What follows belongs to an exercise in optimizing a design on an open flow for small area; a production flow would make more cautious choices. Where RTL was checked, it was by simulation tests only, not by an equivalence proof against the original. The series may have gaps, and a smaller design here may also do less where the tests do not look. The RTL of run 4 was laid out without a check of its function.

==> design.v <==
module DualPortBRAM (
    input  [7:0]  Addr,
    output [14:0] Mag
);
  wire n24, n25, n26, n27, n28, n29, n30,
    n32, n33, n34, n35, n36, n37, n38, n39,
    n40, n41, n42, n43, n44, n45, n46, n47,
    n48, n49, n50, n51, n52, n53, n54, n55,
    n56, n57, n58, n59, n60, n61, n62, n63,
    n64, n65, n66, n67, n68, n69, n71, n72,
    n73, n74, n75, n76, n77, n78, n79, n80,
    n81, n82, n83, n84, n85, n86, n87, n88,
    n89, n90, n91, n92, n93, n94, n95, n96,
    n97, n98, n99, n100, n101, n102, n103,
    n104, n105, n106, n107, n108, n109, n110,
    n111, n112, n113, n114, n115, n116, n117,
    n118, n119, n120, n121, n122, n123, n124,
    n125, n126, n127, n128, n129, n130, n131,
    n132, n133, n134, n135, n136, n137, n138,
    n139, n140, n141, n142, n143, n144, n145,
    n146, n147, n148, n149, n150, n151, n152,
    n153, n154, n155, n156, n157, n158, n159,
    n160, n161, n162, n163, n164, n165, n166,
    n167, n169, n170, n171, n172, n173, n174,
    n175, n176, n177, n178, n179, n180, n181,
    n182, n183, n185, n186, n187, n188, n189,
    n190, n191, n192, n193, n194, n195, n196,
    n197, n198, n199, n200, n201, n202, n203,
    n204, n205, n206, n207, n208, n209, n210,
    n211, n212, n213, n214, n215, n216, n217,
    n218, n219, n220, n221, n222, n223, n224,
    n225, n226, n227, n228, n229, n230, n231,
    n233, n234, n235, n236, n237, n238, n239,
    n240, n241, n242, n243, n244, n246, n247,
    n248, n249, n250, n251, n252, n253, n254,
    n255, n256, n257, n258, n259, n260, n261,
    n262, n263, n264, n265, n266, n267, n268,
    n269, n270, n271, n272, n273, n274, n275,
    n276, n277, n278, n279, n280, n281, n282,
    n283, n284, n285, n286, n287, n288, n289,
    n290, n291, n292, n293, n294, n295, n296,
    n297, n298, n299, n300, n301, n302, n303,
    n304, n305, n306, n307, n308, n309, n310,
    n311, n312, n313, n314, n315, n316, n317,
    n318, n319, n320, n321, n322, n323, n324,
    n325, n326, n327, n328, n329, n330, n331,
    n332, n333, n334, n335, n336, n337, n339,
    n340, n341, n342, n343, n344, n345, n346,
    n347, n348, n349, n350, n351, n352, n353,
    n354, n355, n356, n357, n358, n359, n360,
    n361, n362, n363, n364, n365, n366, n367,
    n368, n369, n370, n371, n372, n373, n374,
    n375, n376, n377, n378, n379, n380, n381,
    n382, n383, n384, n385, n386, n387, n388,
    n389, n390, n391, n392, n393, n394, n395,
    n396, n397, n398, n399, n400, n401, n402,
    n403, n404, n405, n406, n407, n408, n410,
    n411, n412, n413, n414, n415, n416, n417,
    n418, n419, n420, n421, n422, n423, n424,
    n425, n426, n427, n428, n429, n430, n431,
    n432, n433, n434, n435, n436, n437, n438,
    n439, n440, n441, n442, n443, n444, n445,
    n446, n447, n448, n449, n450, n451, n452,
    n453, n454, n455, n456, n457, n458, n459,
    n460, n461, n462, n463, n464, n465, n466,
    n467, n469, n470, n471, n472, n473, n474,
    n475, n476, n477, n478, n479, n480, n481,
    n482, n483, n484, n485, n486, n487, n488,
    n489, n490, n491, n492, n493, n494, n495,
    n496, n497, n498, n499, n500, n501, n502,
    n503, n504, n505, n506, n507, n508, n509,
    n510, n511, n512, n513, n514, n515, n516,
    n517, n518, n519, n520, n521, n522, n523,
    n524, n525, n526, n527, n528, n529, n530,
    n531, n532, n533, n534, n535, n536, n537,
    n538, n539, n541, n542, n543, n544, n545,
    n546, n547, n548, n549, n550, n551, n552,
    n553, n554, n555, n556, n557, n558, n559,
    n560, n561, n562, n563, n564, n565, n566,
    n567, n568, n569, n570, n571, n572, n573,
    n574, n575, n576, n577, n578, n579, n580,
    n581, n582, n583, n584, n585, n586, n587,
    n588, n589, n590, n591, n592, n593, n594,
    n595, n596, n597, n598, n599, n600, n601,
    n602, n603, n604, n605, n606, n607, n608,
    n609, n610, n611, n612, n613, n614, n615,
    n617, n618, n619, n620, n621, n622, n623,
    n624, n625, n626, n627, n628, n629, n630,
    n631, n632, n633, n634, n635, n636, n637,
    n638, n639, n640, n641, n642, n643, n644,
    n645, n646, n647, n648, n649, n650, n651,
    n652, n653, n654, n655, n656, n657, n658,
    n659, n660, n661, n662, n663, n664, n665,
    n666, n667, n668, n669, n670, n671, n672,
    n673, n674, n675, n676, n677, n678, n679,
    n680, n681, n682, n683, n684, n685, n686,
    n687, n688, n689, n690, n691, n692, n693,
    n695, n696, n697, n698, n699, n700, n701,
    n702, n703, n704, n705, n706, n707, n708,
    n709, n710, n711, n712, n713, n714, n715,
    n716, n717, n718, n719, n720, n721, n722,
    n723, n724, n725, n726, n727, n728, n729,
    n730, n731, n732, n733, n734, n735, n736,
    n737, n738, n739, n740, n741, n742, n743,
    n744, n745, n746, n747, n748, n749, n750,
    n751, n752, n753, n754, n755, n756, n757,
    n758, n759, n760, n761, n763, n764, n765,
    n766, n767, n768, n769, n770, n771, n772,
    n773, n774, n775, n776, n777, n778, n779,
    n780, n781, n782, n783, n784, n785, n786,
    n787, n788, n789, n790, n791, n792, n793,
    n794, n795, n796, n797, n798, n799, n800,
    n801, n802, n803, n804, n805, n806, n807,
    n808, n809, n810, n811, n812, n813, n814,
    n815, n816, n817, n818, n819, n820, n821,
    n822, n823, n824, n825, n826, n828, n829,
    n830, n831, n832, n833, n834, n835, n836,
    n837, n838, n839, n840, n841, n842, n843,
    n844, n845, n846, n847, n848, n849, n850,
    n851, n852, n853, n854, n855, n856, n857,
    n858, n859, n860, n861, n862, n863, n864,
    n865, n866, n867, n868, n869, n870, n871,
    n872, n873, n874, n875, n876, n877, n878,
    n879, n880, n881, n882, n883, n884, n885,
    n886, n887, n888, n889, n890;
  assign n24 = ~Addr[7] & ~Addr[6];
  assign n25 = Addr[4] & Addr[3];
  assign n26 = ~Addr[7] & ~Addr[5];
  assign n27 = Addr[4] & Addr[2];
  assign n28 = Addr[1] & n27;
  assign n29 = ~n25 & n26;
  assign n30 = ~n28 & n29;
  assign Mag[14] = ~n24 & ~n30;
  assign n32 = ~Addr[7] & ~Addr[1];
  assign n33 = ~n24 & ~n32;
  assign n34 = Addr[2] & Addr[1];
  assign n35 = Addr[0] & n34;
  assign n36 = ~Addr[7] & ~Addr[4];
  assign n37 = Addr[7] & Addr[4];
  assign n38 = ~n36 & ~n37;
  assign n39 = ~n33 & n35;
  assign n40 = n38 & ~n39;
  assign n41 = Addr[6] & ~Addr[2];
  assign n42 = Addr[5] & ~n41;
  assign n43 = Addr[7] & n34;
  assign n44 = n40 & n42;
  assign n45 = ~n43 & n44;
  assign n46 = ~Addr[2] & ~Addr[1];
  assign n47 = ~Addr[2] & ~Addr[0];
  assign n48 = ~n46 & ~n47;
  assign n49 = ~n42 & n48;
  assign n50 = ~n40 & n49;
  assign n51 = ~n45 & ~n50;
  assign n52 = Addr[5] & ~Addr[1];
  assign n53 = Addr[7] & Addr[6];
  assign n54 = ~Addr[6] & Addr[2];
  assign n55 = Addr[1] & Addr[0];
  assign n56 = ~Addr[4] & ~n54;
  assign n57 = ~n55 & n56;
  assign n58 = ~n33 & ~n52;
  assign n59 = ~n53 & ~n57;
  assign n60 = ~n58 & ~n59;
  assign n61 = Addr[3] & n51;
  assign n62 = ~n60 & n61;
  assign n63 = Addr[7] & Addr[5];
  assign n64 = ~Addr[4] & ~n63;
  assign n65 = ~n62 & n64;
  assign n66 = ~n26 & ~n65;
  assign n67 = ~Addr[7] & Addr[6];
  assign n68 = ~n30 & n67;
  assign n69 = ~Addr[6] & ~n66;
  assign Mag[13] = ~n68 & ~n69;
  assign n71 = Addr[7] & ~Addr[6];
  assign n72 = ~Addr[5] & Addr[2];
  assign n73 = Addr[0] & ~n72;
  assign n74 = Addr[4] & ~Addr[2];
  assign n75 = ~Addr[2] & Addr[0];
  assign n76 = Addr[3] & n75;
  assign n77 = ~Addr[7] & ~n76;
  assign n78 = ~n73 & ~n74;
  assign n79 = ~Addr[3] & n78;
  assign n80 = n77 & ~n79;
  assign n81 = ~Addr[3] & ~Addr[2];
  assign n82 = Addr[6] & ~Addr[4];
  assign n83 = Addr[5] & n81;
  assign n84 = n82 & n83;
  assign n85 = ~Addr[4] & ~Addr[2];
  assign n86 = Addr[5] & n85;
  assign n87 = ~n27 & ~n86;
  assign n88 = Addr[5] & ~Addr[2];
  assign n89 = ~Addr[0] & ~n88;
  assign n90 = ~n87 & ~n89;
  assign n91 = ~Addr[6] & ~n90;
  assign n92 = ~n84 & ~n91;
  assign n93 = Addr[3] & Addr[0];
  assign n94 = n87 & ~n93;
  assign n95 = Addr[5] & Addr[2];
  assign n96 = n93 & ~n95;
  assign n97 = Addr[6] & ~Addr[5];
  assign n98 = ~Addr[4] & ~Addr[3];
  assign n99 = ~n25 & ~n98;
  assign n100 = ~Addr[3] & ~Addr[0];
  assign n101 = ~n85 & ~n100;
  assign n102 = ~Addr[4] & n81;
  assign n103 = ~n101 & ~n102;
  assign n104 = ~n85 & ~n99;
  assign n105 = Addr[7] & n104;
  assign n106 = ~n103 & ~n105;
  assign n107 = n67 & ~n96;
  assign n108 = ~n94 & n107;
  assign n109 = n97 & ~n106;
  assign n110 = ~n108 & ~n109;
  assign n111 = ~n80 & ~n92;
  assign n112 = n110 & ~n111;
  assign n113 = ~n72 & ~n88;
  assign n114 = ~Addr[7] & ~Addr[3];
  assign n115 = ~n112 & ~n113;
  assign n116 = n114 & n115;
  assign n117 = ~n93 & n99;
  assign n118 = ~Addr[2] & n117;
  assign n119 = ~n104 & ~n118;
  assign n120 = ~Addr[6] & ~n119;
  assign n121 = n63 & ~n120;
  assign n122 = ~n84 & n121;
  assign n123 = Addr[4] & n80;
  assign n124 = n95 & ~n123;
  assign n125 = Addr[6] & n124;
  assign n126 = ~Addr[4] & ~n80;
  assign n127 = n125 & ~n126;
  assign n128 = Addr[7] & ~Addr[3];
  assign n129 = Addr[6] & Addr[5];
  assign n130 = Addr[2] & ~Addr[0];
  assign n131 = Addr[6] & Addr[4];
  assign n132 = ~Addr[7] & Addr[3];
  assign n133 = ~Addr[5] & n130;
  assign n134 = n132 & ~n133;
  assign n135 = ~n131 & n134;
  assign n136 = ~Addr[6] & ~Addr[0];
  assign n137 = Addr[6] & Addr[0];
  assign n138 = Addr[7] & ~Addr[5];
  assign n139 = ~n136 & ~n137;
  assign n140 = ~n138 & ~n139;
  assign n141 = n25 & n140;
  assign n142 = ~Addr[5] & n71;
  assign n143 = ~n141 & ~n142;
  assign n144 = ~Addr[2] & ~n143;
  assign n145 = n97 & n128;
  assign n146 = ~n129 & n135;
  assign n147 = ~n145 & ~n146;
  assign n148 = ~n144 & n147;
  assign n149 = ~n116 & ~n122;
  assign n150 = ~n127 & n149;
  assign n151 = n148 & n150;
  assign n152 = ~n55 & n128;
  assign n153 = Addr[1] & ~n152;
  assign n154 = ~n151 & ~n153;
  assign n155 = ~Addr[5] & ~Addr[4];
  assign n156 = ~Addr[7] & Addr[2];
  assign n157 = Addr[7] & ~Addr[2];
  assign n158 = ~Addr[0] & n156;
  assign n159 = ~n157 & ~n158;
  assign n160 = ~Addr[6] & Addr[3];
  assign n161 = ~n75 & ~n130;
  assign n162 = n142 & n161;
  assign n163 = ~n112 & ~n162;
  assign n164 = n159 & n160;
  assign n165 = ~n155 & n164;
  assign n166 = Addr[1] & ~n165;
  assign n167 = ~n163 & n166;
  assign Mag[9] = n154 | n167;
  assign n169 = n82 & Mag[9];
  assign n170 = ~n95 & n169;
  assign n171 = Addr[4] & n71;
  assign n172 = ~n170 & ~n171;
  assign n173 = Addr[4] & ~Addr[3];
  assign n174 = Addr[5] & n54;
  assign n175 = ~Addr[5] & Addr[4];
  assign n176 = Addr[2] & ~n154;
  assign n177 = n175 & ~n176;
  assign n178 = Addr[5] & ~n173;
  assign n179 = ~n177 & ~n178;
  assign n180 = ~n174 & n179;
  assign n181 = n114 & n180;
  assign n182 = ~Addr[3] & ~n172;
  assign n183 = ~n181 & ~n182;
  assign Mag[11] = ~n62 & n183;
  assign n185 = ~Addr[5] & Mag[11];
  assign n186 = Addr[5] & ~Mag[11];
  assign n187 = ~n185 & ~n186;
  assign n188 = Addr[4] & ~Addr[1];
  assign n189 = Addr[3] & ~n188;
  assign n190 = n71 & n87;
  assign n191 = n189 & ~n190;
  assign n192 = ~Addr[6] & Addr[4];
  assign n193 = ~n82 & ~n192;
  assign n194 = ~Addr[7] & Addr[4];
  assign n195 = ~Addr[2] & n194;
  assign n196 = Addr[2] & ~Addr[1];
  assign n197 = ~Addr[5] & ~n196;
  assign n198 = ~Addr[1] & n130;
  assign n199 = ~n197 & ~n198;
  assign n200 = n114 & ~n199;
  assign n201 = ~Addr[4] & Addr[3];
  assign n202 = ~Addr[6] & ~n201;
  assign n203 = Addr[5] & ~Addr[0];
  assign n204 = n46 & n203;
  assign n205 = ~Addr[5] & ~Addr[1];
  assign n206 = ~Addr[4] & Addr[2];
  assign n207 = ~n205 & n206;
  assign n208 = n48 & n138;
  assign n209 = ~n207 & ~n208;
  assign n210 = Addr[3] & ~n209;
  assign n211 = ~Addr[3] & n209;
  assign n212 = ~n210 & ~n211;
  assign n213 = ~n200 & ~n202;
  assign n214 = ~n62 & n213;
  assign n215 = ~n204 & n212;
  assign n216 = ~n214 & ~n215;
  assign n217 = ~n195 & ~n216;
  assign n218 = ~Addr[7] & n129;
  assign n219 = n191 & ~n193;
  assign n220 = n217 & ~n218;
  assign n221 = ~n219 & ~n220;
  assign n222 = Mag[14] & ~n217;
  assign n223 = ~n25 & n53;
  assign n224 = ~n132 & ~n223;
  assign n225 = n35 & ~n217;
  assign n226 = ~n224 & ~n225;
  assign n227 = n222 & n226;
  assign n228 = ~n222 & ~n226;
  assign n229 = ~n227 & ~n228;
  assign n230 = ~n187 & ~n229;
  assign n231 = n187 & ~n221;
  assign Mag[10] = n230 | n231;
  assign n233 = ~Addr[5] & ~Mag[10];
  assign n234 = ~Addr[5] & ~n24;
  assign n235 = ~n62 & ~n233;
  assign n236 = n24 & n235;
  assign n237 = ~n234 & ~n236;
  assign n238 = ~n30 & ~n66;
  assign n239 = ~Addr[6] & ~n238;
  assign n240 = ~n24 & n62;
  assign n241 = Addr[5] & n240;
  assign n242 = ~n68 & ~n239;
  assign n243 = ~n241 & ~n242;
  assign n244 = Addr[4] & n237;
  assign Mag[12] = ~n243 | n244;
  assign n246 = n25 & n34;
  assign n247 = Addr[3] & ~Addr[1];
  assign n248 = Addr[0] & n196;
  assign n249 = ~n203 & ~n248;
  assign n250 = n247 & ~n249;
  assign n251 = Addr[1] & ~Addr[0];
  assign n252 = ~Addr[1] & Addr[0];
  assign n253 = ~n251 & ~n252;
  assign n254 = Addr[5] & ~Addr[3];
  assign n255 = ~Addr[1] & ~Addr[0];
  assign n256 = ~n130 & ~n255;
  assign n257 = ~Addr[1] & ~n74;
  assign n258 = n256 & ~n257;
  assign n259 = ~Addr[5] & ~n253;
  assign n260 = n254 & n258;
  assign n261 = ~n259 & ~n260;
  assign n262 = n71 & n261;
  assign n263 = Addr[3] & Addr[2];
  assign n264 = Addr[5] & ~n81;
  assign n265 = ~n263 & n264;
  assign n266 = n82 & n265;
  assign n267 = ~n76 & ~n130;
  assign n268 = Addr[3] & ~Addr[2];
  assign n269 = n203 & n268;
  assign n270 = ~Addr[5] & ~n267;
  assign n271 = ~n269 & ~n270;
  assign n272 = ~Addr[1] & ~n271;
  assign n273 = ~Addr[7] & ~n272;
  assign n274 = ~Addr[2] & Addr[1];
  assign n275 = ~n100 & n274;
  assign n276 = ~n196 & ~n275;
  assign n277 = ~n25 & ~n276;
  assign n278 = n97 & ~n246;
  assign n279 = ~n277 & n278;
  assign n280 = ~n266 & ~n273;
  assign n281 = ~n279 & n280;
  assign n282 = Addr[2] & n251;
  assign n283 = ~n46 & ~n253;
  assign n284 = n189 & n283;
  assign n285 = ~Addr[3] & ~n283;
  assign n286 = Addr[6] & ~n284;
  assign n287 = ~n285 & n286;
  assign n288 = ~n75 & ~n282;
  assign n289 = ~Addr[6] & n288;
  assign n290 = Addr[5] & ~n289;
  assign n291 = ~n287 & n290;
  assign n292 = n136 & n274;
  assign n293 = ~n34 & ~n46;
  assign n294 = ~n41 & ~n54;
  assign n295 = Addr[3] & n293;
  assign n296 = ~n294 & ~n295;
  assign n297 = Addr[0] & n296;
  assign n298 = ~n292 & ~n297;
  assign n299 = n155 & ~n298;
  assign n300 = ~n291 & ~n299;
  assign n301 = ~Addr[7] & ~n300;
  assign n302 = ~n250 & n262;
  assign n303 = ~n246 & n302;
  assign n304 = ~n281 & ~n301;
  assign n305 = ~n303 & ~n304;
  assign n306 = Addr[3] & ~Addr[0];
  assign n307 = ~Addr[3] & Addr[0];
  assign n308 = ~n306 & ~n307;
  assign n309 = Addr[0] & n81;
  assign n310 = n27 & n308;
  assign n311 = ~n309 & ~n310;
  assign n312 = ~Addr[4] & ~Addr[1];
  assign n313 = ~Addr[7] & ~n312;
  assign n314 = n189 & ~n313;
  assign n315 = ~Addr[4] & ~n308;
  assign n316 = ~n314 & ~n315;
  assign n317 = Addr[2] & n316;
  assign n318 = ~n100 & n267;
  assign n319 = ~n75 & ~n97;
  assign n320 = ~Addr[1] & ~n318;
  assign n321 = ~n319 & ~n320;
  assign n322 = ~n204 & ~n321;
  assign n323 = n153 & ~n311;
  assign n324 = ~n194 & ~n317;
  assign n325 = ~n323 & ~n324;
  assign n326 = ~n322 & n325;
  assign n327 = Addr[6] & ~Addr[0];
  assign n328 = Addr[5] & Addr[4];
  assign n329 = Addr[4] & ~n46;
  assign n330 = ~n52 & ~n329;
  assign n331 = Addr[6] & ~n328;
  assign n332 = ~n330 & n331;
  assign n333 = ~n327 & ~n332;
  assign n334 = ~Addr[6] & Addr[0];
  assign n335 = n28 & n333;
  assign n336 = ~n334 & n335;
  assign n337 = ~n305 & ~n326;
  assign Mag[8] = n336 | ~n337;
  assign n339 = ~n37 & ~Mag[10];
  assign n340 = n251 & ~n339;
  assign n341 = n97 & n340;
  assign n342 = n51 & n341;
  assign n343 = Addr[3] & ~n47;
  assign n344 = n82 & ~n343;
  assign n345 = n192 & ~n307;
  assign n346 = ~n344 & ~n345;
  assign n347 = ~n88 & n137;
  assign n348 = ~Addr[5] & ~n98;
  assign n349 = ~n347 & ~n348;
  assign n350 = Addr[0] & n349;
  assign n351 = ~Addr[5] & ~n346;
  assign n352 = ~n350 & ~n351;
  assign n353 = n25 & n253;
  assign n354 = n41 & n353;
  assign n355 = ~Addr[1] & ~n352;
  assign n356 = ~n354 & ~n355;
  assign n357 = n46 & n254;
  assign n358 = ~Addr[4] & n357;
  assign n359 = ~Addr[1] & ~n358;
  assign n360 = n352 & ~n359;
  assign n361 = Addr[4] & n92;
  assign n362 = n360 & ~n361;
  assign n363 = n86 & ~n308;
  assign n364 = ~Addr[7] & ~n84;
  assign n365 = ~n363 & ~n364;
  assign n366 = n356 & ~n362;
  assign n367 = ~n365 & ~n366;
  assign n368 = Addr[1] & ~n97;
  assign n369 = n25 & ~n368;
  assign n370 = ~Addr[3] & Addr[1];
  assign n371 = ~Addr[6] & ~n255;
  assign n372 = ~Addr[3] & ~n82;
  assign n373 = ~n371 & ~n372;
  assign n374 = ~Addr[2] & n373;
  assign n375 = n54 & n370;
  assign n376 = n136 & n188;
  assign n377 = ~n375 & ~n376;
  assign n378 = ~n374 & n377;
  assign n379 = ~n155 & ~n378;
  assign n380 = Addr[5] & ~n46;
  assign n381 = n328 & n370;
  assign n382 = ~n205 & ~n381;
  assign n383 = ~n27 & n382;
  assign n384 = n334 & n380;
  assign n385 = n383 & ~n384;
  assign n386 = ~n369 & ~n379;
  assign n387 = ~n385 & ~n386;
  assign n388 = ~n191 & n205;
  assign n389 = ~n385 & ~n388;
  assign n390 = ~n379 & ~n389;
  assign n391 = Addr[7] & ~n387;
  assign n392 = ~n390 & n391;
  assign n393 = n196 & n327;
  assign n394 = n27 & n129;
  assign n395 = n308 & n394;
  assign n396 = ~Addr[5] & ~Addr[3];
  assign n397 = ~Addr[7] & ~Addr[2];
  assign n398 = Addr[6] & n252;
  assign n399 = ~n397 & n398;
  assign n400 = n396 & n399;
  assign n401 = ~Addr[0] & n142;
  assign n402 = ~n400 & ~n401;
  assign n403 = ~n128 & n393;
  assign n404 = ~n38 & n403;
  assign n405 = n402 & ~n404;
  assign n406 = ~n395 & n405;
  assign n407 = ~n342 & ~n367;
  assign n408 = ~n392 & n407;
  assign Mag[7] = ~n406 | ~n408;
  assign n410 = ~n75 & ~n99;
  assign n411 = n71 & ~n410;
  assign n412 = n75 & n99;
  assign n413 = n411 & ~n412;
  assign n414 = ~n88 & ~n206;
  assign n415 = Addr[3] & n414;
  assign n416 = n334 & ~n415;
  assign n417 = ~n357 & n416;
  assign n418 = n333 & ~n417;
  assign n419 = ~Addr[3] & ~Addr[1];
  assign n420 = ~n275 & ~n419;
  assign n421 = ~Addr[0] & ~n420;
  assign n422 = ~n47 & ~n247;
  assign n423 = ~Addr[5] & ~n422;
  assign n424 = n35 & n173;
  assign n425 = ~n423 & ~n424;
  assign n426 = ~Addr[7] & ~n418;
  assign n427 = ~n421 & n426;
  assign n428 = n425 & n427;
  assign n429 = ~Addr[2] & ~n178;
  assign n430 = Addr[7] & Addr[1];
  assign n431 = Addr[2] & n306;
  assign n432 = ~n429 & n430;
  assign n433 = ~n431 & n432;
  assign n434 = ~Addr[3] & ~n46;
  assign n435 = n328 & ~n434;
  assign n436 = n53 & n435;
  assign n437 = ~n428 & ~n433;
  assign n438 = ~n436 & n437;
  assign n439 = Addr[6] & ~n34;
  assign n440 = n308 & n439;
  assign n441 = ~n160 & ~n440;
  assign n442 = n234 & ~n329;
  assign n443 = ~n441 & n442;
  assign n444 = ~Addr[6] & ~Addr[2];
  assign n445 = n173 & ~n444;
  assign n446 = n293 & n445;
  assign n447 = ~n95 & ~n254;
  assign n448 = ~n446 & ~n447;
  assign n449 = ~n203 & n448;
  assign n450 = Addr[4] & n449;
  assign n451 = Addr[6] & ~n188;
  assign n452 = ~n71 & ~n157;
  assign n453 = ~Addr[5] & n452;
  assign n454 = n306 & n453;
  assign n455 = ~n137 & n396;
  assign n456 = n136 & n419;
  assign n457 = ~n37 & ~n86;
  assign n458 = ~n455 & ~n456;
  assign n459 = ~n457 & ~n458;
  assign n460 = ~n451 & n454;
  assign n461 = ~n459 & ~n460;
  assign n462 = ~n413 & ~n438;
  assign n463 = n461 & ~n462;
  assign n464 = ~n450 & n463;
  assign n465 = ~n443 & n464;
  assign n466 = n187 & n438;
  assign n467 = n413 & n466;
  assign Mag[6] = ~n465 | n467;
  assign n469 = ~Addr[2] & ~n128;
  assign n470 = ~Addr[4] & n157;
  assign n471 = ~Addr[5] & ~n470;
  assign n472 = n55 & n99;
  assign n473 = ~n469 & n471;
  assign n474 = ~n472 & ~n473;
  assign n475 = n37 & n92;
  assign n476 = n474 & ~n475;
  assign n477 = Addr[2] & n472;
  assign n478 = n37 & n93;
  assign n479 = ~Addr[6] & ~n478;
  assign n480 = ~n43 & n479;
  assign n481 = ~Addr[5] & n160;
  assign n482 = ~Addr[1] & ~n54;
  assign n483 = n93 & n482;
  assign n484 = Addr[7] & n483;
  assign n485 = n73 & n370;
  assign n486 = ~n484 & ~n485;
  assign n487 = n95 & n251;
  assign n488 = n486 & ~n487;
  assign n489 = ~n481 & n488;
  assign n490 = ~n456 & n489;
  assign n491 = Addr[3] & Addr[1];
  assign n492 = ~Addr[5] & ~Addr[0];
  assign n493 = Addr[4] & n491;
  assign n494 = ~n492 & n493;
  assign n495 = ~Addr[3] & n188;
  assign n496 = ~n62 & ~n495;
  assign n497 = n47 & ~n496;
  assign n498 = ~Addr[4] & ~n490;
  assign n499 = ~n497 & ~n498;
  assign n500 = ~n494 & n499;
  assign n501 = ~n24 & n500;
  assign n502 = ~n99 & ~n357;
  assign n503 = ~n447 & ~n502;
  assign n504 = ~Addr[7] & ~n503;
  assign n505 = ~n205 & ~n504;
  assign n506 = ~n501 & n505;
  assign n507 = n27 & n52;
  assign n508 = n96 & ~n188;
  assign n509 = ~n507 & ~n508;
  assign n510 = n203 & n509;
  assign n511 = ~Mag[10] & n510;
  assign n512 = Mag[10] & ~n509;
  assign n513 = Addr[1] & n132;
  assign n514 = n27 & n513;
  assign n515 = n471 & ~n514;
  assign n516 = ~Addr[7] & ~n274;
  assign n517 = Addr[3] & ~n516;
  assign n518 = n256 & n517;
  assign n519 = ~n93 & n159;
  assign n520 = n518 & ~n519;
  assign n521 = n63 & n252;
  assign n522 = n515 & ~n520;
  assign n523 = ~n521 & ~n522;
  assign n524 = ~n152 & n206;
  assign n525 = ~n513 & n524;
  assign n526 = Addr[4] & ~n153;
  assign n527 = ~n157 & n526;
  assign n528 = ~n343 & n527;
  assign n529 = ~n35 & ~n204;
  assign n530 = n194 & ~n529;
  assign n531 = ~n525 & ~n528;
  assign n532 = ~n523 & n531;
  assign n533 = ~n530 & ~n532;
  assign n534 = ~n512 & n533;
  assign n535 = ~n511 & n534;
  assign n536 = Addr[6] & ~n535;
  assign n537 = ~n477 & n480;
  assign n538 = ~n476 & n537;
  assign n539 = ~n506 & ~n538;
  assign Mag[5] = n536 | ~n539;
  assign n541 = ~Addr[4] & Addr[1];
  assign n542 = ~n188 & ~n541;
  assign n543 = ~n37 & ~n371;
  assign n544 = ~Addr[4] & n334;
  assign n545 = ~n251 & ~n544;
  assign n546 = Addr[2] & ~n327;
  assign n547 = Addr[7] & n546;
  assign n548 = ~n542 & ~n543;
  assign n549 = n38 & ~n545;
  assign n550 = ~n548 & ~n549;
  assign n551 = ~n547 & n550;
  assign n552 = n396 & ~n551;
  assign n553 = n132 & n292;
  assign n554 = Addr[0] & ~n155;
  assign n555 = n67 & ~n554;
  assign n556 = n419 & n555;
  assign n557 = ~n552 & ~n553;
  assign n558 = ~n556 & n557;
  assign n559 = ~Mag[9] & ~n542;
  assign n560 = Addr[7] & n559;
  assign n561 = ~n558 & ~n560;
  assign n562 = n113 & n137;
  assign n563 = n53 & n282;
  assign n564 = ~n562 & ~n563;
  assign n565 = Addr[5] & n136;
  assign n566 = ~n51 & ~n565;
  assign n567 = Addr[2] & n566;
  assign n568 = n51 & ~n393;
  assign n569 = ~n567 & ~n568;
  assign n570 = n71 & n161;
  assign n571 = ~n88 & n570;
  assign n572 = ~n252 & ~n430;
  assign n573 = ~n89 & n572;
  assign n574 = Addr[4] & ~n573;
  assign n575 = ~n41 & ~n334;
  assign n576 = n205 & ~n575;
  assign n577 = n36 & ~n282;
  assign n578 = ~n571 & n574;
  assign n579 = ~n569 & n578;
  assign n580 = ~n576 & n577;
  assign n581 = ~n579 & ~n580;
  assign n582 = Addr[1] & n54;
  assign n583 = Addr[3] & ~n582;
  assign n584 = Addr[7] & ~Addr[4];
  assign n585 = n203 & ~n482;
  assign n586 = n584 & ~n585;
  assign n587 = ~n293 & n481;
  assign n588 = n583 & ~n586;
  assign n589 = ~n587 & ~n588;
  assign n590 = n564 & ~n581;
  assign n591 = ~n589 & ~n590;
  assign n592 = ~Addr[4] & n100;
  assign n593 = ~n444 & ~n592;
  assign n594 = n52 & ~n593;
  assign n595 = n370 & ~n546;
  assign n596 = n161 & n247;
  assign n597 = ~n595 & ~n596;
  assign n598 = n584 & ~n597;
  assign n599 = ~n36 & n334;
  assign n600 = ~n28 & ~n599;
  assign n601 = n254 & n600;
  assign n602 = ~n598 & n601;
  assign n603 = n55 & n71;
  assign n604 = Addr[4] & n603;
  assign n605 = ~n86 & ~n602;
  assign n606 = ~n604 & n605;
  assign n607 = ~n569 & ~n594;
  assign n608 = ~n92 & ~n607;
  assign n609 = ~n131 & ~n569;
  assign n610 = ~Addr[0] & ~n609;
  assign n611 = n397 & ~n594;
  assign n612 = ~n610 & ~n611;
  assign n613 = ~n608 & n612;
  assign n614 = ~n606 & n613;
  assign n615 = ~n561 & ~n591;
  assign Mag[4] = n614 | ~n615;
  assign n617 = n46 & n327;
  assign n618 = n114 & ~n312;
  assign n619 = ~n329 & n517;
  assign n620 = ~n128 & ~n430;
  assign n621 = ~n99 & ~n620;
  assign n622 = ~n619 & ~n621;
  assign n623 = ~n541 & ~n622;
  assign n624 = ~n618 & ~n623;
  assign n625 = n203 & ~n624;
  assign n626 = Addr[4] & ~n132;
  assign n627 = ~n397 & n626;
  assign n628 = ~n491 & ~n627;
  assign n629 = ~n157 & ~n628;
  assign n630 = ~Addr[5] & ~n629;
  assign n631 = Addr[6] & ~n630;
  assign n632 = n88 & n491;
  assign n633 = ~n263 & ~n329;
  assign n634 = n38 & ~n633;
  assign n635 = Addr[5] & Addr[3];
  assign n636 = n541 & n635;
  assign n637 = Addr[0] & ~n634;
  assign n638 = ~n636 & ~n637;
  assign n639 = n188 & ~n263;
  assign n640 = Addr[7] & n639;
  assign n641 = ~n632 & ~n640;
  assign n642 = ~n638 & n641;
  assign n643 = ~n625 & n631;
  assign n644 = ~n642 & n643;
  assign n645 = ~n251 & ~n274;
  assign n646 = ~Addr[3] & ~n645;
  assign n647 = n71 & ~n646;
  assign n648 = n293 & n330;
  assign n649 = Addr[3] & n328;
  assign n650 = n46 & n649;
  assign n651 = ~n396 & ~n635;
  assign n652 = ~n74 & n651;
  assign n653 = ~n541 & n652;
  assign n654 = ~n648 & ~n650;
  assign n655 = ~n653 & n654;
  assign n656 = Addr[0] & ~n655;
  assign n657 = n196 & n201;
  assign n658 = ~Addr[0] & n657;
  assign n659 = n647 & ~n658;
  assign n660 = ~n656 & n659;
  assign n661 = ~n88 & ~n492;
  assign n662 = n117 & ~n661;
  assign n663 = n93 & n188;
  assign n664 = ~n662 & ~n663;
  assign n665 = ~n594 & n664;
  assign n666 = n24 & n665;
  assign n667 = ~Addr[5] & Addr[0];
  assign n668 = ~n99 & ~Mag[11];
  assign n669 = n667 & n668;
  assign n670 = n666 & ~n669;
  assign n671 = n38 & n617;
  assign n672 = ~n670 & ~n671;
  assign n673 = ~n660 & n672;
  assign n674 = ~n644 & n673;
  assign n675 = ~n81 & ~n370;
  assign n676 = ~n247 & n675;
  assign n677 = Addr[7] & n676;
  assign n678 = n132 & ~n293;
  assign n679 = ~n677 & ~n678;
  assign n680 = n88 & n542;
  assign n681 = ~n173 & n680;
  assign n682 = n679 & ~n681;
  assign n683 = ~n175 & ~n679;
  assign n684 = ~n682 & ~n683;
  assign n685 = ~Addr[0] & n684;
  assign n686 = ~n195 & ~n619;
  assign n687 = n137 & n686;
  assign n688 = ~n380 & n687;
  assign n689 = Addr[7] & n279;
  assign n690 = ~n74 & ~n206;
  assign n691 = n689 & n690;
  assign n692 = n688 & ~n691;
  assign n693 = ~n674 & ~n685;
  assign Mag[3] = ~n692 & ~n693;
  assign n695 = n307 & ~n444;
  assign n696 = n97 & n161;
  assign n697 = ~n370 & ~n695;
  assign n698 = ~n161 & n380;
  assign n699 = ~n697 & ~n698;
  assign n700 = ~n696 & n699;
  assign n701 = Addr[4] & ~n393;
  assign n702 = n212 & n327;
  assign n703 = ~Addr[3] & Addr[2];
  assign n704 = ~Addr[6] & n651;
  assign n705 = ~n703 & ~n704;
  assign n706 = n312 & n705;
  assign n707 = ~n700 & n701;
  assign n708 = ~n702 & n706;
  assign n709 = ~n707 & ~n708;
  assign n710 = ~Addr[2] & n253;
  assign n711 = ~n197 & ~n253;
  assign n712 = ~Addr[4] & ~Addr[0];
  assign n713 = n279 & ~n712;
  assign n714 = ~n212 & n713;
  assign n715 = ~n710 & ~n711;
  assign n716 = n160 & n715;
  assign n717 = Addr[7] & ~n716;
  assign n718 = ~n714 & n717;
  assign n719 = ~n243 & ~n249;
  assign n720 = ~n282 & ~n719;
  assign n721 = ~Addr[6] & ~Addr[1];
  assign n722 = ~Addr[2] & ~n565;
  assign n723 = ~n721 & ~n722;
  assign n724 = n243 & ~n723;
  assign n725 = ~n116 & n724;
  assign n726 = ~Addr[5] & ~n268;
  assign n727 = n287 & ~n726;
  assign n728 = ~n725 & ~n727;
  assign n729 = Mag[11] & ~n720;
  assign n730 = n728 & ~n729;
  assign n731 = ~n709 & n718;
  assign n732 = n36 & ~n730;
  assign n733 = ~n731 & ~n732;
  assign n734 = ~n175 & ~n712;
  assign n735 = ~n187 & ~n734;
  assign n736 = Addr[4] & n308;
  assign n737 = ~n203 & n736;
  assign n738 = ~n735 & ~n737;
  assign n739 = ~n62 & ~n174;
  assign n740 = n251 & ~n739;
  assign n741 = n129 & n161;
  assign n742 = ~n269 & ~n741;
  assign n743 = n541 & n742;
  assign n744 = Addr[7] & n743;
  assign n745 = n194 & ~n617;
  assign n746 = ~n740 & n745;
  assign n747 = ~n744 & ~n746;
  assign n748 = n294 & ~n738;
  assign n749 = ~n747 & ~n748;
  assign n750 = ~n200 & n217;
  assign n751 = ~Addr[6] & n81;
  assign n752 = Addr[6] & ~n81;
  assign n753 = n52 & ~n752;
  assign n754 = ~n137 & n253;
  assign n755 = ~n398 & ~n754;
  assign n756 = n95 & n755;
  assign n757 = n25 & n756;
  assign n758 = ~n751 & n753;
  assign n759 = ~n750 & n758;
  assign n760 = ~n757 & ~n759;
  assign n761 = n733 & ~n749;
  assign Mag[2] = ~n760 | n761;
  assign n763 = ~n177 & ~n491;
  assign n764 = ~n81 & n763;
  assign n765 = Addr[7] & ~n347;
  assign n766 = ~n764 & ~n765;
  assign n767 = ~n46 & n155;
  assign n768 = n161 & ~n398;
  assign n769 = ~n199 & n767;
  assign n770 = ~Addr[3] & ~n768;
  assign n771 = ~n769 & ~n770;
  assign n772 = ~n191 & n771;
  assign n773 = ~n93 & ~n254;
  assign n774 = ~n216 & ~n584;
  assign n775 = n773 & n774;
  assign n776 = n772 & ~n775;
  assign n777 = ~n766 & ~n776;
  assign n778 = ~n273 & ~n777;
  assign n779 = n26 & ~n103;
  assign n780 = n99 & n779;
  assign n781 = ~Addr[0] & n651;
  assign n782 = ~n98 & n781;
  assign n783 = ~n780 & ~n782;
  assign n784 = ~n144 & n783;
  assign n785 = Addr[1] & n784;
  assign n786 = ~n363 & ~n785;
  assign n787 = ~Addr[4] & n128;
  assign n788 = ~n786 & ~n787;
  assign n789 = n479 & n788;
  assign n790 = ~n195 & n789;
  assign n791 = ~n55 & ~n370;
  assign n792 = n156 & n791;
  assign n793 = Addr[6] & ~n419;
  assign n794 = ~n783 & ~n793;
  assign n795 = n792 & n794;
  assign n796 = ~Addr[1] & n194;
  assign n797 = ~n268 & ~n796;
  assign n798 = ~n194 & ~n205;
  assign n799 = ~n155 & n798;
  assign n800 = n797 & ~n799;
  assign n801 = ~n27 & n52;
  assign n802 = Addr[0] & ~n98;
  assign n803 = ~n88 & n584;
  assign n804 = ~n802 & ~n803;
  assign n805 = n801 & n804;
  assign n806 = ~n801 & ~n804;
  assign n807 = ~n805 & ~n806;
  assign n808 = Addr[3] & ~n457;
  assign n809 = ~n63 & n808;
  assign n810 = ~n188 & n809;
  assign n811 = ~n47 & n254;
  assign n812 = Addr[4] & n811;
  assign n813 = ~n767 & ~n812;
  assign n814 = ~n810 & n813;
  assign n815 = ~n27 & ~n814;
  assign n816 = Addr[7] & n306;
  assign n817 = ~n34 & n114;
  assign n818 = ~n816 & ~n817;
  assign n819 = ~n282 & n818;
  assign n820 = n807 & ~n815;
  assign n821 = ~n800 & n820;
  assign n822 = ~n813 & ~n819;
  assign n823 = ~n821 & ~n822;
  assign n824 = Addr[6] & ~n823;
  assign n825 = ~n778 & ~n790;
  assign n826 = ~n795 & n825;
  assign Mag[1] = n824 | ~n826;
  assign n828 = n327 & n419;
  assign n829 = ~n35 & ~n828;
  assign n830 = Addr[6] & ~Addr[3];
  assign n831 = Addr[2] & n830;
  assign n832 = Addr[1] & n831;
  assign n833 = Addr[6] & ~n519;
  assign n834 = ~n315 & ~n833;
  assign n835 = Addr[3] & n46;
  assign n836 = ~n834 & ~n835;
  assign n837 = ~n832 & n836;
  assign n838 = ~n584 & n837;
  assign n839 = Addr[4] & ~n829;
  assign n840 = ~n838 & ~n839;
  assign n841 = ~n598 & n840;
  assign n842 = ~Addr[5] & n841;
  assign n843 = Addr[5] & ~n137;
  assign n844 = ~n446 & n843;
  assign n845 = ~n71 & n312;
  assign n846 = ~Addr[0] & ~n845;
  assign n847 = Addr[6] & ~n196;
  assign n848 = ~Addr[4] & n253;
  assign n849 = ~n431 & n848;
  assign n850 = n128 & n645;
  assign n851 = n626 & ~n850;
  assign n852 = n263 & ~n846;
  assign n853 = ~n851 & ~n852;
  assign n854 = ~n849 & n853;
  assign n855 = ~n847 & n854;
  assign n856 = Addr[7] & ~n160;
  assign n857 = n397 & ~n752;
  assign n858 = ~n856 & ~n857;
  assign n859 = n541 & n858;
  assign n860 = Addr[7] & ~n136;
  assign n861 = ~n98 & ~n860;
  assign n862 = n469 & ~n861;
  assign n863 = ~n251 & n862;
  assign n864 = n844 & ~n855;
  assign n865 = ~n859 & n864;
  assign n866 = ~n863 & n865;
  assign n867 = n129 & ~n397;
  assign n868 = ~n32 & ~n867;
  assign n869 = Addr[0] & ~n396;
  assign n870 = ~n495 & n869;
  assign n871 = n85 & n132;
  assign n872 = n870 & ~n871;
  assign n873 = ~n621 & n872;
  assign n874 = ~n868 & n873;
  assign n875 = ~n842 & ~n866;
  assign n876 = ~n874 & n875;
  assign n877 = ~n88 & ~n157;
  assign n878 = n93 & n877;
  assign n879 = Addr[7] & n161;
  assign n880 = n627 & ~n879;
  assign n881 = ~n63 & n878;
  assign n882 = ~n27 & n881;
  assign n883 = ~n880 & ~n882;
  assign n884 = ~n157 & ~n160;
  assign n885 = n471 & ~n884;
  assign n886 = ~n156 & n885;
  assign n887 = Addr[1] & n886;
  assign n888 = n883 & ~n887;
  assign n889 = ~n721 & ~n883;
  assign n890 = ~n888 & ~n889;
  assign Mag[0] = n876 | n890;
endmodule
`timescale 1ns / 1ps
module DDS(
    input                DAC_clk,
    input                rst_n,
    input                en,
    input         [31:0] FreqCntrl,
    input         [31:0] PhaseCntrl,
    input signed  [15:0] AmplCntrl,
    input                DataPathSelect,
    input         [31:0] DirectValue,
    output signed [15:0] SampleOut
    );
    reg [23:0] Accu;
    reg [9:0]  PhaseAddress;    
    reg [9:0]  AddrR;           
    reg [15:0] SampleMag;       
    reg        SampleNeg;
    reg [15:0] MultRes;         
    wire [23:0] AccuSum;        
    wire [9:0]  PhaseSum;       
    wire s1;
    wire c2;
    DDS_HA ha2 (.A(Accu[0]), .B(FreqCntrl[0]), .S(s1), .CO(c2));
    wire s3;
    wire c4;
    DDS_FA fa4 (.A(Accu[1]), .B(FreqCntrl[1]), .CI(c2), .S(s3), .CO(c4));
    wire s5;
    wire c6;
    DDS_FA fa6 (.A(Accu[2]), .B(FreqCntrl[2]), .CI(c4), .S(s5), .CO(c6));
    wire s7;
    wire c8;
    DDS_FA fa8 (.A(Accu[3]), .B(FreqCntrl[3]), .CI(c6), .S(s7), .CO(c8));
    wire s9;
    wire c10;
    DDS_FA fa10 (.A(Accu[4]), .B(FreqCntrl[4]), .CI(c8), .S(s9), .CO(c10));
    wire s11;
    wire c12;
    DDS_FA fa12 (.A(Accu[5]), .B(FreqCntrl[5]), .CI(c10), .S(s11), .CO(c12));
    wire s13;
    wire c14;
    DDS_FA fa14 (.A(Accu[6]), .B(FreqCntrl[6]), .CI(c12), .S(s13), .CO(c14));
    wire s15;
    wire c16;
    DDS_FA fa16 (.A(Accu[7]), .B(FreqCntrl[7]), .CI(c14), .S(s15), .CO(c16));
    wire s17;
    wire c18;
    DDS_FA fa18 (.A(Accu[8]), .B(FreqCntrl[8]), .CI(c16), .S(s17), .CO(c18));
    wire s19;
    wire c20;
    DDS_FA fa20 (.A(Accu[9]), .B(FreqCntrl[9]), .CI(c18), .S(s19), .CO(c20));
    wire s21;
    wire c22;
    DDS_FA fa22 (.A(Accu[10]), .B(FreqCntrl[10]), .CI(c20), .S(s21), .CO(c22));
    wire s23;
    wire c24;
    DDS_FA fa24 (.A(Accu[11]), .B(FreqCntrl[11]), .CI(c22), .S(s23), .CO(c24));
    wire s25;
    wire c26;
    DDS_FA fa26 (.A(Accu[12]), .B(FreqCntrl[12]), .CI(c24), .S(s25), .CO(c26));
    wire s27;
    wire c28;
    DDS_FA fa28 (.A(Accu[13]), .B(FreqCntrl[13]), .CI(c26), .S(s27), .CO(c28));
    wire s29;
    wire c30;
    DDS_HA ha30 (.A(Accu[14]), .B(FreqCntrl[14]), .S(s29), .CO(c30));
    wire s31;
    wire c32;
    DDS_FA fa32 (.A(Accu[15]), .B(FreqCntrl[15]), .CI(c30), .S(s31), .CO(c32));
    wire s33;
    wire c34;
    DDS_FA fa34 (.A(Accu[16]), .B(FreqCntrl[16]), .CI(c32), .S(s33), .CO(c34));
    wire s35;
    wire c36;
    DDS_FA fa36 (.A(Accu[17]), .B(FreqCntrl[17]), .CI(c34), .S(s35), .CO(c36));
    wire s37;
    wire c38;
    DDS_FA fa38 (.A(Accu[18]), .B(FreqCntrl[18]), .CI(c36), .S(s37), .CO(c38));
    wire s39;
    wire c40;
    DDS_FA fa40 (.A(Accu[19]), .B(FreqCntrl[19]), .CI(c38), .S(s39), .CO(c40));
    wire s41;
    wire c42;
    DDS_FA fa42 (.A(Accu[20]), .B(FreqCntrl[20]), .CI(c40), .S(s41), .CO(c42));
    wire s43;
    wire c44;
    DDS_FA fa44 (.A(Accu[21]), .B(FreqCntrl[21]), .CI(c42), .S(s43), .CO(c44));
    wire s45;
    wire c46;
    DDS_FA fa46 (.A(Accu[22]), .B(FreqCntrl[22]), .CI(c44), .S(s45), .CO(c46));
    wire x47;
    assign x47 = Accu[23] ^ FreqCntrl[23] ^ c46;
    wire x48;
    assign x48 = s29 ^ c28;
    wire x49;
    assign x49 = s31 ^ (c28 & s29);
    wire t50;
    assign t50 = s29 & s31;
    wire x51;
    assign x51 = s33 ^ (c28 & t50);
    wire t52;
    assign t52 = t50 & s33;
    wire x53;
    assign x53 = s35 ^ (c28 & t52);
    wire t54;
    assign t54 = t52 & s35;
    wire x55;
    assign x55 = s37 ^ (c28 & t54);
    wire t56;
    assign t56 = t54 & s37;
    wire x57;
    assign x57 = s39 ^ (c28 & t56);
    wire t58;
    assign t58 = t56 & s39;
    wire x59;
    assign x59 = s41 ^ (c28 & t58);
    wire t60;
    assign t60 = t58 & s41;
    wire x61;
    assign x61 = s43 ^ (c28 & t60);
    wire t62;
    assign t62 = t60 & s43;
    wire x63;
    assign x63 = s45 ^ (c28 & t62);
    wire t64;
    assign t64 = t62 & s45;
    wire x65;
    assign x65 = x47 ^ (c28 & t64);
    assign AccuSum[0] = s1;
    assign AccuSum[1] = s3;
    assign AccuSum[2] = s5;
    assign AccuSum[3] = s7;
    assign AccuSum[4] = s9;
    assign AccuSum[5] = s11;
    assign AccuSum[6] = s13;
    assign AccuSum[7] = s15;
    assign AccuSum[8] = s17;
    assign AccuSum[9] = s19;
    assign AccuSum[10] = s21;
    assign AccuSum[11] = s23;
    assign AccuSum[12] = s25;
    assign AccuSum[13] = s27;
    assign AccuSum[14] = x48;
    assign AccuSum[15] = x49;
    assign AccuSum[16] = x51;
    assign AccuSum[17] = x53;
    assign AccuSum[18] = x55;
    assign AccuSum[19] = x57;
    assign AccuSum[20] = x59;
    assign AccuSum[21] = x61;
    assign AccuSum[22] = x63;
    assign AccuSum[23] = x65;
    wire g66;
    assign g66 = Accu[0] & PhaseCntrl[0];
    wire m67;
    DDS_MAJ mj67 (.A(Accu[1]), .B(PhaseCntrl[1]), .C(g66), .Y(m67));
    wire m68;
    DDS_MAJ mj68 (.A(Accu[2]), .B(PhaseCntrl[2]), .C(m67), .Y(m68));
    wire m69;
    DDS_MAJ mj69 (.A(Accu[3]), .B(PhaseCntrl[3]), .C(m68), .Y(m69));
    wire m70;
    DDS_MAJ mj70 (.A(Accu[4]), .B(PhaseCntrl[4]), .C(m69), .Y(m70));
    wire m71;
    DDS_MAJ mj71 (.A(Accu[5]), .B(PhaseCntrl[5]), .C(m70), .Y(m71));
    wire m72;
    DDS_MAJ mj72 (.A(Accu[6]), .B(PhaseCntrl[6]), .C(m71), .Y(m72));
    wire m73;
    DDS_MAJ mj73 (.A(Accu[7]), .B(PhaseCntrl[7]), .C(m72), .Y(m73));
    wire m74;
    DDS_MAJ mj74 (.A(Accu[8]), .B(PhaseCntrl[8]), .C(m73), .Y(m74));
    wire m75;
    DDS_MAJ mj75 (.A(Accu[9]), .B(PhaseCntrl[9]), .C(m74), .Y(m75));
    wire m76;
    DDS_MAJ mj76 (.A(Accu[10]), .B(PhaseCntrl[10]), .C(m75), .Y(m76));
    wire m77;
    DDS_MAJ mj77 (.A(Accu[11]), .B(PhaseCntrl[11]), .C(m76), .Y(m77));
    wire m78;
    DDS_MAJ mj78 (.A(Accu[12]), .B(PhaseCntrl[12]), .C(m77), .Y(m78));
    wire m79;
    DDS_MAJ mj79 (.A(Accu[13]), .B(PhaseCntrl[13]), .C(m78), .Y(m79));
    wire s80;
    wire c81;
    DDS_HA ha81 (.A(Accu[14]), .B(PhaseCntrl[14]), .S(s80), .CO(c81));
    wire s82;
    wire c83;
    DDS_FA fa83 (.A(Accu[15]), .B(PhaseCntrl[15]), .CI(c81), .S(s82), .CO(c83));
    wire s84;
    wire c85;
    DDS_FA fa85 (.A(Accu[16]), .B(PhaseCntrl[16]), .CI(c83), .S(s84), .CO(c85));
    wire s86;
    wire c87;
    DDS_FA fa87 (.A(Accu[17]), .B(PhaseCntrl[17]), .CI(c85), .S(s86), .CO(c87));
    wire s88;
    wire c89;
    DDS_FA fa89 (.A(Accu[18]), .B(PhaseCntrl[18]), .CI(c87), .S(s88), .CO(c89));
    wire s90;
    wire c91;
    DDS_FA fa91 (.A(Accu[19]), .B(PhaseCntrl[19]), .CI(c89), .S(s90), .CO(c91));
    wire s92;
    wire c93;
    DDS_FA fa93 (.A(Accu[20]), .B(PhaseCntrl[20]), .CI(c91), .S(s92), .CO(c93));
    wire s94;
    wire c95;
    DDS_FA fa95 (.A(Accu[21]), .B(PhaseCntrl[21]), .CI(c93), .S(s94), .CO(c95));
    wire s96;
    wire c97;
    DDS_FA fa97 (.A(Accu[22]), .B(PhaseCntrl[22]), .CI(c95), .S(s96), .CO(c97));
    wire x98;
    assign x98 = Accu[23] ^ PhaseCntrl[23] ^ c97;
    wire x99;
    assign x99 = s80 ^ m79;
    wire x100;
    assign x100 = s82 ^ (m79 & s80);
    wire t101;
    assign t101 = s80 & s82;
    wire x102;
    assign x102 = s84 ^ (m79 & t101);
    wire t103;
    assign t103 = t101 & s84;
    wire x104;
    assign x104 = s86 ^ (m79 & t103);
    wire t105;
    assign t105 = t103 & s86;
    wire x106;
    assign x106 = s88 ^ (m79 & t105);
    wire t107;
    assign t107 = t105 & s88;
    wire x108;
    assign x108 = s90 ^ (m79 & t107);
    wire t109;
    assign t109 = t107 & s90;
    wire x110;
    assign x110 = s92 ^ (m79 & t109);
    wire t111;
    assign t111 = t109 & s92;
    wire x112;
    assign x112 = s94 ^ (m79 & t111);
    wire t113;
    assign t113 = t111 & s94;
    wire x114;
    assign x114 = s96 ^ (m79 & t113);
    wire t115;
    assign t115 = t113 & s96;
    wire x116;
    assign x116 = x98 ^ (m79 & t115);
    assign PhaseSum[0] = x99;
    assign PhaseSum[1] = x100;
    assign PhaseSum[2] = x102;
    assign PhaseSum[3] = x104;
    assign PhaseSum[4] = x106;
    assign PhaseSum[5] = x108;
    assign PhaseSum[6] = x110;
    assign PhaseSum[7] = x112;
    assign PhaseSum[8] = x114;
    assign PhaseSum[9] = x116;
    always @(posedge DAC_clk) begin
        if (!rst_n || !en) Accu <= 24'd0;
        else               Accu <= AccuSum;
    end
    always @(posedge DAC_clk) begin
        if (!rst_n) PhaseAddress <= 10'd0;
        else        PhaseAddress <= PhaseSum;
    end
    always @(posedge DAC_clk)
        AddrR <= PhaseAddress;
    wire       Half    = AddrR[9];
    wire       Mirror  = AddrR[8];
    wire [7:0] J       = AddrR[7:0];
    wire       JZero   = (J == 8'd0);
    wire [7:0] Idx     = Mirror ? (JZero ? 8'd255 : (8'd0 - J)) : J;
    wire       Special = Half & Mirror & JZero;    
    wire [14:0] Mag;
    DualPortBRAM LUT (.Addr(Idx), .Mag(Mag));
    always @(posedge DAC_clk) begin
        if (!rst_n) begin
            SampleMag <= 16'd0;
            SampleNeg <= 1'b0;
        end else begin
            SampleMag <= Special ? 16'h8000 : {1'b0, Mag};
            SampleNeg <= Half & !Special;
        end
    end
    wire [15:0] Prod;
    DDS_Mult Mult (.Mag(SampleMag), .Neg(SampleNeg), .A(AmplCntrl), .P(Prod));
    always @(posedge DAC_clk) begin
        if (!rst_n)              MultRes <= 16'd0;
        else if (DataPathSelect) MultRes <= Prod;
        else                     MultRes <= DirectValue[15:0];
    end
    assign SampleOut = MultRes;
endmodule
module DDS_FA (input A, input B, input CI, output S, output CO);
    assign S  = A ^ B ^ CI;
    assign CO = (A & B) | (A & CI) | (B & CI);
endmodule
module DDS_HA (input A, input B, output S, output CO);
    assign S  = A ^ B;
    assign CO = A & B;
endmodule
module DDS_MAJ (input A, input B, input C, output Y);
    assign Y = (A & B) | (A & C) | (B & C);
endmodule
module DDS_BPP (input One, input Two, input Ng, input Aj, input Ajm, output P);
    assign P = ((One & Aj) | (Two & Ajm)) ^ Ng;
endmodule
module DDS_Mult (
    input  [15:0] Mag,
    input         Neg,
    input  [15:0] A,
    output [15:0] P
);
    wire one0 = Mag[0] ^ 1'b0;
    wire two0 = (Mag[1] ^ Mag[0]) & ~(Mag[0] ^ 1'b0);
    wire ng0 = Mag[1] ^ Neg;
    wire [16:0] pp0;
    assign pp0[0] = ((one0 & A[0]) | (two0 & 1'b0)) ^ ng0;
    assign pp0[1] = ((one0 & A[1]) | (two0 & A[0])) ^ ng0;
    assign pp0[2] = ((one0 & A[2]) | (two0 & A[1])) ^ ng0;
    assign pp0[3] = ((one0 & A[3]) | (two0 & A[2])) ^ ng0;
    assign pp0[4] = ((one0 & A[4]) | (two0 & A[3])) ^ ng0;
    assign pp0[5] = ((one0 & A[5]) | (two0 & A[4])) ^ ng0;
    assign pp0[6] = ((one0 & A[6]) | (two0 & A[5])) ^ ng0;
    assign pp0[7] = ((one0 & A[7]) | (two0 & A[6])) ^ ng0;
    assign pp0[8] = ((one0 & A[8]) | (two0 & A[7])) ^ ng0;
    assign pp0[9] = ((one0 & A[9]) | (two0 & A[8])) ^ ng0;
    assign pp0[10] = ((one0 & A[10]) | (two0 & A[9])) ^ ng0;
    assign pp0[11] = ((one0 & A[11]) | (two0 & A[10])) ^ ng0;
    assign pp0[12] = ((one0 & A[12]) | (two0 & A[11])) ^ ng0;
    assign pp0[13] = ((one0 & A[13]) | (two0 & A[12])) ^ ng0;
    assign pp0[14] = ((one0 & A[14]) | (two0 & A[13])) ^ ng0;
    assign pp0[15] = ((one0 & A[15]) | (two0 & A[14])) ^ ng0;
    assign pp0[16] = ((one0 & A[15]) | (two0 & A[15])) ^ ng0;
    wire one1 = Mag[2] ^ Mag[1];
    wire two1 = (Mag[3] ^ Mag[2]) & ~(Mag[2] ^ Mag[1]);
    wire ng1 = Mag[3] ^ Neg;
    wire [16:0] pp1;
    assign pp1[0] = ((one1 & A[0]) | (two1 & 1'b0)) ^ ng1;
    assign pp1[1] = ((one1 & A[1]) | (two1 & A[0])) ^ ng1;
    assign pp1[2] = ((one1 & A[2]) | (two1 & A[1])) ^ ng1;
    assign pp1[3] = ((one1 & A[3]) | (two1 & A[2])) ^ ng1;
    assign pp1[4] = ((one1 & A[4]) | (two1 & A[3])) ^ ng1;
    assign pp1[5] = ((one1 & A[5]) | (two1 & A[4])) ^ ng1;
    assign pp1[6] = ((one1 & A[6]) | (two1 & A[5])) ^ ng1;
    assign pp1[7] = ((one1 & A[7]) | (two1 & A[6])) ^ ng1;
    assign pp1[8] = ((one1 & A[8]) | (two1 & A[7])) ^ ng1;
    assign pp1[9] = ((one1 & A[9]) | (two1 & A[8])) ^ ng1;
    assign pp1[10] = ((one1 & A[10]) | (two1 & A[9])) ^ ng1;
    assign pp1[11] = ((one1 & A[11]) | (two1 & A[10])) ^ ng1;
    assign pp1[12] = ((one1 & A[12]) | (two1 & A[11])) ^ ng1;
    assign pp1[13] = ((one1 & A[13]) | (two1 & A[12])) ^ ng1;
    assign pp1[14] = ((one1 & A[14]) | (two1 & A[13])) ^ ng1;
    assign pp1[15] = ((one1 & A[15]) | (two1 & A[14])) ^ ng1;
    assign pp1[16] = ((one1 & A[15]) | (two1 & A[15])) ^ ng1;
    wire one2 = Mag[4] ^ Mag[3];
    wire two2 = (Mag[5] ^ Mag[4]) & ~(Mag[4] ^ Mag[3]);
    wire ng2 = Mag[5] ^ Neg;
    wire [16:0] pp2;
    assign pp2[0] = ((one2 & A[0]) | (two2 & 1'b0)) ^ ng2;
    assign pp2[1] = ((one2 & A[1]) | (two2 & A[0])) ^ ng2;
    assign pp2[2] = ((one2 & A[2]) | (two2 & A[1])) ^ ng2;
    assign pp2[3] = ((one2 & A[3]) | (two2 & A[2])) ^ ng2;
    assign pp2[4] = ((one2 & A[4]) | (two2 & A[3])) ^ ng2;
    assign pp2[5] = ((one2 & A[5]) | (two2 & A[4])) ^ ng2;
    assign pp2[6] = ((one2 & A[6]) | (two2 & A[5])) ^ ng2;
    assign pp2[7] = ((one2 & A[7]) | (two2 & A[6])) ^ ng2;
    assign pp2[8] = ((one2 & A[8]) | (two2 & A[7])) ^ ng2;
    assign pp2[9] = ((one2 & A[9]) | (two2 & A[8])) ^ ng2;
    assign pp2[10] = ((one2 & A[10]) | (two2 & A[9])) ^ ng2;
    assign pp2[11] = ((one2 & A[11]) | (two2 & A[10])) ^ ng2;
    assign pp2[12] = ((one2 & A[12]) | (two2 & A[11])) ^ ng2;
    assign pp2[13] = ((one2 & A[13]) | (two2 & A[12])) ^ ng2;
    assign pp2[14] = ((one2 & A[14]) | (two2 & A[13])) ^ ng2;
    assign pp2[15] = ((one2 & A[15]) | (two2 & A[14])) ^ ng2;
    assign pp2[16] = ((one2 & A[15]) | (two2 & A[15])) ^ ng2;
    wire one3 = Mag[6] ^ Mag[5];
    wire two3 = (Mag[7] ^ Mag[6]) & ~(Mag[6] ^ Mag[5]);
    wire ng3 = Mag[7] ^ Neg;
    wire [16:0] pp3;
    assign pp3[0] = ((one3 & A[0]) | (two3 & 1'b0)) ^ ng3;
    assign pp3[1] = ((one3 & A[1]) | (two3 & A[0])) ^ ng3;
    assign pp3[2] = ((one3 & A[2]) | (two3 & A[1])) ^ ng3;
    assign pp3[3] = ((one3 & A[3]) | (two3 & A[2])) ^ ng3;
    assign pp3[4] = ((one3 & A[4]) | (two3 & A[3])) ^ ng3;
    assign pp3[5] = ((one3 & A[5]) | (two3 & A[4])) ^ ng3;
    assign pp3[6] = ((one3 & A[6]) | (two3 & A[5])) ^ ng3;
    assign pp3[7] = ((one3 & A[7]) | (two3 & A[6])) ^ ng3;
    assign pp3[8] = ((one3 & A[8]) | (two3 & A[7])) ^ ng3;
    assign pp3[9] = ((one3 & A[9]) | (two3 & A[8])) ^ ng3;
    assign pp3[10] = ((one3 & A[10]) | (two3 & A[9])) ^ ng3;
    assign pp3[11] = ((one3 & A[11]) | (two3 & A[10])) ^ ng3;
    assign pp3[12] = ((one3 & A[12]) | (two3 & A[11])) ^ ng3;
    assign pp3[13] = ((one3 & A[13]) | (two3 & A[12])) ^ ng3;
    assign pp3[14] = ((one3 & A[14]) | (two3 & A[13])) ^ ng3;
    assign pp3[15] = ((one3 & A[15]) | (two3 & A[14])) ^ ng3;
    assign pp3[16] = ((one3 & A[15]) | (two3 & A[15])) ^ ng3;
    wire one4 = Mag[8] ^ Mag[7];
    wire two4 = (Mag[9] ^ Mag[8]) & ~(Mag[8] ^ Mag[7]);
    wire ng4 = Mag[9] ^ Neg;
    wire [16:0] pp4;
    assign pp4[0] = ((one4 & A[0]) | (two4 & 1'b0)) ^ ng4;
    assign pp4[1] = ((one4 & A[1]) | (two4 & A[0])) ^ ng4;
    assign pp4[2] = ((one4 & A[2]) | (two4 & A[1])) ^ ng4;
    assign pp4[3] = ((one4 & A[3]) | (two4 & A[2])) ^ ng4;
    assign pp4[4] = ((one4 & A[4]) | (two4 & A[3])) ^ ng4;
    assign pp4[5] = ((one4 & A[5]) | (two4 & A[4])) ^ ng4;
    assign pp4[6] = ((one4 & A[6]) | (two4 & A[5])) ^ ng4;
    assign pp4[7] = ((one4 & A[7]) | (two4 & A[6])) ^ ng4;
    assign pp4[8] = ((one4 & A[8]) | (two4 & A[7])) ^ ng4;
    assign pp4[9] = ((one4 & A[9]) | (two4 & A[8])) ^ ng4;
    assign pp4[10] = ((one4 & A[10]) | (two4 & A[9])) ^ ng4;
    assign pp4[11] = ((one4 & A[11]) | (two4 & A[10])) ^ ng4;
    assign pp4[12] = ((one4 & A[12]) | (two4 & A[11])) ^ ng4;
    assign pp4[13] = ((one4 & A[13]) | (two4 & A[12])) ^ ng4;
    assign pp4[14] = ((one4 & A[14]) | (two4 & A[13])) ^ ng4;
    assign pp4[15] = ((one4 & A[15]) | (two4 & A[14])) ^ ng4;
    assign pp4[16] = ((one4 & A[15]) | (two4 & A[15])) ^ ng4;
    wire one5 = Mag[10] ^ Mag[9];
    wire two5 = (Mag[11] ^ Mag[10]) & ~(Mag[10] ^ Mag[9]);
    wire ng5 = Mag[11] ^ Neg;
    wire [16:0] pp5;
    assign pp5[0] = ((one5 & A[0]) | (two5 & 1'b0)) ^ ng5;
    assign pp5[1] = ((one5 & A[1]) | (two5 & A[0])) ^ ng5;
    assign pp5[2] = ((one5 & A[2]) | (two5 & A[1])) ^ ng5;
    assign pp5[3] = ((one5 & A[3]) | (two5 & A[2])) ^ ng5;
    assign pp5[4] = ((one5 & A[4]) | (two5 & A[3])) ^ ng5;
    assign pp5[5] = ((one5 & A[5]) | (two5 & A[4])) ^ ng5;
    assign pp5[6] = ((one5 & A[6]) | (two5 & A[5])) ^ ng5;
    assign pp5[7] = ((one5 & A[7]) | (two5 & A[6])) ^ ng5;
    assign pp5[8] = ((one5 & A[8]) | (two5 & A[7])) ^ ng5;
    assign pp5[9] = ((one5 & A[9]) | (two5 & A[8])) ^ ng5;
    assign pp5[10] = ((one5 & A[10]) | (two5 & A[9])) ^ ng5;
    assign pp5[11] = ((one5 & A[11]) | (two5 & A[10])) ^ ng5;
    assign pp5[12] = ((one5 & A[12]) | (two5 & A[11])) ^ ng5;
    assign pp5[13] = ((one5 & A[13]) | (two5 & A[12])) ^ ng5;
    assign pp5[14] = ((one5 & A[14]) | (two5 & A[13])) ^ ng5;
    assign pp5[15] = ((one5 & A[15]) | (two5 & A[14])) ^ ng5;
    assign pp5[16] = ((one5 & A[15]) | (two5 & A[15])) ^ ng5;
    wire one6 = Mag[12] ^ Mag[11];
    wire two6 = (Mag[13] ^ Mag[12]) & ~(Mag[12] ^ Mag[11]);
    wire ng6 = Mag[13] ^ Neg;
    wire [16:0] pp6;
    assign pp6[0] = ((one6 & A[0]) | (two6 & 1'b0)) ^ ng6;
    assign pp6[1] = ((one6 & A[1]) | (two6 & A[0])) ^ ng6;
    assign pp6[2] = ((one6 & A[2]) | (two6 & A[1])) ^ ng6;
    assign pp6[3] = ((one6 & A[3]) | (two6 & A[2])) ^ ng6;
    assign pp6[4] = ((one6 & A[4]) | (two6 & A[3])) ^ ng6;
    assign pp6[5] = ((one6 & A[5]) | (two6 & A[4])) ^ ng6;
    assign pp6[6] = ((one6 & A[6]) | (two6 & A[5])) ^ ng6;
    assign pp6[7] = ((one6 & A[7]) | (two6 & A[6])) ^ ng6;
    assign pp6[8] = ((one6 & A[8]) | (two6 & A[7])) ^ ng6;
    assign pp6[9] = ((one6 & A[9]) | (two6 & A[8])) ^ ng6;
    assign pp6[10] = ((one6 & A[10]) | (two6 & A[9])) ^ ng6;
    assign pp6[11] = ((one6 & A[11]) | (two6 & A[10])) ^ ng6;
    assign pp6[12] = ((one6 & A[12]) | (two6 & A[11])) ^ ng6;
    assign pp6[13] = ((one6 & A[13]) | (two6 & A[12])) ^ ng6;
    assign pp6[14] = ((one6 & A[14]) | (two6 & A[13])) ^ ng6;
    assign pp6[15] = ((one6 & A[15]) | (two6 & A[14])) ^ ng6;
    assign pp6[16] = ((one6 & A[15]) | (two6 & A[15])) ^ ng6;
    wire one7 = Mag[14] ^ Mag[13];
    wire two7 = (Mag[15] ^ Mag[14]) & ~(Mag[14] ^ Mag[13]);
    wire ng7 = Mag[15] ^ Neg;
    wire [16:0] pp7;
    assign pp7[0] = ((one7 & A[0]) | (two7 & 1'b0)) ^ ng7;
    assign pp7[1] = ((one7 & A[1]) | (two7 & A[0])) ^ ng7;
    assign pp7[2] = ((one7 & A[2]) | (two7 & A[1])) ^ ng7;
    assign pp7[3] = ((one7 & A[3]) | (two7 & A[2])) ^ ng7;
    assign pp7[4] = ((one7 & A[4]) | (two7 & A[3])) ^ ng7;
    assign pp7[5] = ((one7 & A[5]) | (two7 & A[4])) ^ ng7;
    assign pp7[6] = ((one7 & A[6]) | (two7 & A[5])) ^ ng7;
    assign pp7[7] = ((one7 & A[7]) | (two7 & A[6])) ^ ng7;
    assign pp7[8] = ((one7 & A[8]) | (two7 & A[7])) ^ ng7;
    assign pp7[9] = ((one7 & A[9]) | (two7 & A[8])) ^ ng7;
    assign pp7[10] = ((one7 & A[10]) | (two7 & A[9])) ^ ng7;
    assign pp7[11] = ((one7 & A[11]) | (two7 & A[10])) ^ ng7;
    assign pp7[12] = ((one7 & A[12]) | (two7 & A[11])) ^ ng7;
    assign pp7[13] = ((one7 & A[13]) | (two7 & A[12])) ^ ng7;
    assign pp7[14] = ((one7 & A[14]) | (two7 & A[13])) ^ ng7;
    assign pp7[15] = ((one7 & A[15]) | (two7 & A[14])) ^ ng7;
    assign pp7[16] = ((one7 & A[15]) | (two7 & A[15])) ^ ng7;
    wire s1;
    wire c2;
    DDS_HA ha2 (.A(ng5), .B(pp0[10]), .S(s1), .CO(c2));
    wire s3;
    wire c4;
    DDS_HA ha4 (.A(pp0[11]), .B(pp1[9]), .S(s3), .CO(c4));
    wire s5;
    wire c6;
    DDS_FA fa6 (.A(ng6), .B(pp0[12]), .CI(pp1[10]), .S(s5), .CO(c6));
    wire s7;
    wire c8;
    DDS_HA ha8 (.A(pp2[8]), .B(pp3[6]), .S(s7), .CO(c8));
    wire s9;
    wire c10;
    DDS_FA fa10 (.A(pp0[13]), .B(pp1[11]), .CI(pp2[9]), .S(s9), .CO(c10));
    wire s11;
    wire c12;
    DDS_HA ha12 (.A(pp3[7]), .B(pp4[5]), .S(s11), .CO(c12));
    wire s13;
    wire c14;
    DDS_FA fa14 (.A(ng7), .B(pp0[14]), .CI(pp1[12]), .S(s13), .CO(c14));
    wire s15;
    wire c16;
    DDS_FA fa16 (.A(pp2[10]), .B(pp3[8]), .CI(pp4[6]), .S(s15), .CO(c16));
    wire s17;
    wire c18;
    DDS_HA ha18 (.A(pp5[4]), .B(pp6[2]), .S(s17), .CO(c18));
    wire s19;
    wire c20;
    DDS_FA fa20 (.A(pp0[15]), .B(pp1[13]), .CI(pp2[11]), .S(s19), .CO(c20));
    wire s21;
    wire c22;
    DDS_FA fa22 (.A(pp3[9]), .B(pp4[7]), .CI(pp5[5]), .S(s21), .CO(c22));
    wire s23;
    wire c24;
    DDS_HA ha24 (.A(pp6[3]), .B(pp7[1]), .S(s23), .CO(c24));
    wire s25;
    wire c26;
    DDS_FA fa26 (.A(~pp0[16]), .B(pp1[14]), .CI(pp2[12]), .S(s25), .CO(c26));
    wire s27;
    wire c28;
    DDS_FA fa28 (.A(pp3[10]), .B(pp4[8]), .CI(pp5[6]), .S(s27), .CO(c28));
    wire s29;
    wire c30;
    DDS_HA ha30 (.A(pp6[4]), .B(~pp7[2]), .S(s29), .CO(c30));
    wire s31;
    wire c32;
    DDS_FA fa32 (.A(pp1[15]), .B(pp2[13]), .CI(pp3[11]), .S(s31), .CO(c32));
    wire s33;
    wire c34;
    DDS_FA fa34 (.A(pp4[9]), .B(pp5[7]), .CI(pp6[5]), .S(s33), .CO(c34));
    wire s35;
    wire c36;
    DDS_HA ha36 (.A(pp7[3]), .B(~pp7[2]), .S(s35), .CO(c36));
    wire s37;
    wire c38;
    DDS_FA fa38 (.A(~pp1[16]), .B(pp2[14]), .CI(pp3[12]), .S(s37), .CO(c38));
    wire s39;
    wire c40;
    DDS_FA fa40 (.A(pp4[10]), .B(pp5[8]), .CI(pp6[6]), .S(s39), .CO(c40));
    wire s41;
    wire c42;
    DDS_HA ha42 (.A(pp7[4]), .B(pp7[2]), .S(s41), .CO(c42));
    wire s43;
    wire c44;
    DDS_FA fa44 (.A(pp2[15]), .B(pp3[13]), .CI(pp4[11]), .S(s43), .CO(c44));
    wire s45;
    wire c46;
    DDS_HA ha46 (.A(pp5[9]), .B(pp6[7]), .S(s45), .CO(c46));
    wire s47;
    wire c48;
    DDS_FA fa48 (.A(~pp2[16]), .B(pp3[14]), .CI(pp4[12]), .S(s47), .CO(c48));
    wire s49;
    wire c50;
    DDS_HA ha50 (.A(pp5[10]), .B(pp6[8]), .S(s49), .CO(c50));
    wire s51;
    wire c52;
    DDS_HA ha52 (.A(pp3[15]), .B(pp4[13]), .S(s51), .CO(c52));
    wire s53;
    wire c54;
    DDS_HA ha54 (.A(~pp3[16]), .B(pp4[14]), .S(s53), .CO(c54));
    wire s55;
    wire c56;
    DDS_HA ha56 (.A(ng3), .B(pp0[6]), .S(s55), .CO(c56));
    wire s57;
    wire c58;
    DDS_HA ha58 (.A(pp0[7]), .B(pp1[5]), .S(s57), .CO(c58));
    wire s59;
    wire c60;
    DDS_FA fa60 (.A(ng4), .B(pp0[8]), .CI(pp1[6]), .S(s59), .CO(c60));
    wire s61;
    wire c62;
    DDS_HA ha62 (.A(pp2[4]), .B(pp3[2]), .S(s61), .CO(c62));
    wire s63;
    wire c64;
    DDS_FA fa64 (.A(pp0[9]), .B(pp1[7]), .CI(pp2[5]), .S(s63), .CO(c64));
    wire s65;
    wire c66;
    DDS_HA ha66 (.A(pp3[3]), .B(pp4[1]), .S(s65), .CO(c66));
    wire s67;
    wire c68;
    DDS_FA fa68 (.A(pp1[8]), .B(pp2[6]), .CI(pp3[4]), .S(s67), .CO(c68));
    wire s69;
    wire c70;
    DDS_FA fa70 (.A(pp4[2]), .B(pp5[0]), .CI(s1), .S(s69), .CO(c70));
    wire s71;
    wire c72;
    DDS_FA fa72 (.A(pp2[7]), .B(pp3[5]), .CI(pp4[3]), .S(s71), .CO(c72));
    wire s73;
    wire c74;
    DDS_FA fa74 (.A(pp5[1]), .B(c2), .CI(s3), .S(s73), .CO(c74));
    wire s75;
    wire c76;
    DDS_FA fa76 (.A(pp4[4]), .B(pp5[2]), .CI(pp6[0]), .S(s75), .CO(c76));
    wire s77;
    wire c78;
    DDS_FA fa78 (.A(c4), .B(s7), .CI(s5), .S(s77), .CO(c78));
    wire s79;
    wire c80;
    DDS_FA fa80 (.A(pp5[3]), .B(pp6[1]), .CI(c8), .S(s79), .CO(c80));
    wire s81;
    wire c82;
    DDS_FA fa82 (.A(s11), .B(c6), .CI(s9), .S(s81), .CO(c82));
    wire s83;
    wire c84;
    DDS_FA fa84 (.A(pp7[0]), .B(c12), .CI(s17), .S(s83), .CO(c84));
    wire s85;
    wire c86;
    DDS_FA fa86 (.A(c10), .B(s13), .CI(s15), .S(s85), .CO(c86));
    wire s87;
    wire c88;
    DDS_FA fa88 (.A(c18), .B(s23), .CI(c14), .S(s87), .CO(c88));
    wire s89;
    wire c90;
    DDS_FA fa90 (.A(c16), .B(s19), .CI(s21), .S(s89), .CO(c90));
    wire s91;
    wire c92;
    DDS_FA fa92 (.A(c24), .B(s29), .CI(c20), .S(s91), .CO(c92));
    wire s93;
    wire c94;
    DDS_FA fa94 (.A(c22), .B(s25), .CI(s27), .S(s93), .CO(c94));
    wire s95;
    wire c96;
    DDS_FA fa96 (.A(c30), .B(s35), .CI(c26), .S(s95), .CO(c96));
    wire s97;
    wire c98;
    DDS_FA fa98 (.A(c28), .B(s31), .CI(s33), .S(s97), .CO(c98));
    wire s99;
    wire c100;
    DDS_FA fa100 (.A(c36), .B(s41), .CI(c32), .S(s99), .CO(c100));
    wire s101;
    wire c102;
    DDS_FA fa102 (.A(c34), .B(s37), .CI(s39), .S(s101), .CO(c102));
    wire s103;
    wire c104;
    DDS_FA fa104 (.A(~pp7[5]), .B(c42), .CI(s45), .S(s103), .CO(c104));
    wire s105;
    wire c106;
    DDS_FA fa106 (.A(c38), .B(c40), .CI(s43), .S(s105), .CO(c106));
    wire s107;
    wire c108;
    DDS_FA fa108 (.A(pp7[6]), .B(pp7[5]), .CI(c46), .S(s107), .CO(c108));
    wire s109;
    wire c110;
    DDS_FA fa110 (.A(s49), .B(c44), .CI(s47), .S(s109), .CO(c110));
    wire s111;
    wire c112;
    DDS_FA fa112 (.A(pp5[11]), .B(pp6[9]), .CI(~pp7[7]), .S(s111), .CO(c112));
    wire s113;
    wire c114;
    DDS_FA fa114 (.A(c50), .B(s51), .CI(c48), .S(s113), .CO(c114));
    wire s115;
    wire c116;
    DDS_FA fa116 (.A(pp5[12]), .B(pp6[10]), .CI(pp7[8]), .S(s115), .CO(c116));
    wire s117;
    wire c118;
    DDS_FA fa118 (.A(pp7[7]), .B(c52), .CI(s53), .S(s117), .CO(c118));
    wire s119;
    wire c120;
    DDS_FA fa120 (.A(pp4[15]), .B(pp5[13]), .CI(pp6[11]), .S(s119), .CO(c120));
    wire s121;
    wire c122;
    DDS_HA ha122 (.A(~pp7[9]), .B(c54), .S(s121), .CO(c122));
    wire s123;
    wire c124;
    DDS_FA fa124 (.A(~pp4[16]), .B(pp5[14]), .CI(pp6[12]), .S(s123), .CO(c124));
    wire s125;
    wire c126;
    DDS_HA ha126 (.A(pp7[10]), .B(pp7[9]), .S(s125), .CO(c126));
    wire s127;
    wire c128;
    DDS_HA ha128 (.A(pp5[15]), .B(pp6[13]), .S(s127), .CO(c128));
    wire s129;
    wire c130;
    DDS_HA ha130 (.A(~pp5[16]), .B(pp6[14]), .S(s129), .CO(c130));
    wire s131;
    wire c132;
    DDS_HA ha132 (.A(ng2), .B(pp0[4]), .S(s131), .CO(c132));
    wire s133;
    wire c134;
    DDS_HA ha134 (.A(pp0[5]), .B(pp1[3]), .S(s133), .CO(c134));
    wire s135;
    wire c136;
    DDS_FA fa136 (.A(pp1[4]), .B(pp2[2]), .CI(pp3[0]), .S(s135), .CO(c136));
    wire s137;
    wire c138;
    DDS_FA fa138 (.A(pp2[3]), .B(pp3[1]), .CI(c56), .S(s137), .CO(c138));
    wire s139;
    wire c140;
    DDS_FA fa140 (.A(pp4[0]), .B(c58), .CI(s61), .S(s139), .CO(c140));
    wire s141;
    wire c142;
    DDS_FA fa142 (.A(c62), .B(s65), .CI(c60), .S(s141), .CO(c142));
    wire s143;
    wire c144;
    DDS_FA fa144 (.A(c66), .B(c64), .CI(s67), .S(s143), .CO(c144));
    wire s145;
    wire c146;
    DDS_FA fa146 (.A(c68), .B(s71), .CI(c70), .S(s145), .CO(c146));
    wire s147;
    wire c148;
    DDS_FA fa148 (.A(c72), .B(s75), .CI(c74), .S(s147), .CO(c148));
    wire s149;
    wire c150;
    DDS_FA fa150 (.A(c76), .B(s79), .CI(c78), .S(s149), .CO(c150));
    wire s151;
    wire c152;
    DDS_FA fa152 (.A(c80), .B(s83), .CI(c82), .S(s151), .CO(c152));
    wire s153;
    wire c154;
    DDS_FA fa154 (.A(c84), .B(c86), .CI(s87), .S(s153), .CO(c154));
    wire s155;
    wire c156;
    DDS_FA fa156 (.A(c88), .B(c90), .CI(s91), .S(s155), .CO(c156));
    wire s157;
    wire c158;
    DDS_FA fa158 (.A(c92), .B(c94), .CI(s95), .S(s157), .CO(c158));
    wire s159;
    wire c160;
    DDS_FA fa160 (.A(c96), .B(c98), .CI(s99), .S(s159), .CO(c160));
    wire s161;
    wire c162;
    DDS_FA fa162 (.A(c100), .B(s103), .CI(c102), .S(s161), .CO(c162));
    wire s163;
    wire c164;
    DDS_FA fa164 (.A(c104), .B(s107), .CI(c106), .S(s163), .CO(c164));
    wire s165;
    wire c166;
    DDS_FA fa166 (.A(s111), .B(c108), .CI(c110), .S(s165), .CO(c166));
    wire s167;
    wire c168;
    DDS_FA fa168 (.A(c112), .B(s115), .CI(c114), .S(s167), .CO(c168));
    wire s169;
    wire c170;
    DDS_FA fa170 (.A(c116), .B(s119), .CI(s121), .S(s169), .CO(c170));
    wire s171;
    wire c172;
    DDS_FA fa172 (.A(s125), .B(c120), .CI(c122), .S(s171), .CO(c172));
    wire s173;
    wire c174;
    DDS_FA fa174 (.A(~pp7[11]), .B(c126), .CI(s127), .S(s173), .CO(c174));
    wire s175;
    wire c176;
    DDS_FA fa176 (.A(pp7[12]), .B(pp7[11]), .CI(c128), .S(s175), .CO(c176));
    wire s177;
    wire c178;
    DDS_HA ha178 (.A(pp6[15]), .B(~pp7[13]), .S(s177), .CO(c178));
    wire s179;
    wire c180;
    DDS_HA ha180 (.A(~pp6[16]), .B(pp7[14]), .S(s179), .CO(c180));
    wire s181;
    wire c182;
    DDS_HA ha182 (.A(ng1), .B(pp0[2]), .S(s181), .CO(c182));
    wire s183;
    wire c184;
    DDS_HA ha184 (.A(pp0[3]), .B(pp1[1]), .S(s183), .CO(c184));
    wire s185;
    wire c186;
    DDS_FA fa186 (.A(pp1[2]), .B(pp2[0]), .CI(s131), .S(s185), .CO(c186));
    wire s187;
    wire c188;
    DDS_FA fa188 (.A(pp2[1]), .B(c132), .CI(s133), .S(s187), .CO(c188));
    wire s189;
    wire c190;
    DDS_FA fa190 (.A(c134), .B(s55), .CI(s135), .S(s189), .CO(c190));
    wire s191;
    wire c192;
    DDS_FA fa192 (.A(s57), .B(c136), .CI(s137), .S(s191), .CO(c192));
    wire s193;
    wire c194;
    DDS_FA fa194 (.A(s59), .B(c138), .CI(s139), .S(s193), .CO(c194));
    wire s195;
    wire c196;
    DDS_FA fa196 (.A(s63), .B(c140), .CI(s141), .S(s195), .CO(c196));
    wire s197;
    wire c198;
    DDS_FA fa198 (.A(c142), .B(s69), .CI(s143), .S(s197), .CO(c198));
    wire s199;
    wire c200;
    DDS_FA fa200 (.A(s73), .B(c144), .CI(s145), .S(s199), .CO(c200));
    wire s201;
    wire c202;
    DDS_FA fa202 (.A(s77), .B(c146), .CI(s147), .S(s201), .CO(c202));
    wire s203;
    wire c204;
    DDS_FA fa204 (.A(s81), .B(c148), .CI(s149), .S(s203), .CO(c204));
    wire s205;
    wire c206;
    DDS_FA fa206 (.A(s85), .B(c150), .CI(s151), .S(s205), .CO(c206));
    wire s207;
    wire c208;
    DDS_FA fa208 (.A(s89), .B(c152), .CI(s153), .S(s207), .CO(c208));
    wire s209;
    wire c210;
    DDS_FA fa210 (.A(s93), .B(c154), .CI(s155), .S(s209), .CO(c210));
    wire s211;
    wire c212;
    DDS_FA fa212 (.A(s97), .B(c156), .CI(s157), .S(s211), .CO(c212));
    wire s213;
    wire c214;
    DDS_FA fa214 (.A(s101), .B(c158), .CI(s159), .S(s213), .CO(c214));
    wire s215;
    wire c216;
    DDS_FA fa216 (.A(s105), .B(c160), .CI(s161), .S(s215), .CO(c216));
    wire s217;
    wire c218;
    DDS_FA fa218 (.A(s109), .B(c162), .CI(s163), .S(s217), .CO(c218));
    wire s219;
    wire c220;
    DDS_FA fa220 (.A(s113), .B(c164), .CI(s165), .S(s219), .CO(c220));
    wire s221;
    wire c222;
    DDS_FA fa222 (.A(s117), .B(c166), .CI(s167), .S(s221), .CO(c222));
    wire s223;
    wire c224;
    DDS_FA fa224 (.A(c118), .B(s169), .CI(c168), .S(s223), .CO(c224));
    wire s225;
    wire c226;
    DDS_FA fa226 (.A(s123), .B(c170), .CI(s171), .S(s225), .CO(c226));
    wire s227;
    wire c228;
    DDS_FA fa228 (.A(c124), .B(s173), .CI(c172), .S(s227), .CO(c228));
    wire s229;
    wire c230;
    DDS_FA fa230 (.A(s129), .B(c174), .CI(s175), .S(s229), .CO(c230));
    wire s231;
    wire c232;
    DDS_FA fa232 (.A(c130), .B(s177), .CI(c176), .S(s231), .CO(c232));
    wire s233;
    wire c234;
    DDS_FA fa234 (.A(pp7[13]), .B(c178), .CI(s179), .S(s233), .CO(c234));
    wire s235;
    wire c236;
    DDS_HA ha236 (.A(~pp7[15]), .B(c180), .S(s235), .CO(c236));
    wire s237;
    wire c238;
    DDS_HA ha238 (.A(~pp7[16]), .B(pp7[15]), .S(s237), .CO(c238));
    wire g239;
    assign g239 = ng0 & pp0[0];
    wire p240;
    assign p240 = ng0 | pp0[0];
    wire g241;
    assign g241 = s181 & pp1[0];
    wire p242;
    assign p242 = s181 | pp1[0];
    wire g243;
    assign g243 = c182 & s183;
    wire p244;
    assign p244 = c182 | s183;
    wire g245;
    assign g245 = c184 & s185;
    wire p246;
    assign p246 = c184 | s185;
    wire g247;
    assign g247 = c186 & s187;
    wire p248;
    assign p248 = c186 | s187;
    wire g249;
    assign g249 = c188 & s189;
    wire p250;
    assign p250 = c188 | s189;
    wire g251;
    assign g251 = c190 & s191;
    wire p252;
    assign p252 = c190 | s191;
    wire g253;
    assign g253 = c192 & s193;
    wire p254;
    assign p254 = c192 | s193;
    wire g255;
    assign g255 = c194 & s195;
    wire p256;
    assign p256 = c194 | s195;
    wire g257;
    assign g257 = c196 & s197;
    wire p258;
    assign p258 = c196 | s197;
    wire g259;
    assign g259 = c198 & s199;
    wire p260;
    assign p260 = c198 | s199;
    wire g261;
    assign g261 = c200 & s201;
    wire p262;
    assign p262 = c200 | s201;
    wire g263;
    assign g263 = c202 & s203;
    wire p264;
    assign p264 = c202 | s203;
    wire g265;
    assign g265 = c204 & s205;
    wire p266;
    assign p266 = c204 | s205;
    wire g267;
    assign g267 = c206 & s207;
    wire p268;
    assign p268 = c206 | s207;
    wire s269;
    wire c270;
    DDS_HA ha270 (.A(c208), .B(s209), .S(s269), .CO(c270));
    wire s271;
    wire c272;
    DDS_HA ha272 (.A(c210), .B(s211), .S(s271), .CO(c272));
    wire s273;
    wire c274;
    DDS_HA ha274 (.A(c212), .B(s213), .S(s273), .CO(c274));
    wire s275;
    wire c276;
    DDS_HA ha276 (.A(c214), .B(s215), .S(s275), .CO(c276));
    wire s277;
    wire c278;
    DDS_HA ha278 (.A(c216), .B(s217), .S(s277), .CO(c278));
    wire s279;
    wire c280;
    DDS_HA ha280 (.A(c218), .B(s219), .S(s279), .CO(c280));
    wire s281;
    wire c282;
    DDS_HA ha282 (.A(c220), .B(s221), .S(s281), .CO(c282));
    wire s283;
    wire c284;
    DDS_HA ha284 (.A(c222), .B(s223), .S(s283), .CO(c284));
    wire s285;
    wire c286;
    DDS_HA ha286 (.A(c224), .B(s225), .S(s285), .CO(c286));
    wire s287;
    wire c288;
    DDS_HA ha288 (.A(c226), .B(s227), .S(s287), .CO(c288));
    wire s289;
    wire c290;
    DDS_HA ha290 (.A(c228), .B(s229), .S(s289), .CO(c290));
    wire s291;
    wire c292;
    DDS_HA ha292 (.A(c230), .B(s231), .S(s291), .CO(c292));
    wire s293;
    wire c294;
    DDS_HA ha294 (.A(c232), .B(s233), .S(s293), .CO(c294));
    wire s295;
    wire c296;
    DDS_HA ha296 (.A(c234), .B(s235), .S(s295), .CO(c296));
    wire s297;
    wire c298;
    DDS_HA ha298 (.A(c236), .B(s237), .S(s297), .CO(c298));
    wire s299;
    wire c300;
    DDS_HA ha300 (.A(c238), .B(1'b1), .S(s299), .CO(c300));
    wire G301;
    assign G301 = 1'b0 | (pp0[1] & g239);
    wire P302;
    assign P302 = pp0[1] & p240;
    wire G303;
    assign G303 = g243 | (p244 & g241);
    wire P304;
    assign P304 = p244 & p242;
    wire G305;
    assign G305 = G303 | (P304 & G301);
    wire P306;
    assign P306 = P304 & P302;
    wire G307;
    assign G307 = g247 | (p248 & g245);
    wire P308;
    assign P308 = p248 & p246;
    wire G309;
    assign G309 = g251 | (p252 & g249);
    wire P310;
    assign P310 = p252 & p250;
    wire G311;
    assign G311 = G309 | (P310 & G307);
    wire P312;
    assign P312 = P310 & P308;
    wire G313;
    assign G313 = G311 | (P312 & G305);
    wire P314;
    assign P314 = P312 & P306;
    wire G315;
    assign G315 = g255 | (p256 & g253);
    wire P316;
    assign P316 = p256 & p254;
    wire G317;
    assign G317 = g259 | (p260 & g257);
    wire P318;
    assign P318 = p260 & p258;
    wire G319;
    assign G319 = G317 | (P318 & G315);
    wire P320;
    assign P320 = P318 & P316;
    wire G321;
    assign G321 = g263 | (p264 & g261);
    wire P322;
    assign P322 = p264 & p262;
    wire G323;
    assign G323 = g267 | (p268 & g265);
    wire P324;
    assign P324 = p268 & p266;
    wire G325;
    assign G325 = G323 | (P324 & G321);
    wire P326;
    assign P326 = P324 & P322;
    wire G327;
    assign G327 = G325 | (P326 & G319);
    wire P328;
    assign P328 = P326 & P320;
    wire G329;
    assign G329 = G327 | (P328 & G313);
    wire P330;
    assign P330 = P328 & P314;
    wire k331;
    assign k331 = G329 | (P330 & 1'b0);
    wire G332;
    assign G332 = c272 | (s271 & c270);
    wire P333;
    assign P333 = s271 & s269;
    wire G334;
    assign G334 = c276 | (s275 & c274);
    wire P335;
    assign P335 = s275 & s273;
    wire G336;
    assign G336 = c274 | (s273 & G332);
    wire P337;
    assign P337 = s273 & P333;
    wire G338;
    assign G338 = G334 | (P335 & G332);
    wire P339;
    assign P339 = P335 & P333;
    wire G340;
    assign G340 = c280 | (s279 & c278);
    wire P341;
    assign P341 = s279 & s277;
    wire G342;
    assign G342 = c284 | (s283 & c282);
    wire P343;
    assign P343 = s283 & s281;
    wire G344;
    assign G344 = c282 | (s281 & G340);
    wire P345;
    assign P345 = s281 & P341;
    wire G346;
    assign G346 = G342 | (P343 & G340);
    wire P347;
    assign P347 = P343 & P341;
    wire G348;
    assign G348 = c278 | (s277 & G338);
    wire P349;
    assign P349 = s277 & P339;
    wire G350;
    assign G350 = G340 | (P341 & G338);
    wire P351;
    assign P351 = P341 & P339;
    wire G352;
    assign G352 = G344 | (P345 & G338);
    wire P353;
    assign P353 = P345 & P339;
    wire G354;
    assign G354 = G346 | (P347 & G338);
    wire P355;
    assign P355 = P347 & P339;
    wire G356;
    assign G356 = c288 | (s287 & c286);
    wire P357;
    assign P357 = s287 & s285;
    wire G358;
    assign G358 = c292 | (s291 & c290);
    wire P359;
    assign P359 = s291 & s289;
    wire G360;
    assign G360 = c290 | (s289 & G356);
    wire P361;
    assign P361 = s289 & P357;
    wire G362;
    assign G362 = G358 | (P359 & G356);
    wire P363;
    assign P363 = P359 & P357;
    wire G364;
    assign G364 = c296 | (s295 & c294);
    wire P365;
    assign P365 = s295 & s293;
    wire G366;
    assign G366 = c300 | (s299 & c298);
    wire P367;
    assign P367 = s299 & s297;
    wire G368;
    assign G368 = c298 | (s297 & G364);
    wire P369;
    assign P369 = s297 & P365;
    wire G370;
    assign G370 = G366 | (P367 & G364);
    wire P371;
    assign P371 = P367 & P365;
    wire G372;
    assign G372 = c294 | (s293 & G362);
    wire P373;
    assign P373 = s293 & P363;
    wire G374;
    assign G374 = G364 | (P365 & G362);
    wire P375;
    assign P375 = P365 & P363;
    wire G376;
    assign G376 = G368 | (P369 & G362);
    wire P377;
    assign P377 = P369 & P363;
    wire G378;
    assign G378 = G370 | (P371 & G362);
    wire P379;
    assign P379 = P371 & P363;
    wire G380;
    assign G380 = c286 | (s285 & G354);
    wire P381;
    assign P381 = s285 & P355;
    wire G382;
    assign G382 = G356 | (P357 & G354);
    wire P383;
    assign P383 = P357 & P355;
    wire G384;
    assign G384 = G360 | (P361 & G354);
    wire P385;
    assign P385 = P361 & P355;
    wire G386;
    assign G386 = G362 | (P363 & G354);
    wire P387;
    assign P387 = P363 & P355;
    wire G388;
    assign G388 = G372 | (P373 & G354);
    wire P389;
    assign P389 = P373 & P355;
    wire G390;
    assign G390 = G374 | (P375 & G354);
    wire P391;
    assign P391 = P375 & P355;
    wire G392;
    assign G392 = G376 | (P377 & G354);
    wire P393;
    assign P393 = P377 & P355;
    wire G394;
    assign G394 = G378 | (P379 & G354);
    wire P395;
    assign P395 = P379 & P355;
    assign P[0] = s269 ^ k331;
    wire k396;
    assign k396 = c270 | (s269 & k331);
    assign P[1] = s271 ^ k396;
    wire k397;
    assign k397 = G332 | (P333 & k331);
    assign P[2] = s273 ^ k397;
    wire k398;
    assign k398 = G336 | (P337 & k331);
    assign P[3] = s275 ^ k398;
    wire k399;
    assign k399 = G338 | (P339 & k331);
    assign P[4] = s277 ^ k399;
    wire k400;
    assign k400 = G348 | (P349 & k331);
    assign P[5] = s279 ^ k400;
    wire k401;
    assign k401 = G350 | (P351 & k331);
    assign P[6] = s281 ^ k401;
    wire k402;
    assign k402 = G352 | (P353 & k331);
    assign P[7] = s283 ^ k402;
    wire k403;
    assign k403 = G354 | (P355 & k331);
    assign P[8] = s285 ^ k403;
    wire k404;
    assign k404 = G380 | (P381 & k331);
    assign P[9] = s287 ^ k404;
    wire k405;
    assign k405 = G382 | (P383 & k331);
    assign P[10] = s289 ^ k405;
    wire k406;
    assign k406 = G384 | (P385 & k331);
    assign P[11] = s291 ^ k406;
    wire k407;
    assign k407 = G386 | (P387 & k331);
    assign P[12] = s293 ^ k407;
    wire k408;
    assign k408 = G388 | (P389 & k331);
    assign P[13] = s295 ^ k408;
    wire k409;
    assign k409 = G390 | (P391 & k331);
    assign P[14] = s297 ^ k409;
    wire k410;
    assign k410 = G392 | (P393 & k331);
    assign P[15] = s299 ^ k410;
endmodule
==> flow/run.sh <==
#!/bin/bash
# The standard layout (standard.sh, all ORFS steps), with the port buffers
# made of the smallest buffer cell instead of the default clkdlybuf4s50_1.
set -euo pipefail
bash standard.sh BUFFER_PORTS_ARGS="-buffer_cell sky130_fd_sc_hd__buf_1" finish > standard_flow.log 2>&1
==> standard.sh <==
#!/bin/bash
# synth_recipe.tcl (not shown) runs the flow's synth.tcl, then flattens the netlist and writes it again
# the make line also repeats each setting of config.mk as NAME=value (left out here)
make -C /OpenROAD-flow-scripts/flow DESIGN_CONFIG=/design/flow/config.mk WORK_HOME=/design/flow/orfs CLKGATE_MAP_FILE= SYNTH_SCRIPT=/design/flow/synth_recipe.tcl "${@:-finish}"
==> config.mk <==
export PLATFORM = sky130hd
export DESIGN_NAME = DDS
export DESIGN_NICKNAME = DDS
export VERILOG_FILES = /design/flow/design.v
export SDC_FILE = /design/flow/constraint.sdc
export NUM_CORES = 4
export LEC_CHECK = 0
export ABC_AREA = 1
export CAP_MARGIN = 20
export CORE_MARGIN = 2
export CORE_UTILIZATION = 55.0
export CTS_BUF_LIST = sky130_fd_sc_hd__clkbuf_8
export PLACE_DENSITY = 0.65
export SLEW_MARGIN = 20
export SYNTH_HIERARCHICAL = 1
export SYNTH_MEMORY_MAX_BITS = 262144
export SYNTH_MINIMUM_KEEP_SIZE = 0
==> constraint.sdc <==
create_clock -name core_clock -period 10.0 [get_ports {DAC_clk}]
set_input_delay 2.0000 -clock core_clock [delete_from_list [all_inputs] [get_ports {DAC_clk}]]
set_output_delay 2.0000 -clock core_clock [all_outputs]
set_load 0.01 [all_outputs]
==> run summary, run 1 <==
WL per Instance=21.1 um; post-synthesis instance area=12900 um^2; data arrival at the endpoint of the critical path=8.02 ns; Req. time, crit path=10.27 ns; hold path endpoint=AddrR[2]$_DFF_P_; sequential area share after synthesis=0.119; cell taking the most area after synthesis=sky130_fd_sc_hd__fa_1; drt first pass iters=6; worst reg2reg path depth=20; origin of the critical flop-to-flop path=Accu[0]$_SDFF_PP0_; dominant combinational cell family by area after synthesis=adder cells; count of unresolved DRC violations after routing=0; post-synthesis mux area share=0; GRT Residual Overflow=0; slowest library cell on the worst path=sky130_fd_sc_hd__fa_1; number of global-route vias before repair=13000; Max Slew Vio Count=0; capturing instance or port of the critical path=Accu[21]$_SDFF_PP0_; half-perimeter wire length after placement=34800 um; floorplan row count=56; Buffers excl. clock=119; proportion of netlist area held by the largest area contributor=0.184; sum of buffers and inverters on the critical path=2; Bufs on Longest Clock Path=2; via count=13400; Layout area overhead=6.28%; H-Tree Depth=3; inverters=206; maximum net fanout on the critical path=5; number of clock sinks seen by CTS=77; clock slew at the register clock pins of the worst setup and hold paths=0.09 ns; Port Buf Inserts=99; total of cells resized after clock tree synthesis=0; I/O pins=132; highest achievable clock rate=129 MHz; synthesized instance count=1794; compound-gate portion of the synthesized area=0.180; minimum setup slack among reg-to-reg paths=3.61 ns; total nets after synthesis=2127; mean number of vias per cell=6.16; count of flip-flops with a built-in enable after synthesis=0; count of hold buffers inserted by post-cts repair=0; number of clock buffers in the layout=10; run status=no timing/DRC/antenna violations; family with the most delay on the worst path=adder cells; proportion of cell area occupied by multi-input gates=0.747; synthesized area divided by synthesized cell count=7.21 um^2; list of cells traversed by the critical path=buf_1, ha_1, fa_1, fa_1, fa_1, fa_1, fa_1, fa_1, fa_1, fa_1, fa_1, fa_1, fa_1, fa_1, fa_1, inv_1, nor2_2, nand4_2, nor2_2, o21ai_0, nor2_1; clock tree from TritonCTS=done; share of cells above drive strength 1=0.0620; sequential fraction of total cell area=0.112; final layout net count=2182; Max Clock Skew=0.0157 ns; area of all sequential standard cells=1540 um^2; largest net degree at the start of global routing=29; most frequently used cell type in the post-synthesis netlist=sky130_fd_sc_hd__nand2_1; NonClk Buf Share=0.0380; Final Hold Fails=0; final critical delay including setup and external delays=7.74 ns; multi-input gates=1436; top cells by instance count after synthesis=sky130_fd_sc_hd__nand2_1 (328), sky130_fd_sc_hd__inv_1 (191), sky130_fd_sc_hd__nor2_1 (190); fillcell total=2171; arithmetic-cell share of the synthesized area counting full adders, half adders and majority gates=0.279; number of sequential storage elements=77; stage delay of the slowest cell on the critical path=0.41 ns; Routed Wire Length=45800 um; setup TNS after final layout=0 ns; Inserted Clock Buffers=9; worst reg2reg endpoint=Accu[21]$_SDFF_PP0_; Cells on Worst Hold Path=0; count of inserted tapcells=319; Max Cap Viol=0; cell seen most often among critical-path stages=sky130_fd_sc_hd__fa_1; slew at the pin with the worst max-slew slack=0.754 ns
-- run 1: per-stage QoR --
stage	std cells	hold slack (ns)	worst slack, ns
2_1_floorplan	1794	0.310	2.31
3_3_place_gp	2157	0.310	2.01
3_5_place_dp	2157	0.312	1.92
4_1_cts	2173	0.332	2.30
5_1_grt	2173	0.342	2.03
6_report	2173	0.331	2.26
-- run 1: routing by layer --
layer / wire (um) / up-vias / share of wire / track usage
met4: 2960 / 2 / 0.065 / 0.203
met1: 17200 / 6295 / 0.37 / 0.442
met3: 4400 / 222 / 0.096 / 0.0840
li1: - / 6087 / - / -
met2: 21200 / 786 / 0.46 / 0.625
met5: 14 / - / 0.00031 / 0
-- run 1: worst register-to-register path: cells and delay by family, from the launching register on --
family	cells	cell delay [ns]
buffers and inverters	1	0.10
AO/OA/AOI/OAI	1	0.14
AND/OR/NAND/NOR	4	0.31
adder cells (fa/ha/maj)	14	5.42
flip-flops	1	0.32
-- run 1: flip-flops by register name (all words and copies together) (netlist names) --
register / flops
SampleMag: 16
Accu: 24
AddrR: 10
MultRes: 16
PhaseAddress: 10
SampleNeg: 1
run_1/chip.png
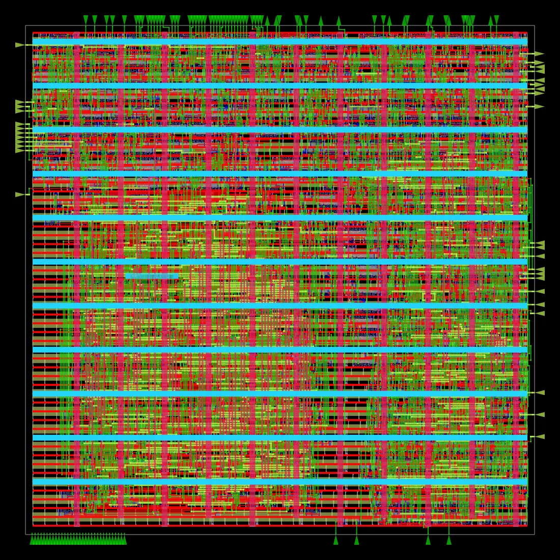
vertical die dimension: 157 um
overall die area: 24700 um^2
finished layout cell area: 13700 um^2

run_1/cell_density.png
Drawn at 2 px/um. 16 x 16 tiles, from dark purple (low) to yellow (high), 0 to 100% covered.
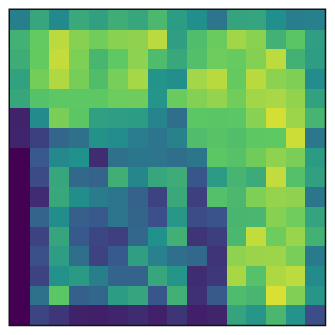
tiles over 75% full: 25%
emptiest ninth of the die: bottom left
fullest tile: 94%
nearly empty tiles: 3.5%
area of the core: 23300 um^2
utilization after layout: 0.591

run_1/layer_met2.png
Drawn at 4 px/um. Cells faint in the background.
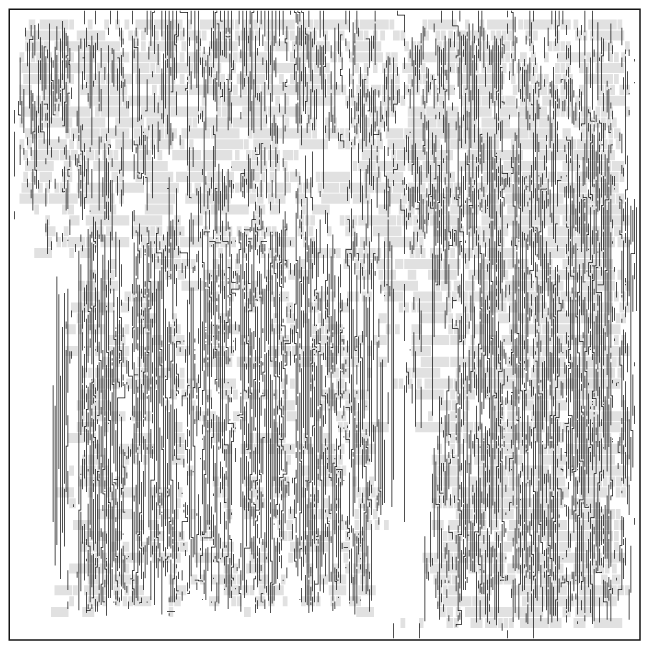
main direction: vertical
nets with wire on the layer: 1754

run_1/routing.png
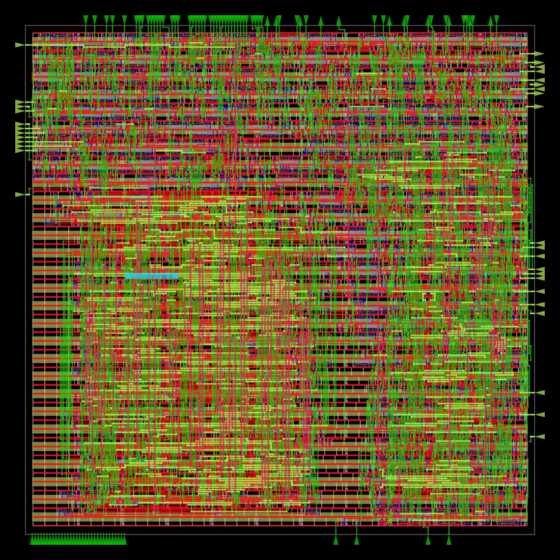
combined global-route utilization of all metal layers: 0.372
max layer used: met5

run_1/io_placement.png
Drawn at 2 px/um. Pins as bars across the die edge, other pins in gray.
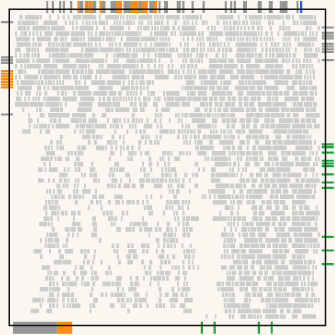

==> inputs of run 2 (changes only) <==
--- a/design.v
+++ b/design.v
@@ -1145,32 +1145,32 @@
     assign AccuSum[23] = x65;
     wire g66;
     assign g66 = Accu[0] & PhaseCntrl[0];
-    wire m67;
-    DDS_MAJ mj67 (.A(Accu[1]), .B(PhaseCntrl[1]), .C(g66), .Y(m67));
-    wire m68;
-    DDS_MAJ mj68 (.A(Accu[2]), .B(PhaseCntrl[2]), .C(m67), .Y(m68));
-    wire m69;
-    DDS_MAJ mj69 (.A(Accu[3]), .B(PhaseCntrl[3]), .C(m68), .Y(m69));
-    wire m70;
-    DDS_MAJ mj70 (.A(Accu[4]), .B(PhaseCntrl[4]), .C(m69), .Y(m70));
-    wire m71;
-    DDS_MAJ mj71 (.A(Accu[5]), .B(PhaseCntrl[5]), .C(m70), .Y(m71));
-    wire m72;
-    DDS_MAJ mj72 (.A(Accu[6]), .B(PhaseCntrl[6]), .C(m71), .Y(m72));
-    wire m73;
-    DDS_MAJ mj73 (.A(Accu[7]), .B(PhaseCntrl[7]), .C(m72), .Y(m73));
-    wire m74;
-    DDS_MAJ mj74 (.A(Accu[8]), .B(PhaseCntrl[8]), .C(m73), .Y(m74));
-    wire m75;
-    DDS_MAJ mj75 (.A(Accu[9]), .B(PhaseCntrl[9]), .C(m74), .Y(m75));
-    wire m76;
-    DDS_MAJ mj76 (.A(Accu[10]), .B(PhaseCntrl[10]), .C(m75), .Y(m76));
-    wire m77;
-    DDS_MAJ mj77 (.A(Accu[11]), .B(PhaseCntrl[11]), .C(m76), .Y(m77));
-    wire m78;
-    DDS_MAJ mj78 (.A(Accu[12]), .B(PhaseCntrl[12]), .C(m77), .Y(m78));
-    wire m79;
-    DDS_MAJ mj79 (.A(Accu[13]), .B(PhaseCntrl[13]), .C(m78), .Y(m79));
+    wire k67;
+    assign k67 = (Accu[1] & PhaseCntrl[1]) | (g66 & (Accu[1] | PhaseCntrl[1]));
+    wire k68;
+    assign k68 = (Accu[2] & PhaseCntrl[2]) | (k67 & (Accu[2] | PhaseCntrl[2]));
+    wire k69;
+    assign k69 = (Accu[3] & PhaseCntrl[3]) | (k68 & (Accu[3] | PhaseCntrl[3]));
+    wire k70;
+    assign k70 = (Accu[4] & PhaseCntrl[4]) | (k69 & (Accu[4] | PhaseCntrl[4]));
+    wire k71;
+    assign k71 = (Accu[5] & PhaseCntrl[5]) | (k70 & (Accu[5] | PhaseCntrl[5]));
+    wire k72;
+    assign k72 = (Accu[6] & PhaseCntrl[6]) | (k71 & (Accu[6] | PhaseCntrl[6]));
+    wire k73;
+    assign k73 = (Accu[7] & PhaseCntrl[7]) | (k72 & (Accu[7] | PhaseCntrl[7]));
+    wire k74;
+    assign k74 = (Accu[8] & PhaseCntrl[8]) | (k73 & (Accu[8] | PhaseCntrl[8]));
+    wire k75;
+    assign k75 = (Accu[9] & PhaseCntrl[9]) | (k74 & (Accu[9] | PhaseCntrl[9]));
+    wire k76;
+    assign k76 = (Accu[10] & PhaseCntrl[10]) | (k75 & (Accu[10] | PhaseCntrl[10]));
+    wire k77;
+    assign k77 = (Accu[11] & PhaseCntrl[11]) | (k76 & (Accu[11] | PhaseCntrl[11]));
+    wire k78;
+    assign k78 = (Accu[12] & PhaseCntrl[12]) | (k77 & (Accu[12] | PhaseCntrl[12]));
+    wire k79;
+    assign k79 = (Accu[13] & PhaseCntrl[13]) | (k78 & (Accu[13] | PhaseCntrl[13]));
     wire s80;
     wire c81;
     DDS_HA ha81 (.A(Accu[14]), .B(PhaseCntrl[14]), .S(s80), .CO(c81));
@@ -1201,41 +1201,41 @@
     wire x98;
     assign x98 = Accu[23] ^ PhaseCntrl[23] ^ c97;
     wire x99;
-    assign x99 = s80 ^ m79;
+    assign x99 = s80 ^ k79;
     wire x100;
-    assign x100 = s82 ^ (m79 & s80);
+    assign x100 = s82 ^ (k79 & s80);
     wire t101;
     assign t101 = s80 & s82;
     wire x102;
-    assign x102 = s84 ^ (m79 & t101);
+    assign x102 = s84 ^ (k79 & t101);
     wire t103;
     assign t103 = t101 & s84;
     wire x104;
-    assign x104 = s86 ^ (m79 & t103);
+    assign x104 = s86 ^ (k79 & t103);
     wire t105;
     assign t105 = t103 & s86;
     wire x106;
-    assign x106 = s88 ^ (m79 & t105);
+    assign x106 = s88 ^ (k79 & t105);
     wire t107;
     assign t107 = t105 & s88;
     wire x108;
-    assign x108 = s90 ^ (m79 & t107);
+    assign x108 = s90 ^ (k79 & t107);
     wire t109;
     assign t109 = t107 & s90;
     wire x110;
-    assign x110 = s92 ^ (m79 & t109);
+    assign x110 = s92 ^ (k79 & t109);
     wire t111;
     assign t111 = t109 & s92;
     wire x112;
-    assign x112 = s94 ^ (m79 & t111);
+    assign x112 = s94 ^ (k79 & t111);
     wire t113;
     assign t113 = t111 & s94;
     wire x114;
-    assign x114 = s96 ^ (m79 & t113);
+    assign x114 = s96 ^ (k79 & t113);
     wire t115;
     assign t115 = t113 & s96;
     wire x116;
-    assign x116 = x98 ^ (m79 & t115);
+    assign x116 = x98 ^ (k79 & t115);
     assign PhaseSum[0] = x99;
     assign PhaseSum[1] = x100;
     assign PhaseSum[2] = x102;
@@ -2006,169 +2006,145 @@
     wire P335;
     assign P335 = s275 & s273;
     wire G336;
-    assign G336 = c274 | (s273 & G332);
+    assign G336 = c280 | (s279 & c278);
     wire P337;
-    assign P337 = s273 & P333;
+    assign P337 = s279 & s277;
     wire G338;
-    assign G338 = G334 | (P335 & G332);
+    assign G338 = c284 | (s283 & c282);
     wire P339;
-    assign P339 = P335 & P333;
+    assign P339 = s283 & s281;
     wire G340;
-    assign G340 = c280 | (s279 & c278);
+    assign G340 = c288 | (s287 & c286);
     wire P341;
-    assign P341 = s279 & s277;
+    assign P341 = s287 & s285;
     wire G342;
-    assign G342 = c284 | (s283 & c282);
+    assign G342 = c292 | (s291 & c290);
     wire P343;
-    assign P343 = s283 & s281;
+    assign P343 = s291 & s289;
     wire G344;
-    assign G344 = c282 | (s281 & G340);
+    assign G344 = c296 | (s295 & c294);
     wire P345;
-    assign P345 = s281 & P341;
+    assign P345 = s295 & s293;
     wire G346;
-    assign G346 = G342 | (P343 & G340);
+    assign G346 = c300 | (s299 & c298);
     wire P347;
-    assign P347 = P343 & P341;
+    assign P347 = s299 & s297;
     wire G348;
-    assign G348 = c278 | (s277 & G338);
+    assign G348 = G334 | (P335 & G332);
     wire P349;
-    assign P349 = s277 & P339;
+    assign P349 = P335 & P333;
     wire G350;
-    assign G350 = G340 | (P341 & G338);
+    assign G350 = G338 | (P339 & G336);
     wire P351;
-    assign P351 = P341 & P339;
+    assign P351 = P339 & P337;
     wire G352;
-    assign G352 = G344 | (P345 & G338);
+    assign G352 = G342 | (P343 & G340);
     wire P353;
-    assign P353 = P345 & P339;
+    assign P353 = P343 & P341;
     wire G354;
-    assign G354 = G346 | (P347 & G338);
+    assign G354 = G346 | (P347 & G344);
     wire P355;
-    assign P355 = P347 & P339;
+    assign P355 = P347 & P345;
     wire G356;
-    assign G356 = c288 | (s287 & c286);
+    assign G356 = G350 | (P351 & G348);
     wire P357;
-    assign P357 = s287 & s285;
+    assign P357 = P351 & P349;
     wire G358;
-    assign G358 = c292 | (s291 & c290);
+    assign G358 = G354 | (P355 & G352);
     wire P359;
-    assign P359 = s291 & s289;
+    assign P359 = P355 & P353;
     wire G360;
-    assign G360 = c290 | (s289 & G356);
+    assign G360 = G358 | (P359 & G356);
     wire P361;
-    assign P361 = s289 & P357;
+    assign P361 = P359 & P357;
     wire G362;
-    assign G362 = G358 | (P359 & G356);
+    assign G362 = G352 | (P353 & G356);
     wire P363;
-    assign P363 = P359 & P357;
+    assign P363 = P353 & P357;
     wire G364;
-    assign G364 = c296 | (s295 & c294);
+    assign G364 = G336 | (P337 & G348);
     wire P365;
-    assign P365 = s295 & s293;
+    assign P365 = P337 & P349;
     wire G366;
-    assign G366 = c300 | (s299 & c298);
+    assign G366 = G340 | (P341 & G356);
     wire P367;
-    assign P367 = s299 & s297;
+    assign P367 = P341 & P357;
     wire G368;
-    assign G368 = c298 | (s297 & G364);
+    assign G368 = G344 | (P345 & G362);
     wire P369;
-    assign P369 = s297 & P365;
+    assign P369 = P345 & P363;
     wire G370;
-    assign G370 = G366 | (P367 & G364);
+    assign G370 = c274 | (s273 & G332);
     wire P371;
-    assign P371 = P367 & P365;
+    assign P371 = s273 & P333;
     wire G372;
-    assign G372 = c294 | (s293 & G362);
+    assign G372 = c278 | (s277 & G348);
     wire P373;
-    assign P373 = s293 & P363;
+    assign P373 = s277 & P349;
     wire G374;
-    assign G374 = G364 | (P365 & G362);
+    assign G374 = c282 | (s281 & G364);
     wire P375;
-    assign P375 = P365 & P363;
+    assign P375 = s281 & P365;
     wire G376;
-    assign G376 = G368 | (P369 & G362);
+    assign G376 = c286 | (s285 & G356);
     wire P377;
-    assign P377 = P369 & P363;
+    assign P377 = s285 & P357;
     wire G378;
-    assign G378 = G370 | (P371 & G362);
+    assign G378 = c290 | (s289 & G366);
     wire P379;
-    assign P379 = P371 & P363;
+    assign P379 = s289 & P367;
     wire G380;
-    assign G380 = c286 | (s285 & G354);
+    assign G380 = c294 | (s293 & G362);
     wire P381;
-    assign P381 = s285 & P355;
+    assign P381 = s293 & P363;
     wire G382;
-    assign G382 = G356 | (P357 & G354);
+    assign G382 = c298 | (s297 & G368);
     wire P383;
-    assign P383 = P357 & P355;
-    wire G384;
-    assign G384 = G360 | (P361 & G354);
-    wire P385;
-    assign P385 = P361 & P355;
-    wire G386;
-    assign G386 = G362 | (P363 & G354);
-    wire P387;
-    assign P387 = P363 & P355;
-    wire G388;
-    assign G388 = G372 | (P373 & G354);
-    wire P389;
-    assign P389 = P373 & P355;
-    wire G390;
-    assign G390 = G374 | (P375 & G354);
-    wire P391;
-    assign P391 = P375 & P355;
-    wire G392;
-    assign G392 = G376 | (P377 & G354);
-    wire P393;
-    assign P393 = P377 & P355;
-    wire G394;
-    assign G394 = G378 | (P379 & G354);
-    wire P395;
-    assign P395 = P379 & P355;
+    assign P383 = s297 & P369;
     assign P[0] = s269 ^ k331;
+    wire k384;
+    assign k384 = c270 | (s269 & k331);
+    assign P[1] = s271 ^ k384;
+    wire k385;
+    assign k385 = G332 | (P333 & k331);
+    assign P[2] = s273 ^ k385;
+    wire k386;
+    assign k386 = G370 | (P371 & k331);
+    assign P[3] = s275 ^ k386;
+    wire k387;
+    assign k387 = G348 | (P349 & k331);
+    assign P[4] = s277 ^ k387;
+    wire k388;
+    assign k388 = G372 | (P373 & k331);
+    assign P[5] = s279 ^ k388;
+    wire k389;
+    assign k389 = G364 | (P365 & k331);
+    assign P[6] = s281 ^ k389;
+    wire k390;
+    assign k390 = G374 | (P375 & k331);
+    assign P[7] = s283 ^ k390;
+    wire k391;
+    assign k391 = G356 | (P357 & k331);
+    assign P[8] = s285 ^ k391;
+    wire k392;
+    assign k392 = G376 | (P377 & k331);
+    assign P[9] = s287 ^ k392;
+    wire k393;
+    assign k393 = G366 | (P367 & k331);
+    assign P[10] = s289 ^ k393;
+    wire k394;
+    assign k394 = G378 | (P379 & k331);
+    assign P[11] = s291 ^ k394;
+    wire k395;
+    assign k395 = G362 | (P363 & k331);
+    assign P[12] = s293 ^ k395;
     wire k396;
-    assign k396 = c270 | (s269 & k331);
-    assign P[1] = s271 ^ k396;
+    assign k396 = G380 | (P381 & k331);
+    assign P[13] = s295 ^ k396;
     wire k397;
-    assign k397 = G332 | (P333 & k331);
-    assign P[2] = s273 ^ k397;
+    assign k397 = G368 | (P369 & k331);
+    assign P[14] = s297 ^ k397;
     wire k398;
-    assign k398 = G336 | (P337 & k331);
-    assign P[3] = s275 ^ k398;
-    wire k399;
-    assign k399 = G338 | (P339 & k331);
-    assign P[4] = s277 ^ k399;
-    wire k400;
-    assign k400 = G348 | (P349 & k331);
-    assign P[5] = s279 ^ k400;
-    wire k401;
-    assign k401 = G350 | (P351 & k331);
-    assign P[6] = s281 ^ k401;
-    wire k402;
-    assign k402 = G352 | (P353 & k331);
-    assign P[7] = s283 ^ k402;
-    wire k403;
-    assign k403 = G354 | (P355 & k331);
-    assign P[8] = s285 ^ k403;
-    wire k404;
-    assign k404 = G380 | (P381 & k331);
-    assign P[9] = s287 ^ k404;
-    wire k405;
-    assign k405 = G382 | (P383 & k331);
-    assign P[10] = s289 ^ k405;
-    wire k406;
-    assign k406 = G384 | (P385 & k331);
-    assign P[11] = s291 ^ k406;
-    wire k407;
-    assign k407 = G386 | (P387 & k331);
-    assign P[12] = s293 ^ k407;
-    wire k408;
-    assign k408 = G388 | (P389 & k331);
-    assign P[13] = s295 ^ k408;
-    wire k409;
-    assign k409 = G390 | (P391 & k331);
-    assign P[14] = s297 ^ k409;
-    wire k410;
-    assign k410 = G392 | (P393 & k331);
-    assign P[15] = s299 ^ k410;
+    assign k398 = G382 | (P383 & k331);
+    assign P[15] = s299 ^ k398;
 endmodule
==> flow/run.sh (replaced) <==
#!/bin/bash
# The standard layout (standard.sh runs every ORFS step), with
# - the port buffers made of the smallest buffer cell instead of the default clkdlybuf4s50_1,
# - clock tree synthesis without dummy load cells at the leaves.
set -euo pipefail
bash standard.sh \
  BUFFER_PORTS_ARGS="-buffer_cell sky130_fd_sc_hd__buf_1" \
  CTS_ARGS="-sink_clustering_enable -repair_clock_nets -dont_use_dummy_load -buf_list sky130_fd_sc_hd__clkbuf_8 -sink_clustering_size 20 -sink_clustering_max_diameter 100" \
  finish > standard_flow.log 2>&1
--- a/config.mk
+++ b/config.mk
@@ -6,12 +6,11 @@
 export NUM_CORES = 4
 export LEC_CHECK = 0
 export ABC_AREA = 1
-export CAP_MARGIN = 20
+export CAP_MARGIN = 10
 export CORE_MARGIN = 2
 export CORE_UTILIZATION = 55.0
-export CTS_BUF_LIST = sky130_fd_sc_hd__clkbuf_8
 export PLACE_DENSITY = 0.65
-export SLEW_MARGIN = 20
+export SLEW_MARGIN = 10
 export SYNTH_HIERARCHICAL = 1
 export SYNTH_MEMORY_MAX_BITS = 262144
 export SYNTH_MINIMUM_KEEP_SIZE = 0
run_2/io_placement.png
Drawn at 2 px/um. Pins as bars across the die edge, other pins in gray.
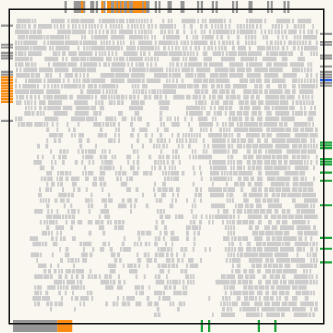
[blue] DataPathSelect | pins: 1 | direction: input | edge: right
[orange] PhaseCntrl | pins: 32 | direction: input | edge: 14 top, 10 left, 8 bottom
[green] AmplCntrl | pins: 16 | direction: input | edge: 12 right, 4 bottom
all pins by edge: 53 top, 36 bottom, 24 right, 19 left
Port Buf Inserts: 99
die extent in x: 156 um

==> run 2 against run 1 <==
  * Critical path depth is 7 higher
  * Global-route usage is 0.34 points higher
  * Non-clock buffer count stayed put
  * Wire length is 0.69% lower
  * Cell count is 2.6% lower
  * Count of clock-buffer cells in the layout is 1 lower
  * Hold slack worse by 0.017 ns
  * First-iteration DRC count is 11% higher
  * Via count is 0.88% lower
  * Highest routed layer is now met4
==> run summary, run 2 <==
total of cells resized after clock tree synthesis=0 (unchanged); combined global-route utilization of all metal layers=0.376 (was 0.372); top cells by instance count after synthesis=sky130_fd_sc_hd__nand2_1 (306), sky130_fd_sc_hd__inv_1 (207), sky130_fd_sc_hd__nor2_1 (191) (was sky130_fd_sc_hd__nand2_1 (328), sky130_fd_sc_hd__inv_1 (191), sky130_fd_sc_hd__nor2_1 (190)); cell taking the most area after synthesis=sky130_fd_sc_hd__fa_1 (unchanged); highest achievable clock rate=121 MHz (was 129 MHz); type of origin of the critical path=input port (unchanged); slew at the pin with the worst max-slew slack=0.788 ns (was 0.754 ns); maximum net fanout on the critical path=3 (was 5); Layout area overhead=5.10% (was 6.28%); proportion of cell area occupied by multi-input gates=0.748 (was 0.747); weighted congestion at the end of routability-driven global placement=1.06 (was 1.05); stage delay of the slowest cell on the critical path=0.43 ns (was 0.41 ns); timing startpoint of the critical path=FreqCntrl[0] (unchanged); distinct cell type count after synthesis=60 (was 62); hold path endpoint=AddrR[3]$_DFF_P_ (was AddrR[2]$_DFF_P_); half-perimeter wire length after placement=34700 um (was 34800 um); minimum setup slack in the final design=1.75 ns (was 2.26 ns); utilization after layout=0.592 (was 0.591); sequential fraction of total cell area=0.115 (was 0.112); share of cells above drive strength 1=0.0470 (was 0.0620); sum of buffers and inverters on the critical path=4 (was 2); finished layout cell area=13400 um^2 (was 13700 um^2); buffer cell driving the clock tree root=sky130_fd_sc_hd__clkbuf_8 (unchanged); area taken by multi-input logic gates=10100 um^2 (was 10300 um^2); area of the core=22700 um^2 (was 23300 um^2); number of global-route vias before repair=13100 (was 13000); largest net degree at the start of global routing=29 (unchanged); Post-Place Worst Slack=1.44 ns (was 1.92 ns); fillcell total=2181 (was 2171); Bufs on Longest Clock Path=2 (unchanged); Max Cap Viol=0 (unchanged); Cells on Worst Hold Path=0 (unchanged); compound-gate portion of the synthesized area=0.187 (was 0.180); family with the most delay on the worst path=adder cells (unchanged); Inserted Clock Buffers=9 (unchanged); slowest library cell on the worst path=sky130_fd_sc_hd__fa_1 (unchanged); post-synthesis instance area=12800 um^2 (was 12900 um^2); floorplan row count=55 (was 56); length of routed met3 wiring=4690 um (was 4400 um); number of clock sinks seen by CTS=77 (unchanged); capturing instance or port of the critical path=Accu[23]$_SDFF_PP0_ (was Accu[21]$_SDFF_PP0_); multi-input gates=1403 (was 1436); NonClk Buf Share=0.0388 (was 0.0380); count of hold buffers inserted by post-cts repair=0 (unchanged); GRT Residual Overflow=0 (unchanged); synthesized instance count=1780 (was 1794); wire length on met2=20800 um (was 21200 um); worst hold slack=0.313 ns (was 0.331 ns); WL per Instance=21.5 um (was 21.1 um); count of unresolved DRC violations after routing=0 (unchanged); count of inserted tapcells=285 (was 319); max layer used=met4 (was met5); Final Hold Fails=0 (unchanged); clock slew at the register clock pins of the worst setup and hold paths=0.09 ns (about the same); run status=no timing/DRC/antenna violations (unchanged); number of placed cells counting well taps=2107 (was 2157); final cell count without fillers=2116 (was 2173); number of gates on the worst path with buffers counted=28 (was 21); met1 wire length=17200 um (about the same); Tightest Hold Check Type=reg -> reg (unchanged); Req. time, crit path=10.26 ns (was 10.27 ns); final layout net count=2166 (was 2182); biggest registers after layout=Accu (24), MultRes (16), SampleMag (16) (unchanged); cell seen most often among critical-path stages=sky130_fd_sc_hd__fa_1 (unchanged); H-Tree Depth=3 (unchanged); minimum setup slack among reg-to-reg paths=3.13 ns (was 3.61 ns); data arrival at the endpoint of the critical path=8.50 ns (was 8.02 ns); origin of the critical flop-to-flop path=Accu[0]$_SDFF_PP0_ (unchanged); via count=13300 (was 13400); share of the synthesized netlist area taken by xor and xnor gates=0.103 (was 0.102); number of clock buffers in the layout=9 (was 10); worst reg2reg endpoint=Accu[23]$_SDFF_PP0_ (was Accu[21]$_SDFF_PP0_); proportion of netlist area held by the largest area contributor=0.186 (was 0.184); total nets after synthesis=2113 (was 2127); arithmetic-cell share of the synthesized area counting full adders, half adders and majority gates=0.282 (was 0.279); final critical delay including setup and external delays=8.25 ns (was 7.74 ns); drt first pass iters=6 (unchanged); overall die area=24500 um^2 (was 24700 um^2); number of flip-flops under the largest register name=24 (unchanged); number of sequential storage elements=77 (unchanged); clock tree from TritonCTS=done (unchanged); Max Clock Skew=0.0317 ns (was 0.0157 ns); starting density of the core=0.563 (was 0.556); sequential area share after synthesis=0.121 (was 0.119); hold wc startpoint=PhaseAddress[3]$_SDFF_PN0_ (was PhaseAddress[2]$_SDFF_PN0_); area of all sequential standard cells=1540 um^2 (unchanged); most frequent standard cell in the layout excluding fill and tap cells=sky130_fd_sc_hd__nand2_1 (unchanged); worst reg2reg path depth=27 (was 20); Largest Register=Accu (unchanged); dominant combinational cell family by area after synthesis=adder cells (unchanged); setup TNS after final layout=0 ns (unchanged); mean number of vias per cell=6.27 (was 6.16); inverters=223 (was 206); synthesized area divided by synthesized cell count=7.18 um^2 (was 7.21 um^2); Max Slew Vio Count=0 (unchanged); post-synthesis mux area share=0 (unchanged); I/O pins=132 (unchanged); count of flip-flops with a built-in enable after synthesis=0 (unchanged); Buffers excl. clock=119 (unchanged); most frequently used cell type in the post-synthesis netlist=sky130_fd_sc_hd__nand2_1 (unchanged)
run_2/layer_met2.png
Drawn at 4 px/um. Cells faint in the background.
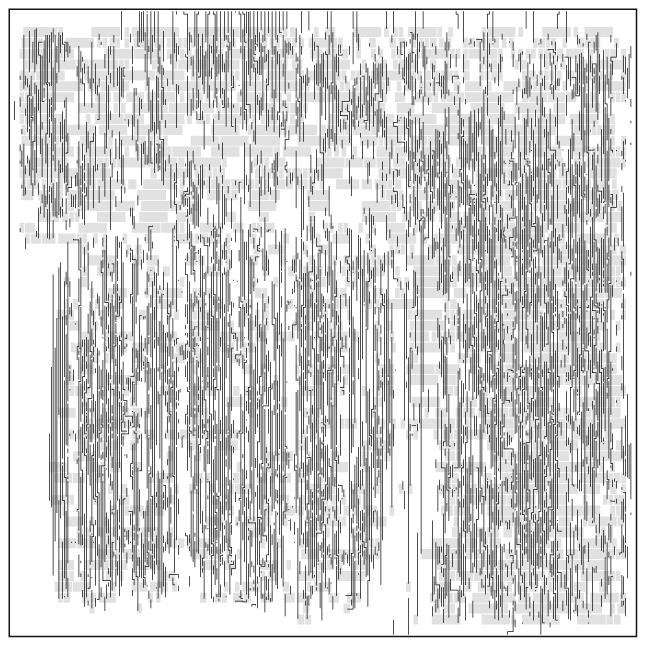
wire length on this layer: 20.8 mm
longest straight run: 81.9 um
Routed Wire Length: 45400 um
met2 Resource Use GR: 0.621

==> run 2: cell count changes in the layout (fill, tap and decap cells not counted), moves of 3 or more <==
cell / previous run / this run
sky130_fd_sc_hd__nor3b_1: 1 / 5
sky130_fd_sc_hd__o22a_1: 0 / 3
sky130_fd_sc_hd__nand4_1: 16 / 9
sky130_fd_sc_hd__nor3_1: 18 / 25
sky130_fd_sc_hd__nor2_2: 15 / 6
sky130_fd_sc_hd__inv_1: 191 / 207
sky130_fd_sc_hd__a21oi_1: 83 / 92
sky130_fd_sc_hd__nand2_1: 328 / 306
sky130_fd_sc_hd__nand3_2: 15 / 6
==> run 2: routing by layer <==
layer | vias to the layer above | GRT usage
li1 | 6015 | -
met4 | 0 | 0.197
met2 | 875 | 0.621
met3 | 215 | 0.0786
met5 | - | 0
met1 | 6169 | 0.462
run_2/chip.png
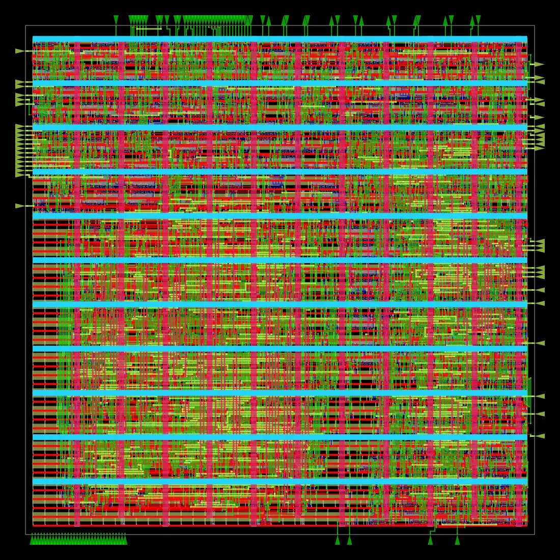

==> inputs of run 3 (changes only) <==
==> flow/run.sh (replaced) <==
#!/bin/bash
# Layout flow: the standard synthesis, then the combinational logic of its netlist
# re-mapped by ABC with an area script (registers, full and half adders kept as they
# are, so every register keeps its name and cell), then the standard ORFS steps with
# - the port buffers made of the smallest buffer cell instead of the default clkdlybuf4s50_1,
# - clock tree synthesis without dummy load cells at the leaves.
# Each tool's output goes to a log file in this folder.
set -euo pipefail
ARGS=(
  BUFFER_PORTS_ARGS="-buffer_cell sky130_fd_sc_hd__buf_1"
  CTS_ARGS="-sink_clustering_enable -repair_clock_nets -dont_use_dummy_load -buf_list sky130_fd_sc_hd__clkbuf_8 -sink_clustering_size 20 -sink_clustering_max_diameter 100"
)
bash standard.sh "${ARGS[@]}" synth > flow_synth.log 2>&1

R=orfs/results/${FLOW_PLATFORM}/DDS/base
LIB=${FLOW_HOME}/platforms/${FLOW_PLATFORM}/lib/sky130_fd_sc_hd__tt_025C_1v80.lib
YOSYS=yosys
if [[ -x ${FLOW_HOME}/../tools/install/yosys/bin/yosys ]]; then
  YOSYS=${FLOW_HOME}/../tools/install/yosys/bin/yosys
fi
cp $R/1_2_yosys.v 1_2_yosys.standard.v
python3 flow/cellfunc.py "$LIB" cells_func.v > cellfunc.log 2>&1
DONTUSE=""
for c in $(sed -n 's/.*cell ("\(sky130_fd_sc_hd__\(lpflow\|probe\)[a-z0-9_]*\)").*/\1/p' "$LIB"); do
  DONTUSE="$DONTUSE -dont_use $c"
done
cat > resyn.ys <<EOT
read_verilog cells_func.v
read_liberty -lib -ignore_redef $LIB
read_verilog 1_2_yosys.standard.v
hierarchy -top ${FLOW_TOP}
flatten
hierarchy -top ${FLOW_TOP}
read_liberty -lib -ignore_redef $LIB
techmap
opt -purge
abc -liberty $LIB $DONTUSE -script $PWD/flow/resyn.abc
opt_clean -purge
setundef -zero
hilomap -singleton -hicell sky130_fd_sc_hd__conb_1 HI -locell sky130_fd_sc_hd__conb_1 LO
insbuf -buf sky130_fd_sc_hd__buf_1 A X
splitnets
opt_clean -purge
check -assert
stat -liberty $LIB
write_verilog -noattr -nohex -nodec 1_2_yosys.resyn.v
EOT
$YOSYS -s resyn.ys > resyn.log 2>&1
cp 1_2_yosys.resyn.v $R/1_2_yosys.v
touch $R/1_2_yosys.v

bash standard.sh "${ARGS[@]}" finish > flow_finish.log 2>&1
==> flow/cellfunc.py (new file) <==
#!/usr/bin/env python3
"""Writes a Verilog model (one assign) of every single-output combinational cell of a
liberty file, except full/half adders, so yosys can re-map the standard synthesis's logic."""
import re, sys
lib = open(sys.argv[1]).read()
skip = ['__fa_', '__ha_', '__conb_', '__lpflow_', '__probe']
out = []
for c in re.split(r'\n\s*cell \(', lib)[1:]:
    name = re.match(r'"([^"]+)"', c).group(1)
    if any(x in name for x in skip) or re.search(r'\bff\s*\(|\blatch\s*\(|statetable', c):
        continue
    ins, outs, ok = [], [], True
    for p, body in re.findall(r'pin \("(\w+)"\)\s*\{(.*?)\n\s{8}\}', c, re.S):
        d = re.search(r'direction\s*:\s*"?(\w+)', body)
        if not d:
            continue
        if d.group(1) == 'input':
            ins.append(p)
        elif d.group(1) == 'output':
            f = re.search(r'function\s*:\s*"([^"]+)"', body)
            if not f or re.search(r'three_state', body):
                ok = False
                break
            outs.append((p, f.group(1)))
        else:
            ok = False
    if not ok or len(outs) != 1 or not ins:
        continue
    p, f = outs[0]
    e = f.replace('!', '~').replace('*', '&').replace('+', '|')
    e = re.sub(r'(\w)\s+(?=[\w(~])', r'\1 & ', e)
    e = re.sub(r'\)\s+(?=[\w(~])', r') & ', e)
    out.append("module %s(%s); %s output %s; assign %s = %s; endmodule" % (
        name, ", ".join(ins + [p]), " ".join("input %s;" % i for i in ins), p, p, e))
open(sys.argv[2], 'w').write("\n".join(out) + "\n")
==> flow/resyn.abc (new file) <==
strash
&get -n
&dch
&nf -R 1000
&put
mfs2
strash
dch
map -a
mfs2
strash
dch
map -a
topo
run_3/chip.png
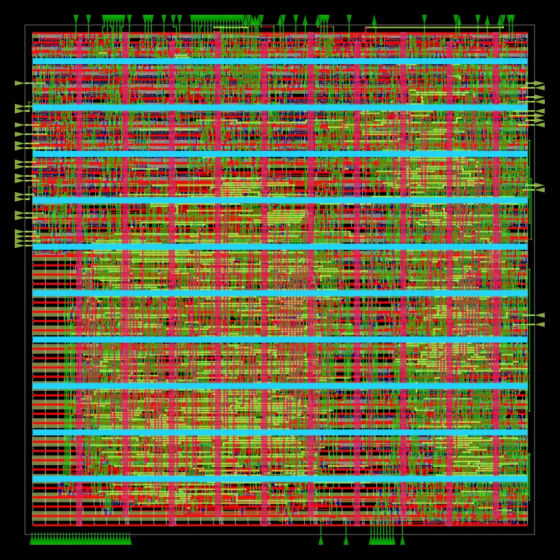
die extent in x: 149 um
I/O pins: 132

==> run 3 against run 2 <==
  * Still clean on timing, DRC and antenna
  * Register-to-register slack worse by 0.52 ns
  * Wire length down 1.8%
  * Critical path depth down 1
  * Non-clock buffer count up 17
  * Die area down 8.9%
  * Global-route usage up 2.9 points
  * Cell count down 10%
  * Core utilization up 2.1 points
  * Critical path type unchanged
  * Largest cell class unchanged
==> run summary, run 3 <==
run status=no timing/DRC/antenna violations (unchanged); slowest library cell on the worst path=sky130_fd_sc_hd__o221ai_1 (was sky130_fd_sc_hd__fa_1); final critical delay including setup and external delays=8.51 ns (was 8.25 ns); data arrival at the endpoint of the critical path=8.72 ns (was 8.50 ns); Layout area overhead=10.2% (was 5.10%); combined global-route utilization of all metal layers=0.405 (was 0.376); Port Buf Inserts=99 (unchanged); Inserted Clock Buffers=9 (unchanged); number of global-route vias before repair=12300 (was 13100); share of cells above drive strength 1=0.0414 (was 0.0470); synthesized instance count=1474 (was 1780); Max Slew Vio Count=0 (unchanged); worst reg2reg path depth=28 (was 27); number of flip-flops under the largest register name=24 (unchanged); Bufs on Longest Clock Path=2 (unchanged); count of unresolved DRC violations after routing=0 (unchanged); count of hold buffers inserted by post-cts repair=0 (unchanged); origin of the critical flop-to-flop path=SampleMag[7]$_SDFF_PP0_ (was Accu[0]$_SDFF_PP0_); half-perimeter wire length after placement=33800 um (was 34700 um); final layout net count=1954 (was 2166); minimum setup slack among reg-to-reg paths=2.61 ns (was 3.13 ns); largest net degree at the start of global routing=33 (was 29); Largest Register=Accu (unchanged); drt first pass iters=8 (was 6); sum of buffers and inverters on the critical path=2 (was 4); Max Cap Viol=0 (unchanged); setup TNS after final layout=0 ns (unchanged); most frequent standard cell in the layout excluding fill and tap cells=sky130_fd_sc_hd__clkinv_1 (was sky130_fd_sc_hd__nand2_1); highest achievable clock rate=117 MHz (was 121 MHz); Cells on Worst Hold Path=0 (unchanged); overall die area=22300 um^2 (was 24500 um^2); biggest registers after layout=Accu (24), MultRes (16), SampleMag (16) (unchanged); Max Clock Skew=0.0326 ns (was 0.0317 ns); synthesized area divided by synthesized cell count=7.88 um^2 (was 7.18 um^2); number of placed cells counting well taps=1885 (was 2107)
run_3/cell_density.png
Drawn at 2 px/um. 15 x 15 tiles, from dark purple (low) to yellow (high), 0 to 100% covered.
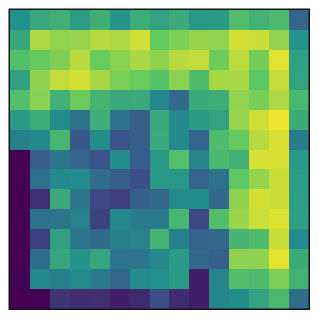
fullest tile: 98%
tiles over 75% full: 28%
mean over tiles: 56%
nearly empty tiles: 4.0%
emptiest ninth of the die: bottom left
area of the core: 20900 um^2
starting density of the core: 0.556
utilization after layout: 0.612

[run 3: per-layer routing]
layer,GRT usage,routed length (um),up-vias
met3,0.102,5200,256
met1,0.495,15900,5795
met4,0.230,3210,0
met5,0,0,-
li1,-,-,5488
met2,0.651,20300,916
[run 3: stage by stage]
stage                     cell area, um^2   util  worst slack, ns  hold WS [ns]
final                               12800  0.612             1.49         0.298
after global routing                12800  0.612             1.15         0.290
after CTS                           12800  0.612             1.48         0.297
after detailed placement            12700  0.606             1.11         0.312
after global placement              12700  0.606             1.32         0.311
after floorplan                     11600      -             1.60         0.310
[run 3: layout make-up]
cell class	instances	area (um^2)
Fill cell	1863	8100
Sequential cell	77	1540
Clock buffer	9	124
Tap cell	275	344
Multi-Input combinational cell	1199	9390
Timing Repair Buffer	136	649
Inverter	198	743
[run 3: worst reg2reg max path: cells and delay by family, from the launching register on]
kind,cells,cell delay [ns]
flops,1,0.37
buf+inv,1,0.55
xor+xnor,2,0.36
compound gates,10,2.63
fa+ha+maj,4,1.87
simple gates,11,1.47
run_3/layer_met2.png
Drawn at 4 px/um. Cells faint in the background.
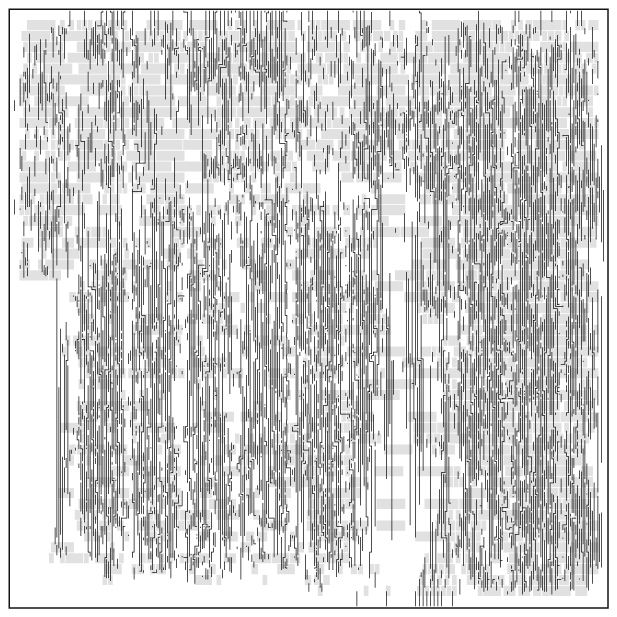

==> run 4: too many edits to list; what changed since run 3 <==
design.v: 2150 -> 2116 lines; modules unchanged: 5
  DualPortBRAM: edited, 994 -> 955 lines
  DDS: edited, 289 -> 294 lines
==> module DDS as of run 4 <==
module DDS(
    input                DAC_clk,
    input                rst_n,
    input                en,
    input         [31:0] FreqCntrl,
    input         [31:0] PhaseCntrl,
    input signed  [15:0] AmplCntrl,
    input                DataPathSelect,
    input         [31:0] DirectValue,
    output signed [15:0] SampleOut
    );
    reg [23:0] Accu;
    reg [9:0]  PhaseAddress;    
    reg [15:0] SampleMag;       
    reg        SampleNeg;
    reg [15:0] MultRes;         
    wire [23:0] AccuSum;        
    wire [9:0]  PhaseSum;       
    wire s1;
    wire c2;
    DDS_HA ha2 (.A(Accu[0]), .B(FreqCntrl[0]), .S(s1), .CO(c2));
    wire s3;
    wire c4;
    DDS_FA fa4 (.A(Accu[1]), .B(FreqCntrl[1]), .CI(c2), .S(s3), .CO(c4));
    wire s5;
    wire c6;
    DDS_FA fa6 (.A(Accu[2]), .B(FreqCntrl[2]), .CI(c4), .S(s5), .CO(c6));
    wire s7;
    wire c8;
    DDS_FA fa8 (.A(Accu[3]), .B(FreqCntrl[3]), .CI(c6), .S(s7), .CO(c8));
    wire s9;
    wire c10;
    DDS_FA fa10 (.A(Accu[4]), .B(FreqCntrl[4]), .CI(c8), .S(s9), .CO(c10));
    wire s11;
    wire c12;
    DDS_FA fa12 (.A(Accu[5]), .B(FreqCntrl[5]), .CI(c10), .S(s11), .CO(c12));
    wire s13;
    wire c14;
    DDS_FA fa14 (.A(Accu[6]), .B(FreqCntrl[6]), .CI(c12), .S(s13), .CO(c14));
    wire s15;
    wire c16;
    DDS_FA fa16 (.A(Accu[7]), .B(FreqCntrl[7]), .CI(c14), .S(s15), .CO(c16));
    wire s17;
    wire c18;
    DDS_FA fa18 (.A(Accu[8]), .B(FreqCntrl[8]), .CI(c16), .S(s17), .CO(c18));
    wire s19;
    wire c20;
    DDS_FA fa20 (.A(Accu[9]), .B(FreqCntrl[9]), .CI(c18), .S(s19), .CO(c20));
    wire s21;
    wire c22;
    DDS_FA fa22 (.A(Accu[10]), .B(FreqCntrl[10]), .CI(c20), .S(s21), .CO(c22));
    wire s23;
    wire c24;
    DDS_FA fa24 (.A(Accu[11]), .B(FreqCntrl[11]), .CI(c22), .S(s23), .CO(c24));
    wire s25;
    wire c26;
    DDS_FA fa26 (.A(Accu[12]), .B(FreqCntrl[12]), .CI(c24), .S(s25), .CO(c26));
    wire s27;
    wire c28;
    DDS_FA fa28 (.A(Accu[13]), .B(FreqCntrl[13]), .CI(c26), .S(s27), .CO(c28));
    wire s29;
    wire c30;
    DDS_HA ha30 (.A(Accu[14]), .B(FreqCntrl[14]), .S(s29), .CO(c30));
    wire s31;
    wire c32;
    DDS_FA fa32 (.A(Accu[15]), .B(FreqCntrl[15]), .CI(c30), .S(s31), .CO(c32));
    wire s33;
    wire c34;
    DDS_FA fa34 (.A(Accu[16]), .B(FreqCntrl[16]), .CI(c32), .S(s33), .CO(c34));
    wire s35;
    wire c36;
    DDS_FA fa36 (.A(Accu[17]), .B(FreqCntrl[17]), .CI(c34), .S(s35), .CO(c36));
    wire s37;
    wire c38;
    DDS_FA fa38 (.A(Accu[18]), .B(FreqCntrl[18]), .CI(c36), .S(s37), .CO(c38));
    wire s39;
    wire c40;
    DDS_FA fa40 (.A(Accu[19]), .B(FreqCntrl[19]), .CI(c38), .S(s39), .CO(c40));
    wire s41;
    wire c42;
    DDS_FA fa42 (.A(Accu[20]), .B(FreqCntrl[20]), .CI(c40), .S(s41), .CO(c42));
    wire s43;
    wire c44;
    DDS_FA fa44 (.A(Accu[21]), .B(FreqCntrl[21]), .CI(c42), .S(s43), .CO(c44));
    wire s45;
    wire c46;
    DDS_FA fa46 (.A(Accu[22]), .B(FreqCntrl[22]), .CI(c44), .S(s45), .CO(c46));
    wire x47;
    assign x47 = Accu[23] ^ FreqCntrl[23] ^ c46;
    wire x48;
    assign x48 = s29 ^ c28;
    wire x49;
    assign x49 = s31 ^ (c28 & s29);
    wire t50;
    assign t50 = s29 & s31;
    wire x51;
    assign x51 = s33 ^ (c28 & t50);
    wire t52;
    assign t52 = t50 & s33;
    wire x53;
    assign x53 = s35 ^ (c28 & t52);
    wire t54;
    assign t54 = t52 & s35;
    wire x55;
    assign x55 = s37 ^ (c28 & t54);
    wire t56;
    assign t56 = t54 & s37;
    wire x57;
    assign x57 = s39 ^ (c28 & t56);
    wire t58;
    assign t58 = t56 & s39;
    wire x59;
    assign x59 = s41 ^ (c28 & t58);
    wire t60;
    assign t60 = t58 & s41;
    wire x61;
    assign x61 = s43 ^ (c28 & t60);
    wire t62;
    assign t62 = t60 & s43;
    wire x63;
    assign x63 = s45 ^ (c28 & t62);
    wire t64;
    assign t64 = t62 & s45;
    wire x65;
    assign x65 = x47 ^ (c28 & t64);
    assign AccuSum[0] = s1;
    assign AccuSum[1] = s3;
    assign AccuSum[2] = s5;
    assign AccuSum[3] = s7;
    assign AccuSum[4] = s9;
    assign AccuSum[5] = s11;
    assign AccuSum[6] = s13;
    assign AccuSum[7] = s15;
    assign AccuSum[8] = s17;
    assign AccuSum[9] = s19;
    assign AccuSum[10] = s21;
    assign AccuSum[11] = s23;
    assign AccuSum[12] = s25;
    assign AccuSum[13] = s27;
    assign AccuSum[14] = x48;
    assign AccuSum[15] = x49;
    assign AccuSum[16] = x51;
    assign AccuSum[17] = x53;
    assign AccuSum[18] = x55;
    assign AccuSum[19] = x57;
    assign AccuSum[20] = x59;
    assign AccuSum[21] = x61;
    assign AccuSum[22] = x63;
    assign AccuSum[23] = x65;
    wire g66;
    assign g66 = Accu[0] & PhaseCntrl[0];
    wire k67;
    assign k67 = (Accu[1] & PhaseCntrl[1]) | (g66 & (Accu[1] | PhaseCntrl[1]));
    wire k68;
    assign k68 = (Accu[2] & PhaseCntrl[2]) | (k67 & (Accu[2] | PhaseCntrl[2]));
    wire k69;
    assign k69 = (Accu[3] & PhaseCntrl[3]) | (k68 & (Accu[3] | PhaseCntrl[3]));
    wire k70;
    assign k70 = (Accu[4] & PhaseCntrl[4]) | (k69 & (Accu[4] | PhaseCntrl[4]));
    wire k71;
    assign k71 = (Accu[5] & PhaseCntrl[5]) | (k70 & (Accu[5] | PhaseCntrl[5]));
    wire k72;
    assign k72 = (Accu[6] & PhaseCntrl[6]) | (k71 & (Accu[6] | PhaseCntrl[6]));
    wire k73;
    assign k73 = (Accu[7] & PhaseCntrl[7]) | (k72 & (Accu[7] | PhaseCntrl[7]));
    wire k74;
    assign k74 = (Accu[8] & PhaseCntrl[8]) | (k73 & (Accu[8] | PhaseCntrl[8]));
    wire k75;
    assign k75 = (Accu[9] & PhaseCntrl[9]) | (k74 & (Accu[9] | PhaseCntrl[9]));
    wire k76;
    assign k76 = (Accu[10] & PhaseCntrl[10]) | (k75 & (Accu[10] | PhaseCntrl[10]));
    wire k77;
    assign k77 = (Accu[11] & PhaseCntrl[11]) | (k76 & (Accu[11] | PhaseCntrl[11]));
    wire k78;
    assign k78 = (Accu[12] & PhaseCntrl[12]) | (k77 & (Accu[12] | PhaseCntrl[12]));
    wire k79;
    assign k79 = (Accu[13] & PhaseCntrl[13]) | (k78 & (Accu[13] | PhaseCntrl[13]));
    wire s80;
    wire c81;
    DDS_HA ha81 (.A(Accu[14]), .B(PhaseCntrl[14]), .S(s80), .CO(c81));
    wire s82;
    wire c83;
    DDS_FA fa83 (.A(Accu[15]), .B(PhaseCntrl[15]), .CI(c81), .S(s82), .CO(c83));
    wire s84;
    wire c85;
    DDS_FA fa85 (.A(Accu[16]), .B(PhaseCntrl[16]), .CI(c83), .S(s84), .CO(c85));
    wire s86;
    wire c87;
    DDS_FA fa87 (.A(Accu[17]), .B(PhaseCntrl[17]), .CI(c85), .S(s86), .CO(c87));
    wire s88;
    wire c89;
    DDS_FA fa89 (.A(Accu[18]), .B(PhaseCntrl[18]), .CI(c87), .S(s88), .CO(c89));
    wire s90;
    wire c91;
    DDS_FA fa91 (.A(Accu[19]), .B(PhaseCntrl[19]), .CI(c89), .S(s90), .CO(c91));
    wire s92;
    wire c93;
    DDS_FA fa93 (.A(Accu[20]), .B(PhaseCntrl[20]), .CI(c91), .S(s92), .CO(c93));
    wire s94;
    wire c95;
    DDS_FA fa95 (.A(Accu[21]), .B(PhaseCntrl[21]), .CI(c93), .S(s94), .CO(c95));
    wire s96;
    wire c97;
    DDS_FA fa97 (.A(Accu[22]), .B(PhaseCntrl[22]), .CI(c95), .S(s96), .CO(c97));
    wire x98;
    assign x98 = Accu[23] ^ PhaseCntrl[23] ^ c97;
    wire x99;
    assign x99 = s80 ^ k79;
    wire x100;
    assign x100 = s82 ^ (k79 & s80);
    wire t101;
    assign t101 = s80 & s82;
    wire x102;
    assign x102 = s84 ^ (k79 & t101);
    wire t103;
    assign t103 = t101 & s84;
    wire x104;
    assign x104 = s86 ^ (k79 & t103);
    wire t105;
    assign t105 = t103 & s86;
    wire x106;
    assign x106 = s88 ^ (k79 & t105);
    wire t107;
    assign t107 = t105 & s88;
    wire x108;
    assign x108 = s90 ^ (k79 & t107);
    wire t109;
    assign t109 = t107 & s90;
    wire x110;
    assign x110 = s92 ^ (k79 & t109);
    wire t111;
    assign t111 = t109 & s92;
    wire x112;
    assign x112 = s94 ^ (k79 & t111);
    wire t113;
    assign t113 = t111 & s94;
    wire x114;
    assign x114 = s96 ^ (k79 & t113);
    wire t115;
    assign t115 = t113 & s96;
    wire x116;
    assign x116 = x98 ^ (k79 & t115);
    assign PhaseSum[0] = x99;
    assign PhaseSum[1] = x100;
    assign PhaseSum[2] = x102;
    assign PhaseSum[3] = x104;
    assign PhaseSum[4] = x106;
    assign PhaseSum[5] = x108;
    assign PhaseSum[6] = x110;
    assign PhaseSum[7] = x112;
    assign PhaseSum[8] = x114;
    assign PhaseSum[9] = x116;
    always @(posedge DAC_clk) begin
        if (!rst_n || !en) Accu <= 24'd0;
        else               Accu <= AccuSum;
    end
    always @(posedge DAC_clk) begin
        if (!rst_n) PhaseAddress <= 10'd0;
        else        PhaseAddress <= PhaseSum;
    end
    wire       Half    = PhaseAddress[9];
    wire       Mirror  = PhaseAddress[8];
    wire [7:0] J       = PhaseAddress[7:0];
    wire       JZero   = (J == 8'd0);
    wire [7:0] Fold    = Mirror ? (JZero ? 8'd255 : (8'd0 - J)) : J;
    reg  [7:0] Idx;
    reg        IdxHalf;       
    reg        IdxSpecial;    
    always @(posedge DAC_clk) begin
        Idx        <= Fold;
        IdxHalf    <= Half;
        IdxSpecial <= Half & Mirror & JZero;
    end
    wire       Special = IdxSpecial;
    wire [14:0] Mag;
    DualPortBRAM LUT (.Addr(Idx), .Mag(Mag));
    always @(posedge DAC_clk) begin
        if (!rst_n) begin
            SampleMag <= 16'd0;
            SampleNeg <= 1'b0;
        end else begin
            SampleMag <= Special ? 16'h8000 : {1'b0, Mag};
            SampleNeg <= IdxHalf & !Special;
        end
    end
    wire [15:0] Prod;
    DDS_Mult Mult (.Mag(SampleMag), .Neg(SampleNeg), .A(AmplCntrl), .P(Prod));
    always @(posedge DAC_clk) begin
        if (!rst_n)              MultRes <= 16'd0;
        else if (DataPathSelect) MultRes <= Prod;
        else                     MultRes <= DirectValue[15:0];
    end
    assign SampleOut = MultRes;
endmodule
--- a/flow/run.sh
+++ b/flow/run.sh
@@ -1,6 +1,8 @@
 #!/bin/bash
 # Layout flow: the standard synthesis, then the combinational logic of its netlist
-# re-mapped by ABC with an area script (registers, full and half adders kept as they
-# are, so every register keeps its name and cell), then the standard ORFS steps with
+# re-mapped by ABC with an area script (registers kept as they are, so every register
+# keeps its name and cell; the full and half adder cells of the design's own adder
+# modules kept too; adders that synthesis found in random logic turned back into
+# logic), then the standard ORFS steps with
 # - the port buffers made of the smallest buffer cell instead of the default clkdlybuf4s50_1,
 # - clock tree synthesis without dummy load cells at the leaves.
@@ -21,4 +23,5 @@
 cp $R/1_2_yosys.v 1_2_yosys.standard.v
 python3 flow/cellfunc.py "$LIB" cells_func.v > cellfunc.log 2>&1
+python3 flow/unmapfa.py 1_2_yosys.standard.v 1_2_yosys.marked.v > unmapfa.log 2>&1
 DONTUSE=""
 for c in $(sed -n 's/.*cell ("\(sky130_fd_sc_hd__\(lpflow\|probe\)[a-z0-9_]*\)").*/\1/p' "$LIB"); do
@@ -28,5 +31,5 @@
 read_verilog cells_func.v
 read_liberty -lib -ignore_redef $LIB
-read_verilog 1_2_yosys.standard.v
+read_verilog 1_2_yosys.marked.v
 hierarchy -top ${FLOW_TOP}
 flatten
--- a/flow/cellfunc.py
+++ b/flow/cellfunc.py
@@ -34,2 +34,7 @@
         name, ", ".join(ins + [p]), " ".join("input %s;" % i for i in ins), p, p, e))
 open(sys.argv[2], 'w').write("\n".join(out) + "\n")
+with open(sys.argv[2], 'a') as f:
+    f.write("module remap_fa(A, B, CIN, COUT, SUM); input A; input B; input CIN; output COUT; output SUM;"
+            " assign SUM = A ^ B ^ CIN; assign COUT = (A & B) | (A & CIN) | (B & CIN); endmodule\n")
+    f.write("module remap_ha(A, B, COUT, SUM); input A; input B; output COUT; output SUM;"
+            " assign SUM = A ^ B; assign COUT = A & B; endmodule\n")
==> flow/resyn.abc (replaced) <==
strash
&get -n
&dch
&nf -R 1000
&put
mfs2
strash
&get -n
&dch
&nf -R 1000
&put
mfs2
strash
dch
map -a
mfs2
strash
dch
map -a
mfs2
strash
dch
map -a
topo
==> flow/unmapfa.py (new file) <==
#!/usr/bin/env python3
"""Marks the full/half adder cells of a netlist whose outputs drive only anonymous nets
(adders that Yosys's extract_fa found in random logic, rather than the design's own
adder cells) so that the re-mapping turns them back into logic."""
import re, sys
src = open(sys.argv[1]).read()
pat = re.compile(r'(sky130_fd_sc_hd__(fa|ha)_\d+)(\s+\S+\s*\()(.*?)\);', re.S)
n = [0, 0]
def sub(m):
    pins = dict(re.findall(r'\.(\w+)\(([^()]*)\)', m.group(4)))
    outs = [pins.get(p, '').strip() for p in ('SUM', 'COUT')]
    if all(o == '' or re.fullmatch(r'_\d+_', o) for o in outs):
        n[0] += 1
        return 'remap_%s%s%s);' % (m.group(2), m.group(3), m.group(4))
    n[1] += 1
    return m.group(0)
out = pat.sub(sub, src)
open(sys.argv[2], 'w').write(out)
sys.stderr.write("adders re-mapped: %d, kept: %d\n" % tuple(n))
--- a/config.mk
+++ b/config.mk
@@ -9,5 +9,6 @@
 export CAP_MARGIN = 10
 export CORE_MARGIN = 2
-export CORE_UTILIZATION = 55.0
+export CORE_UTILIZATION = 55
+export GPL_TIMING_DRIVEN = 0
 export PLACE_DENSITY = 0.65
 export SLEW_MARGIN = 10
run_4/layer_met2.png
Drawn at 4 px/um. Cells faint in the background.
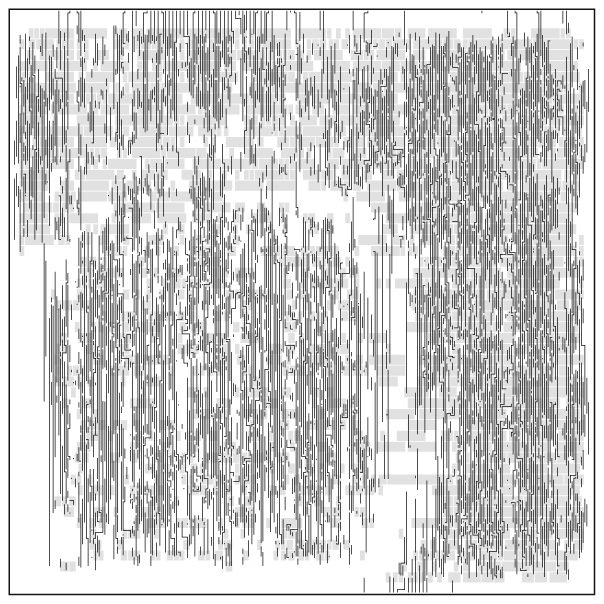
share of all routed wire: 45%
nets with wire on the layer: 1556
main direction: vertical
wire length on this layer: 19900 um
via count: 12500
met2 Resource Use GR: 0.656
Routed Wire Length: 44400 um

run_4/cell_density.png
Drawn at 2 px/um. 15 x 15 tiles, from dark purple (low) to yellow (high), 0 to 100% covered.
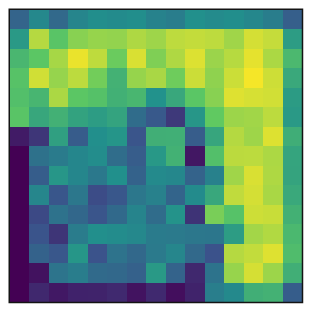
fullest tile: 99%
nearly empty tiles: 3.6%
tiles over 75% full: 30%
utilization after layout: 0.618
starting density of the core: 0.565
area of the core: 19600 um^2

==> run 4 against run 3 <==
  * Core utilization grew 0.58 points
  * Clock skew shrank 0.0033 ns
  * Critical path type is now reg -> reg
  * Critical endpoint is now SampleMag[4]$_SDFF_PP0_
  * Highest routed layer is now met5
==> run summary, run 4 <==
run status=no timing/DRC/antenna violations (unchanged); largest net degree at the start of global routing=33 (unchanged); clock slew at the register clock pins of the worst setup and hold paths=0.08 ns (was 0.09 ns); share of cells above drive strength 1=0.0227 (was 0.0414); overall die area=21300 um^2 (was 22300 um^2); final layout net count=1873 (was 1954); data arrival at the endpoint of the critical path=9.48 ns (was 8.72 ns); vertical die dimension=146 um (was 149 um); Post-Place Worst Slack=0.860 ns (was 1.11 ns); Port Buf Inserts=99 (unchanged); Largest Register=Accu (unchanged); Max Slew Vio Count=0 (unchanged); I/O pins=132 (unchanged); die extent in x=146 um (was 149 um); H-Tree Depth=3 (unchanged); Req. time, crit path=10.22 ns (was 10.21 ns); fillcell total=1696 (was 1863); cell area reported after detailed placement=12000 um^2 (was 12700 um^2); type of origin of the critical path=register (was input port); slowest library cell on the worst path=sky130_fd_sc_hd__clkinv_1 (was sky130_fd_sc_hd__o221ai_1); timing startpoint of the critical path=Idx[4]$_DFF_P_ (was AmplCntrl[8]); maximum net fanout on the critical path=24 (was 16); Inserted Clock Buffers=9 (unchanged); final critical delay including setup and external delays=9.25 ns (was 8.51 ns); hold path endpoint=IdxHalf$_DFF_P_ (was AddrR[6]$_DFF_P_); post-synthesis instance area=11100 um^2 (was 11600 um^2); number of flip-flops under the largest register name=24 (unchanged); origin of the critical flop-to-flop path=Idx[4]$_DFF_P_ (was SampleMag[7]$_SDFF_PP0_); antenna violation net count after detailed routing=0 (unchanged); Max Cap Viol=0 (unchanged); Layout area overhead=9.33% (was 10.2%); number of clock sinks seen by CTS=77 (unchanged); synthesized area divided by synthesized cell count=7.55 um^2 (was 7.88 um^2); count of hold buffers inserted by post-cts repair=0 (unchanged); Max Clock Skew=0.0292 ns (was 0.0326 ns); stage delay of the slowest cell on the critical path=1.08 ns (was 0.66 ns); weighted congestion at the end of routability-driven global placement=1.12 (was 1.03); clock tree from TritonCTS=done (unchanged); finished layout cell area=12100 um^2 (was 12800 um^2); count of unresolved DRC violations after routing=0 (unchanged); minimum setup slack among reg-to-reg paths=0.75 ns (was 2.61 ns); most frequent standard cell in the layout excluding fill and tap cells=sky130_fd_sc_hd__nor2_1 (was sky130_fd_sc_hd__clkinv_1); synthesized instance count=1468 (was 1474); combined global-route utilization of all metal layers=0.412 (was 0.405); total of cells resized after clock tree synthesis=0 (unchanged); setup TNS after final layout=0 ns (unchanged); capturing instance or port of the critical path=SampleMag[4]$_SDFF_PP0_ (was MultRes[15]$_SDFF_PN0_); Cells on Worst Hold Path=0 (unchanged); GRT Residual Overflow=0 (unchanged); half-perimeter wire length after placement=33600 um (was 33800 um); slew at the pin with the worst max-slew slack=1.17 ns (was 1.21 ns); number of placed cells counting well taps=1840 (was 1885); mean number of vias per cell=6.75 (was 6.58); worst hold slack=0.368 ns (was 0.298 ns); cell seen most often among critical-path stages=sky130_fd_sc_hd__nor2_1; floorplan row count=51 (was 53); final cell count without fillers=1850 (was 1894); hold wc startpoint=PhaseAddress[9]$_SDFF_PN0_ (was PhaseAddress[6]$_SDFF_PN0_); minimum setup slack in the final design=0.746 ns (was 1.49 ns); Final Hold Fails=0 (unchanged); highest achievable clock rate=108 MHz (was 117 MHz); Period Utilization, post-route=0.925 (was 0.851); WL per Instance=24.0 um (was 23.6 um); drt first pass iters=9 (was 8); violation count after the first detailed-route iteration=1611 (was 1233); biggest registers after layout=Accu (24), MultRes (16), SampleMag (16) (unchanged); total nets after synthesis=1754 (was 1807); number of global-route vias before repair=12600 (was 12300)
==> run 4: changes by cell type in the layout (fill, tap and decap cells not counted), sizes merged, moves of 5 or more <==
cell and delta:
nand2 +9, nor2 +45, clkinv -10, o22ai +7, a21oi +22, buf -28
o211ai -9, o221ai -5, ha -47
==> run 4: cell type report <==
type	instances	area, um^2	area share
well taps	265	332	0.0274
multi-input cells	1203	8920	0.736
repair buffers	108	492	0.0406
clock buffers	9	124	0.0102
inverters	188	706	0.0583
flip-flops and latches	77	1540	0.127
==> run 4: layer usage <==
metal,track usage,vias up,part of all wire
met5,0,-,0.00029
met4,0.290,2,0.083
met3,0.114,343,0.13
met2,0.656,1053,0.45
met1,0.480,5719,0.34
li1,-,5378,-
==> run 4: critical path, delay by kind of cell (launching register included) <==
kind / cells / cell delay (ns)
flops: 1 / 1.02
xor+xnor: 1 / 0.49
buf+inv: 5 / 1.85
simple gates: 12 / 3.06
compound gates: 10 / 2.69
run_4/io_fan.png
Drawn at 4 px/um.
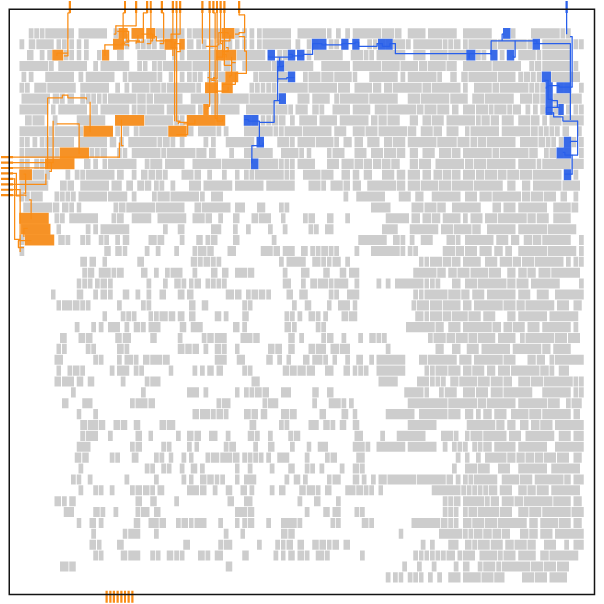

==> inputs of run 5 (changes only) <==
--- a/design.v
+++ b/design.v
@@ -967,6 +967,7 @@
     );
     reg [23:0] Accu;
     reg [9:0]  PhaseAddress;    
+    reg [9:0]  AddrR;           
     reg [15:0] SampleMag;       
     reg        SampleNeg;
     reg [15:0] MultRes;         
@@ -1214,20 +1215,14 @@
         if (!rst_n) PhaseAddress <= 10'd0;
         else        PhaseAddress <= PhaseSum;
     end
-    wire       Half    = PhaseAddress[9];
-    wire       Mirror  = PhaseAddress[8];
-    wire [7:0] J       = PhaseAddress[7:0];
+    always @(posedge DAC_clk)
+        AddrR <= PhaseAddress;
+    wire       Half    = AddrR[9];
+    wire       Mirror  = AddrR[8];
+    wire [7:0] J       = AddrR[7:0];
     wire       JZero   = (J == 8'd0);
-    wire [7:0] Fold    = Mirror ? (JZero ? 8'd255 : (8'd0 - J)) : J;
-    reg  [7:0] Idx;
-    reg        IdxHalf;       
-    reg        IdxSpecial;    
-    always @(posedge DAC_clk) begin
-        Idx        <= Fold;
-        IdxHalf    <= Half;
-        IdxSpecial <= Half & Mirror & JZero;
-    end
-    wire       Special = IdxSpecial;
+    wire [7:0] Idx     = Mirror ? (JZero ? 8'd255 : (8'd0 - J)) : J;
+    wire       Special = Half & Mirror & JZero;    
     wire [14:0] Mag;
     DualPortBRAM LUT (.Addr(Idx), .Mag(Mag));
     always @(posedge DAC_clk) begin
@@ -1236,7 +1231,7 @@
             SampleNeg <= 1'b0;
         end else begin
             SampleMag <= Special ? 16'h8000 : {1'b0, Mag};
-            SampleNeg <= IdxHalf & !Special;
+            SampleNeg <= Half & !Special;
         end
     end
     wire [15:0] Prod;
--- a/config.mk
+++ b/config.mk
@@ -9,7 +9,6 @@
 export CAP_MARGIN = 10
 export CORE_MARGIN = 2
 export CORE_UTILIZATION = 55
-export GPL_TIMING_DRIVEN = 0
 export PLACE_DENSITY = 0.65
 export SLEW_MARGIN = 10
 export SYNTH_HIERARCHICAL = 1
run_5/io_fan.png
Drawn at 4 px/um.
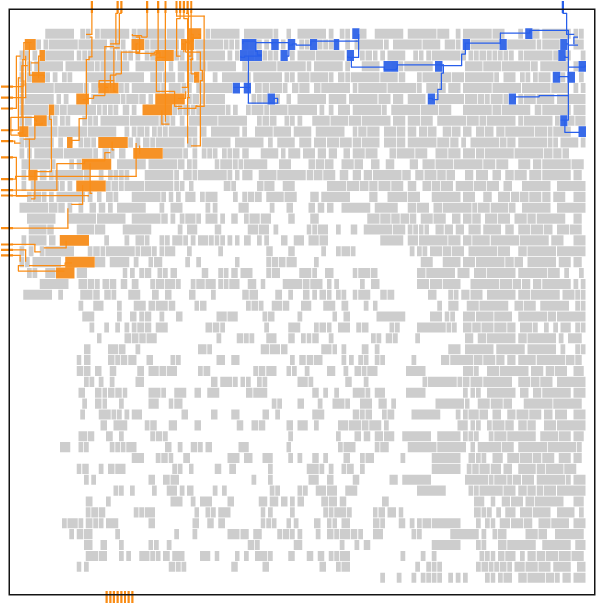
[orange] PhaseCntrl | bits: 32 | direction: input | edge: 13 left, 11 top, 8 bottom | end cells: 27 | buffers: 24 | wire: 758 um
[blue] DataPathSelect | bits: 1 | direction: input | edge: top | end cells: 30 | buffers: 2 | wire: 230 um

==> run 5 against run 4 <==
  * Maximum frequency up 7.2%
  * Setup slack improved by 0.62 ns
  * Design area is 1.9% higher
  * Critical path depth up 6
  * Largest cell class unchanged
  * Synthesized cell count barely moved
==> run summary, run 5 <==
starting density of the core=0.564 (was 0.565); Port Buf Inserts=99 (unchanged); Tightest Hold Check Type=reg -> reg (unchanged); cell area reported after detailed placement=12200 um^2 (was 12000 um^2); biggest registers after layout=Accu (24), MultRes (16), SampleMag (16) (unchanged); drt first pass iters=7 (was 9); Bufs on Longest Clock Path=2 (unchanged); slew at the pin with the worst max-slew slack=1.16 ns (was 1.17 ns); Max Cap Viol=0 (unchanged); final layout net count=1910 (was 1873); Max Slew Vio Count=0 (unchanged); data arrival at the endpoint of the critical path=8.92 ns (was 9.48 ns); timing startpoint of the critical path=AmplCntrl[7] (was Idx[4]$_DFF_P_); count of unresolved DRC violations after routing=0 (unchanged); total nets after synthesis=1753 (was 1754); floorplan row count=51 (unchanged); run status=no timing/DRC/antenna violations (unchanged); clock slew at the register clock pins of the worst setup and hold paths=0.08 ns (about the same); stage delay of the slowest cell on the critical path=0.53 ns (was 1.08 ns); largest net degree at the start of global routing=31 (was 33); total of cells resized after clock tree synthesis=0 (unchanged); worst reg2reg endpoint=SampleMag[4]$_SDFF_PP0_ (unchanged); Period Utilization, post-route=0.863 (was 0.925); Final Hold Fails=0 (unchanged); synth warn=7 (unchanged); Inserted Clock Buffers=9 (unchanged); most frequent standard cell in the layout excluding fill and tap cells=sky130_fd_sc_hd__nor2_1 (unchanged); H-Tree Depth=3 (unchanged); WL per Instance=24.5 um (was 24.0 um); hold path endpoint=AddrR[1]$_DFF_P_ (was IdxHalf$_DFF_P_); clock tree from TritonCTS=done (unchanged); antenna violation net count after detailed routing=0 (unchanged); GRT Residual Overflow=0 (unchanged); number of clock sinks seen by CTS=77 (unchanged); via count=12800 (was 12500); area of the core=19700 um^2 (was 19600 um^2); Max Clock Skew=0.0320 ns (was 0.0292 ns); family with the most delay on the worst path=compound AO/OA/AOI/OAI gates (was simple AND/OR/NAND/NOR gates); Largest Register=Accu (unchanged); capturing instance or port of the critical path=MultRes[15]$_SDFF_PN0_ (was SampleMag[4]$_SDFF_PP0_); I/O pins=132 (unchanged); origin of the critical flop-to-flop path=AddrR[0]$_DFF_P_ (was Idx[4]$_DFF_P_); slowest library cell on the worst path=sky130_fd_sc_hd__fa_1 (was sky130_fd_sc_hd__clkinv_1); count of hold buffers inserted by post-cts repair=0 (unchanged); combined global-route utilization of all metal layers=0.429 (was 0.412); violation count after the first detailed-route iteration=1652 (was 1611); area taken by multi-input logic gates=8900 um^2 (was 8920 um^2); antenna violations before repair=0 (was 1); number of gates on the worst path with buffers counted=34 (was 28); share of cells above drive strength 1=0.0475 (was 0.0227); type of origin of the critical path=input port (was register); Cells on Worst Hold Path=0 (unchanged); synthesized area divided by synthesized cell count=7.56 um^2 (was 7.55 um^2); Req. time, crit path=10.29 ns (was 10.22 ns); fillcell total=1699 (was 1696); area of all sequential standard cells=1540 um^2 (unchanged); buffer cell driving the clock tree root=sky130_fd_sc_hd__clkbuf_8 (unchanged); weighted congestion at the end of routability-driven global placement=1.11 (was 1.12); Layout area overhead=11.3% (was 9.33%); setup TNS after final layout=0 ns (unchanged); synthesized instance count=1467 (was 1468); highest achievable clock rate=116 MHz (was 108 MHz); hold wc startpoint=PhaseAddress[1]$_SDFF_PN0_ (was PhaseAddress[9]$_SDFF_PN0_); post-synthesis instance area=11100 um^2 (about the same); mean number of vias per cell=6.80 (was 6.75); worst reg2reg path depth=40 (was 28); number of global-route vias before repair=12800 (was 12600); number of flip-flops under the largest register name=24 (unchanged); sum of buffers and inverters on the critical path=6 (was 5); final critical delay including setup and external delays=8.63 ns (was 9.25 ns); maximum net fanout on the critical path=16 (was 24); minimum setup slack among reg-to-reg paths=2.12 ns (was 0.75 ns); half-perimeter wire length after placement=35400 um (was 33600 um)
run_5/chip.png
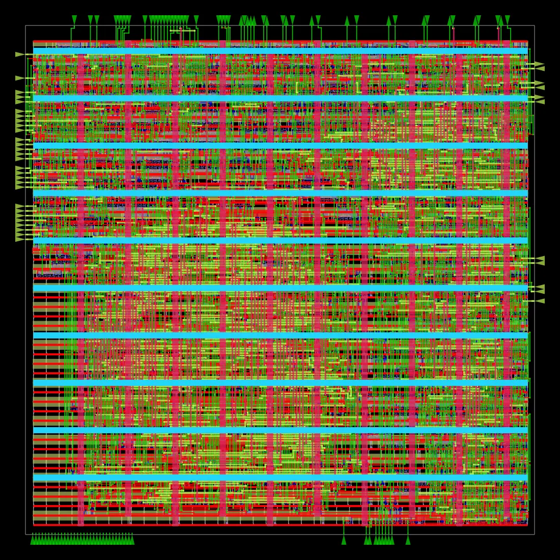
utilization after layout: 0.628
finished layout cell area: 12300 um^2
die extent in x: 146 um
overall die area: 21300 um^2
Routed Wire Length: 46100 um

## run 5: metal layers
| metal | share of wire | vias to the layer above | track usage |
|---|---|---|---|
| li1 | - | 5435 | - |
| met1 | 0.35 | 5978 | 0.517 |
| met2 | 0.46 | 1116 | 0.705 |
| met3 | 0.12 | 308 | 0.101 |
| met4 | 0.073 | 0 | 0.244 |
| met5 | 0 | - | 0 |
## run 5: layout make-up
type / count / area share
inverters: 193 / 0.0587
flip-flops and latches: 77 / 0.125
multi-input cells: 1197 / 0.721
repair buffers: 146 / 0.0587
clock buffers: 9 / 0.0100
well taps: 265 / 0.0269
## run 5: stage by stage
| step | hold slack, ns | utilization | cells | worst slack (ns) |
|---|---|---|---|---|
| 2_1_floorplan | 0.310 | - | 1467 | 1.58 |
| 6_report | 0.312 | 0.628 | 1887 | 1.37 |
| 3_3_place_gp | 0.311 | 0.622 | 1878 | 1.25 |
| 5_1_grt | 0.320 | 0.628 | 1887 | 0.930 |
| 3_5_place_dp | 0.313 | 0.622 | 1878 | 1.04 |
| 4_1_cts | 0.317 | 0.628 | 1887 | 1.46 |
run_5/routing.png
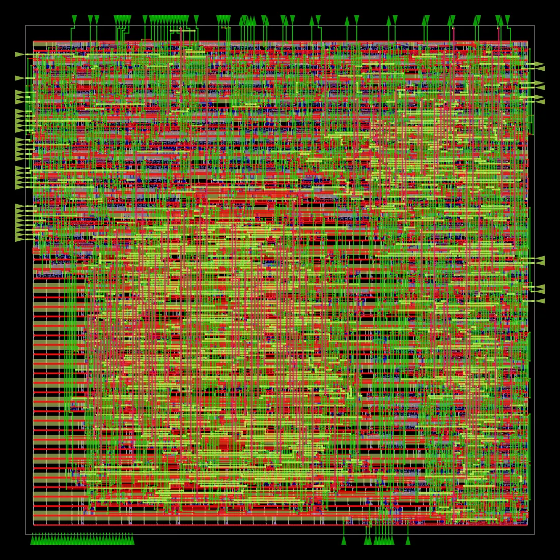

==> inputs of run 6 (changes only) <==
--- a/design.v
+++ b/design.v
@@ -967,7 +967,6 @@
     );
     reg [23:0] Accu;
     reg [9:0]  PhaseAddress;    
-    reg [9:0]  AddrR;           
     reg [15:0] SampleMag;       
     reg        SampleNeg;
     reg [15:0] MultRes;         
@@ -1011,13 +1010,13 @@
     DDS_FA fa24 (.A(Accu[11]), .B(FreqCntrl[11]), .CI(c22), .S(s23), .CO(c24));
     wire s25;
     wire c26;
-    DDS_FA fa26 (.A(Accu[12]), .B(FreqCntrl[12]), .CI(c24), .S(s25), .CO(c26));
+    DDS_HA ha26 (.A(Accu[12]), .B(FreqCntrl[12]), .S(s25), .CO(c26));
     wire s27;
     wire c28;
     DDS_FA fa28 (.A(Accu[13]), .B(FreqCntrl[13]), .CI(c26), .S(s27), .CO(c28));
     wire s29;
     wire c30;
-    DDS_HA ha30 (.A(Accu[14]), .B(FreqCntrl[14]), .S(s29), .CO(c30));
+    DDS_FA fa30 (.A(Accu[14]), .B(FreqCntrl[14]), .CI(c28), .S(s29), .CO(c30));
     wire s31;
     wire c32;
     DDS_FA fa32 (.A(Accu[15]), .B(FreqCntrl[15]), .CI(c30), .S(s31), .CO(c32));
@@ -1045,41 +1044,49 @@
     wire x47;
     assign x47 = Accu[23] ^ FreqCntrl[23] ^ c46;
     wire x48;
-    assign x48 = s29 ^ c28;
+    assign x48 = s25 ^ c24;
     wire x49;
-    assign x49 = s31 ^ (c28 & s29);
+    assign x49 = s27 ^ (c24 & s25);
     wire t50;
-    assign t50 = s29 & s31;
+    assign t50 = s25 & s27;
     wire x51;
-    assign x51 = s33 ^ (c28 & t50);
+    assign x51 = s29 ^ (c24 & t50);
     wire t52;
-    assign t52 = t50 & s33;
+    assign t52 = t50 & s29;
     wire x53;
-    assign x53 = s35 ^ (c28 & t52);
+    assign x53 = s31 ^ (c24 & t52);
     wire t54;
-    assign t54 = t52 & s35;
+    assign t54 = t52 & s31;
     wire x55;
-    assign x55 = s37 ^ (c28 & t54);
+    assign x55 = s33 ^ (c24 & t54);
     wire t56;
-    assign t56 = t54 & s37;
+    assign t56 = t54 & s33;
     wire x57;
-    assign x57 = s39 ^ (c28 & t56);
+    assign x57 = s35 ^ (c24 & t56);
     wire t58;
-    assign t58 = t56 & s39;
+    assign t58 = t56 & s35;
     wire x59;
-    assign x59 = s41 ^ (c28 & t58);
+    assign x59 = s37 ^ (c24 & t58);
     wire t60;
-    assign t60 = t58 & s41;
+    assign t60 = t58 & s37;
     wire x61;
-    assign x61 = s43 ^ (c28 & t60);
+    assign x61 = s39 ^ (c24 & t60);
     wire t62;
-    assign t62 = t60 & s43;
+    assign t62 = t60 & s39;
     wire x63;
-    assign x63 = s45 ^ (c28 & t62);
+    assign x63 = s41 ^ (c24 & t62);
     wire t64;
-    assign t64 = t62 & s45;
+    assign t64 = t62 & s41;
     wire x65;
-    assign x65 = x47 ^ (c28 & t64);
+    assign x65 = s43 ^ (c24 & t64);
+    wire t66;
+    assign t66 = t64 & s43;
+    wire x67;
+    assign x67 = s45 ^ (c24 & t66);
+    wire t68;
+    assign t68 = t66 & s45;
+    wire x69;
+    assign x69 = x47 ^ (c24 & t68);
     assign AccuSum[0] = s1;
     assign AccuSum[1] = s3;
     assign AccuSum[2] = s5;
@@ -1092,121 +1099,121 @@
     assign AccuSum[9] = s19;
     assign AccuSum[10] = s21;
     assign AccuSum[11] = s23;
-    assign AccuSum[12] = s25;
-    assign AccuSum[13] = s27;
-    assign AccuSum[14] = x48;
-    assign AccuSum[15] = x49;
-    assign AccuSum[16] = x51;
-    assign AccuSum[17] = x53;
-    assign AccuSum[18] = x55;
-    assign AccuSum[19] = x57;
-    assign AccuSum[20] = x59;
-    assign AccuSum[21] = x61;
-    assign AccuSum[22] = x63;
-    assign AccuSum[23] = x65;
-    wire g66;
-    assign g66 = Accu[0] & PhaseCntrl[0];
-    wire k67;
-    assign k67 = (Accu[1] & PhaseCntrl[1]) | (g66 & (Accu[1] | PhaseCntrl[1]));
-    wire k68;
-    assign k68 = (Accu[2] & PhaseCntrl[2]) | (k67 & (Accu[2] | PhaseCntrl[2]));
-    wire k69;
-    assign k69 = (Accu[3] & PhaseCntrl[3]) | (k68 & (Accu[3] | PhaseCntrl[3]));
-    wire k70;
-    assign k70 = (Accu[4] & PhaseCntrl[4]) | (k69 & (Accu[4] | PhaseCntrl[4]));
+    assign AccuSum[12] = x48;
+    assign AccuSum[13] = x49;
+    assign AccuSum[14] = x51;
+    assign AccuSum[15] = x53;
+    assign AccuSum[16] = x55;
+    assign AccuSum[17] = x57;
+    assign AccuSum[18] = x59;
+    assign AccuSum[19] = x61;
+    assign AccuSum[20] = x63;
+    assign AccuSum[21] = x65;
+    assign AccuSum[22] = x67;
+    assign AccuSum[23] = x69;
+    wire g70;
+    assign g70 = Accu[0] & PhaseCntrl[0];
     wire k71;
-    assign k71 = (Accu[5] & PhaseCntrl[5]) | (k70 & (Accu[5] | PhaseCntrl[5]));
+    assign k71 = (Accu[1] & PhaseCntrl[1]) | (g70 & (Accu[1] | PhaseCntrl[1]));
     wire k72;
-    assign k72 = (Accu[6] & PhaseCntrl[6]) | (k71 & (Accu[6] | PhaseCntrl[6]));
+    assign k72 = (Accu[2] & PhaseCntrl[2]) | (k71 & (Accu[2] | PhaseCntrl[2]));
     wire k73;
-    assign k73 = (Accu[7] & PhaseCntrl[7]) | (k72 & (Accu[7] | PhaseCntrl[7]));
+    assign k73 = (Accu[3] & PhaseCntrl[3]) | (k72 & (Accu[3] | PhaseCntrl[3]));
     wire k74;
-    assign k74 = (Accu[8] & PhaseCntrl[8]) | (k73 & (Accu[8] | PhaseCntrl[8]));
+    assign k74 = (Accu[4] & PhaseCntrl[4]) | (k73 & (Accu[4] | PhaseCntrl[4]));
     wire k75;
-    assign k75 = (Accu[9] & PhaseCntrl[9]) | (k74 & (Accu[9] | PhaseCntrl[9]));
+    assign k75 = (Accu[5] & PhaseCntrl[5]) | (k74 & (Accu[5] | PhaseCntrl[5]));
     wire k76;
-    assign k76 = (Accu[10] & PhaseCntrl[10]) | (k75 & (Accu[10] | PhaseCntrl[10]));
+    assign k76 = (Accu[6] & PhaseCntrl[6]) | (k75 & (Accu[6] | PhaseCntrl[6]));
     wire k77;
-    assign k77 = (Accu[11] & PhaseCntrl[11]) | (k76 & (Accu[11] | PhaseCntrl[11]));
+    assign k77 = (Accu[7] & PhaseCntrl[7]) | (k76 & (Accu[7] | PhaseCntrl[7]));
     wire k78;
-    assign k78 = (Accu[12] & PhaseCntrl[12]) | (k77 & (Accu[12] | PhaseCntrl[12]));
+    assign k78 = (Accu[8] & PhaseCntrl[8]) | (k77 & (Accu[8] | PhaseCntrl[8]));
     wire k79;
-    assign k79 = (Accu[13] & PhaseCntrl[13]) | (k78 & (Accu[13] | PhaseCntrl[13]));
-    wire s80;
-    wire c81;
-    DDS_HA ha81 (.A(Accu[14]), .B(PhaseCntrl[14]), .S(s80), .CO(c81));
-    wire s82;
-    wire c83;
-    DDS_FA fa83 (.A(Accu[15]), .B(PhaseCntrl[15]), .CI(c81), .S(s82), .CO(c83));
+    assign k79 = (Accu[9] & PhaseCntrl[9]) | (k78 & (Accu[9] | PhaseCntrl[9]));
+    wire k80;
+    assign k80 = (Accu[10] & PhaseCntrl[10]) | (k79 & (Accu[10] | PhaseCntrl[10]));
+    wire k81;
+    assign k81 = (Accu[11] & PhaseCntrl[11]) | (k80 & (Accu[11] | PhaseCntrl[11]));
+    wire k82;
+    assign k82 = (Accu[12] & PhaseCntrl[12]) | (k81 & (Accu[12] | PhaseCntrl[12]));
+    wire k83;
+    assign k83 = (Accu[13] & PhaseCntrl[13]) | (k82 & (Accu[13] | PhaseCntrl[13]));
     wire s84;
     wire c85;
-    DDS_FA fa85 (.A(Accu[16]), .B(PhaseCntrl[16]), .CI(c83), .S(s84), .CO(c85));
+    DDS_HA ha85 (.A(Accu[14]), .B(PhaseCntrl[14]), .S(s84), .CO(c85));
     wire s86;
     wire c87;
-    DDS_FA fa87 (.A(Accu[17]), .B(PhaseCntrl[17]), .CI(c85), .S(s86), .CO(c87));
+    DDS_FA fa87 (.A(Accu[15]), .B(PhaseCntrl[15]), .CI(c85), .S(s86), .CO(c87));
     wire s88;
     wire c89;
-    DDS_FA fa89 (.A(Accu[18]), .B(PhaseCntrl[18]), .CI(c87), .S(s88), .CO(c89));
+    DDS_FA fa89 (.A(Accu[16]), .B(PhaseCntrl[16]), .CI(c87), .S(s88), .CO(c89));
     wire s90;
     wire c91;
-    DDS_FA fa91 (.A(Accu[19]), .B(PhaseCntrl[19]), .CI(c89), .S(s90), .CO(c91));
+    DDS_FA fa91 (.A(Accu[17]), .B(PhaseCntrl[17]), .CI(c89), .S(s90), .CO(c91));
     wire s92;
     wire c93;
-    DDS_FA fa93 (.A(Accu[20]), .B(PhaseCntrl[20]), .CI(c91), .S(s92), .CO(c93));
+    DDS_FA fa93 (.A(Accu[18]), .B(PhaseCntrl[18]), .CI(c91), .S(s92), .CO(c93));
     wire s94;
     wire c95;
-    DDS_FA fa95 (.A(Accu[21]), .B(PhaseCntrl[21]), .CI(c93), .S(s94), .CO(c95));
+    DDS_FA fa95 (.A(Accu[19]), .B(PhaseCntrl[19]), .CI(c93), .S(s94), .CO(c95));
     wire s96;
     wire c97;
-    DDS_FA fa97 (.A(Accu[22]), .B(PhaseCntrl[22]), .CI(c95), .S(s96), .CO(c97));
-    wire x98;
-    assign x98 = Accu[23] ^ PhaseCntrl[23] ^ c97;
-    wire x99;
-    assign x99 = s80 ^ k79;
-    wire x100;
-    assign x100 = s82 ^ (k79 & s80);
-    wire t101;
-    assign t101 = s80 & s82;
+    DDS_FA fa97 (.A(Accu[20]), .B(PhaseCntrl[20]), .CI(c95), .S(s96), .CO(c97));
+    wire s98;
+    wire c99;
+    DDS_FA fa99 (.A(Accu[21]), .B(PhaseCntrl[21]), .CI(c97), .S(s98), .CO(c99));
+    wire s100;
+    wire c101;
+    DDS_FA fa101 (.A(Accu[22]), .B(PhaseCntrl[22]), .CI(c99), .S(s100), .CO(c101));
     wire x102;
-    assign x102 = s84 ^ (k79 & t101);
-    wire t103;
-    assign t103 = t101 & s84;
+    assign x102 = Accu[23] ^ PhaseCntrl[23] ^ c101;
+    wire x103;
+    assign x103 = s84 ^ k83;
     wire x104;
-    assign x104 = s86 ^ (k79 & t103);
+    assign x104 = s86 ^ (k83 & s84);
     wire t105;
-    assign t105 = t103 & s86;
+    assign t105 = s84 & s86;
     wire x106;
-    assign x106 = s88 ^ (k79 & t105);
+    assign x106 = s88 ^ (k83 & t105);
     wire t107;
     assign t107 = t105 & s88;
     wire x108;
-    assign x108 = s90 ^ (k79 & t107);
+    assign x108 = s90 ^ (k83 & t107);
     wire t109;
     assign t109 = t107 & s90;
     wire x110;
-    assign x110 = s92 ^ (k79 & t109);
+    assign x110 = s92 ^ (k83 & t109);
     wire t111;
     assign t111 = t109 & s92;
     wire x112;
-    assign x112 = s94 ^ (k79 & t111);
+    assign x112 = s94 ^ (k83 & t111);
     wire t113;
     assign t113 = t111 & s94;
     wire x114;
-    assign x114 = s96 ^ (k79 & t113);
+    assign x114 = s96 ^ (k83 & t113);
     wire t115;
     assign t115 = t113 & s96;
     wire x116;
-    assign x116 = x98 ^ (k79 & t115);
-    assign PhaseSum[0] = x99;
-    assign PhaseSum[1] = x100;
-    assign PhaseSum[2] = x102;
-    assign PhaseSum[3] = x104;
-    assign PhaseSum[4] = x106;
-    assign PhaseSum[5] = x108;
-    assign PhaseSum[6] = x110;
-    assign PhaseSum[7] = x112;
-    assign PhaseSum[8] = x114;
-    assign PhaseSum[9] = x116;
+    assign x116 = s98 ^ (k83 & t115);
+    wire t117;
+    assign t117 = t115 & s98;
+    wire x118;
+    assign x118 = s100 ^ (k83 & t117);
+    wire t119;
+    assign t119 = t117 & s100;
+    wire x120;
+    assign x120 = x102 ^ (k83 & t119);
+    assign PhaseSum[0] = x103;
+    assign PhaseSum[1] = x104;
+    assign PhaseSum[2] = x106;
+    assign PhaseSum[3] = x108;
+    assign PhaseSum[4] = x110;
+    assign PhaseSum[5] = x112;
+    assign PhaseSum[6] = x114;
+    assign PhaseSum[7] = x116;
+    assign PhaseSum[8] = x118;
+    assign PhaseSum[9] = x120;
     always @(posedge DAC_clk) begin
         if (!rst_n || !en) Accu <= 24'd0;
         else               Accu <= AccuSum;
@@ -1215,14 +1222,20 @@
         if (!rst_n) PhaseAddress <= 10'd0;
         else        PhaseAddress <= PhaseSum;
     end
-    always @(posedge DAC_clk)
-        AddrR <= PhaseAddress;
-    wire       Half    = AddrR[9];
-    wire       Mirror  = AddrR[8];
-    wire [7:0] J       = AddrR[7:0];
+    wire       Half    = PhaseAddress[9];
+    wire       Mirror  = PhaseAddress[8];
+    wire [7:0] J       = PhaseAddress[7:0];
     wire       JZero   = (J == 8'd0);
-    wire [7:0] Idx     = Mirror ? (JZero ? 8'd255 : (8'd0 - J)) : J;
-    wire       Special = Half & Mirror & JZero;    
+    wire [7:0] Fold    = Mirror ? (JZero ? 8'd255 : (8'd0 - J)) : J;
+    reg  [7:0] Idx;
+    reg        IdxHalf;       
+    reg        IdxSpecial;    
+    always @(posedge DAC_clk) begin
+        Idx        <= Fold;
+        IdxHalf    <= Half;
+        IdxSpecial <= Half & Mirror & JZero;
+    end
+    wire       Special = IdxSpecial;
     wire [14:0] Mag;
     DualPortBRAM LUT (.Addr(Idx), .Mag(Mag));
     always @(posedge DAC_clk) begin
@@ -1231,7 +1244,7 @@
             SampleNeg <= 1'b0;
         end else begin
             SampleMag <= Special ? 16'h8000 : {1'b0, Mag};
-            SampleNeg <= Half & !Special;
+            SampleNeg <= IdxHalf & !Special;
         end
     end
     wire [15:0] Prod;
--- a/flow/run.sh
+++ b/flow/run.sh
@@ -10,7 +10,7 @@
 set -euo pipefail
 ARGS=(
   BUFFER_PORTS_ARGS="-buffer_cell sky130_fd_sc_hd__buf_1"
-  CTS_ARGS="-sink_clustering_enable -repair_clock_nets -dont_use_dummy_load -buf_list sky130_fd_sc_hd__clkbuf_8 -sink_clustering_size 20 -sink_clustering_max_diameter 100"
+  CTS_ARGS="-sink_clustering_enable -repair_clock_nets -dont_use_dummy_load -buf_list sky130_fd_sc_hd__clkbuf_8 -sink_clustering_size 30 -sink_clustering_max_diameter 200"
 )
 bash standard.sh "${ARGS[@]}" synth > flow_synth.log 2>&1
 
--- a/config.mk
+++ b/config.mk
@@ -9,6 +9,7 @@
 export CAP_MARGIN = 10
 export CORE_MARGIN = 2
 export CORE_UTILIZATION = 55
+export GPL_TIMING_DRIVEN = 0
 export PLACE_DENSITY = 0.65
 export SLEW_MARGIN = 10
 export SYNTH_HIERARCHICAL = 1
run_6/routing.png
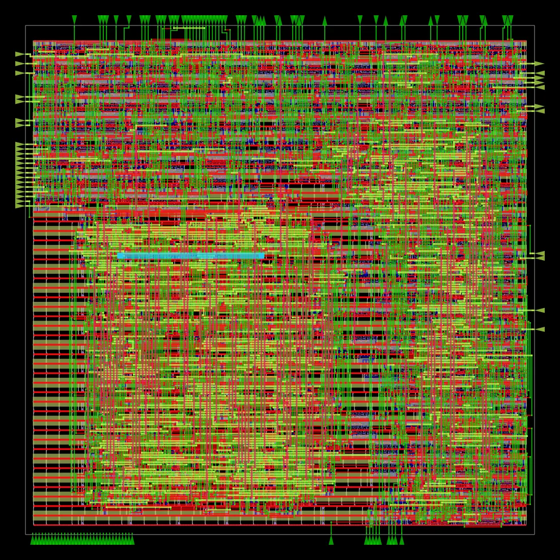
combined global-route utilization of all metal layers: 0.413
via count: 12500
Routed Wire Length: 44600 um
wire length on met2: 20200 um

run_6/io_placement.png
Drawn at 2 px/um. Pins as bars across the die edge, other pins in gray.
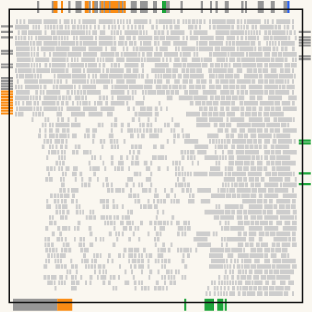
[green] AmplCntrl | pins: 16 | direction: input | edge: 10 bottom, 4 right, 2 top
[blue] DataPathSelect | pins: 1 | direction: input | edge: top
[orange] PhaseCntrl | pins: 32 | direction: input | edge: 15 top, 9 left, 8 bottom
die extent in x: 146 um
vertical die dimension: 146 um

==> run 6 against run 5 <==
  * Count of clock-buffer cells in the layout stayed put
  * Core utilization shrank 1.1 points
  * Cell count down 2.5%
  * Largest cell class unchanged
  * Maximum frequency fell by 8.6%
  * Sequential cell count is the same
  * Critical path type is now reg -> reg
  * Register-to-register slack worse by 1.6 ns
==> run summary, run 6 <==
run status=no timing/DRC/antenna violations (unchanged); biggest registers after layout=Accu (24), MultRes (16), SampleMag (16) (unchanged); most frequent standard cell in the layout excluding fill and tap cells=sky130_fd_sc_hd__nor2_1 (unchanged); final critical delay including setup and external delays=9.45 ns (was 8.63 ns); clock tree from TritonCTS=done (unchanged); synth warn=7 (unchanged); number of global-route vias before repair=12300 (was 12800); timing startpoint of the critical path=Idx[6]$_DFF_P_ (was AmplCntrl[7]); antenna violation net count after detailed routing=0 (unchanged); length of routed met3 wiring=5670 um (was 5580 um); family with the most delay on the worst path=simple AND/OR/NAND/NOR gates (was compound AO/OA/AOI/OAI gates); half-perimeter wire length after placement=33400 um (was 35400 um); final layout net count=1863 (was 1910); number of flip-flops under the largest register name=24 (unchanged); Ant. Diodes=0 (unchanged); maximum net fanout on the critical path=29 (was 16); buffer cell driving the clock tree root=sky130_fd_sc_hd__clkbuf_8 (unchanged); capturing instance or port of the critical path=SampleMag[4]$_SDFF_PP0_ (was MultRes[15]$_SDFF_PN0_); Inserted Clock Buffers=9 (unchanged); final cell count without fillers=1840 (was 1887); Max Slew Vio Count=0 (unchanged); number of endpoints failing setup at the final stage=0 (unchanged); Tightest Hold Check Type=reg -> reg (unchanged); Max-Slew Margin vs Limit=0.139 (was 0.227); Req. time, crit path=10.24 ns (was 10.29 ns); post-synthesis instance area=11100 um^2 (about the same); antenna violations before repair=0 (unchanged); violation count after the first detailed-route iteration=1746 (was 1652); floorplan row count=51 (unchanged); Cells on Worst Hold Path=0 (unchanged); minimum setup slack among reg-to-reg paths=0.55 ns (was 2.12 ns); worst reg2reg endpoint=SampleMag[4]$_SDFF_PP0_ (unchanged); weighted congestion at the end of routability-driven global placement=1.11 (about the same); Period Utilization, post-route=0.945 (was 0.863); area of all sequential standard cells=1540 um^2 (unchanged); top library cells by usage in the layout, fill and taps aside=sky130_fd_sc_hd__nor2_1 (219), sky130_fd_sc_hd__clkinv_1 (184), sky130_fd_sc_hd__o22ai_1 (140) (was sky130_fd_sc_hd__nor2_1 (213), sky130_fd_sc_hd__clkinv_1 (193), sky130_fd_sc_hd__o22ai_1 (139)); number of placed cells counting well taps=1831 (was 1878); data arrival at the endpoint of the critical path=9.69 ns (was 8.92 ns); clock slew at the register clock pins of the worst setup and hold paths=0.09 ns (was 0.08 ns); setup TNS after final layout=0 ns (unchanged); stage delay of the slowest cell on the critical path=1.17 ns (was 0.53 ns); area of the core=19600 um^2 (was 19700 um^2); count of unresolved DRC violations after routing=0 (unchanged); kind of critical path=reg -> reg (was in -> reg); drt first pass iters=6 (was 7); total of cells resized after clock tree synthesis=0 (unchanged); GRT Residual Overflow=0 (unchanged); sum of buffers and inverters on the critical path=6 (unchanged); share of cells above drive strength 1=0.0222 (was 0.0475); hold wc startpoint=PhaseAddress[9]$_SDFF_PN0_ (was PhaseAddress[1]$_SDFF_PN0_); Layout area overhead=9.08% (was 11.3%); number of clock sinks seen by CTS=77 (unchanged); Max Clock Skew=0.0374 ns (was 0.0320 ns); starting density of the core=0.565 (was 0.564); area taken by multi-input logic gates=8940 um^2 (was 8900 um^2); type of origin of the critical path=register (was input port); met1 wire length=15300 um (was 16000 um); cell seen most often among critical-path stages=sky130_fd_sc_hd__clkinv_1; WL per Instance=24.2 um (was 24.5 um); largest net degree at the start of global routing=32 (was 31); global-route wire length before repair=68400 um (was 71300 um); postcts setup bufs=0 (unchanged); slew at the pin with the worst max-slew slack=1.29 ns (was 1.16 ns); Final Hold Fails=0 (unchanged); mean number of vias per cell=6.78 (was 6.80); slowest library cell on the worst path=sky130_fd_sc_hd__clkinv_1 (was sky130_fd_sc_hd__fa_1); Port Buf Inserts=99 (unchanged); hold path endpoint=IdxHalf$_DFF_P_ (was AddrR[1]$_DFF_P_); origin of the critical flop-to-flop path=Idx[6]$_DFF_P_ (was AddrR[0]$_DFF_P_); overall die area=21300 um^2 (about the same); total nets after synthesis=1746 (was 1753); finished layout cell area=12100 um^2 (was 12300 um^2); I/O pins=132 (unchanged); Max Cap Viol=0 (unchanged); synthesized area divided by synthesized cell count=7.59 um^2 (was 7.56 um^2); synthesized instance count=1460 (was 1467); H-Tree Depth=3 (unchanged); Largest Register=Accu (unchanged); cell area reported after detailed placement=11900 um^2 (was 12200 um^2); worst reg2reg path depth=26 (was 40); max layer used=met5 (was met4); highest achievable clock rate=106 MHz (was 116 MHz); clock latency reported for the late side of the worst-skew pair=0.37 ns (about the same); utilization after layout=0.617 (was 0.628); fillcell total=1692 (was 1699); setup repair after global routing missed its margin=false (unchanged); critical path capture point type=register (unchanged); Bufs on Longest Clock Path=2 (unchanged); number of gates on the worst path with buffers counted=26 (was 34); count of hold buffers inserted by post-cts repair=0 (unchanged)
==> run 6: layer usage <==
layer / up-vias / global-route usage
li1: 5372 / -
met1: 5731 / 0.489
met2: 1052 / 0.674
met3: 322 / 0.110
met4: 2 / 0.242
met5: - / 0.0136
==> run 6: cell type report <==
type,instances,area share
sequential,77,0.128
timing repair buffer,106,0.0376
multi-input combinational,1199,0.740
clock buffer,9,0.0103
tap,265,0.0274
inverter,184,0.0572
==> run 6: worst register-to-register path, delay by kind of cell, from the launching register on <==
| family | cells | cell delay, ns |
|---|---|---|
| buffers and inverters | 6 | 2.62 |
| flip-flops | 1 | 0.99 |
| AO/OA/AOI/OAI | 9 | 2.27 |
| AND/OR/NAND/NOR | 11 | 3.46 |
==> run 6: through the flow <==
step,setup slack (ns),hold slack (ns)
floorplan,2.07,0.338
global placement,1.14,0.347
detailed placement,1.44,0.355
CTS,1.48,0.382
global route,0.566,0.395
finish,0.554,0.389
==> inputs of run 7 (changes only) <==
--- a/flow/run.sh
+++ b/flow/run.sh
@@ -10,7 +10,7 @@
 set -euo pipefail
 ARGS=(
   BUFFER_PORTS_ARGS="-buffer_cell sky130_fd_sc_hd__buf_1"
-  CTS_ARGS="-sink_clustering_enable -repair_clock_nets -dont_use_dummy_load -buf_list sky130_fd_sc_hd__clkbuf_8 -sink_clustering_size 30 -sink_clustering_max_diameter 200"
+  CTS_ARGS="-sink_clustering_enable -repair_clock_nets -dont_use_dummy_load -buf_list sky130_fd_sc_hd__clkbuf_8 -sink_clustering_size 20 -sink_clustering_max_diameter 100"
 )
 bash standard.sh "${ARGS[@]}" synth > flow_synth.log 2>&1
 
run_7/io_fan.png
Drawn at 4 px/um.
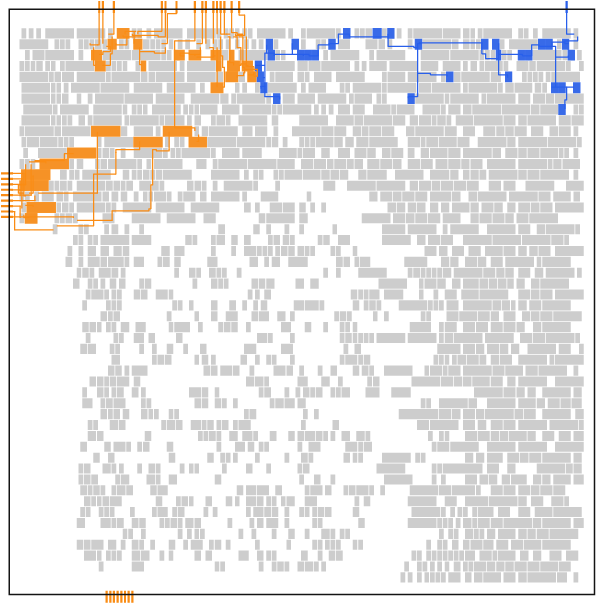
[blue] DataPathSelect | bits: 1 | direction: input | edge: top | end cells: 31 | buffers: 1 | wire: 193 um
[orange] PhaseCntrl | bits: 32 | direction: input | edge: 15 top, 9 left, 8 bottom | end cells: 27 | buffers: 24 | wire: 549 um

==> run 7 against run 6 <==
  * Count of clock-buffer cells in the layout did not move
  * Core utilization did not move
  * First-iteration DRC count did not move
  * Register-to-register slack barely moved
  * Synthesized area did not move
  * Die area did not move
  * Design area did not move
  * Hold slack did not move
  * Non-clock buffer count did not move
  * Critical endpoint unchanged
==> run summary, run 7 <==
run status=no timing/DRC/antenna violations (unchanged); clock tree from TritonCTS=done (unchanged); max layer used=met5 (unchanged); Req. time, crit path=10.24 ns (about the same); mean number of vias per cell=6.78 (unchanged); Max Cap Viol=0 (unchanged); Max Clock Skew=0.0374 ns (unchanged); synthesized instance count=1460 (unchanged); half-perimeter wire length after placement=33400 um (unchanged); Max Slew Vio Count=0 (unchanged); Max-Slew Margin vs Limit=0.139 (unchanged); Period Utilization, post-route=0.945 (unchanged); final layout net count=1863 (unchanged); drt first pass iters=6 (unchanged); slowest library cell on the worst path=sky130_fd_sc_hd__clkinv_1 (unchanged); met3 layer usage reported by global route=0.110 (unchanged); GRT Residual Overflow=0 (unchanged); combined global-route utilization of all metal layers=0.413 (unchanged); Final Hold Fails=0 (unchanged); worst hold slack=0.389 ns (unchanged); sum of buffers and inverters on the critical path=6 (unchanged); type of origin of the critical path=register (unchanged); minimum setup slack in the final design=0.554 ns (unchanged); postcts setup bufs=0 (unchanged); number of flip-flops under the largest register name=24 (unchanged); floorplan row count=51 (unchanged); violation count after the first detailed-route iteration=1746 (unchanged); total nets after synthesis=1746 (unchanged); Ant. Diodes=0 (unchanged); number of global-route vias before repair=12300 (unchanged); antenna violation net count after detailed routing=0 (unchanged); clock slew at the register clock pins of the worst setup and hold paths=0.09 ns (about the same); Port Buf Inserts=99 (unchanged); fillcell total=1692 (unchanged); top library cells by usage in the layout, fill and taps aside=sky130_fd_sc_hd__nor2_1 (219), sky130_fd_sc_hd__clkinv_1 (184), sky130_fd_sc_hd__o22ai_1 (140) (unchanged); die extent in x=146 um (unchanged); biggest registers after layout=Accu (24), MultRes (16), SampleMag (16) (unchanged); clock latency reported for the late side of the worst-skew pair=0.37 ns (about the same); M1 GR Usage=0.489 (unchanged); global-route wire length before repair=68400 um (unchanged); Bufs on Longest Clock Path=2 (unchanged); buffer cell driving the clock tree root=sky130_fd_sc_hd__clkbuf_8 (unchanged); maximum net fanout on the critical path=29 (unchanged); kind of critical path=reg -> reg (unchanged); weighted congestion at the end of routability-driven global placement=1.11 (unchanged); highest achievable clock rate=106 MHz (unchanged); final critical delay including setup and external delays=9.45 ns (unchanged); largest net degree at the start of global routing=32 (unchanged); Tightest Hold Check Type=reg -> reg (unchanged); Post-Place Worst Slack=1.44 ns (unchanged); cell area reported after detailed placement=11900 um^2 (unchanged); overall die area=21300 um^2 (unchanged); total of cells resized after clock tree synthesis=0 (unchanged); setup TNS after final layout=0 ns (unchanged); number of endpoints failing setup at the final stage=0 (unchanged); area of the core=19600 um^2 (unchanged); Routed Wire Length=44600 um (unchanged); count of unresolved DRC violations after routing=0 (unchanged); most frequent standard cell in the layout excluding fill and tap cells=sky130_fd_sc_hd__nor2_1 (unchanged); vertical die dimension=146 um (unchanged); Most Used Layer, Global Route=met2 (unchanged); cell seen most often among critical-path stages=sky130_fd_sc_hd__clkinv_1 (unchanged); synth warn=7 (unchanged); stage delay of the slowest cell on the critical path=1.17 ns (about the same); Layout area overhead=9.08% (unchanged); wire length on met2=20200 um (unchanged); critical path capture point type=register (unchanged); setup repair after global routing missed its margin=false (unchanged); share of cells above drive strength 1=0.0222 (unchanged); length of routed met3 wiring=5670 um (unchanged); met1 wire length=15300 um (unchanged); post-synthesis instance area=11100 um^2 (unchanged); I/O pins=132 (unchanged); antenna violations before repair=0 (unchanged); met2 Resource Use GR=0.674 (unchanged); count of hold buffers inserted by post-cts repair=0 (unchanged); family with the most delay on the worst path=simple AND/OR/NAND/NOR gates (unchanged); number of clock sinks seen by CTS=77 (unchanged); Largest Register=Accu (unchanged); WL per Instance=24.2 um (unchanged); synthesized area divided by synthesized cell count=7.59 um^2 (unchanged); via count=12500 (unchanged); slew at the pin with the worst max-slew slack=1.29 ns (unchanged); H-Tree Depth=3 (unchanged); Inserted Clock Buffers=9 (unchanged); data arrival at the endpoint of the critical path=9.69 ns (about the same); finished layout cell area=12100 um^2 (unchanged)
run_7/cell_density.png
Drawn at 2 px/um. 15 x 15 tiles, from dark purple (low) to yellow (high), 0 to 100% covered.
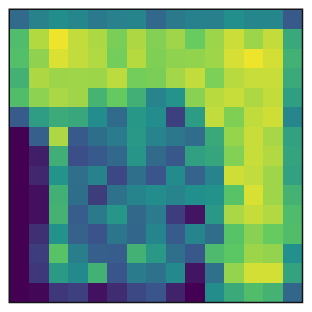
fullest tile: 98%
mean over tiles: 55%
tiles over 75% full: 33%
emptiest ninth of the die: bottom left
nearly empty tiles: 4.9%
starting density of the core: 0.565
utilization after layout: 0.617

==> run 7: worst paths after layout <==
path / from / endpoint / slack [ns] / depth (start not counted)
setup / recovery: Idx[6]$_DFF_P_ / SampleMag[4]$_SDFF_PP0_ / 0.55 / 26
hold / removal: PhaseAddress[9]$_SDFF_PN0_ / IdxHalf$_DFF_P_ / 0.39 / 0
setup reg to reg: Idx[6]$_DFF_P_ / SampleMag[4]$_SDFF_PP0_ / 0.55 / 26
hold reg to reg: PhaseAddress[9]$_SDFF_PN0_ / IdxHalf$_DFF_P_ / 0.39 / 0
==> run 7: through the flow <==
step | cells | util
after floorplan | 1460 | -
final | 1840 | 0.617
after global routing | 1840 | 0.617
after detailed placement | 1831 | 0.610
after global placement | 1824 | 0.601
after CTS | 1840 | 0.616
==> run 7: cell type report <==
class                      instances  area, um^2  share of cell area
inverter                         184         691              0.0572
sequential                        77        1540               0.128
clock buffer                       9         124              0.0103
multi-input combinational       1199        8940               0.740
tap                              265         332              0.0274
timing repair buffer             106         454              0.0376
run_7/layer_met2.png
Drawn at 4 px/um. Cells faint in the background.
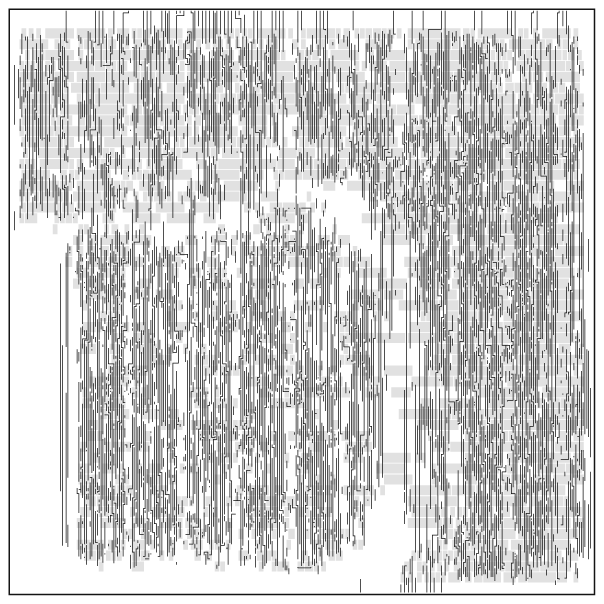

==> inputs of run 8 (changes only) <==
--- a/design.v
+++ b/design.v
@@ -970,253 +970,227 @@
     reg [15:0] SampleMag;       
     reg        SampleNeg;
     reg [15:0] MultRes;         
+    reg         AccuC;
+    wire        AccuCarry;      
     wire [23:0] AccuSum;        
     wire [9:0]  PhaseSum;       
     wire s1;
     wire c2;
     DDS_HA ha2 (.A(Accu[0]), .B(FreqCntrl[0]), .S(s1), .CO(c2));
+    assign AccuSum[0] = s1;
     wire s3;
     wire c4;
     DDS_FA fa4 (.A(Accu[1]), .B(FreqCntrl[1]), .CI(c2), .S(s3), .CO(c4));
+    assign AccuSum[1] = s3;
     wire s5;
     wire c6;
     DDS_FA fa6 (.A(Accu[2]), .B(FreqCntrl[2]), .CI(c4), .S(s5), .CO(c6));
+    assign AccuSum[2] = s5;
     wire s7;
     wire c8;
     DDS_FA fa8 (.A(Accu[3]), .B(FreqCntrl[3]), .CI(c6), .S(s7), .CO(c8));
+    assign AccuSum[3] = s7;
     wire s9;
     wire c10;
     DDS_FA fa10 (.A(Accu[4]), .B(FreqCntrl[4]), .CI(c8), .S(s9), .CO(c10));
+    assign AccuSum[4] = s9;
     wire s11;
     wire c12;
     DDS_FA fa12 (.A(Accu[5]), .B(FreqCntrl[5]), .CI(c10), .S(s11), .CO(c12));
+    assign AccuSum[5] = s11;
     wire s13;
     wire c14;
     DDS_FA fa14 (.A(Accu[6]), .B(FreqCntrl[6]), .CI(c12), .S(s13), .CO(c14));
+    assign AccuSum[6] = s13;
     wire s15;
     wire c16;
     DDS_FA fa16 (.A(Accu[7]), .B(FreqCntrl[7]), .CI(c14), .S(s15), .CO(c16));
+    assign AccuSum[7] = s15;
     wire s17;
     wire c18;
     DDS_FA fa18 (.A(Accu[8]), .B(FreqCntrl[8]), .CI(c16), .S(s17), .CO(c18));
+    assign AccuSum[8] = s17;
     wire s19;
     wire c20;
     DDS_FA fa20 (.A(Accu[9]), .B(FreqCntrl[9]), .CI(c18), .S(s19), .CO(c20));
+    assign AccuSum[9] = s19;
     wire s21;
     wire c22;
     DDS_FA fa22 (.A(Accu[10]), .B(FreqCntrl[10]), .CI(c20), .S(s21), .CO(c22));
+    assign AccuSum[10] = s21;
     wire s23;
     wire c24;
     DDS_FA fa24 (.A(Accu[11]), .B(FreqCntrl[11]), .CI(c22), .S(s23), .CO(c24));
+    assign AccuSum[11] = s23;
+    assign AccuCarry = c24;
     wire s25;
     wire c26;
-    DDS_HA ha26 (.A(Accu[12]), .B(FreqCntrl[12]), .S(s25), .CO(c26));
+    DDS_FA fa26 (.A(Accu[12]), .B(FreqCntrl[12]), .CI(AccuC), .S(s25), .CO(c26));
+    assign AccuSum[12] = s25;
     wire s27;
     wire c28;
     DDS_FA fa28 (.A(Accu[13]), .B(FreqCntrl[13]), .CI(c26), .S(s27), .CO(c28));
+    assign AccuSum[13] = s27;
     wire s29;
     wire c30;
     DDS_FA fa30 (.A(Accu[14]), .B(FreqCntrl[14]), .CI(c28), .S(s29), .CO(c30));
+    assign AccuSum[14] = s29;
     wire s31;
     wire c32;
     DDS_FA fa32 (.A(Accu[15]), .B(FreqCntrl[15]), .CI(c30), .S(s31), .CO(c32));
+    assign AccuSum[15] = s31;
     wire s33;
     wire c34;
     DDS_FA fa34 (.A(Accu[16]), .B(FreqCntrl[16]), .CI(c32), .S(s33), .CO(c34));
+    assign AccuSum[16] = s33;
     wire s35;
     wire c36;
     DDS_FA fa36 (.A(Accu[17]), .B(FreqCntrl[17]), .CI(c34), .S(s35), .CO(c36));
+    assign AccuSum[17] = s35;
     wire s37;
     wire c38;
     DDS_FA fa38 (.A(Accu[18]), .B(FreqCntrl[18]), .CI(c36), .S(s37), .CO(c38));
+    assign AccuSum[18] = s37;
     wire s39;
     wire c40;
     DDS_FA fa40 (.A(Accu[19]), .B(FreqCntrl[19]), .CI(c38), .S(s39), .CO(c40));
+    assign AccuSum[19] = s39;
     wire s41;
     wire c42;
     DDS_FA fa42 (.A(Accu[20]), .B(FreqCntrl[20]), .CI(c40), .S(s41), .CO(c42));
+    assign AccuSum[20] = s41;
     wire s43;
     wire c44;
     DDS_FA fa44 (.A(Accu[21]), .B(FreqCntrl[21]), .CI(c42), .S(s43), .CO(c44));
+    assign AccuSum[21] = s43;
     wire s45;
     wire c46;
     DDS_FA fa46 (.A(Accu[22]), .B(FreqCntrl[22]), .CI(c44), .S(s45), .CO(c46));
+    assign AccuSum[22] = s45;
     wire x47;
     assign x47 = Accu[23] ^ FreqCntrl[23] ^ c46;
-    wire x48;
-    assign x48 = s25 ^ c24;
-    wire x49;
-    assign x49 = s27 ^ (c24 & s25);
-    wire t50;
-    assign t50 = s25 & s27;
-    wire x51;
-    assign x51 = s29 ^ (c24 & t50);
-    wire t52;
-    assign t52 = t50 & s29;
-    wire x53;
-    assign x53 = s31 ^ (c24 & t52);
-    wire t54;
-    assign t54 = t52 & s31;
-    wire x55;
-    assign x55 = s33 ^ (c24 & t54);
-    wire t56;
-    assign t56 = t54 & s33;
-    wire x57;
-    assign x57 = s35 ^ (c24 & t56);
-    wire t58;
-    assign t58 = t56 & s35;
-    wire x59;
-    assign x59 = s37 ^ (c24 & t58);
-    wire t60;
-    assign t60 = t58 & s37;
-    wire x61;
-    assign x61 = s39 ^ (c24 & t60);
-    wire t62;
-    assign t62 = t60 & s39;
-    wire x63;
-    assign x63 = s41 ^ (c24 & t62);
-    wire t64;
-    assign t64 = t62 & s41;
-    wire x65;
-    assign x65 = s43 ^ (c24 & t64);
-    wire t66;
-    assign t66 = t64 & s43;
-    wire x67;
-    assign x67 = s45 ^ (c24 & t66);
-    wire t68;
-    assign t68 = t66 & s45;
-    wire x69;
-    assign x69 = x47 ^ (c24 & t68);
-    assign AccuSum[0] = s1;
-    assign AccuSum[1] = s3;
-    assign AccuSum[2] = s5;
-    assign AccuSum[3] = s7;
-    assign AccuSum[4] = s9;
-    assign AccuSum[5] = s11;
-    assign AccuSum[6] = s13;
-    assign AccuSum[7] = s15;
-    assign AccuSum[8] = s17;
-    assign AccuSum[9] = s19;
-    assign AccuSum[10] = s21;
-    assign AccuSum[11] = s23;
-    assign AccuSum[12] = x48;
-    assign AccuSum[13] = x49;
-    assign AccuSum[14] = x51;
-    assign AccuSum[15] = x53;
-    assign AccuSum[16] = x55;
-    assign AccuSum[17] = x57;
-    assign AccuSum[18] = x59;
-    assign AccuSum[19] = x61;
-    assign AccuSum[20] = x63;
-    assign AccuSum[21] = x65;
-    assign AccuSum[22] = x67;
-    assign AccuSum[23] = x69;
-    wire g70;
-    assign g70 = Accu[0] & PhaseCntrl[0];
-    wire k71;
-    assign k71 = (Accu[1] & PhaseCntrl[1]) | (g70 & (Accu[1] | PhaseCntrl[1]));
-    wire k72;
-    assign k72 = (Accu[2] & PhaseCntrl[2]) | (k71 & (Accu[2] | PhaseCntrl[2]));
-    wire k73;
-    assign k73 = (Accu[3] & PhaseCntrl[3]) | (k72 & (Accu[3] | PhaseCntrl[3]));
-    wire k74;
-    assign k74 = (Accu[4] & PhaseCntrl[4]) | (k73 & (Accu[4] | PhaseCntrl[4]));
-    wire k75;
-    assign k75 = (Accu[5] & PhaseCntrl[5]) | (k74 & (Accu[5] | PhaseCntrl[5]));
-    wire k76;
-    assign k76 = (Accu[6] & PhaseCntrl[6]) | (k75 & (Accu[6] | PhaseCntrl[6]));
-    wire k77;
-    assign k77 = (Accu[7] & PhaseCntrl[7]) | (k76 & (Accu[7] | PhaseCntrl[7]));
-    wire k78;
-    assign k78 = (Accu[8] & PhaseCntrl[8]) | (k77 & (Accu[8] | PhaseCntrl[8]));
-    wire k79;
-    assign k79 = (Accu[9] & PhaseCntrl[9]) | (k78 & (Accu[9] | PhaseCntrl[9]));
-    wire k80;
-    assign k80 = (Accu[10] & PhaseCntrl[10]) | (k79 & (Accu[10] | PhaseCntrl[10]));
-    wire k81;
-    assign k81 = (Accu[11] & PhaseCntrl[11]) | (k80 & (Accu[11] | PhaseCntrl[11]));
-    wire k82;
-    assign k82 = (Accu[12] & PhaseCntrl[12]) | (k81 & (Accu[12] | PhaseCntrl[12]));
-    wire k83;
-    assign k83 = (Accu[13] & PhaseCntrl[13]) | (k82 & (Accu[13] | PhaseCntrl[13]));
-    wire s84;
-    wire c85;
-    DDS_HA ha85 (.A(Accu[14]), .B(PhaseCntrl[14]), .S(s84), .CO(c85));
-    wire s86;
-    wire c87;
-    DDS_FA fa87 (.A(Accu[15]), .B(PhaseCntrl[15]), .CI(c85), .S(s86), .CO(c87));
-    wire s88;
-    wire c89;
-    DDS_FA fa89 (.A(Accu[16]), .B(PhaseCntrl[16]), .CI(c87), .S(s88), .CO(c89));
-    wire s90;
-    wire c91;
-    DDS_FA fa91 (.A(Accu[17]), .B(PhaseCntrl[17]), .CI(c89), .S(s90), .CO(c91));
-    wire s92;
-    wire c93;
-    DDS_FA fa93 (.A(Accu[18]), .B(PhaseCntrl[18]), .CI(c91), .S(s92), .CO(c93));
-    wire s94;
-    wire c95;
-    DDS_FA fa95 (.A(Accu[19]), .B(PhaseCntrl[19]), .CI(c93), .S(s94), .CO(c95));
-    wire s96;
-    wire c97;
-    DDS_FA fa97 (.A(Accu[20]), .B(PhaseCntrl[20]), .CI(c95), .S(s96), .CO(c97));
-    wire s98;
-    wire c99;
-    DDS_FA fa99 (.A(Accu[21]), .B(PhaseCntrl[21]), .CI(c97), .S(s98), .CO(c99));
-    wire s100;
-    wire c101;
-    DDS_FA fa101 (.A(Accu[22]), .B(PhaseCntrl[22]), .CI(c99), .S(s100), .CO(c101));
+    assign AccuSum[23] = x47;
+    wire g48;
+    assign g48 = Accu[0] & PhaseCntrl[0];
+    wire k49;
+    assign k49 = (Accu[1] & PhaseCntrl[1]) | (g48 & (Accu[1] | PhaseCntrl[1]));
+    wire k50;
+    assign k50 = (Accu[2] & PhaseCntrl[2]) | (k49 & (Accu[2] | PhaseCntrl[2]));
+    wire k51;
+    assign k51 = (Accu[3] & PhaseCntrl[3]) | (k50 & (Accu[3] | PhaseCntrl[3]));
+    wire k52;
+    assign k52 = (Accu[4] & PhaseCntrl[4]) | (k51 & (Accu[4] | PhaseCntrl[4]));
+    wire k53;
+    assign k53 = (Accu[5] & PhaseCntrl[5]) | (k52 & (Accu[5] | PhaseCntrl[5]));
+    wire k54;
+    assign k54 = (Accu[6] & PhaseCntrl[6]) | (k53 & (Accu[6] | PhaseCntrl[6]));
+    wire k55;
+    assign k55 = (Accu[7] & PhaseCntrl[7]) | (k54 & (Accu[7] | PhaseCntrl[7]));
+    wire k56;
+    assign k56 = (Accu[8] & PhaseCntrl[8]) | (k55 & (Accu[8] | PhaseCntrl[8]));
+    wire k57;
+    assign k57 = (Accu[9] & PhaseCntrl[9]) | (k56 & (Accu[9] | PhaseCntrl[9]));
+    wire k58;
+    assign k58 = (Accu[10] & PhaseCntrl[10]) | (k57 & (Accu[10] | PhaseCntrl[10]));
+    wire k59;
+    assign k59 = (Accu[11] & PhaseCntrl[11]) | (k58 & (Accu[11] | PhaseCntrl[11]));
+    wire s60;
+    wire c61;
+    DDS_FA fa61 (.A(Accu[12]), .B(PhaseCntrl[12]), .CI(AccuC), .S(s60), .CO(c61));
+    wire s62;
+    wire c63;
+    DDS_FA fa63 (.A(Accu[13]), .B(PhaseCntrl[13]), .CI(c61), .S(s62), .CO(c63));
+    wire s64;
+    wire c65;
+    DDS_FA fa65 (.A(Accu[14]), .B(PhaseCntrl[14]), .CI(c63), .S(s64), .CO(c65));
+    wire s66;
+    wire c67;
+    DDS_FA fa67 (.A(Accu[15]), .B(PhaseCntrl[15]), .CI(c65), .S(s66), .CO(c67));
+    wire s68;
+    wire c69;
+    DDS_FA fa69 (.A(Accu[16]), .B(PhaseCntrl[16]), .CI(c67), .S(s68), .CO(c69));
+    wire s70;
+    wire c71;
+    DDS_FA fa71 (.A(Accu[17]), .B(PhaseCntrl[17]), .CI(c69), .S(s70), .CO(c71));
+    wire s72;
+    wire c73;
+    DDS_FA fa73 (.A(Accu[18]), .B(PhaseCntrl[18]), .CI(c71), .S(s72), .CO(c73));
+    wire s74;
+    wire c75;
+    DDS_FA fa75 (.A(Accu[19]), .B(PhaseCntrl[19]), .CI(c73), .S(s74), .CO(c75));
+    wire s76;
+    wire c77;
+    DDS_FA fa77 (.A(Accu[20]), .B(PhaseCntrl[20]), .CI(c75), .S(s76), .CO(c77));
+    wire s78;
+    wire c79;
+    DDS_FA fa79 (.A(Accu[21]), .B(PhaseCntrl[21]), .CI(c77), .S(s78), .CO(c79));
+    wire s80;
+    wire c81;
+    DDS_FA fa81 (.A(Accu[22]), .B(PhaseCntrl[22]), .CI(c79), .S(s80), .CO(c81));
+    wire x82;
+    assign x82 = Accu[23] ^ PhaseCntrl[23] ^ c81;
+    wire x83;
+    assign x83 = s60 ^ k59;
+    wire x84;
+    assign x84 = s62 ^ (k59 & s60);
+    wire t85;
+    assign t85 = s60 & s62;
+    wire x86;
+    assign x86 = s64 ^ (k59 & t85);
+    wire t87;
+    assign t87 = t85 & s64;
+    wire x88;
+    assign x88 = s66 ^ (k59 & t87);
+    wire t89;
+    assign t89 = t87 & s66;
+    wire x90;
+    assign x90 = s68 ^ (k59 & t89);
+    wire t91;
+    assign t91 = t89 & s68;
+    wire x92;
+    assign x92 = s70 ^ (k59 & t91);
+    wire t93;
+    assign t93 = t91 & s70;
+    wire x94;
+    assign x94 = s72 ^ (k59 & t93);
+    wire t95;
+    assign t95 = t93 & s72;
+    wire x96;
+    assign x96 = s74 ^ (k59 & t95);
+    wire t97;
+    assign t97 = t95 & s74;
+    wire x98;
+    assign x98 = s76 ^ (k59 & t97);
+    wire t99;
+    assign t99 = t97 & s76;
+    wire x100;
+    assign x100 = s78 ^ (k59 & t99);
+    wire t101;
+    assign t101 = t99 & s78;
     wire x102;
-    assign x102 = Accu[23] ^ PhaseCntrl[23] ^ c101;
-    wire x103;
-    assign x103 = s84 ^ k83;
+    assign x102 = s80 ^ (k59 & t101);
+    wire t103;
+    assign t103 = t101 & s80;
     wire x104;
-    assign x104 = s86 ^ (k83 & s84);
-    wire t105;
-    assign t105 = s84 & s86;
-    wire x106;
-    assign x106 = s88 ^ (k83 & t105);
-    wire t107;
-    assign t107 = t105 & s88;
-    wire x108;
-    assign x108 = s90 ^ (k83 & t107);
-    wire t109;
-    assign t109 = t107 & s90;
-    wire x110;
-    assign x110 = s92 ^ (k83 & t109);
-    wire t111;
-    assign t111 = t109 & s92;
-    wire x112;
-    assign x112 = s94 ^ (k83 & t111);
-    wire t113;
-    assign t113 = t111 & s94;
-    wire x114;
-    assign x114 = s96 ^ (k83 & t113);
-    wire t115;
-    assign t115 = t113 & s96;
-    wire x116;
-    assign x116 = s98 ^ (k83 & t115);
-    wire t117;
-    assign t117 = t115 & s98;
-    wire x118;
-    assign x118 = s100 ^ (k83 & t117);
-    wire t119;
-    assign t119 = t117 & s100;
-    wire x120;
-    assign x120 = x102 ^ (k83 & t119);
-    assign PhaseSum[0] = x103;
-    assign PhaseSum[1] = x104;
-    assign PhaseSum[2] = x106;
-    assign PhaseSum[3] = x108;
-    assign PhaseSum[4] = x110;
-    assign PhaseSum[5] = x112;
-    assign PhaseSum[6] = x114;
-    assign PhaseSum[7] = x116;
-    assign PhaseSum[8] = x118;
-    assign PhaseSum[9] = x120;
+    assign x104 = x82 ^ (k59 & t103);
+    assign PhaseSum[0] = x86;
+    assign PhaseSum[1] = x88;
+    assign PhaseSum[2] = x90;
+    assign PhaseSum[3] = x92;
+    assign PhaseSum[4] = x94;
+    assign PhaseSum[5] = x96;
+    assign PhaseSum[6] = x98;
+    assign PhaseSum[7] = x100;
+    assign PhaseSum[8] = x102;
+    assign PhaseSum[9] = x104;
     always @(posedge DAC_clk) begin
-        if (!rst_n || !en) Accu <= 24'd0;
-        else               Accu <= AccuSum;
+        if (!rst_n || !en) begin
+            Accu  <= 24'd0;
+            AccuC <= 1'b0;
+        end else begin
+            Accu  <= AccuSum;
+            AccuC <= AccuCarry;
+        end
     end
     always @(posedge DAC_clk) begin
         if (!rst_n) PhaseAddress <= 10'd0;
--- a/config.mk
+++ b/config.mk
@@ -8,9 +8,9 @@
 export ABC_AREA = 1
 export CAP_MARGIN = 10
 export CORE_MARGIN = 2
-export CORE_UTILIZATION = 55
+export CORE_UTILIZATION = 65
 export GPL_TIMING_DRIVEN = 0
-export PLACE_DENSITY = 0.65
+export PLACE_DENSITY = 0.72
 export SLEW_MARGIN = 10
 export SYNTH_HIERARCHICAL = 1
 export SYNTH_MEMORY_MAX_BITS = 262144
run_8/layer_met2.png
Drawn at 4 px/um. Cells faint in the background.
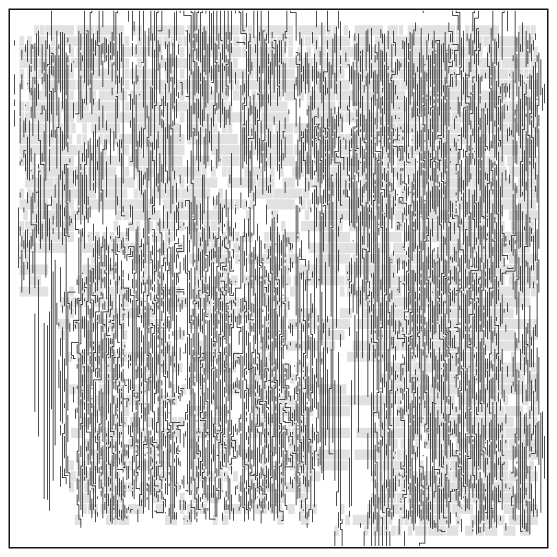
main direction: vertical
nets with wire on the layer: 1575
share of all routed wire: 43%
met2 Resource Use GR: 0.763
Routed Wire Length: 44000 um
via count: 12800

==> run 8 against run 7 <==
  * Maximum frequency rose by 3.6%
  * Global-route usage rose by 7.9 points
  * Sequential share of layout area rose by 0.25 points
  * Synthesized area down 0.42%
  * Register-to-register slack better by 0.33 ns
  * Critical endpoint unchanged
==> run summary, run 8 <==
met1 wire length=14300 um (was 15300 um); Tightest Hold Check Type=reg -> reg (unchanged); number of placed cells counting well taps=1764 (was 1831); die extent in x=134 um (was 146 um); worst reg2reg endpoint=SampleMag[4]$_SDFF_PP0_ (unchanged); vertical die dimension=134 um (was 146 um); stage delay of the slowest cell on the critical path=0.95 ns (was 1.17 ns); Period Utilization, post-route=0.912 (was 0.945); synthesized area divided by synthesized cell count=7.68 um^2 (was 7.59 um^2); Port Buf Inserts=99 (unchanged); number of gates on the worst path with buffers counted=29 (was 26); biggest registers after layout=Accu (24), MultRes (16), SampleMag (16) (unchanged); setup TNS after final layout=0 ns (unchanged); clock slew at the register clock pins of the worst setup and hold paths=0.08 ns (was 0.09 ns); GRT Residual Overflow=0 (unchanged); setup repair after global routing missed its margin=false (unchanged); capturing instance or port of the critical path=SampleMag[4]$_SDFF_PP0_ (unchanged); Final Hold Fails=0 (unchanged); family with the most delay on the worst path=simple AND/OR/NAND/NOR gates (unchanged); buffer cell driving the clock tree root=sky130_fd_sc_hd__clkbuf_8 (unchanged); number of clock sinks seen by CTS=78 (was 77); total of cells resized after clock tree synthesis=0 (unchanged); Ant. Diodes=0 (unchanged); number of global-route vias before repair=12800 (was 12300); share of cells above drive strength 1=0.0257 (was 0.0222); run status=no timing/DRC/antenna violations (unchanged); clock tree from TritonCTS=done (unchanged); highest achievable clock rate=110 MHz (was 106 MHz); wire length on met2=18900 um (was 20200 um); clock latency reported for the late side of the worst-skew pair=0.39 ns (was 0.37 ns); antenna violation net count after detailed routing=0 (unchanged); global-route wire length before repair=68700 um (was 68400 um); count of unresolved DRC violations after routing=0 (unchanged); mean number of vias per cell=7.20 (was 6.78); Most Used Layer, Global Route=met2 (unchanged); cell area reported after detailed placement=11900 um^2 (about the same); Max Clock Skew=0.0366 ns (was 0.0374 ns); post-synthesis instance area=11000 um^2 (was 11100 um^2); WL per Instance=24.8 um (was 24.2 um); kind of critical path=reg -> reg (unchanged); violation count after the first detailed-route iteration=2476 (was 1746); max layer used=met4 (was met5); top library cells by usage in the layout, fill and taps aside=sky130_fd_sc_hd__nor2_1 (219), sky130_fd_sc_hd__clkinv_1 (186), sky130_fd_sc_hd__o22ai_1 (146) (was sky130_fd_sc_hd__nor2_1 (219), sky130_fd_sc_hd__clkinv_1 (184), sky130_fd_sc_hd__o22ai_1 (140)); antenna violations before repair=0 (unchanged)
run_8/chip.png
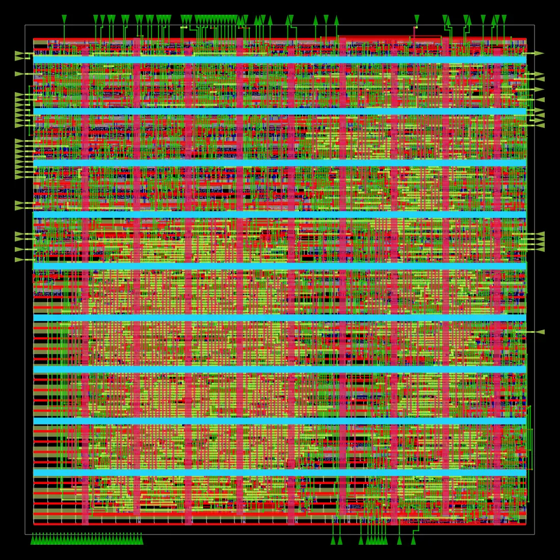
overall die area: 18000 um^2
finished layout cell area: 12000 um^2
floorplan row count: 47
final cell count without fillers: 1775

-- run 8: final cells by class --
cell class,instances,area share
Inverter,186,0.0581
Clock buffer,9,0.0103
Multi-Input combinational cell,1173,0.738
Sequential cell,78,0.130
Timing Repair Buffer,109,0.0410
Tap cell,220,0.0229
-- run 8: worst min path at each step --
stage	start	end	cells after the start
2_1_floorplan	PhaseAddress[9]$_SDFF_PN0_	IdxHalf$_DFF_P_	0
3_3_place_gp	PhaseAddress[9]$_SDFF_PN0_	IdxHalf$_DFF_P_	0
3_5_place_dp	PhaseAddress[9]$_SDFF_PN0_	IdxHalf$_DFF_P_	0
4_1_cts	IdxHalf$_DFF_P_	SampleNeg$_SDFF_PN0_	2
5_1_grt	PhaseAddress[9]$_SDFF_PN0_	IdxHalf$_DFF_P_	0
6_report	IdxHalf$_DFF_P_	SampleNeg$_SDFF_PN0_	2
-- run 8: worst reg2reg max path, delay by kind of cell (launching register included) --
family | cells | cell delay (ns)
compound gates | 7 | 1.63
xor+xnor | 1 | 0.24
buf+inv | 7 | 1.95
flops | 1 | 0.95
simple gates | 14 | 4.22
run_8/io_fan.png
Drawn at 4 px/um.
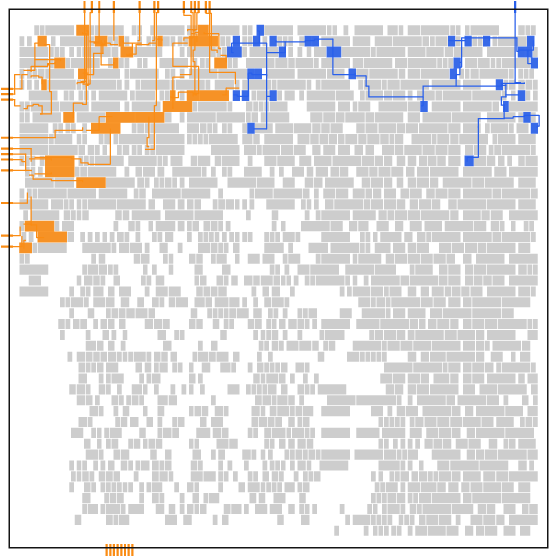

==> inputs of run 9 (changes only) <==
--- a/config.mk
+++ b/config.mk
@@ -8,9 +8,9 @@
 export ABC_AREA = 1
 export CAP_MARGIN = 10
 export CORE_MARGIN = 2
-export CORE_UTILIZATION = 65
+export CORE_UTILIZATION = 55
 export GPL_TIMING_DRIVEN = 0
-export PLACE_DENSITY = 0.72
+export PLACE_DENSITY = 0.65
 export SLEW_MARGIN = 10
 export SYNTH_HIERARCHICAL = 1
 export SYNTH_MEMORY_MAX_BITS = 262144
run_9/io_fan.png
Drawn at 4 px/um.
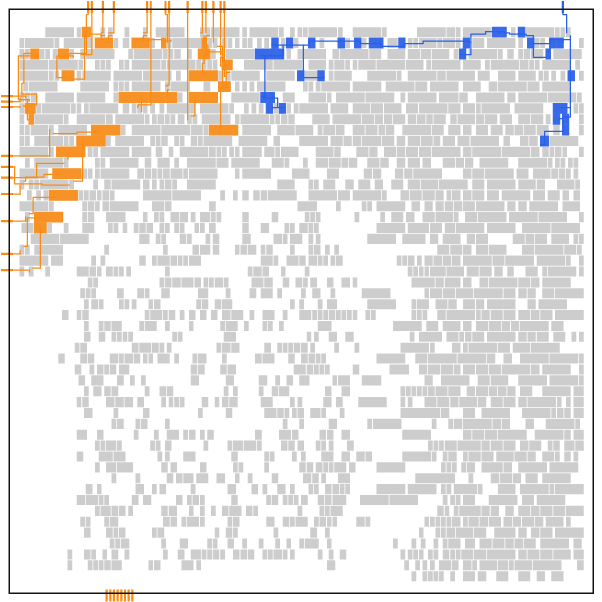
[blue] DataPathSelect | bits: 1 | direction: input | edge: top | end cells: 32 | buffers: 1 | wire: 190 um
[orange] PhaseCntrl | bits: 32 | direction: input | edge: 14 top, 10 left, 8 bottom | end cells: 27 | buffers: 24 | wire: 489 um

run_9/io_placement.png
Drawn at 2 px/um. Pins as bars across the die edge, other pins in gray.
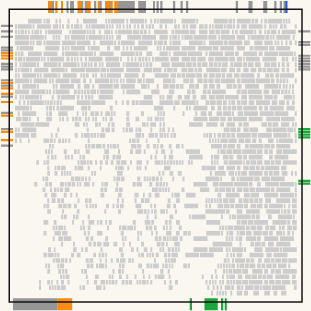
[orange] PhaseCntrl | pins: 32 | direction: input | edge: 14 top, 10 left, 8 bottom
[blue] DataPathSelect | pins: 1 | direction: input | edge: top
[green] AmplCntrl | pins: 16 | direction: input | edge: 10 bottom, 6 right
die extent in x: 146 um
vertical die dimension: 146 um

==> run 9 against run 8 <==
  * Cell count increased by 2.4%
  * Clock skew down 0.0082 ns
  * Still clean
  * Critical endpoint unchanged
  * Highest routed layer unchanged
  * Critical path type unchanged
==> run summary, run 9 <==
I/O pins=132 (unchanged); setup TNS after final layout=0 ns (unchanged); number of flip-flops under the largest register name=24 (unchanged); antenna violation net count after detailed routing=0 (unchanged); utilization after layout=0.615 (was 0.724); final layout net count=1841 (was 1843); number of global-route vias before repair=12200 (was 12800); met1 wire length=15000 um (was 14300 um); Max Slew Vio Count=0 (unchanged); combined global-route utilization of all metal layers=0.403 (was 0.492); clock tree from TritonCTS=done (unchanged); hold path endpoint=IdxHalf$_DFF_P_ (was SampleNeg$_SDFF_PN0_); number of placed cells counting well taps=1809 (was 1764); clock slew at the register clock pins of the worst setup and hold paths=0.09 ns (was 0.08 ns); slew at the pin with the worst max-slew slack=1.34 ns (was 1.37 ns); max layer used=met4 (unchanged); biggest registers after layout=Accu (24), MultRes (16), SampleMag (16) (unchanged); worst hold slack=0.370 ns (was 0.408 ns); share of cells above drive strength 1=0.0225 (was 0.0257); worst reg2reg endpoint=SampleMag[4]$_SDFF_PP0_ (unchanged); Max-Slew Margin vs Limit=0.108 (was 0.0853); wire length on met2=19000 um (was 18900 um); Cells on Worst Hold Path=0 (was 2); run status=no timing/DRC/antenna violations (unchanged); mean number of vias per cell=6.79 (was 7.20); stage delay of the slowest cell on the critical path=1.12 ns (was 0.95 ns); Largest Register=Accu (unchanged); Post-Place Worst Slack=1.24 ns (was 1.22 ns); buffer cell driving the clock tree root=sky130_fd_sc_hd__clkbuf_8 (unchanged); clock latency reported for the late side of the worst-skew pair=0.37 ns (was 0.39 ns); number of endpoints failing setup at the final stage=0 (unchanged); final cell count without fillers=1818 (was 1775); total nets after synthesis=1723 (unchanged); Routed Wire Length=42800 um (was 44000 um); half-perimeter wire length after placement=32000 um (was 31300 um); top library cells by usage in the layout, fill and taps aside=sky130_fd_sc_hd__nor2_1 (219), sky130_fd_sc_hd__clkinv_1 (186), sky130_fd_sc_hd__o22ai_1 (146) (unchanged); length of routed met3 wiring=5260 um (was 6600 um); overall die area=21200 um^2 (was 18000 um^2); count of unresolved DRC violations after routing=0 (unchanged); post-synthesis instance area=11000 um^2 (unchanged); Req. time, crit path=10.22 ns (was 10.24 ns); Tightest Hold Check Type=reg -> reg (unchanged); weighted congestion at the end of routability-driven global placement=1.09 (was 1.24); synthesized area divided by synthesized cell count=7.68 um^2 (unchanged); Final Hold Fails=0 (unchanged); Max Clock Skew=0.0284 ns (was 0.0366 ns); timing startpoint of the critical path=Idx[4]$_DFF_P_ (unchanged); minimum setup slack in the final design=0.681 ns (was 0.879 ns); synth warn=7 (unchanged); H-Tree Depth=3 (unchanged); most frequent standard cell in the layout excluding fill and tap cells=sky130_fd_sc_hd__nor2_1 (unchanged); drt first pass iters=7 (was 14); slowest library cell on the worst path=sky130_fd_sc_hd__clkinv_1 (was sky130_fd_sc_hd__dfxtp_1); cell seen most often among critical-path stages=sky130_fd_sc_hd__clkinv_1 (unchanged); Bufs on Longest Clock Path=2 (unchanged); GRT Residual Overflow=0 (unchanged); largest net degree at the start of global routing=33 (unchanged); minimum setup slack among reg-to-reg paths=0.68 ns (was 0.88 ns); fillcell total=1684 (was 1204); synthesized instance count=1437 (unchanged); cell area reported after detailed placement=11900 um^2 (about the same); maximum net fanout on the critical path=22 (unchanged); antenna violations before repair=0 (unchanged); hold wc startpoint=PhaseAddress[9]$_SDFF_PN0_ (was IdxHalf$_DFF_P_); floorplan row count=51 (was 47); Max Cap Viol=0 (unchanged); count of hold buffers inserted by post-cts repair=0 (unchanged); finished layout cell area=12000 um^2 (about the same); starting density of the core=0.563 (was 0.665); critical path capture point type=register (unchanged); total of cells resized after clock tree synthesis=0 (unchanged); worst reg2reg path depth=29 (unchanged); Period Utilization, post-route=0.932 (was 0.912); type of origin of the critical path=register (unchanged); origin of the critical flop-to-flop path=Idx[4]$_DFF_P_ (unchanged); violation count after the first detailed-route iteration=1787 (was 2476); Port Buf Inserts=99 (unchanged); WL per Instance=23.6 um (was 24.8 um); highest achievable clock rate=107 MHz (was 110 MHz); Layout area overhead=9.22% (was 8.85%); kind of critical path=reg -> reg (unchanged); setup repair after global routing missed its margin=false (unchanged); Inserted Clock Buffers=9 (unchanged); global-route wire length before repair=67000 um (was 68700 um); postcts setup bufs=0 (unchanged); final critical delay including setup and external delays=9.32 ns (was 9.12 ns); area of the core=19600 um^2 (was 16600 um^2); via count=12300 (was 12800)
[run 9: critical path, delay by kind of cell, from the launching register on]
kind	cells	cell delay (ns)
buffers and inverters	7	2.11
and+or+nand+nor	14	3.97
xor gates and xnor gates	1	0.23
DFF	1	1.07
AOI/OAI and AO/OA	7	1.76
[run 9: final cells by class]
cell class | instances | area, um^2 | area share
Clock buffer | 9 | 124 | 0.0103
Inverter | 186 | 698 | 0.0579
Multi-Input combinational cell | 1173 | 8860 | 0.736
Sequential cell | 78 | 1560 | 0.130
Tap cell | 265 | 332 | 0.0275
Timing Repair Buffer | 107 | 469 | 0.0389
[run 9: layer usage]
layer,vias to the layer above,global-route usage
met5,-,0
met2,1091,0.652
met4,0,0.254
li1,5273,-
met3,326,0.0966
met1,5658,0.485

afterwards: timing with drivers on the ports:
Ports are ideal in the flow. The routed layouts listed here were re-timed in OpenROAD.
Step 1 sets driving cells, clkbuf_16 on the clock port and buf_2 on the other inputs (assumed; they add their load-dependent delay and slew).
Step 2 times the ports against the registers' clock, not the clock port: input delays grow and output delays shrink by t, the midpoint of the rising clock arrivals with the driver on.
Three values: ideal, step 1, step 2; two values: the first two.
run	shift t [ns]	slack for setup (ns)	pins driven straight from the clock port
run 1	0.410	2.258 / 2.276 / 1.866	1
run 2	0.395	1.752 / 1.769 / 1.374	1
run 3	0.397	1.487 / 1.503 / 1.106	1
run 4	0.395	0.746 / 0.746 / 0.737	1
run 5	0.398	1.371 / 1.391 / 0.993	1
run 6	0.400	0.554 / 0.554 / 0.554	1
run 7	0.400	0.554 / 0.554 / 0.554	1
run 8	0.410	0.879 / 0.879 / 0.879	1
run 9	0.397	0.681 / 0.681 / 0.681	1
After both steps setup and hold are still met in every run listed. For run 1, which loses most, drivers alone change the setup slack by +0.018 ns; drivers and shift together by -0.392 ns.
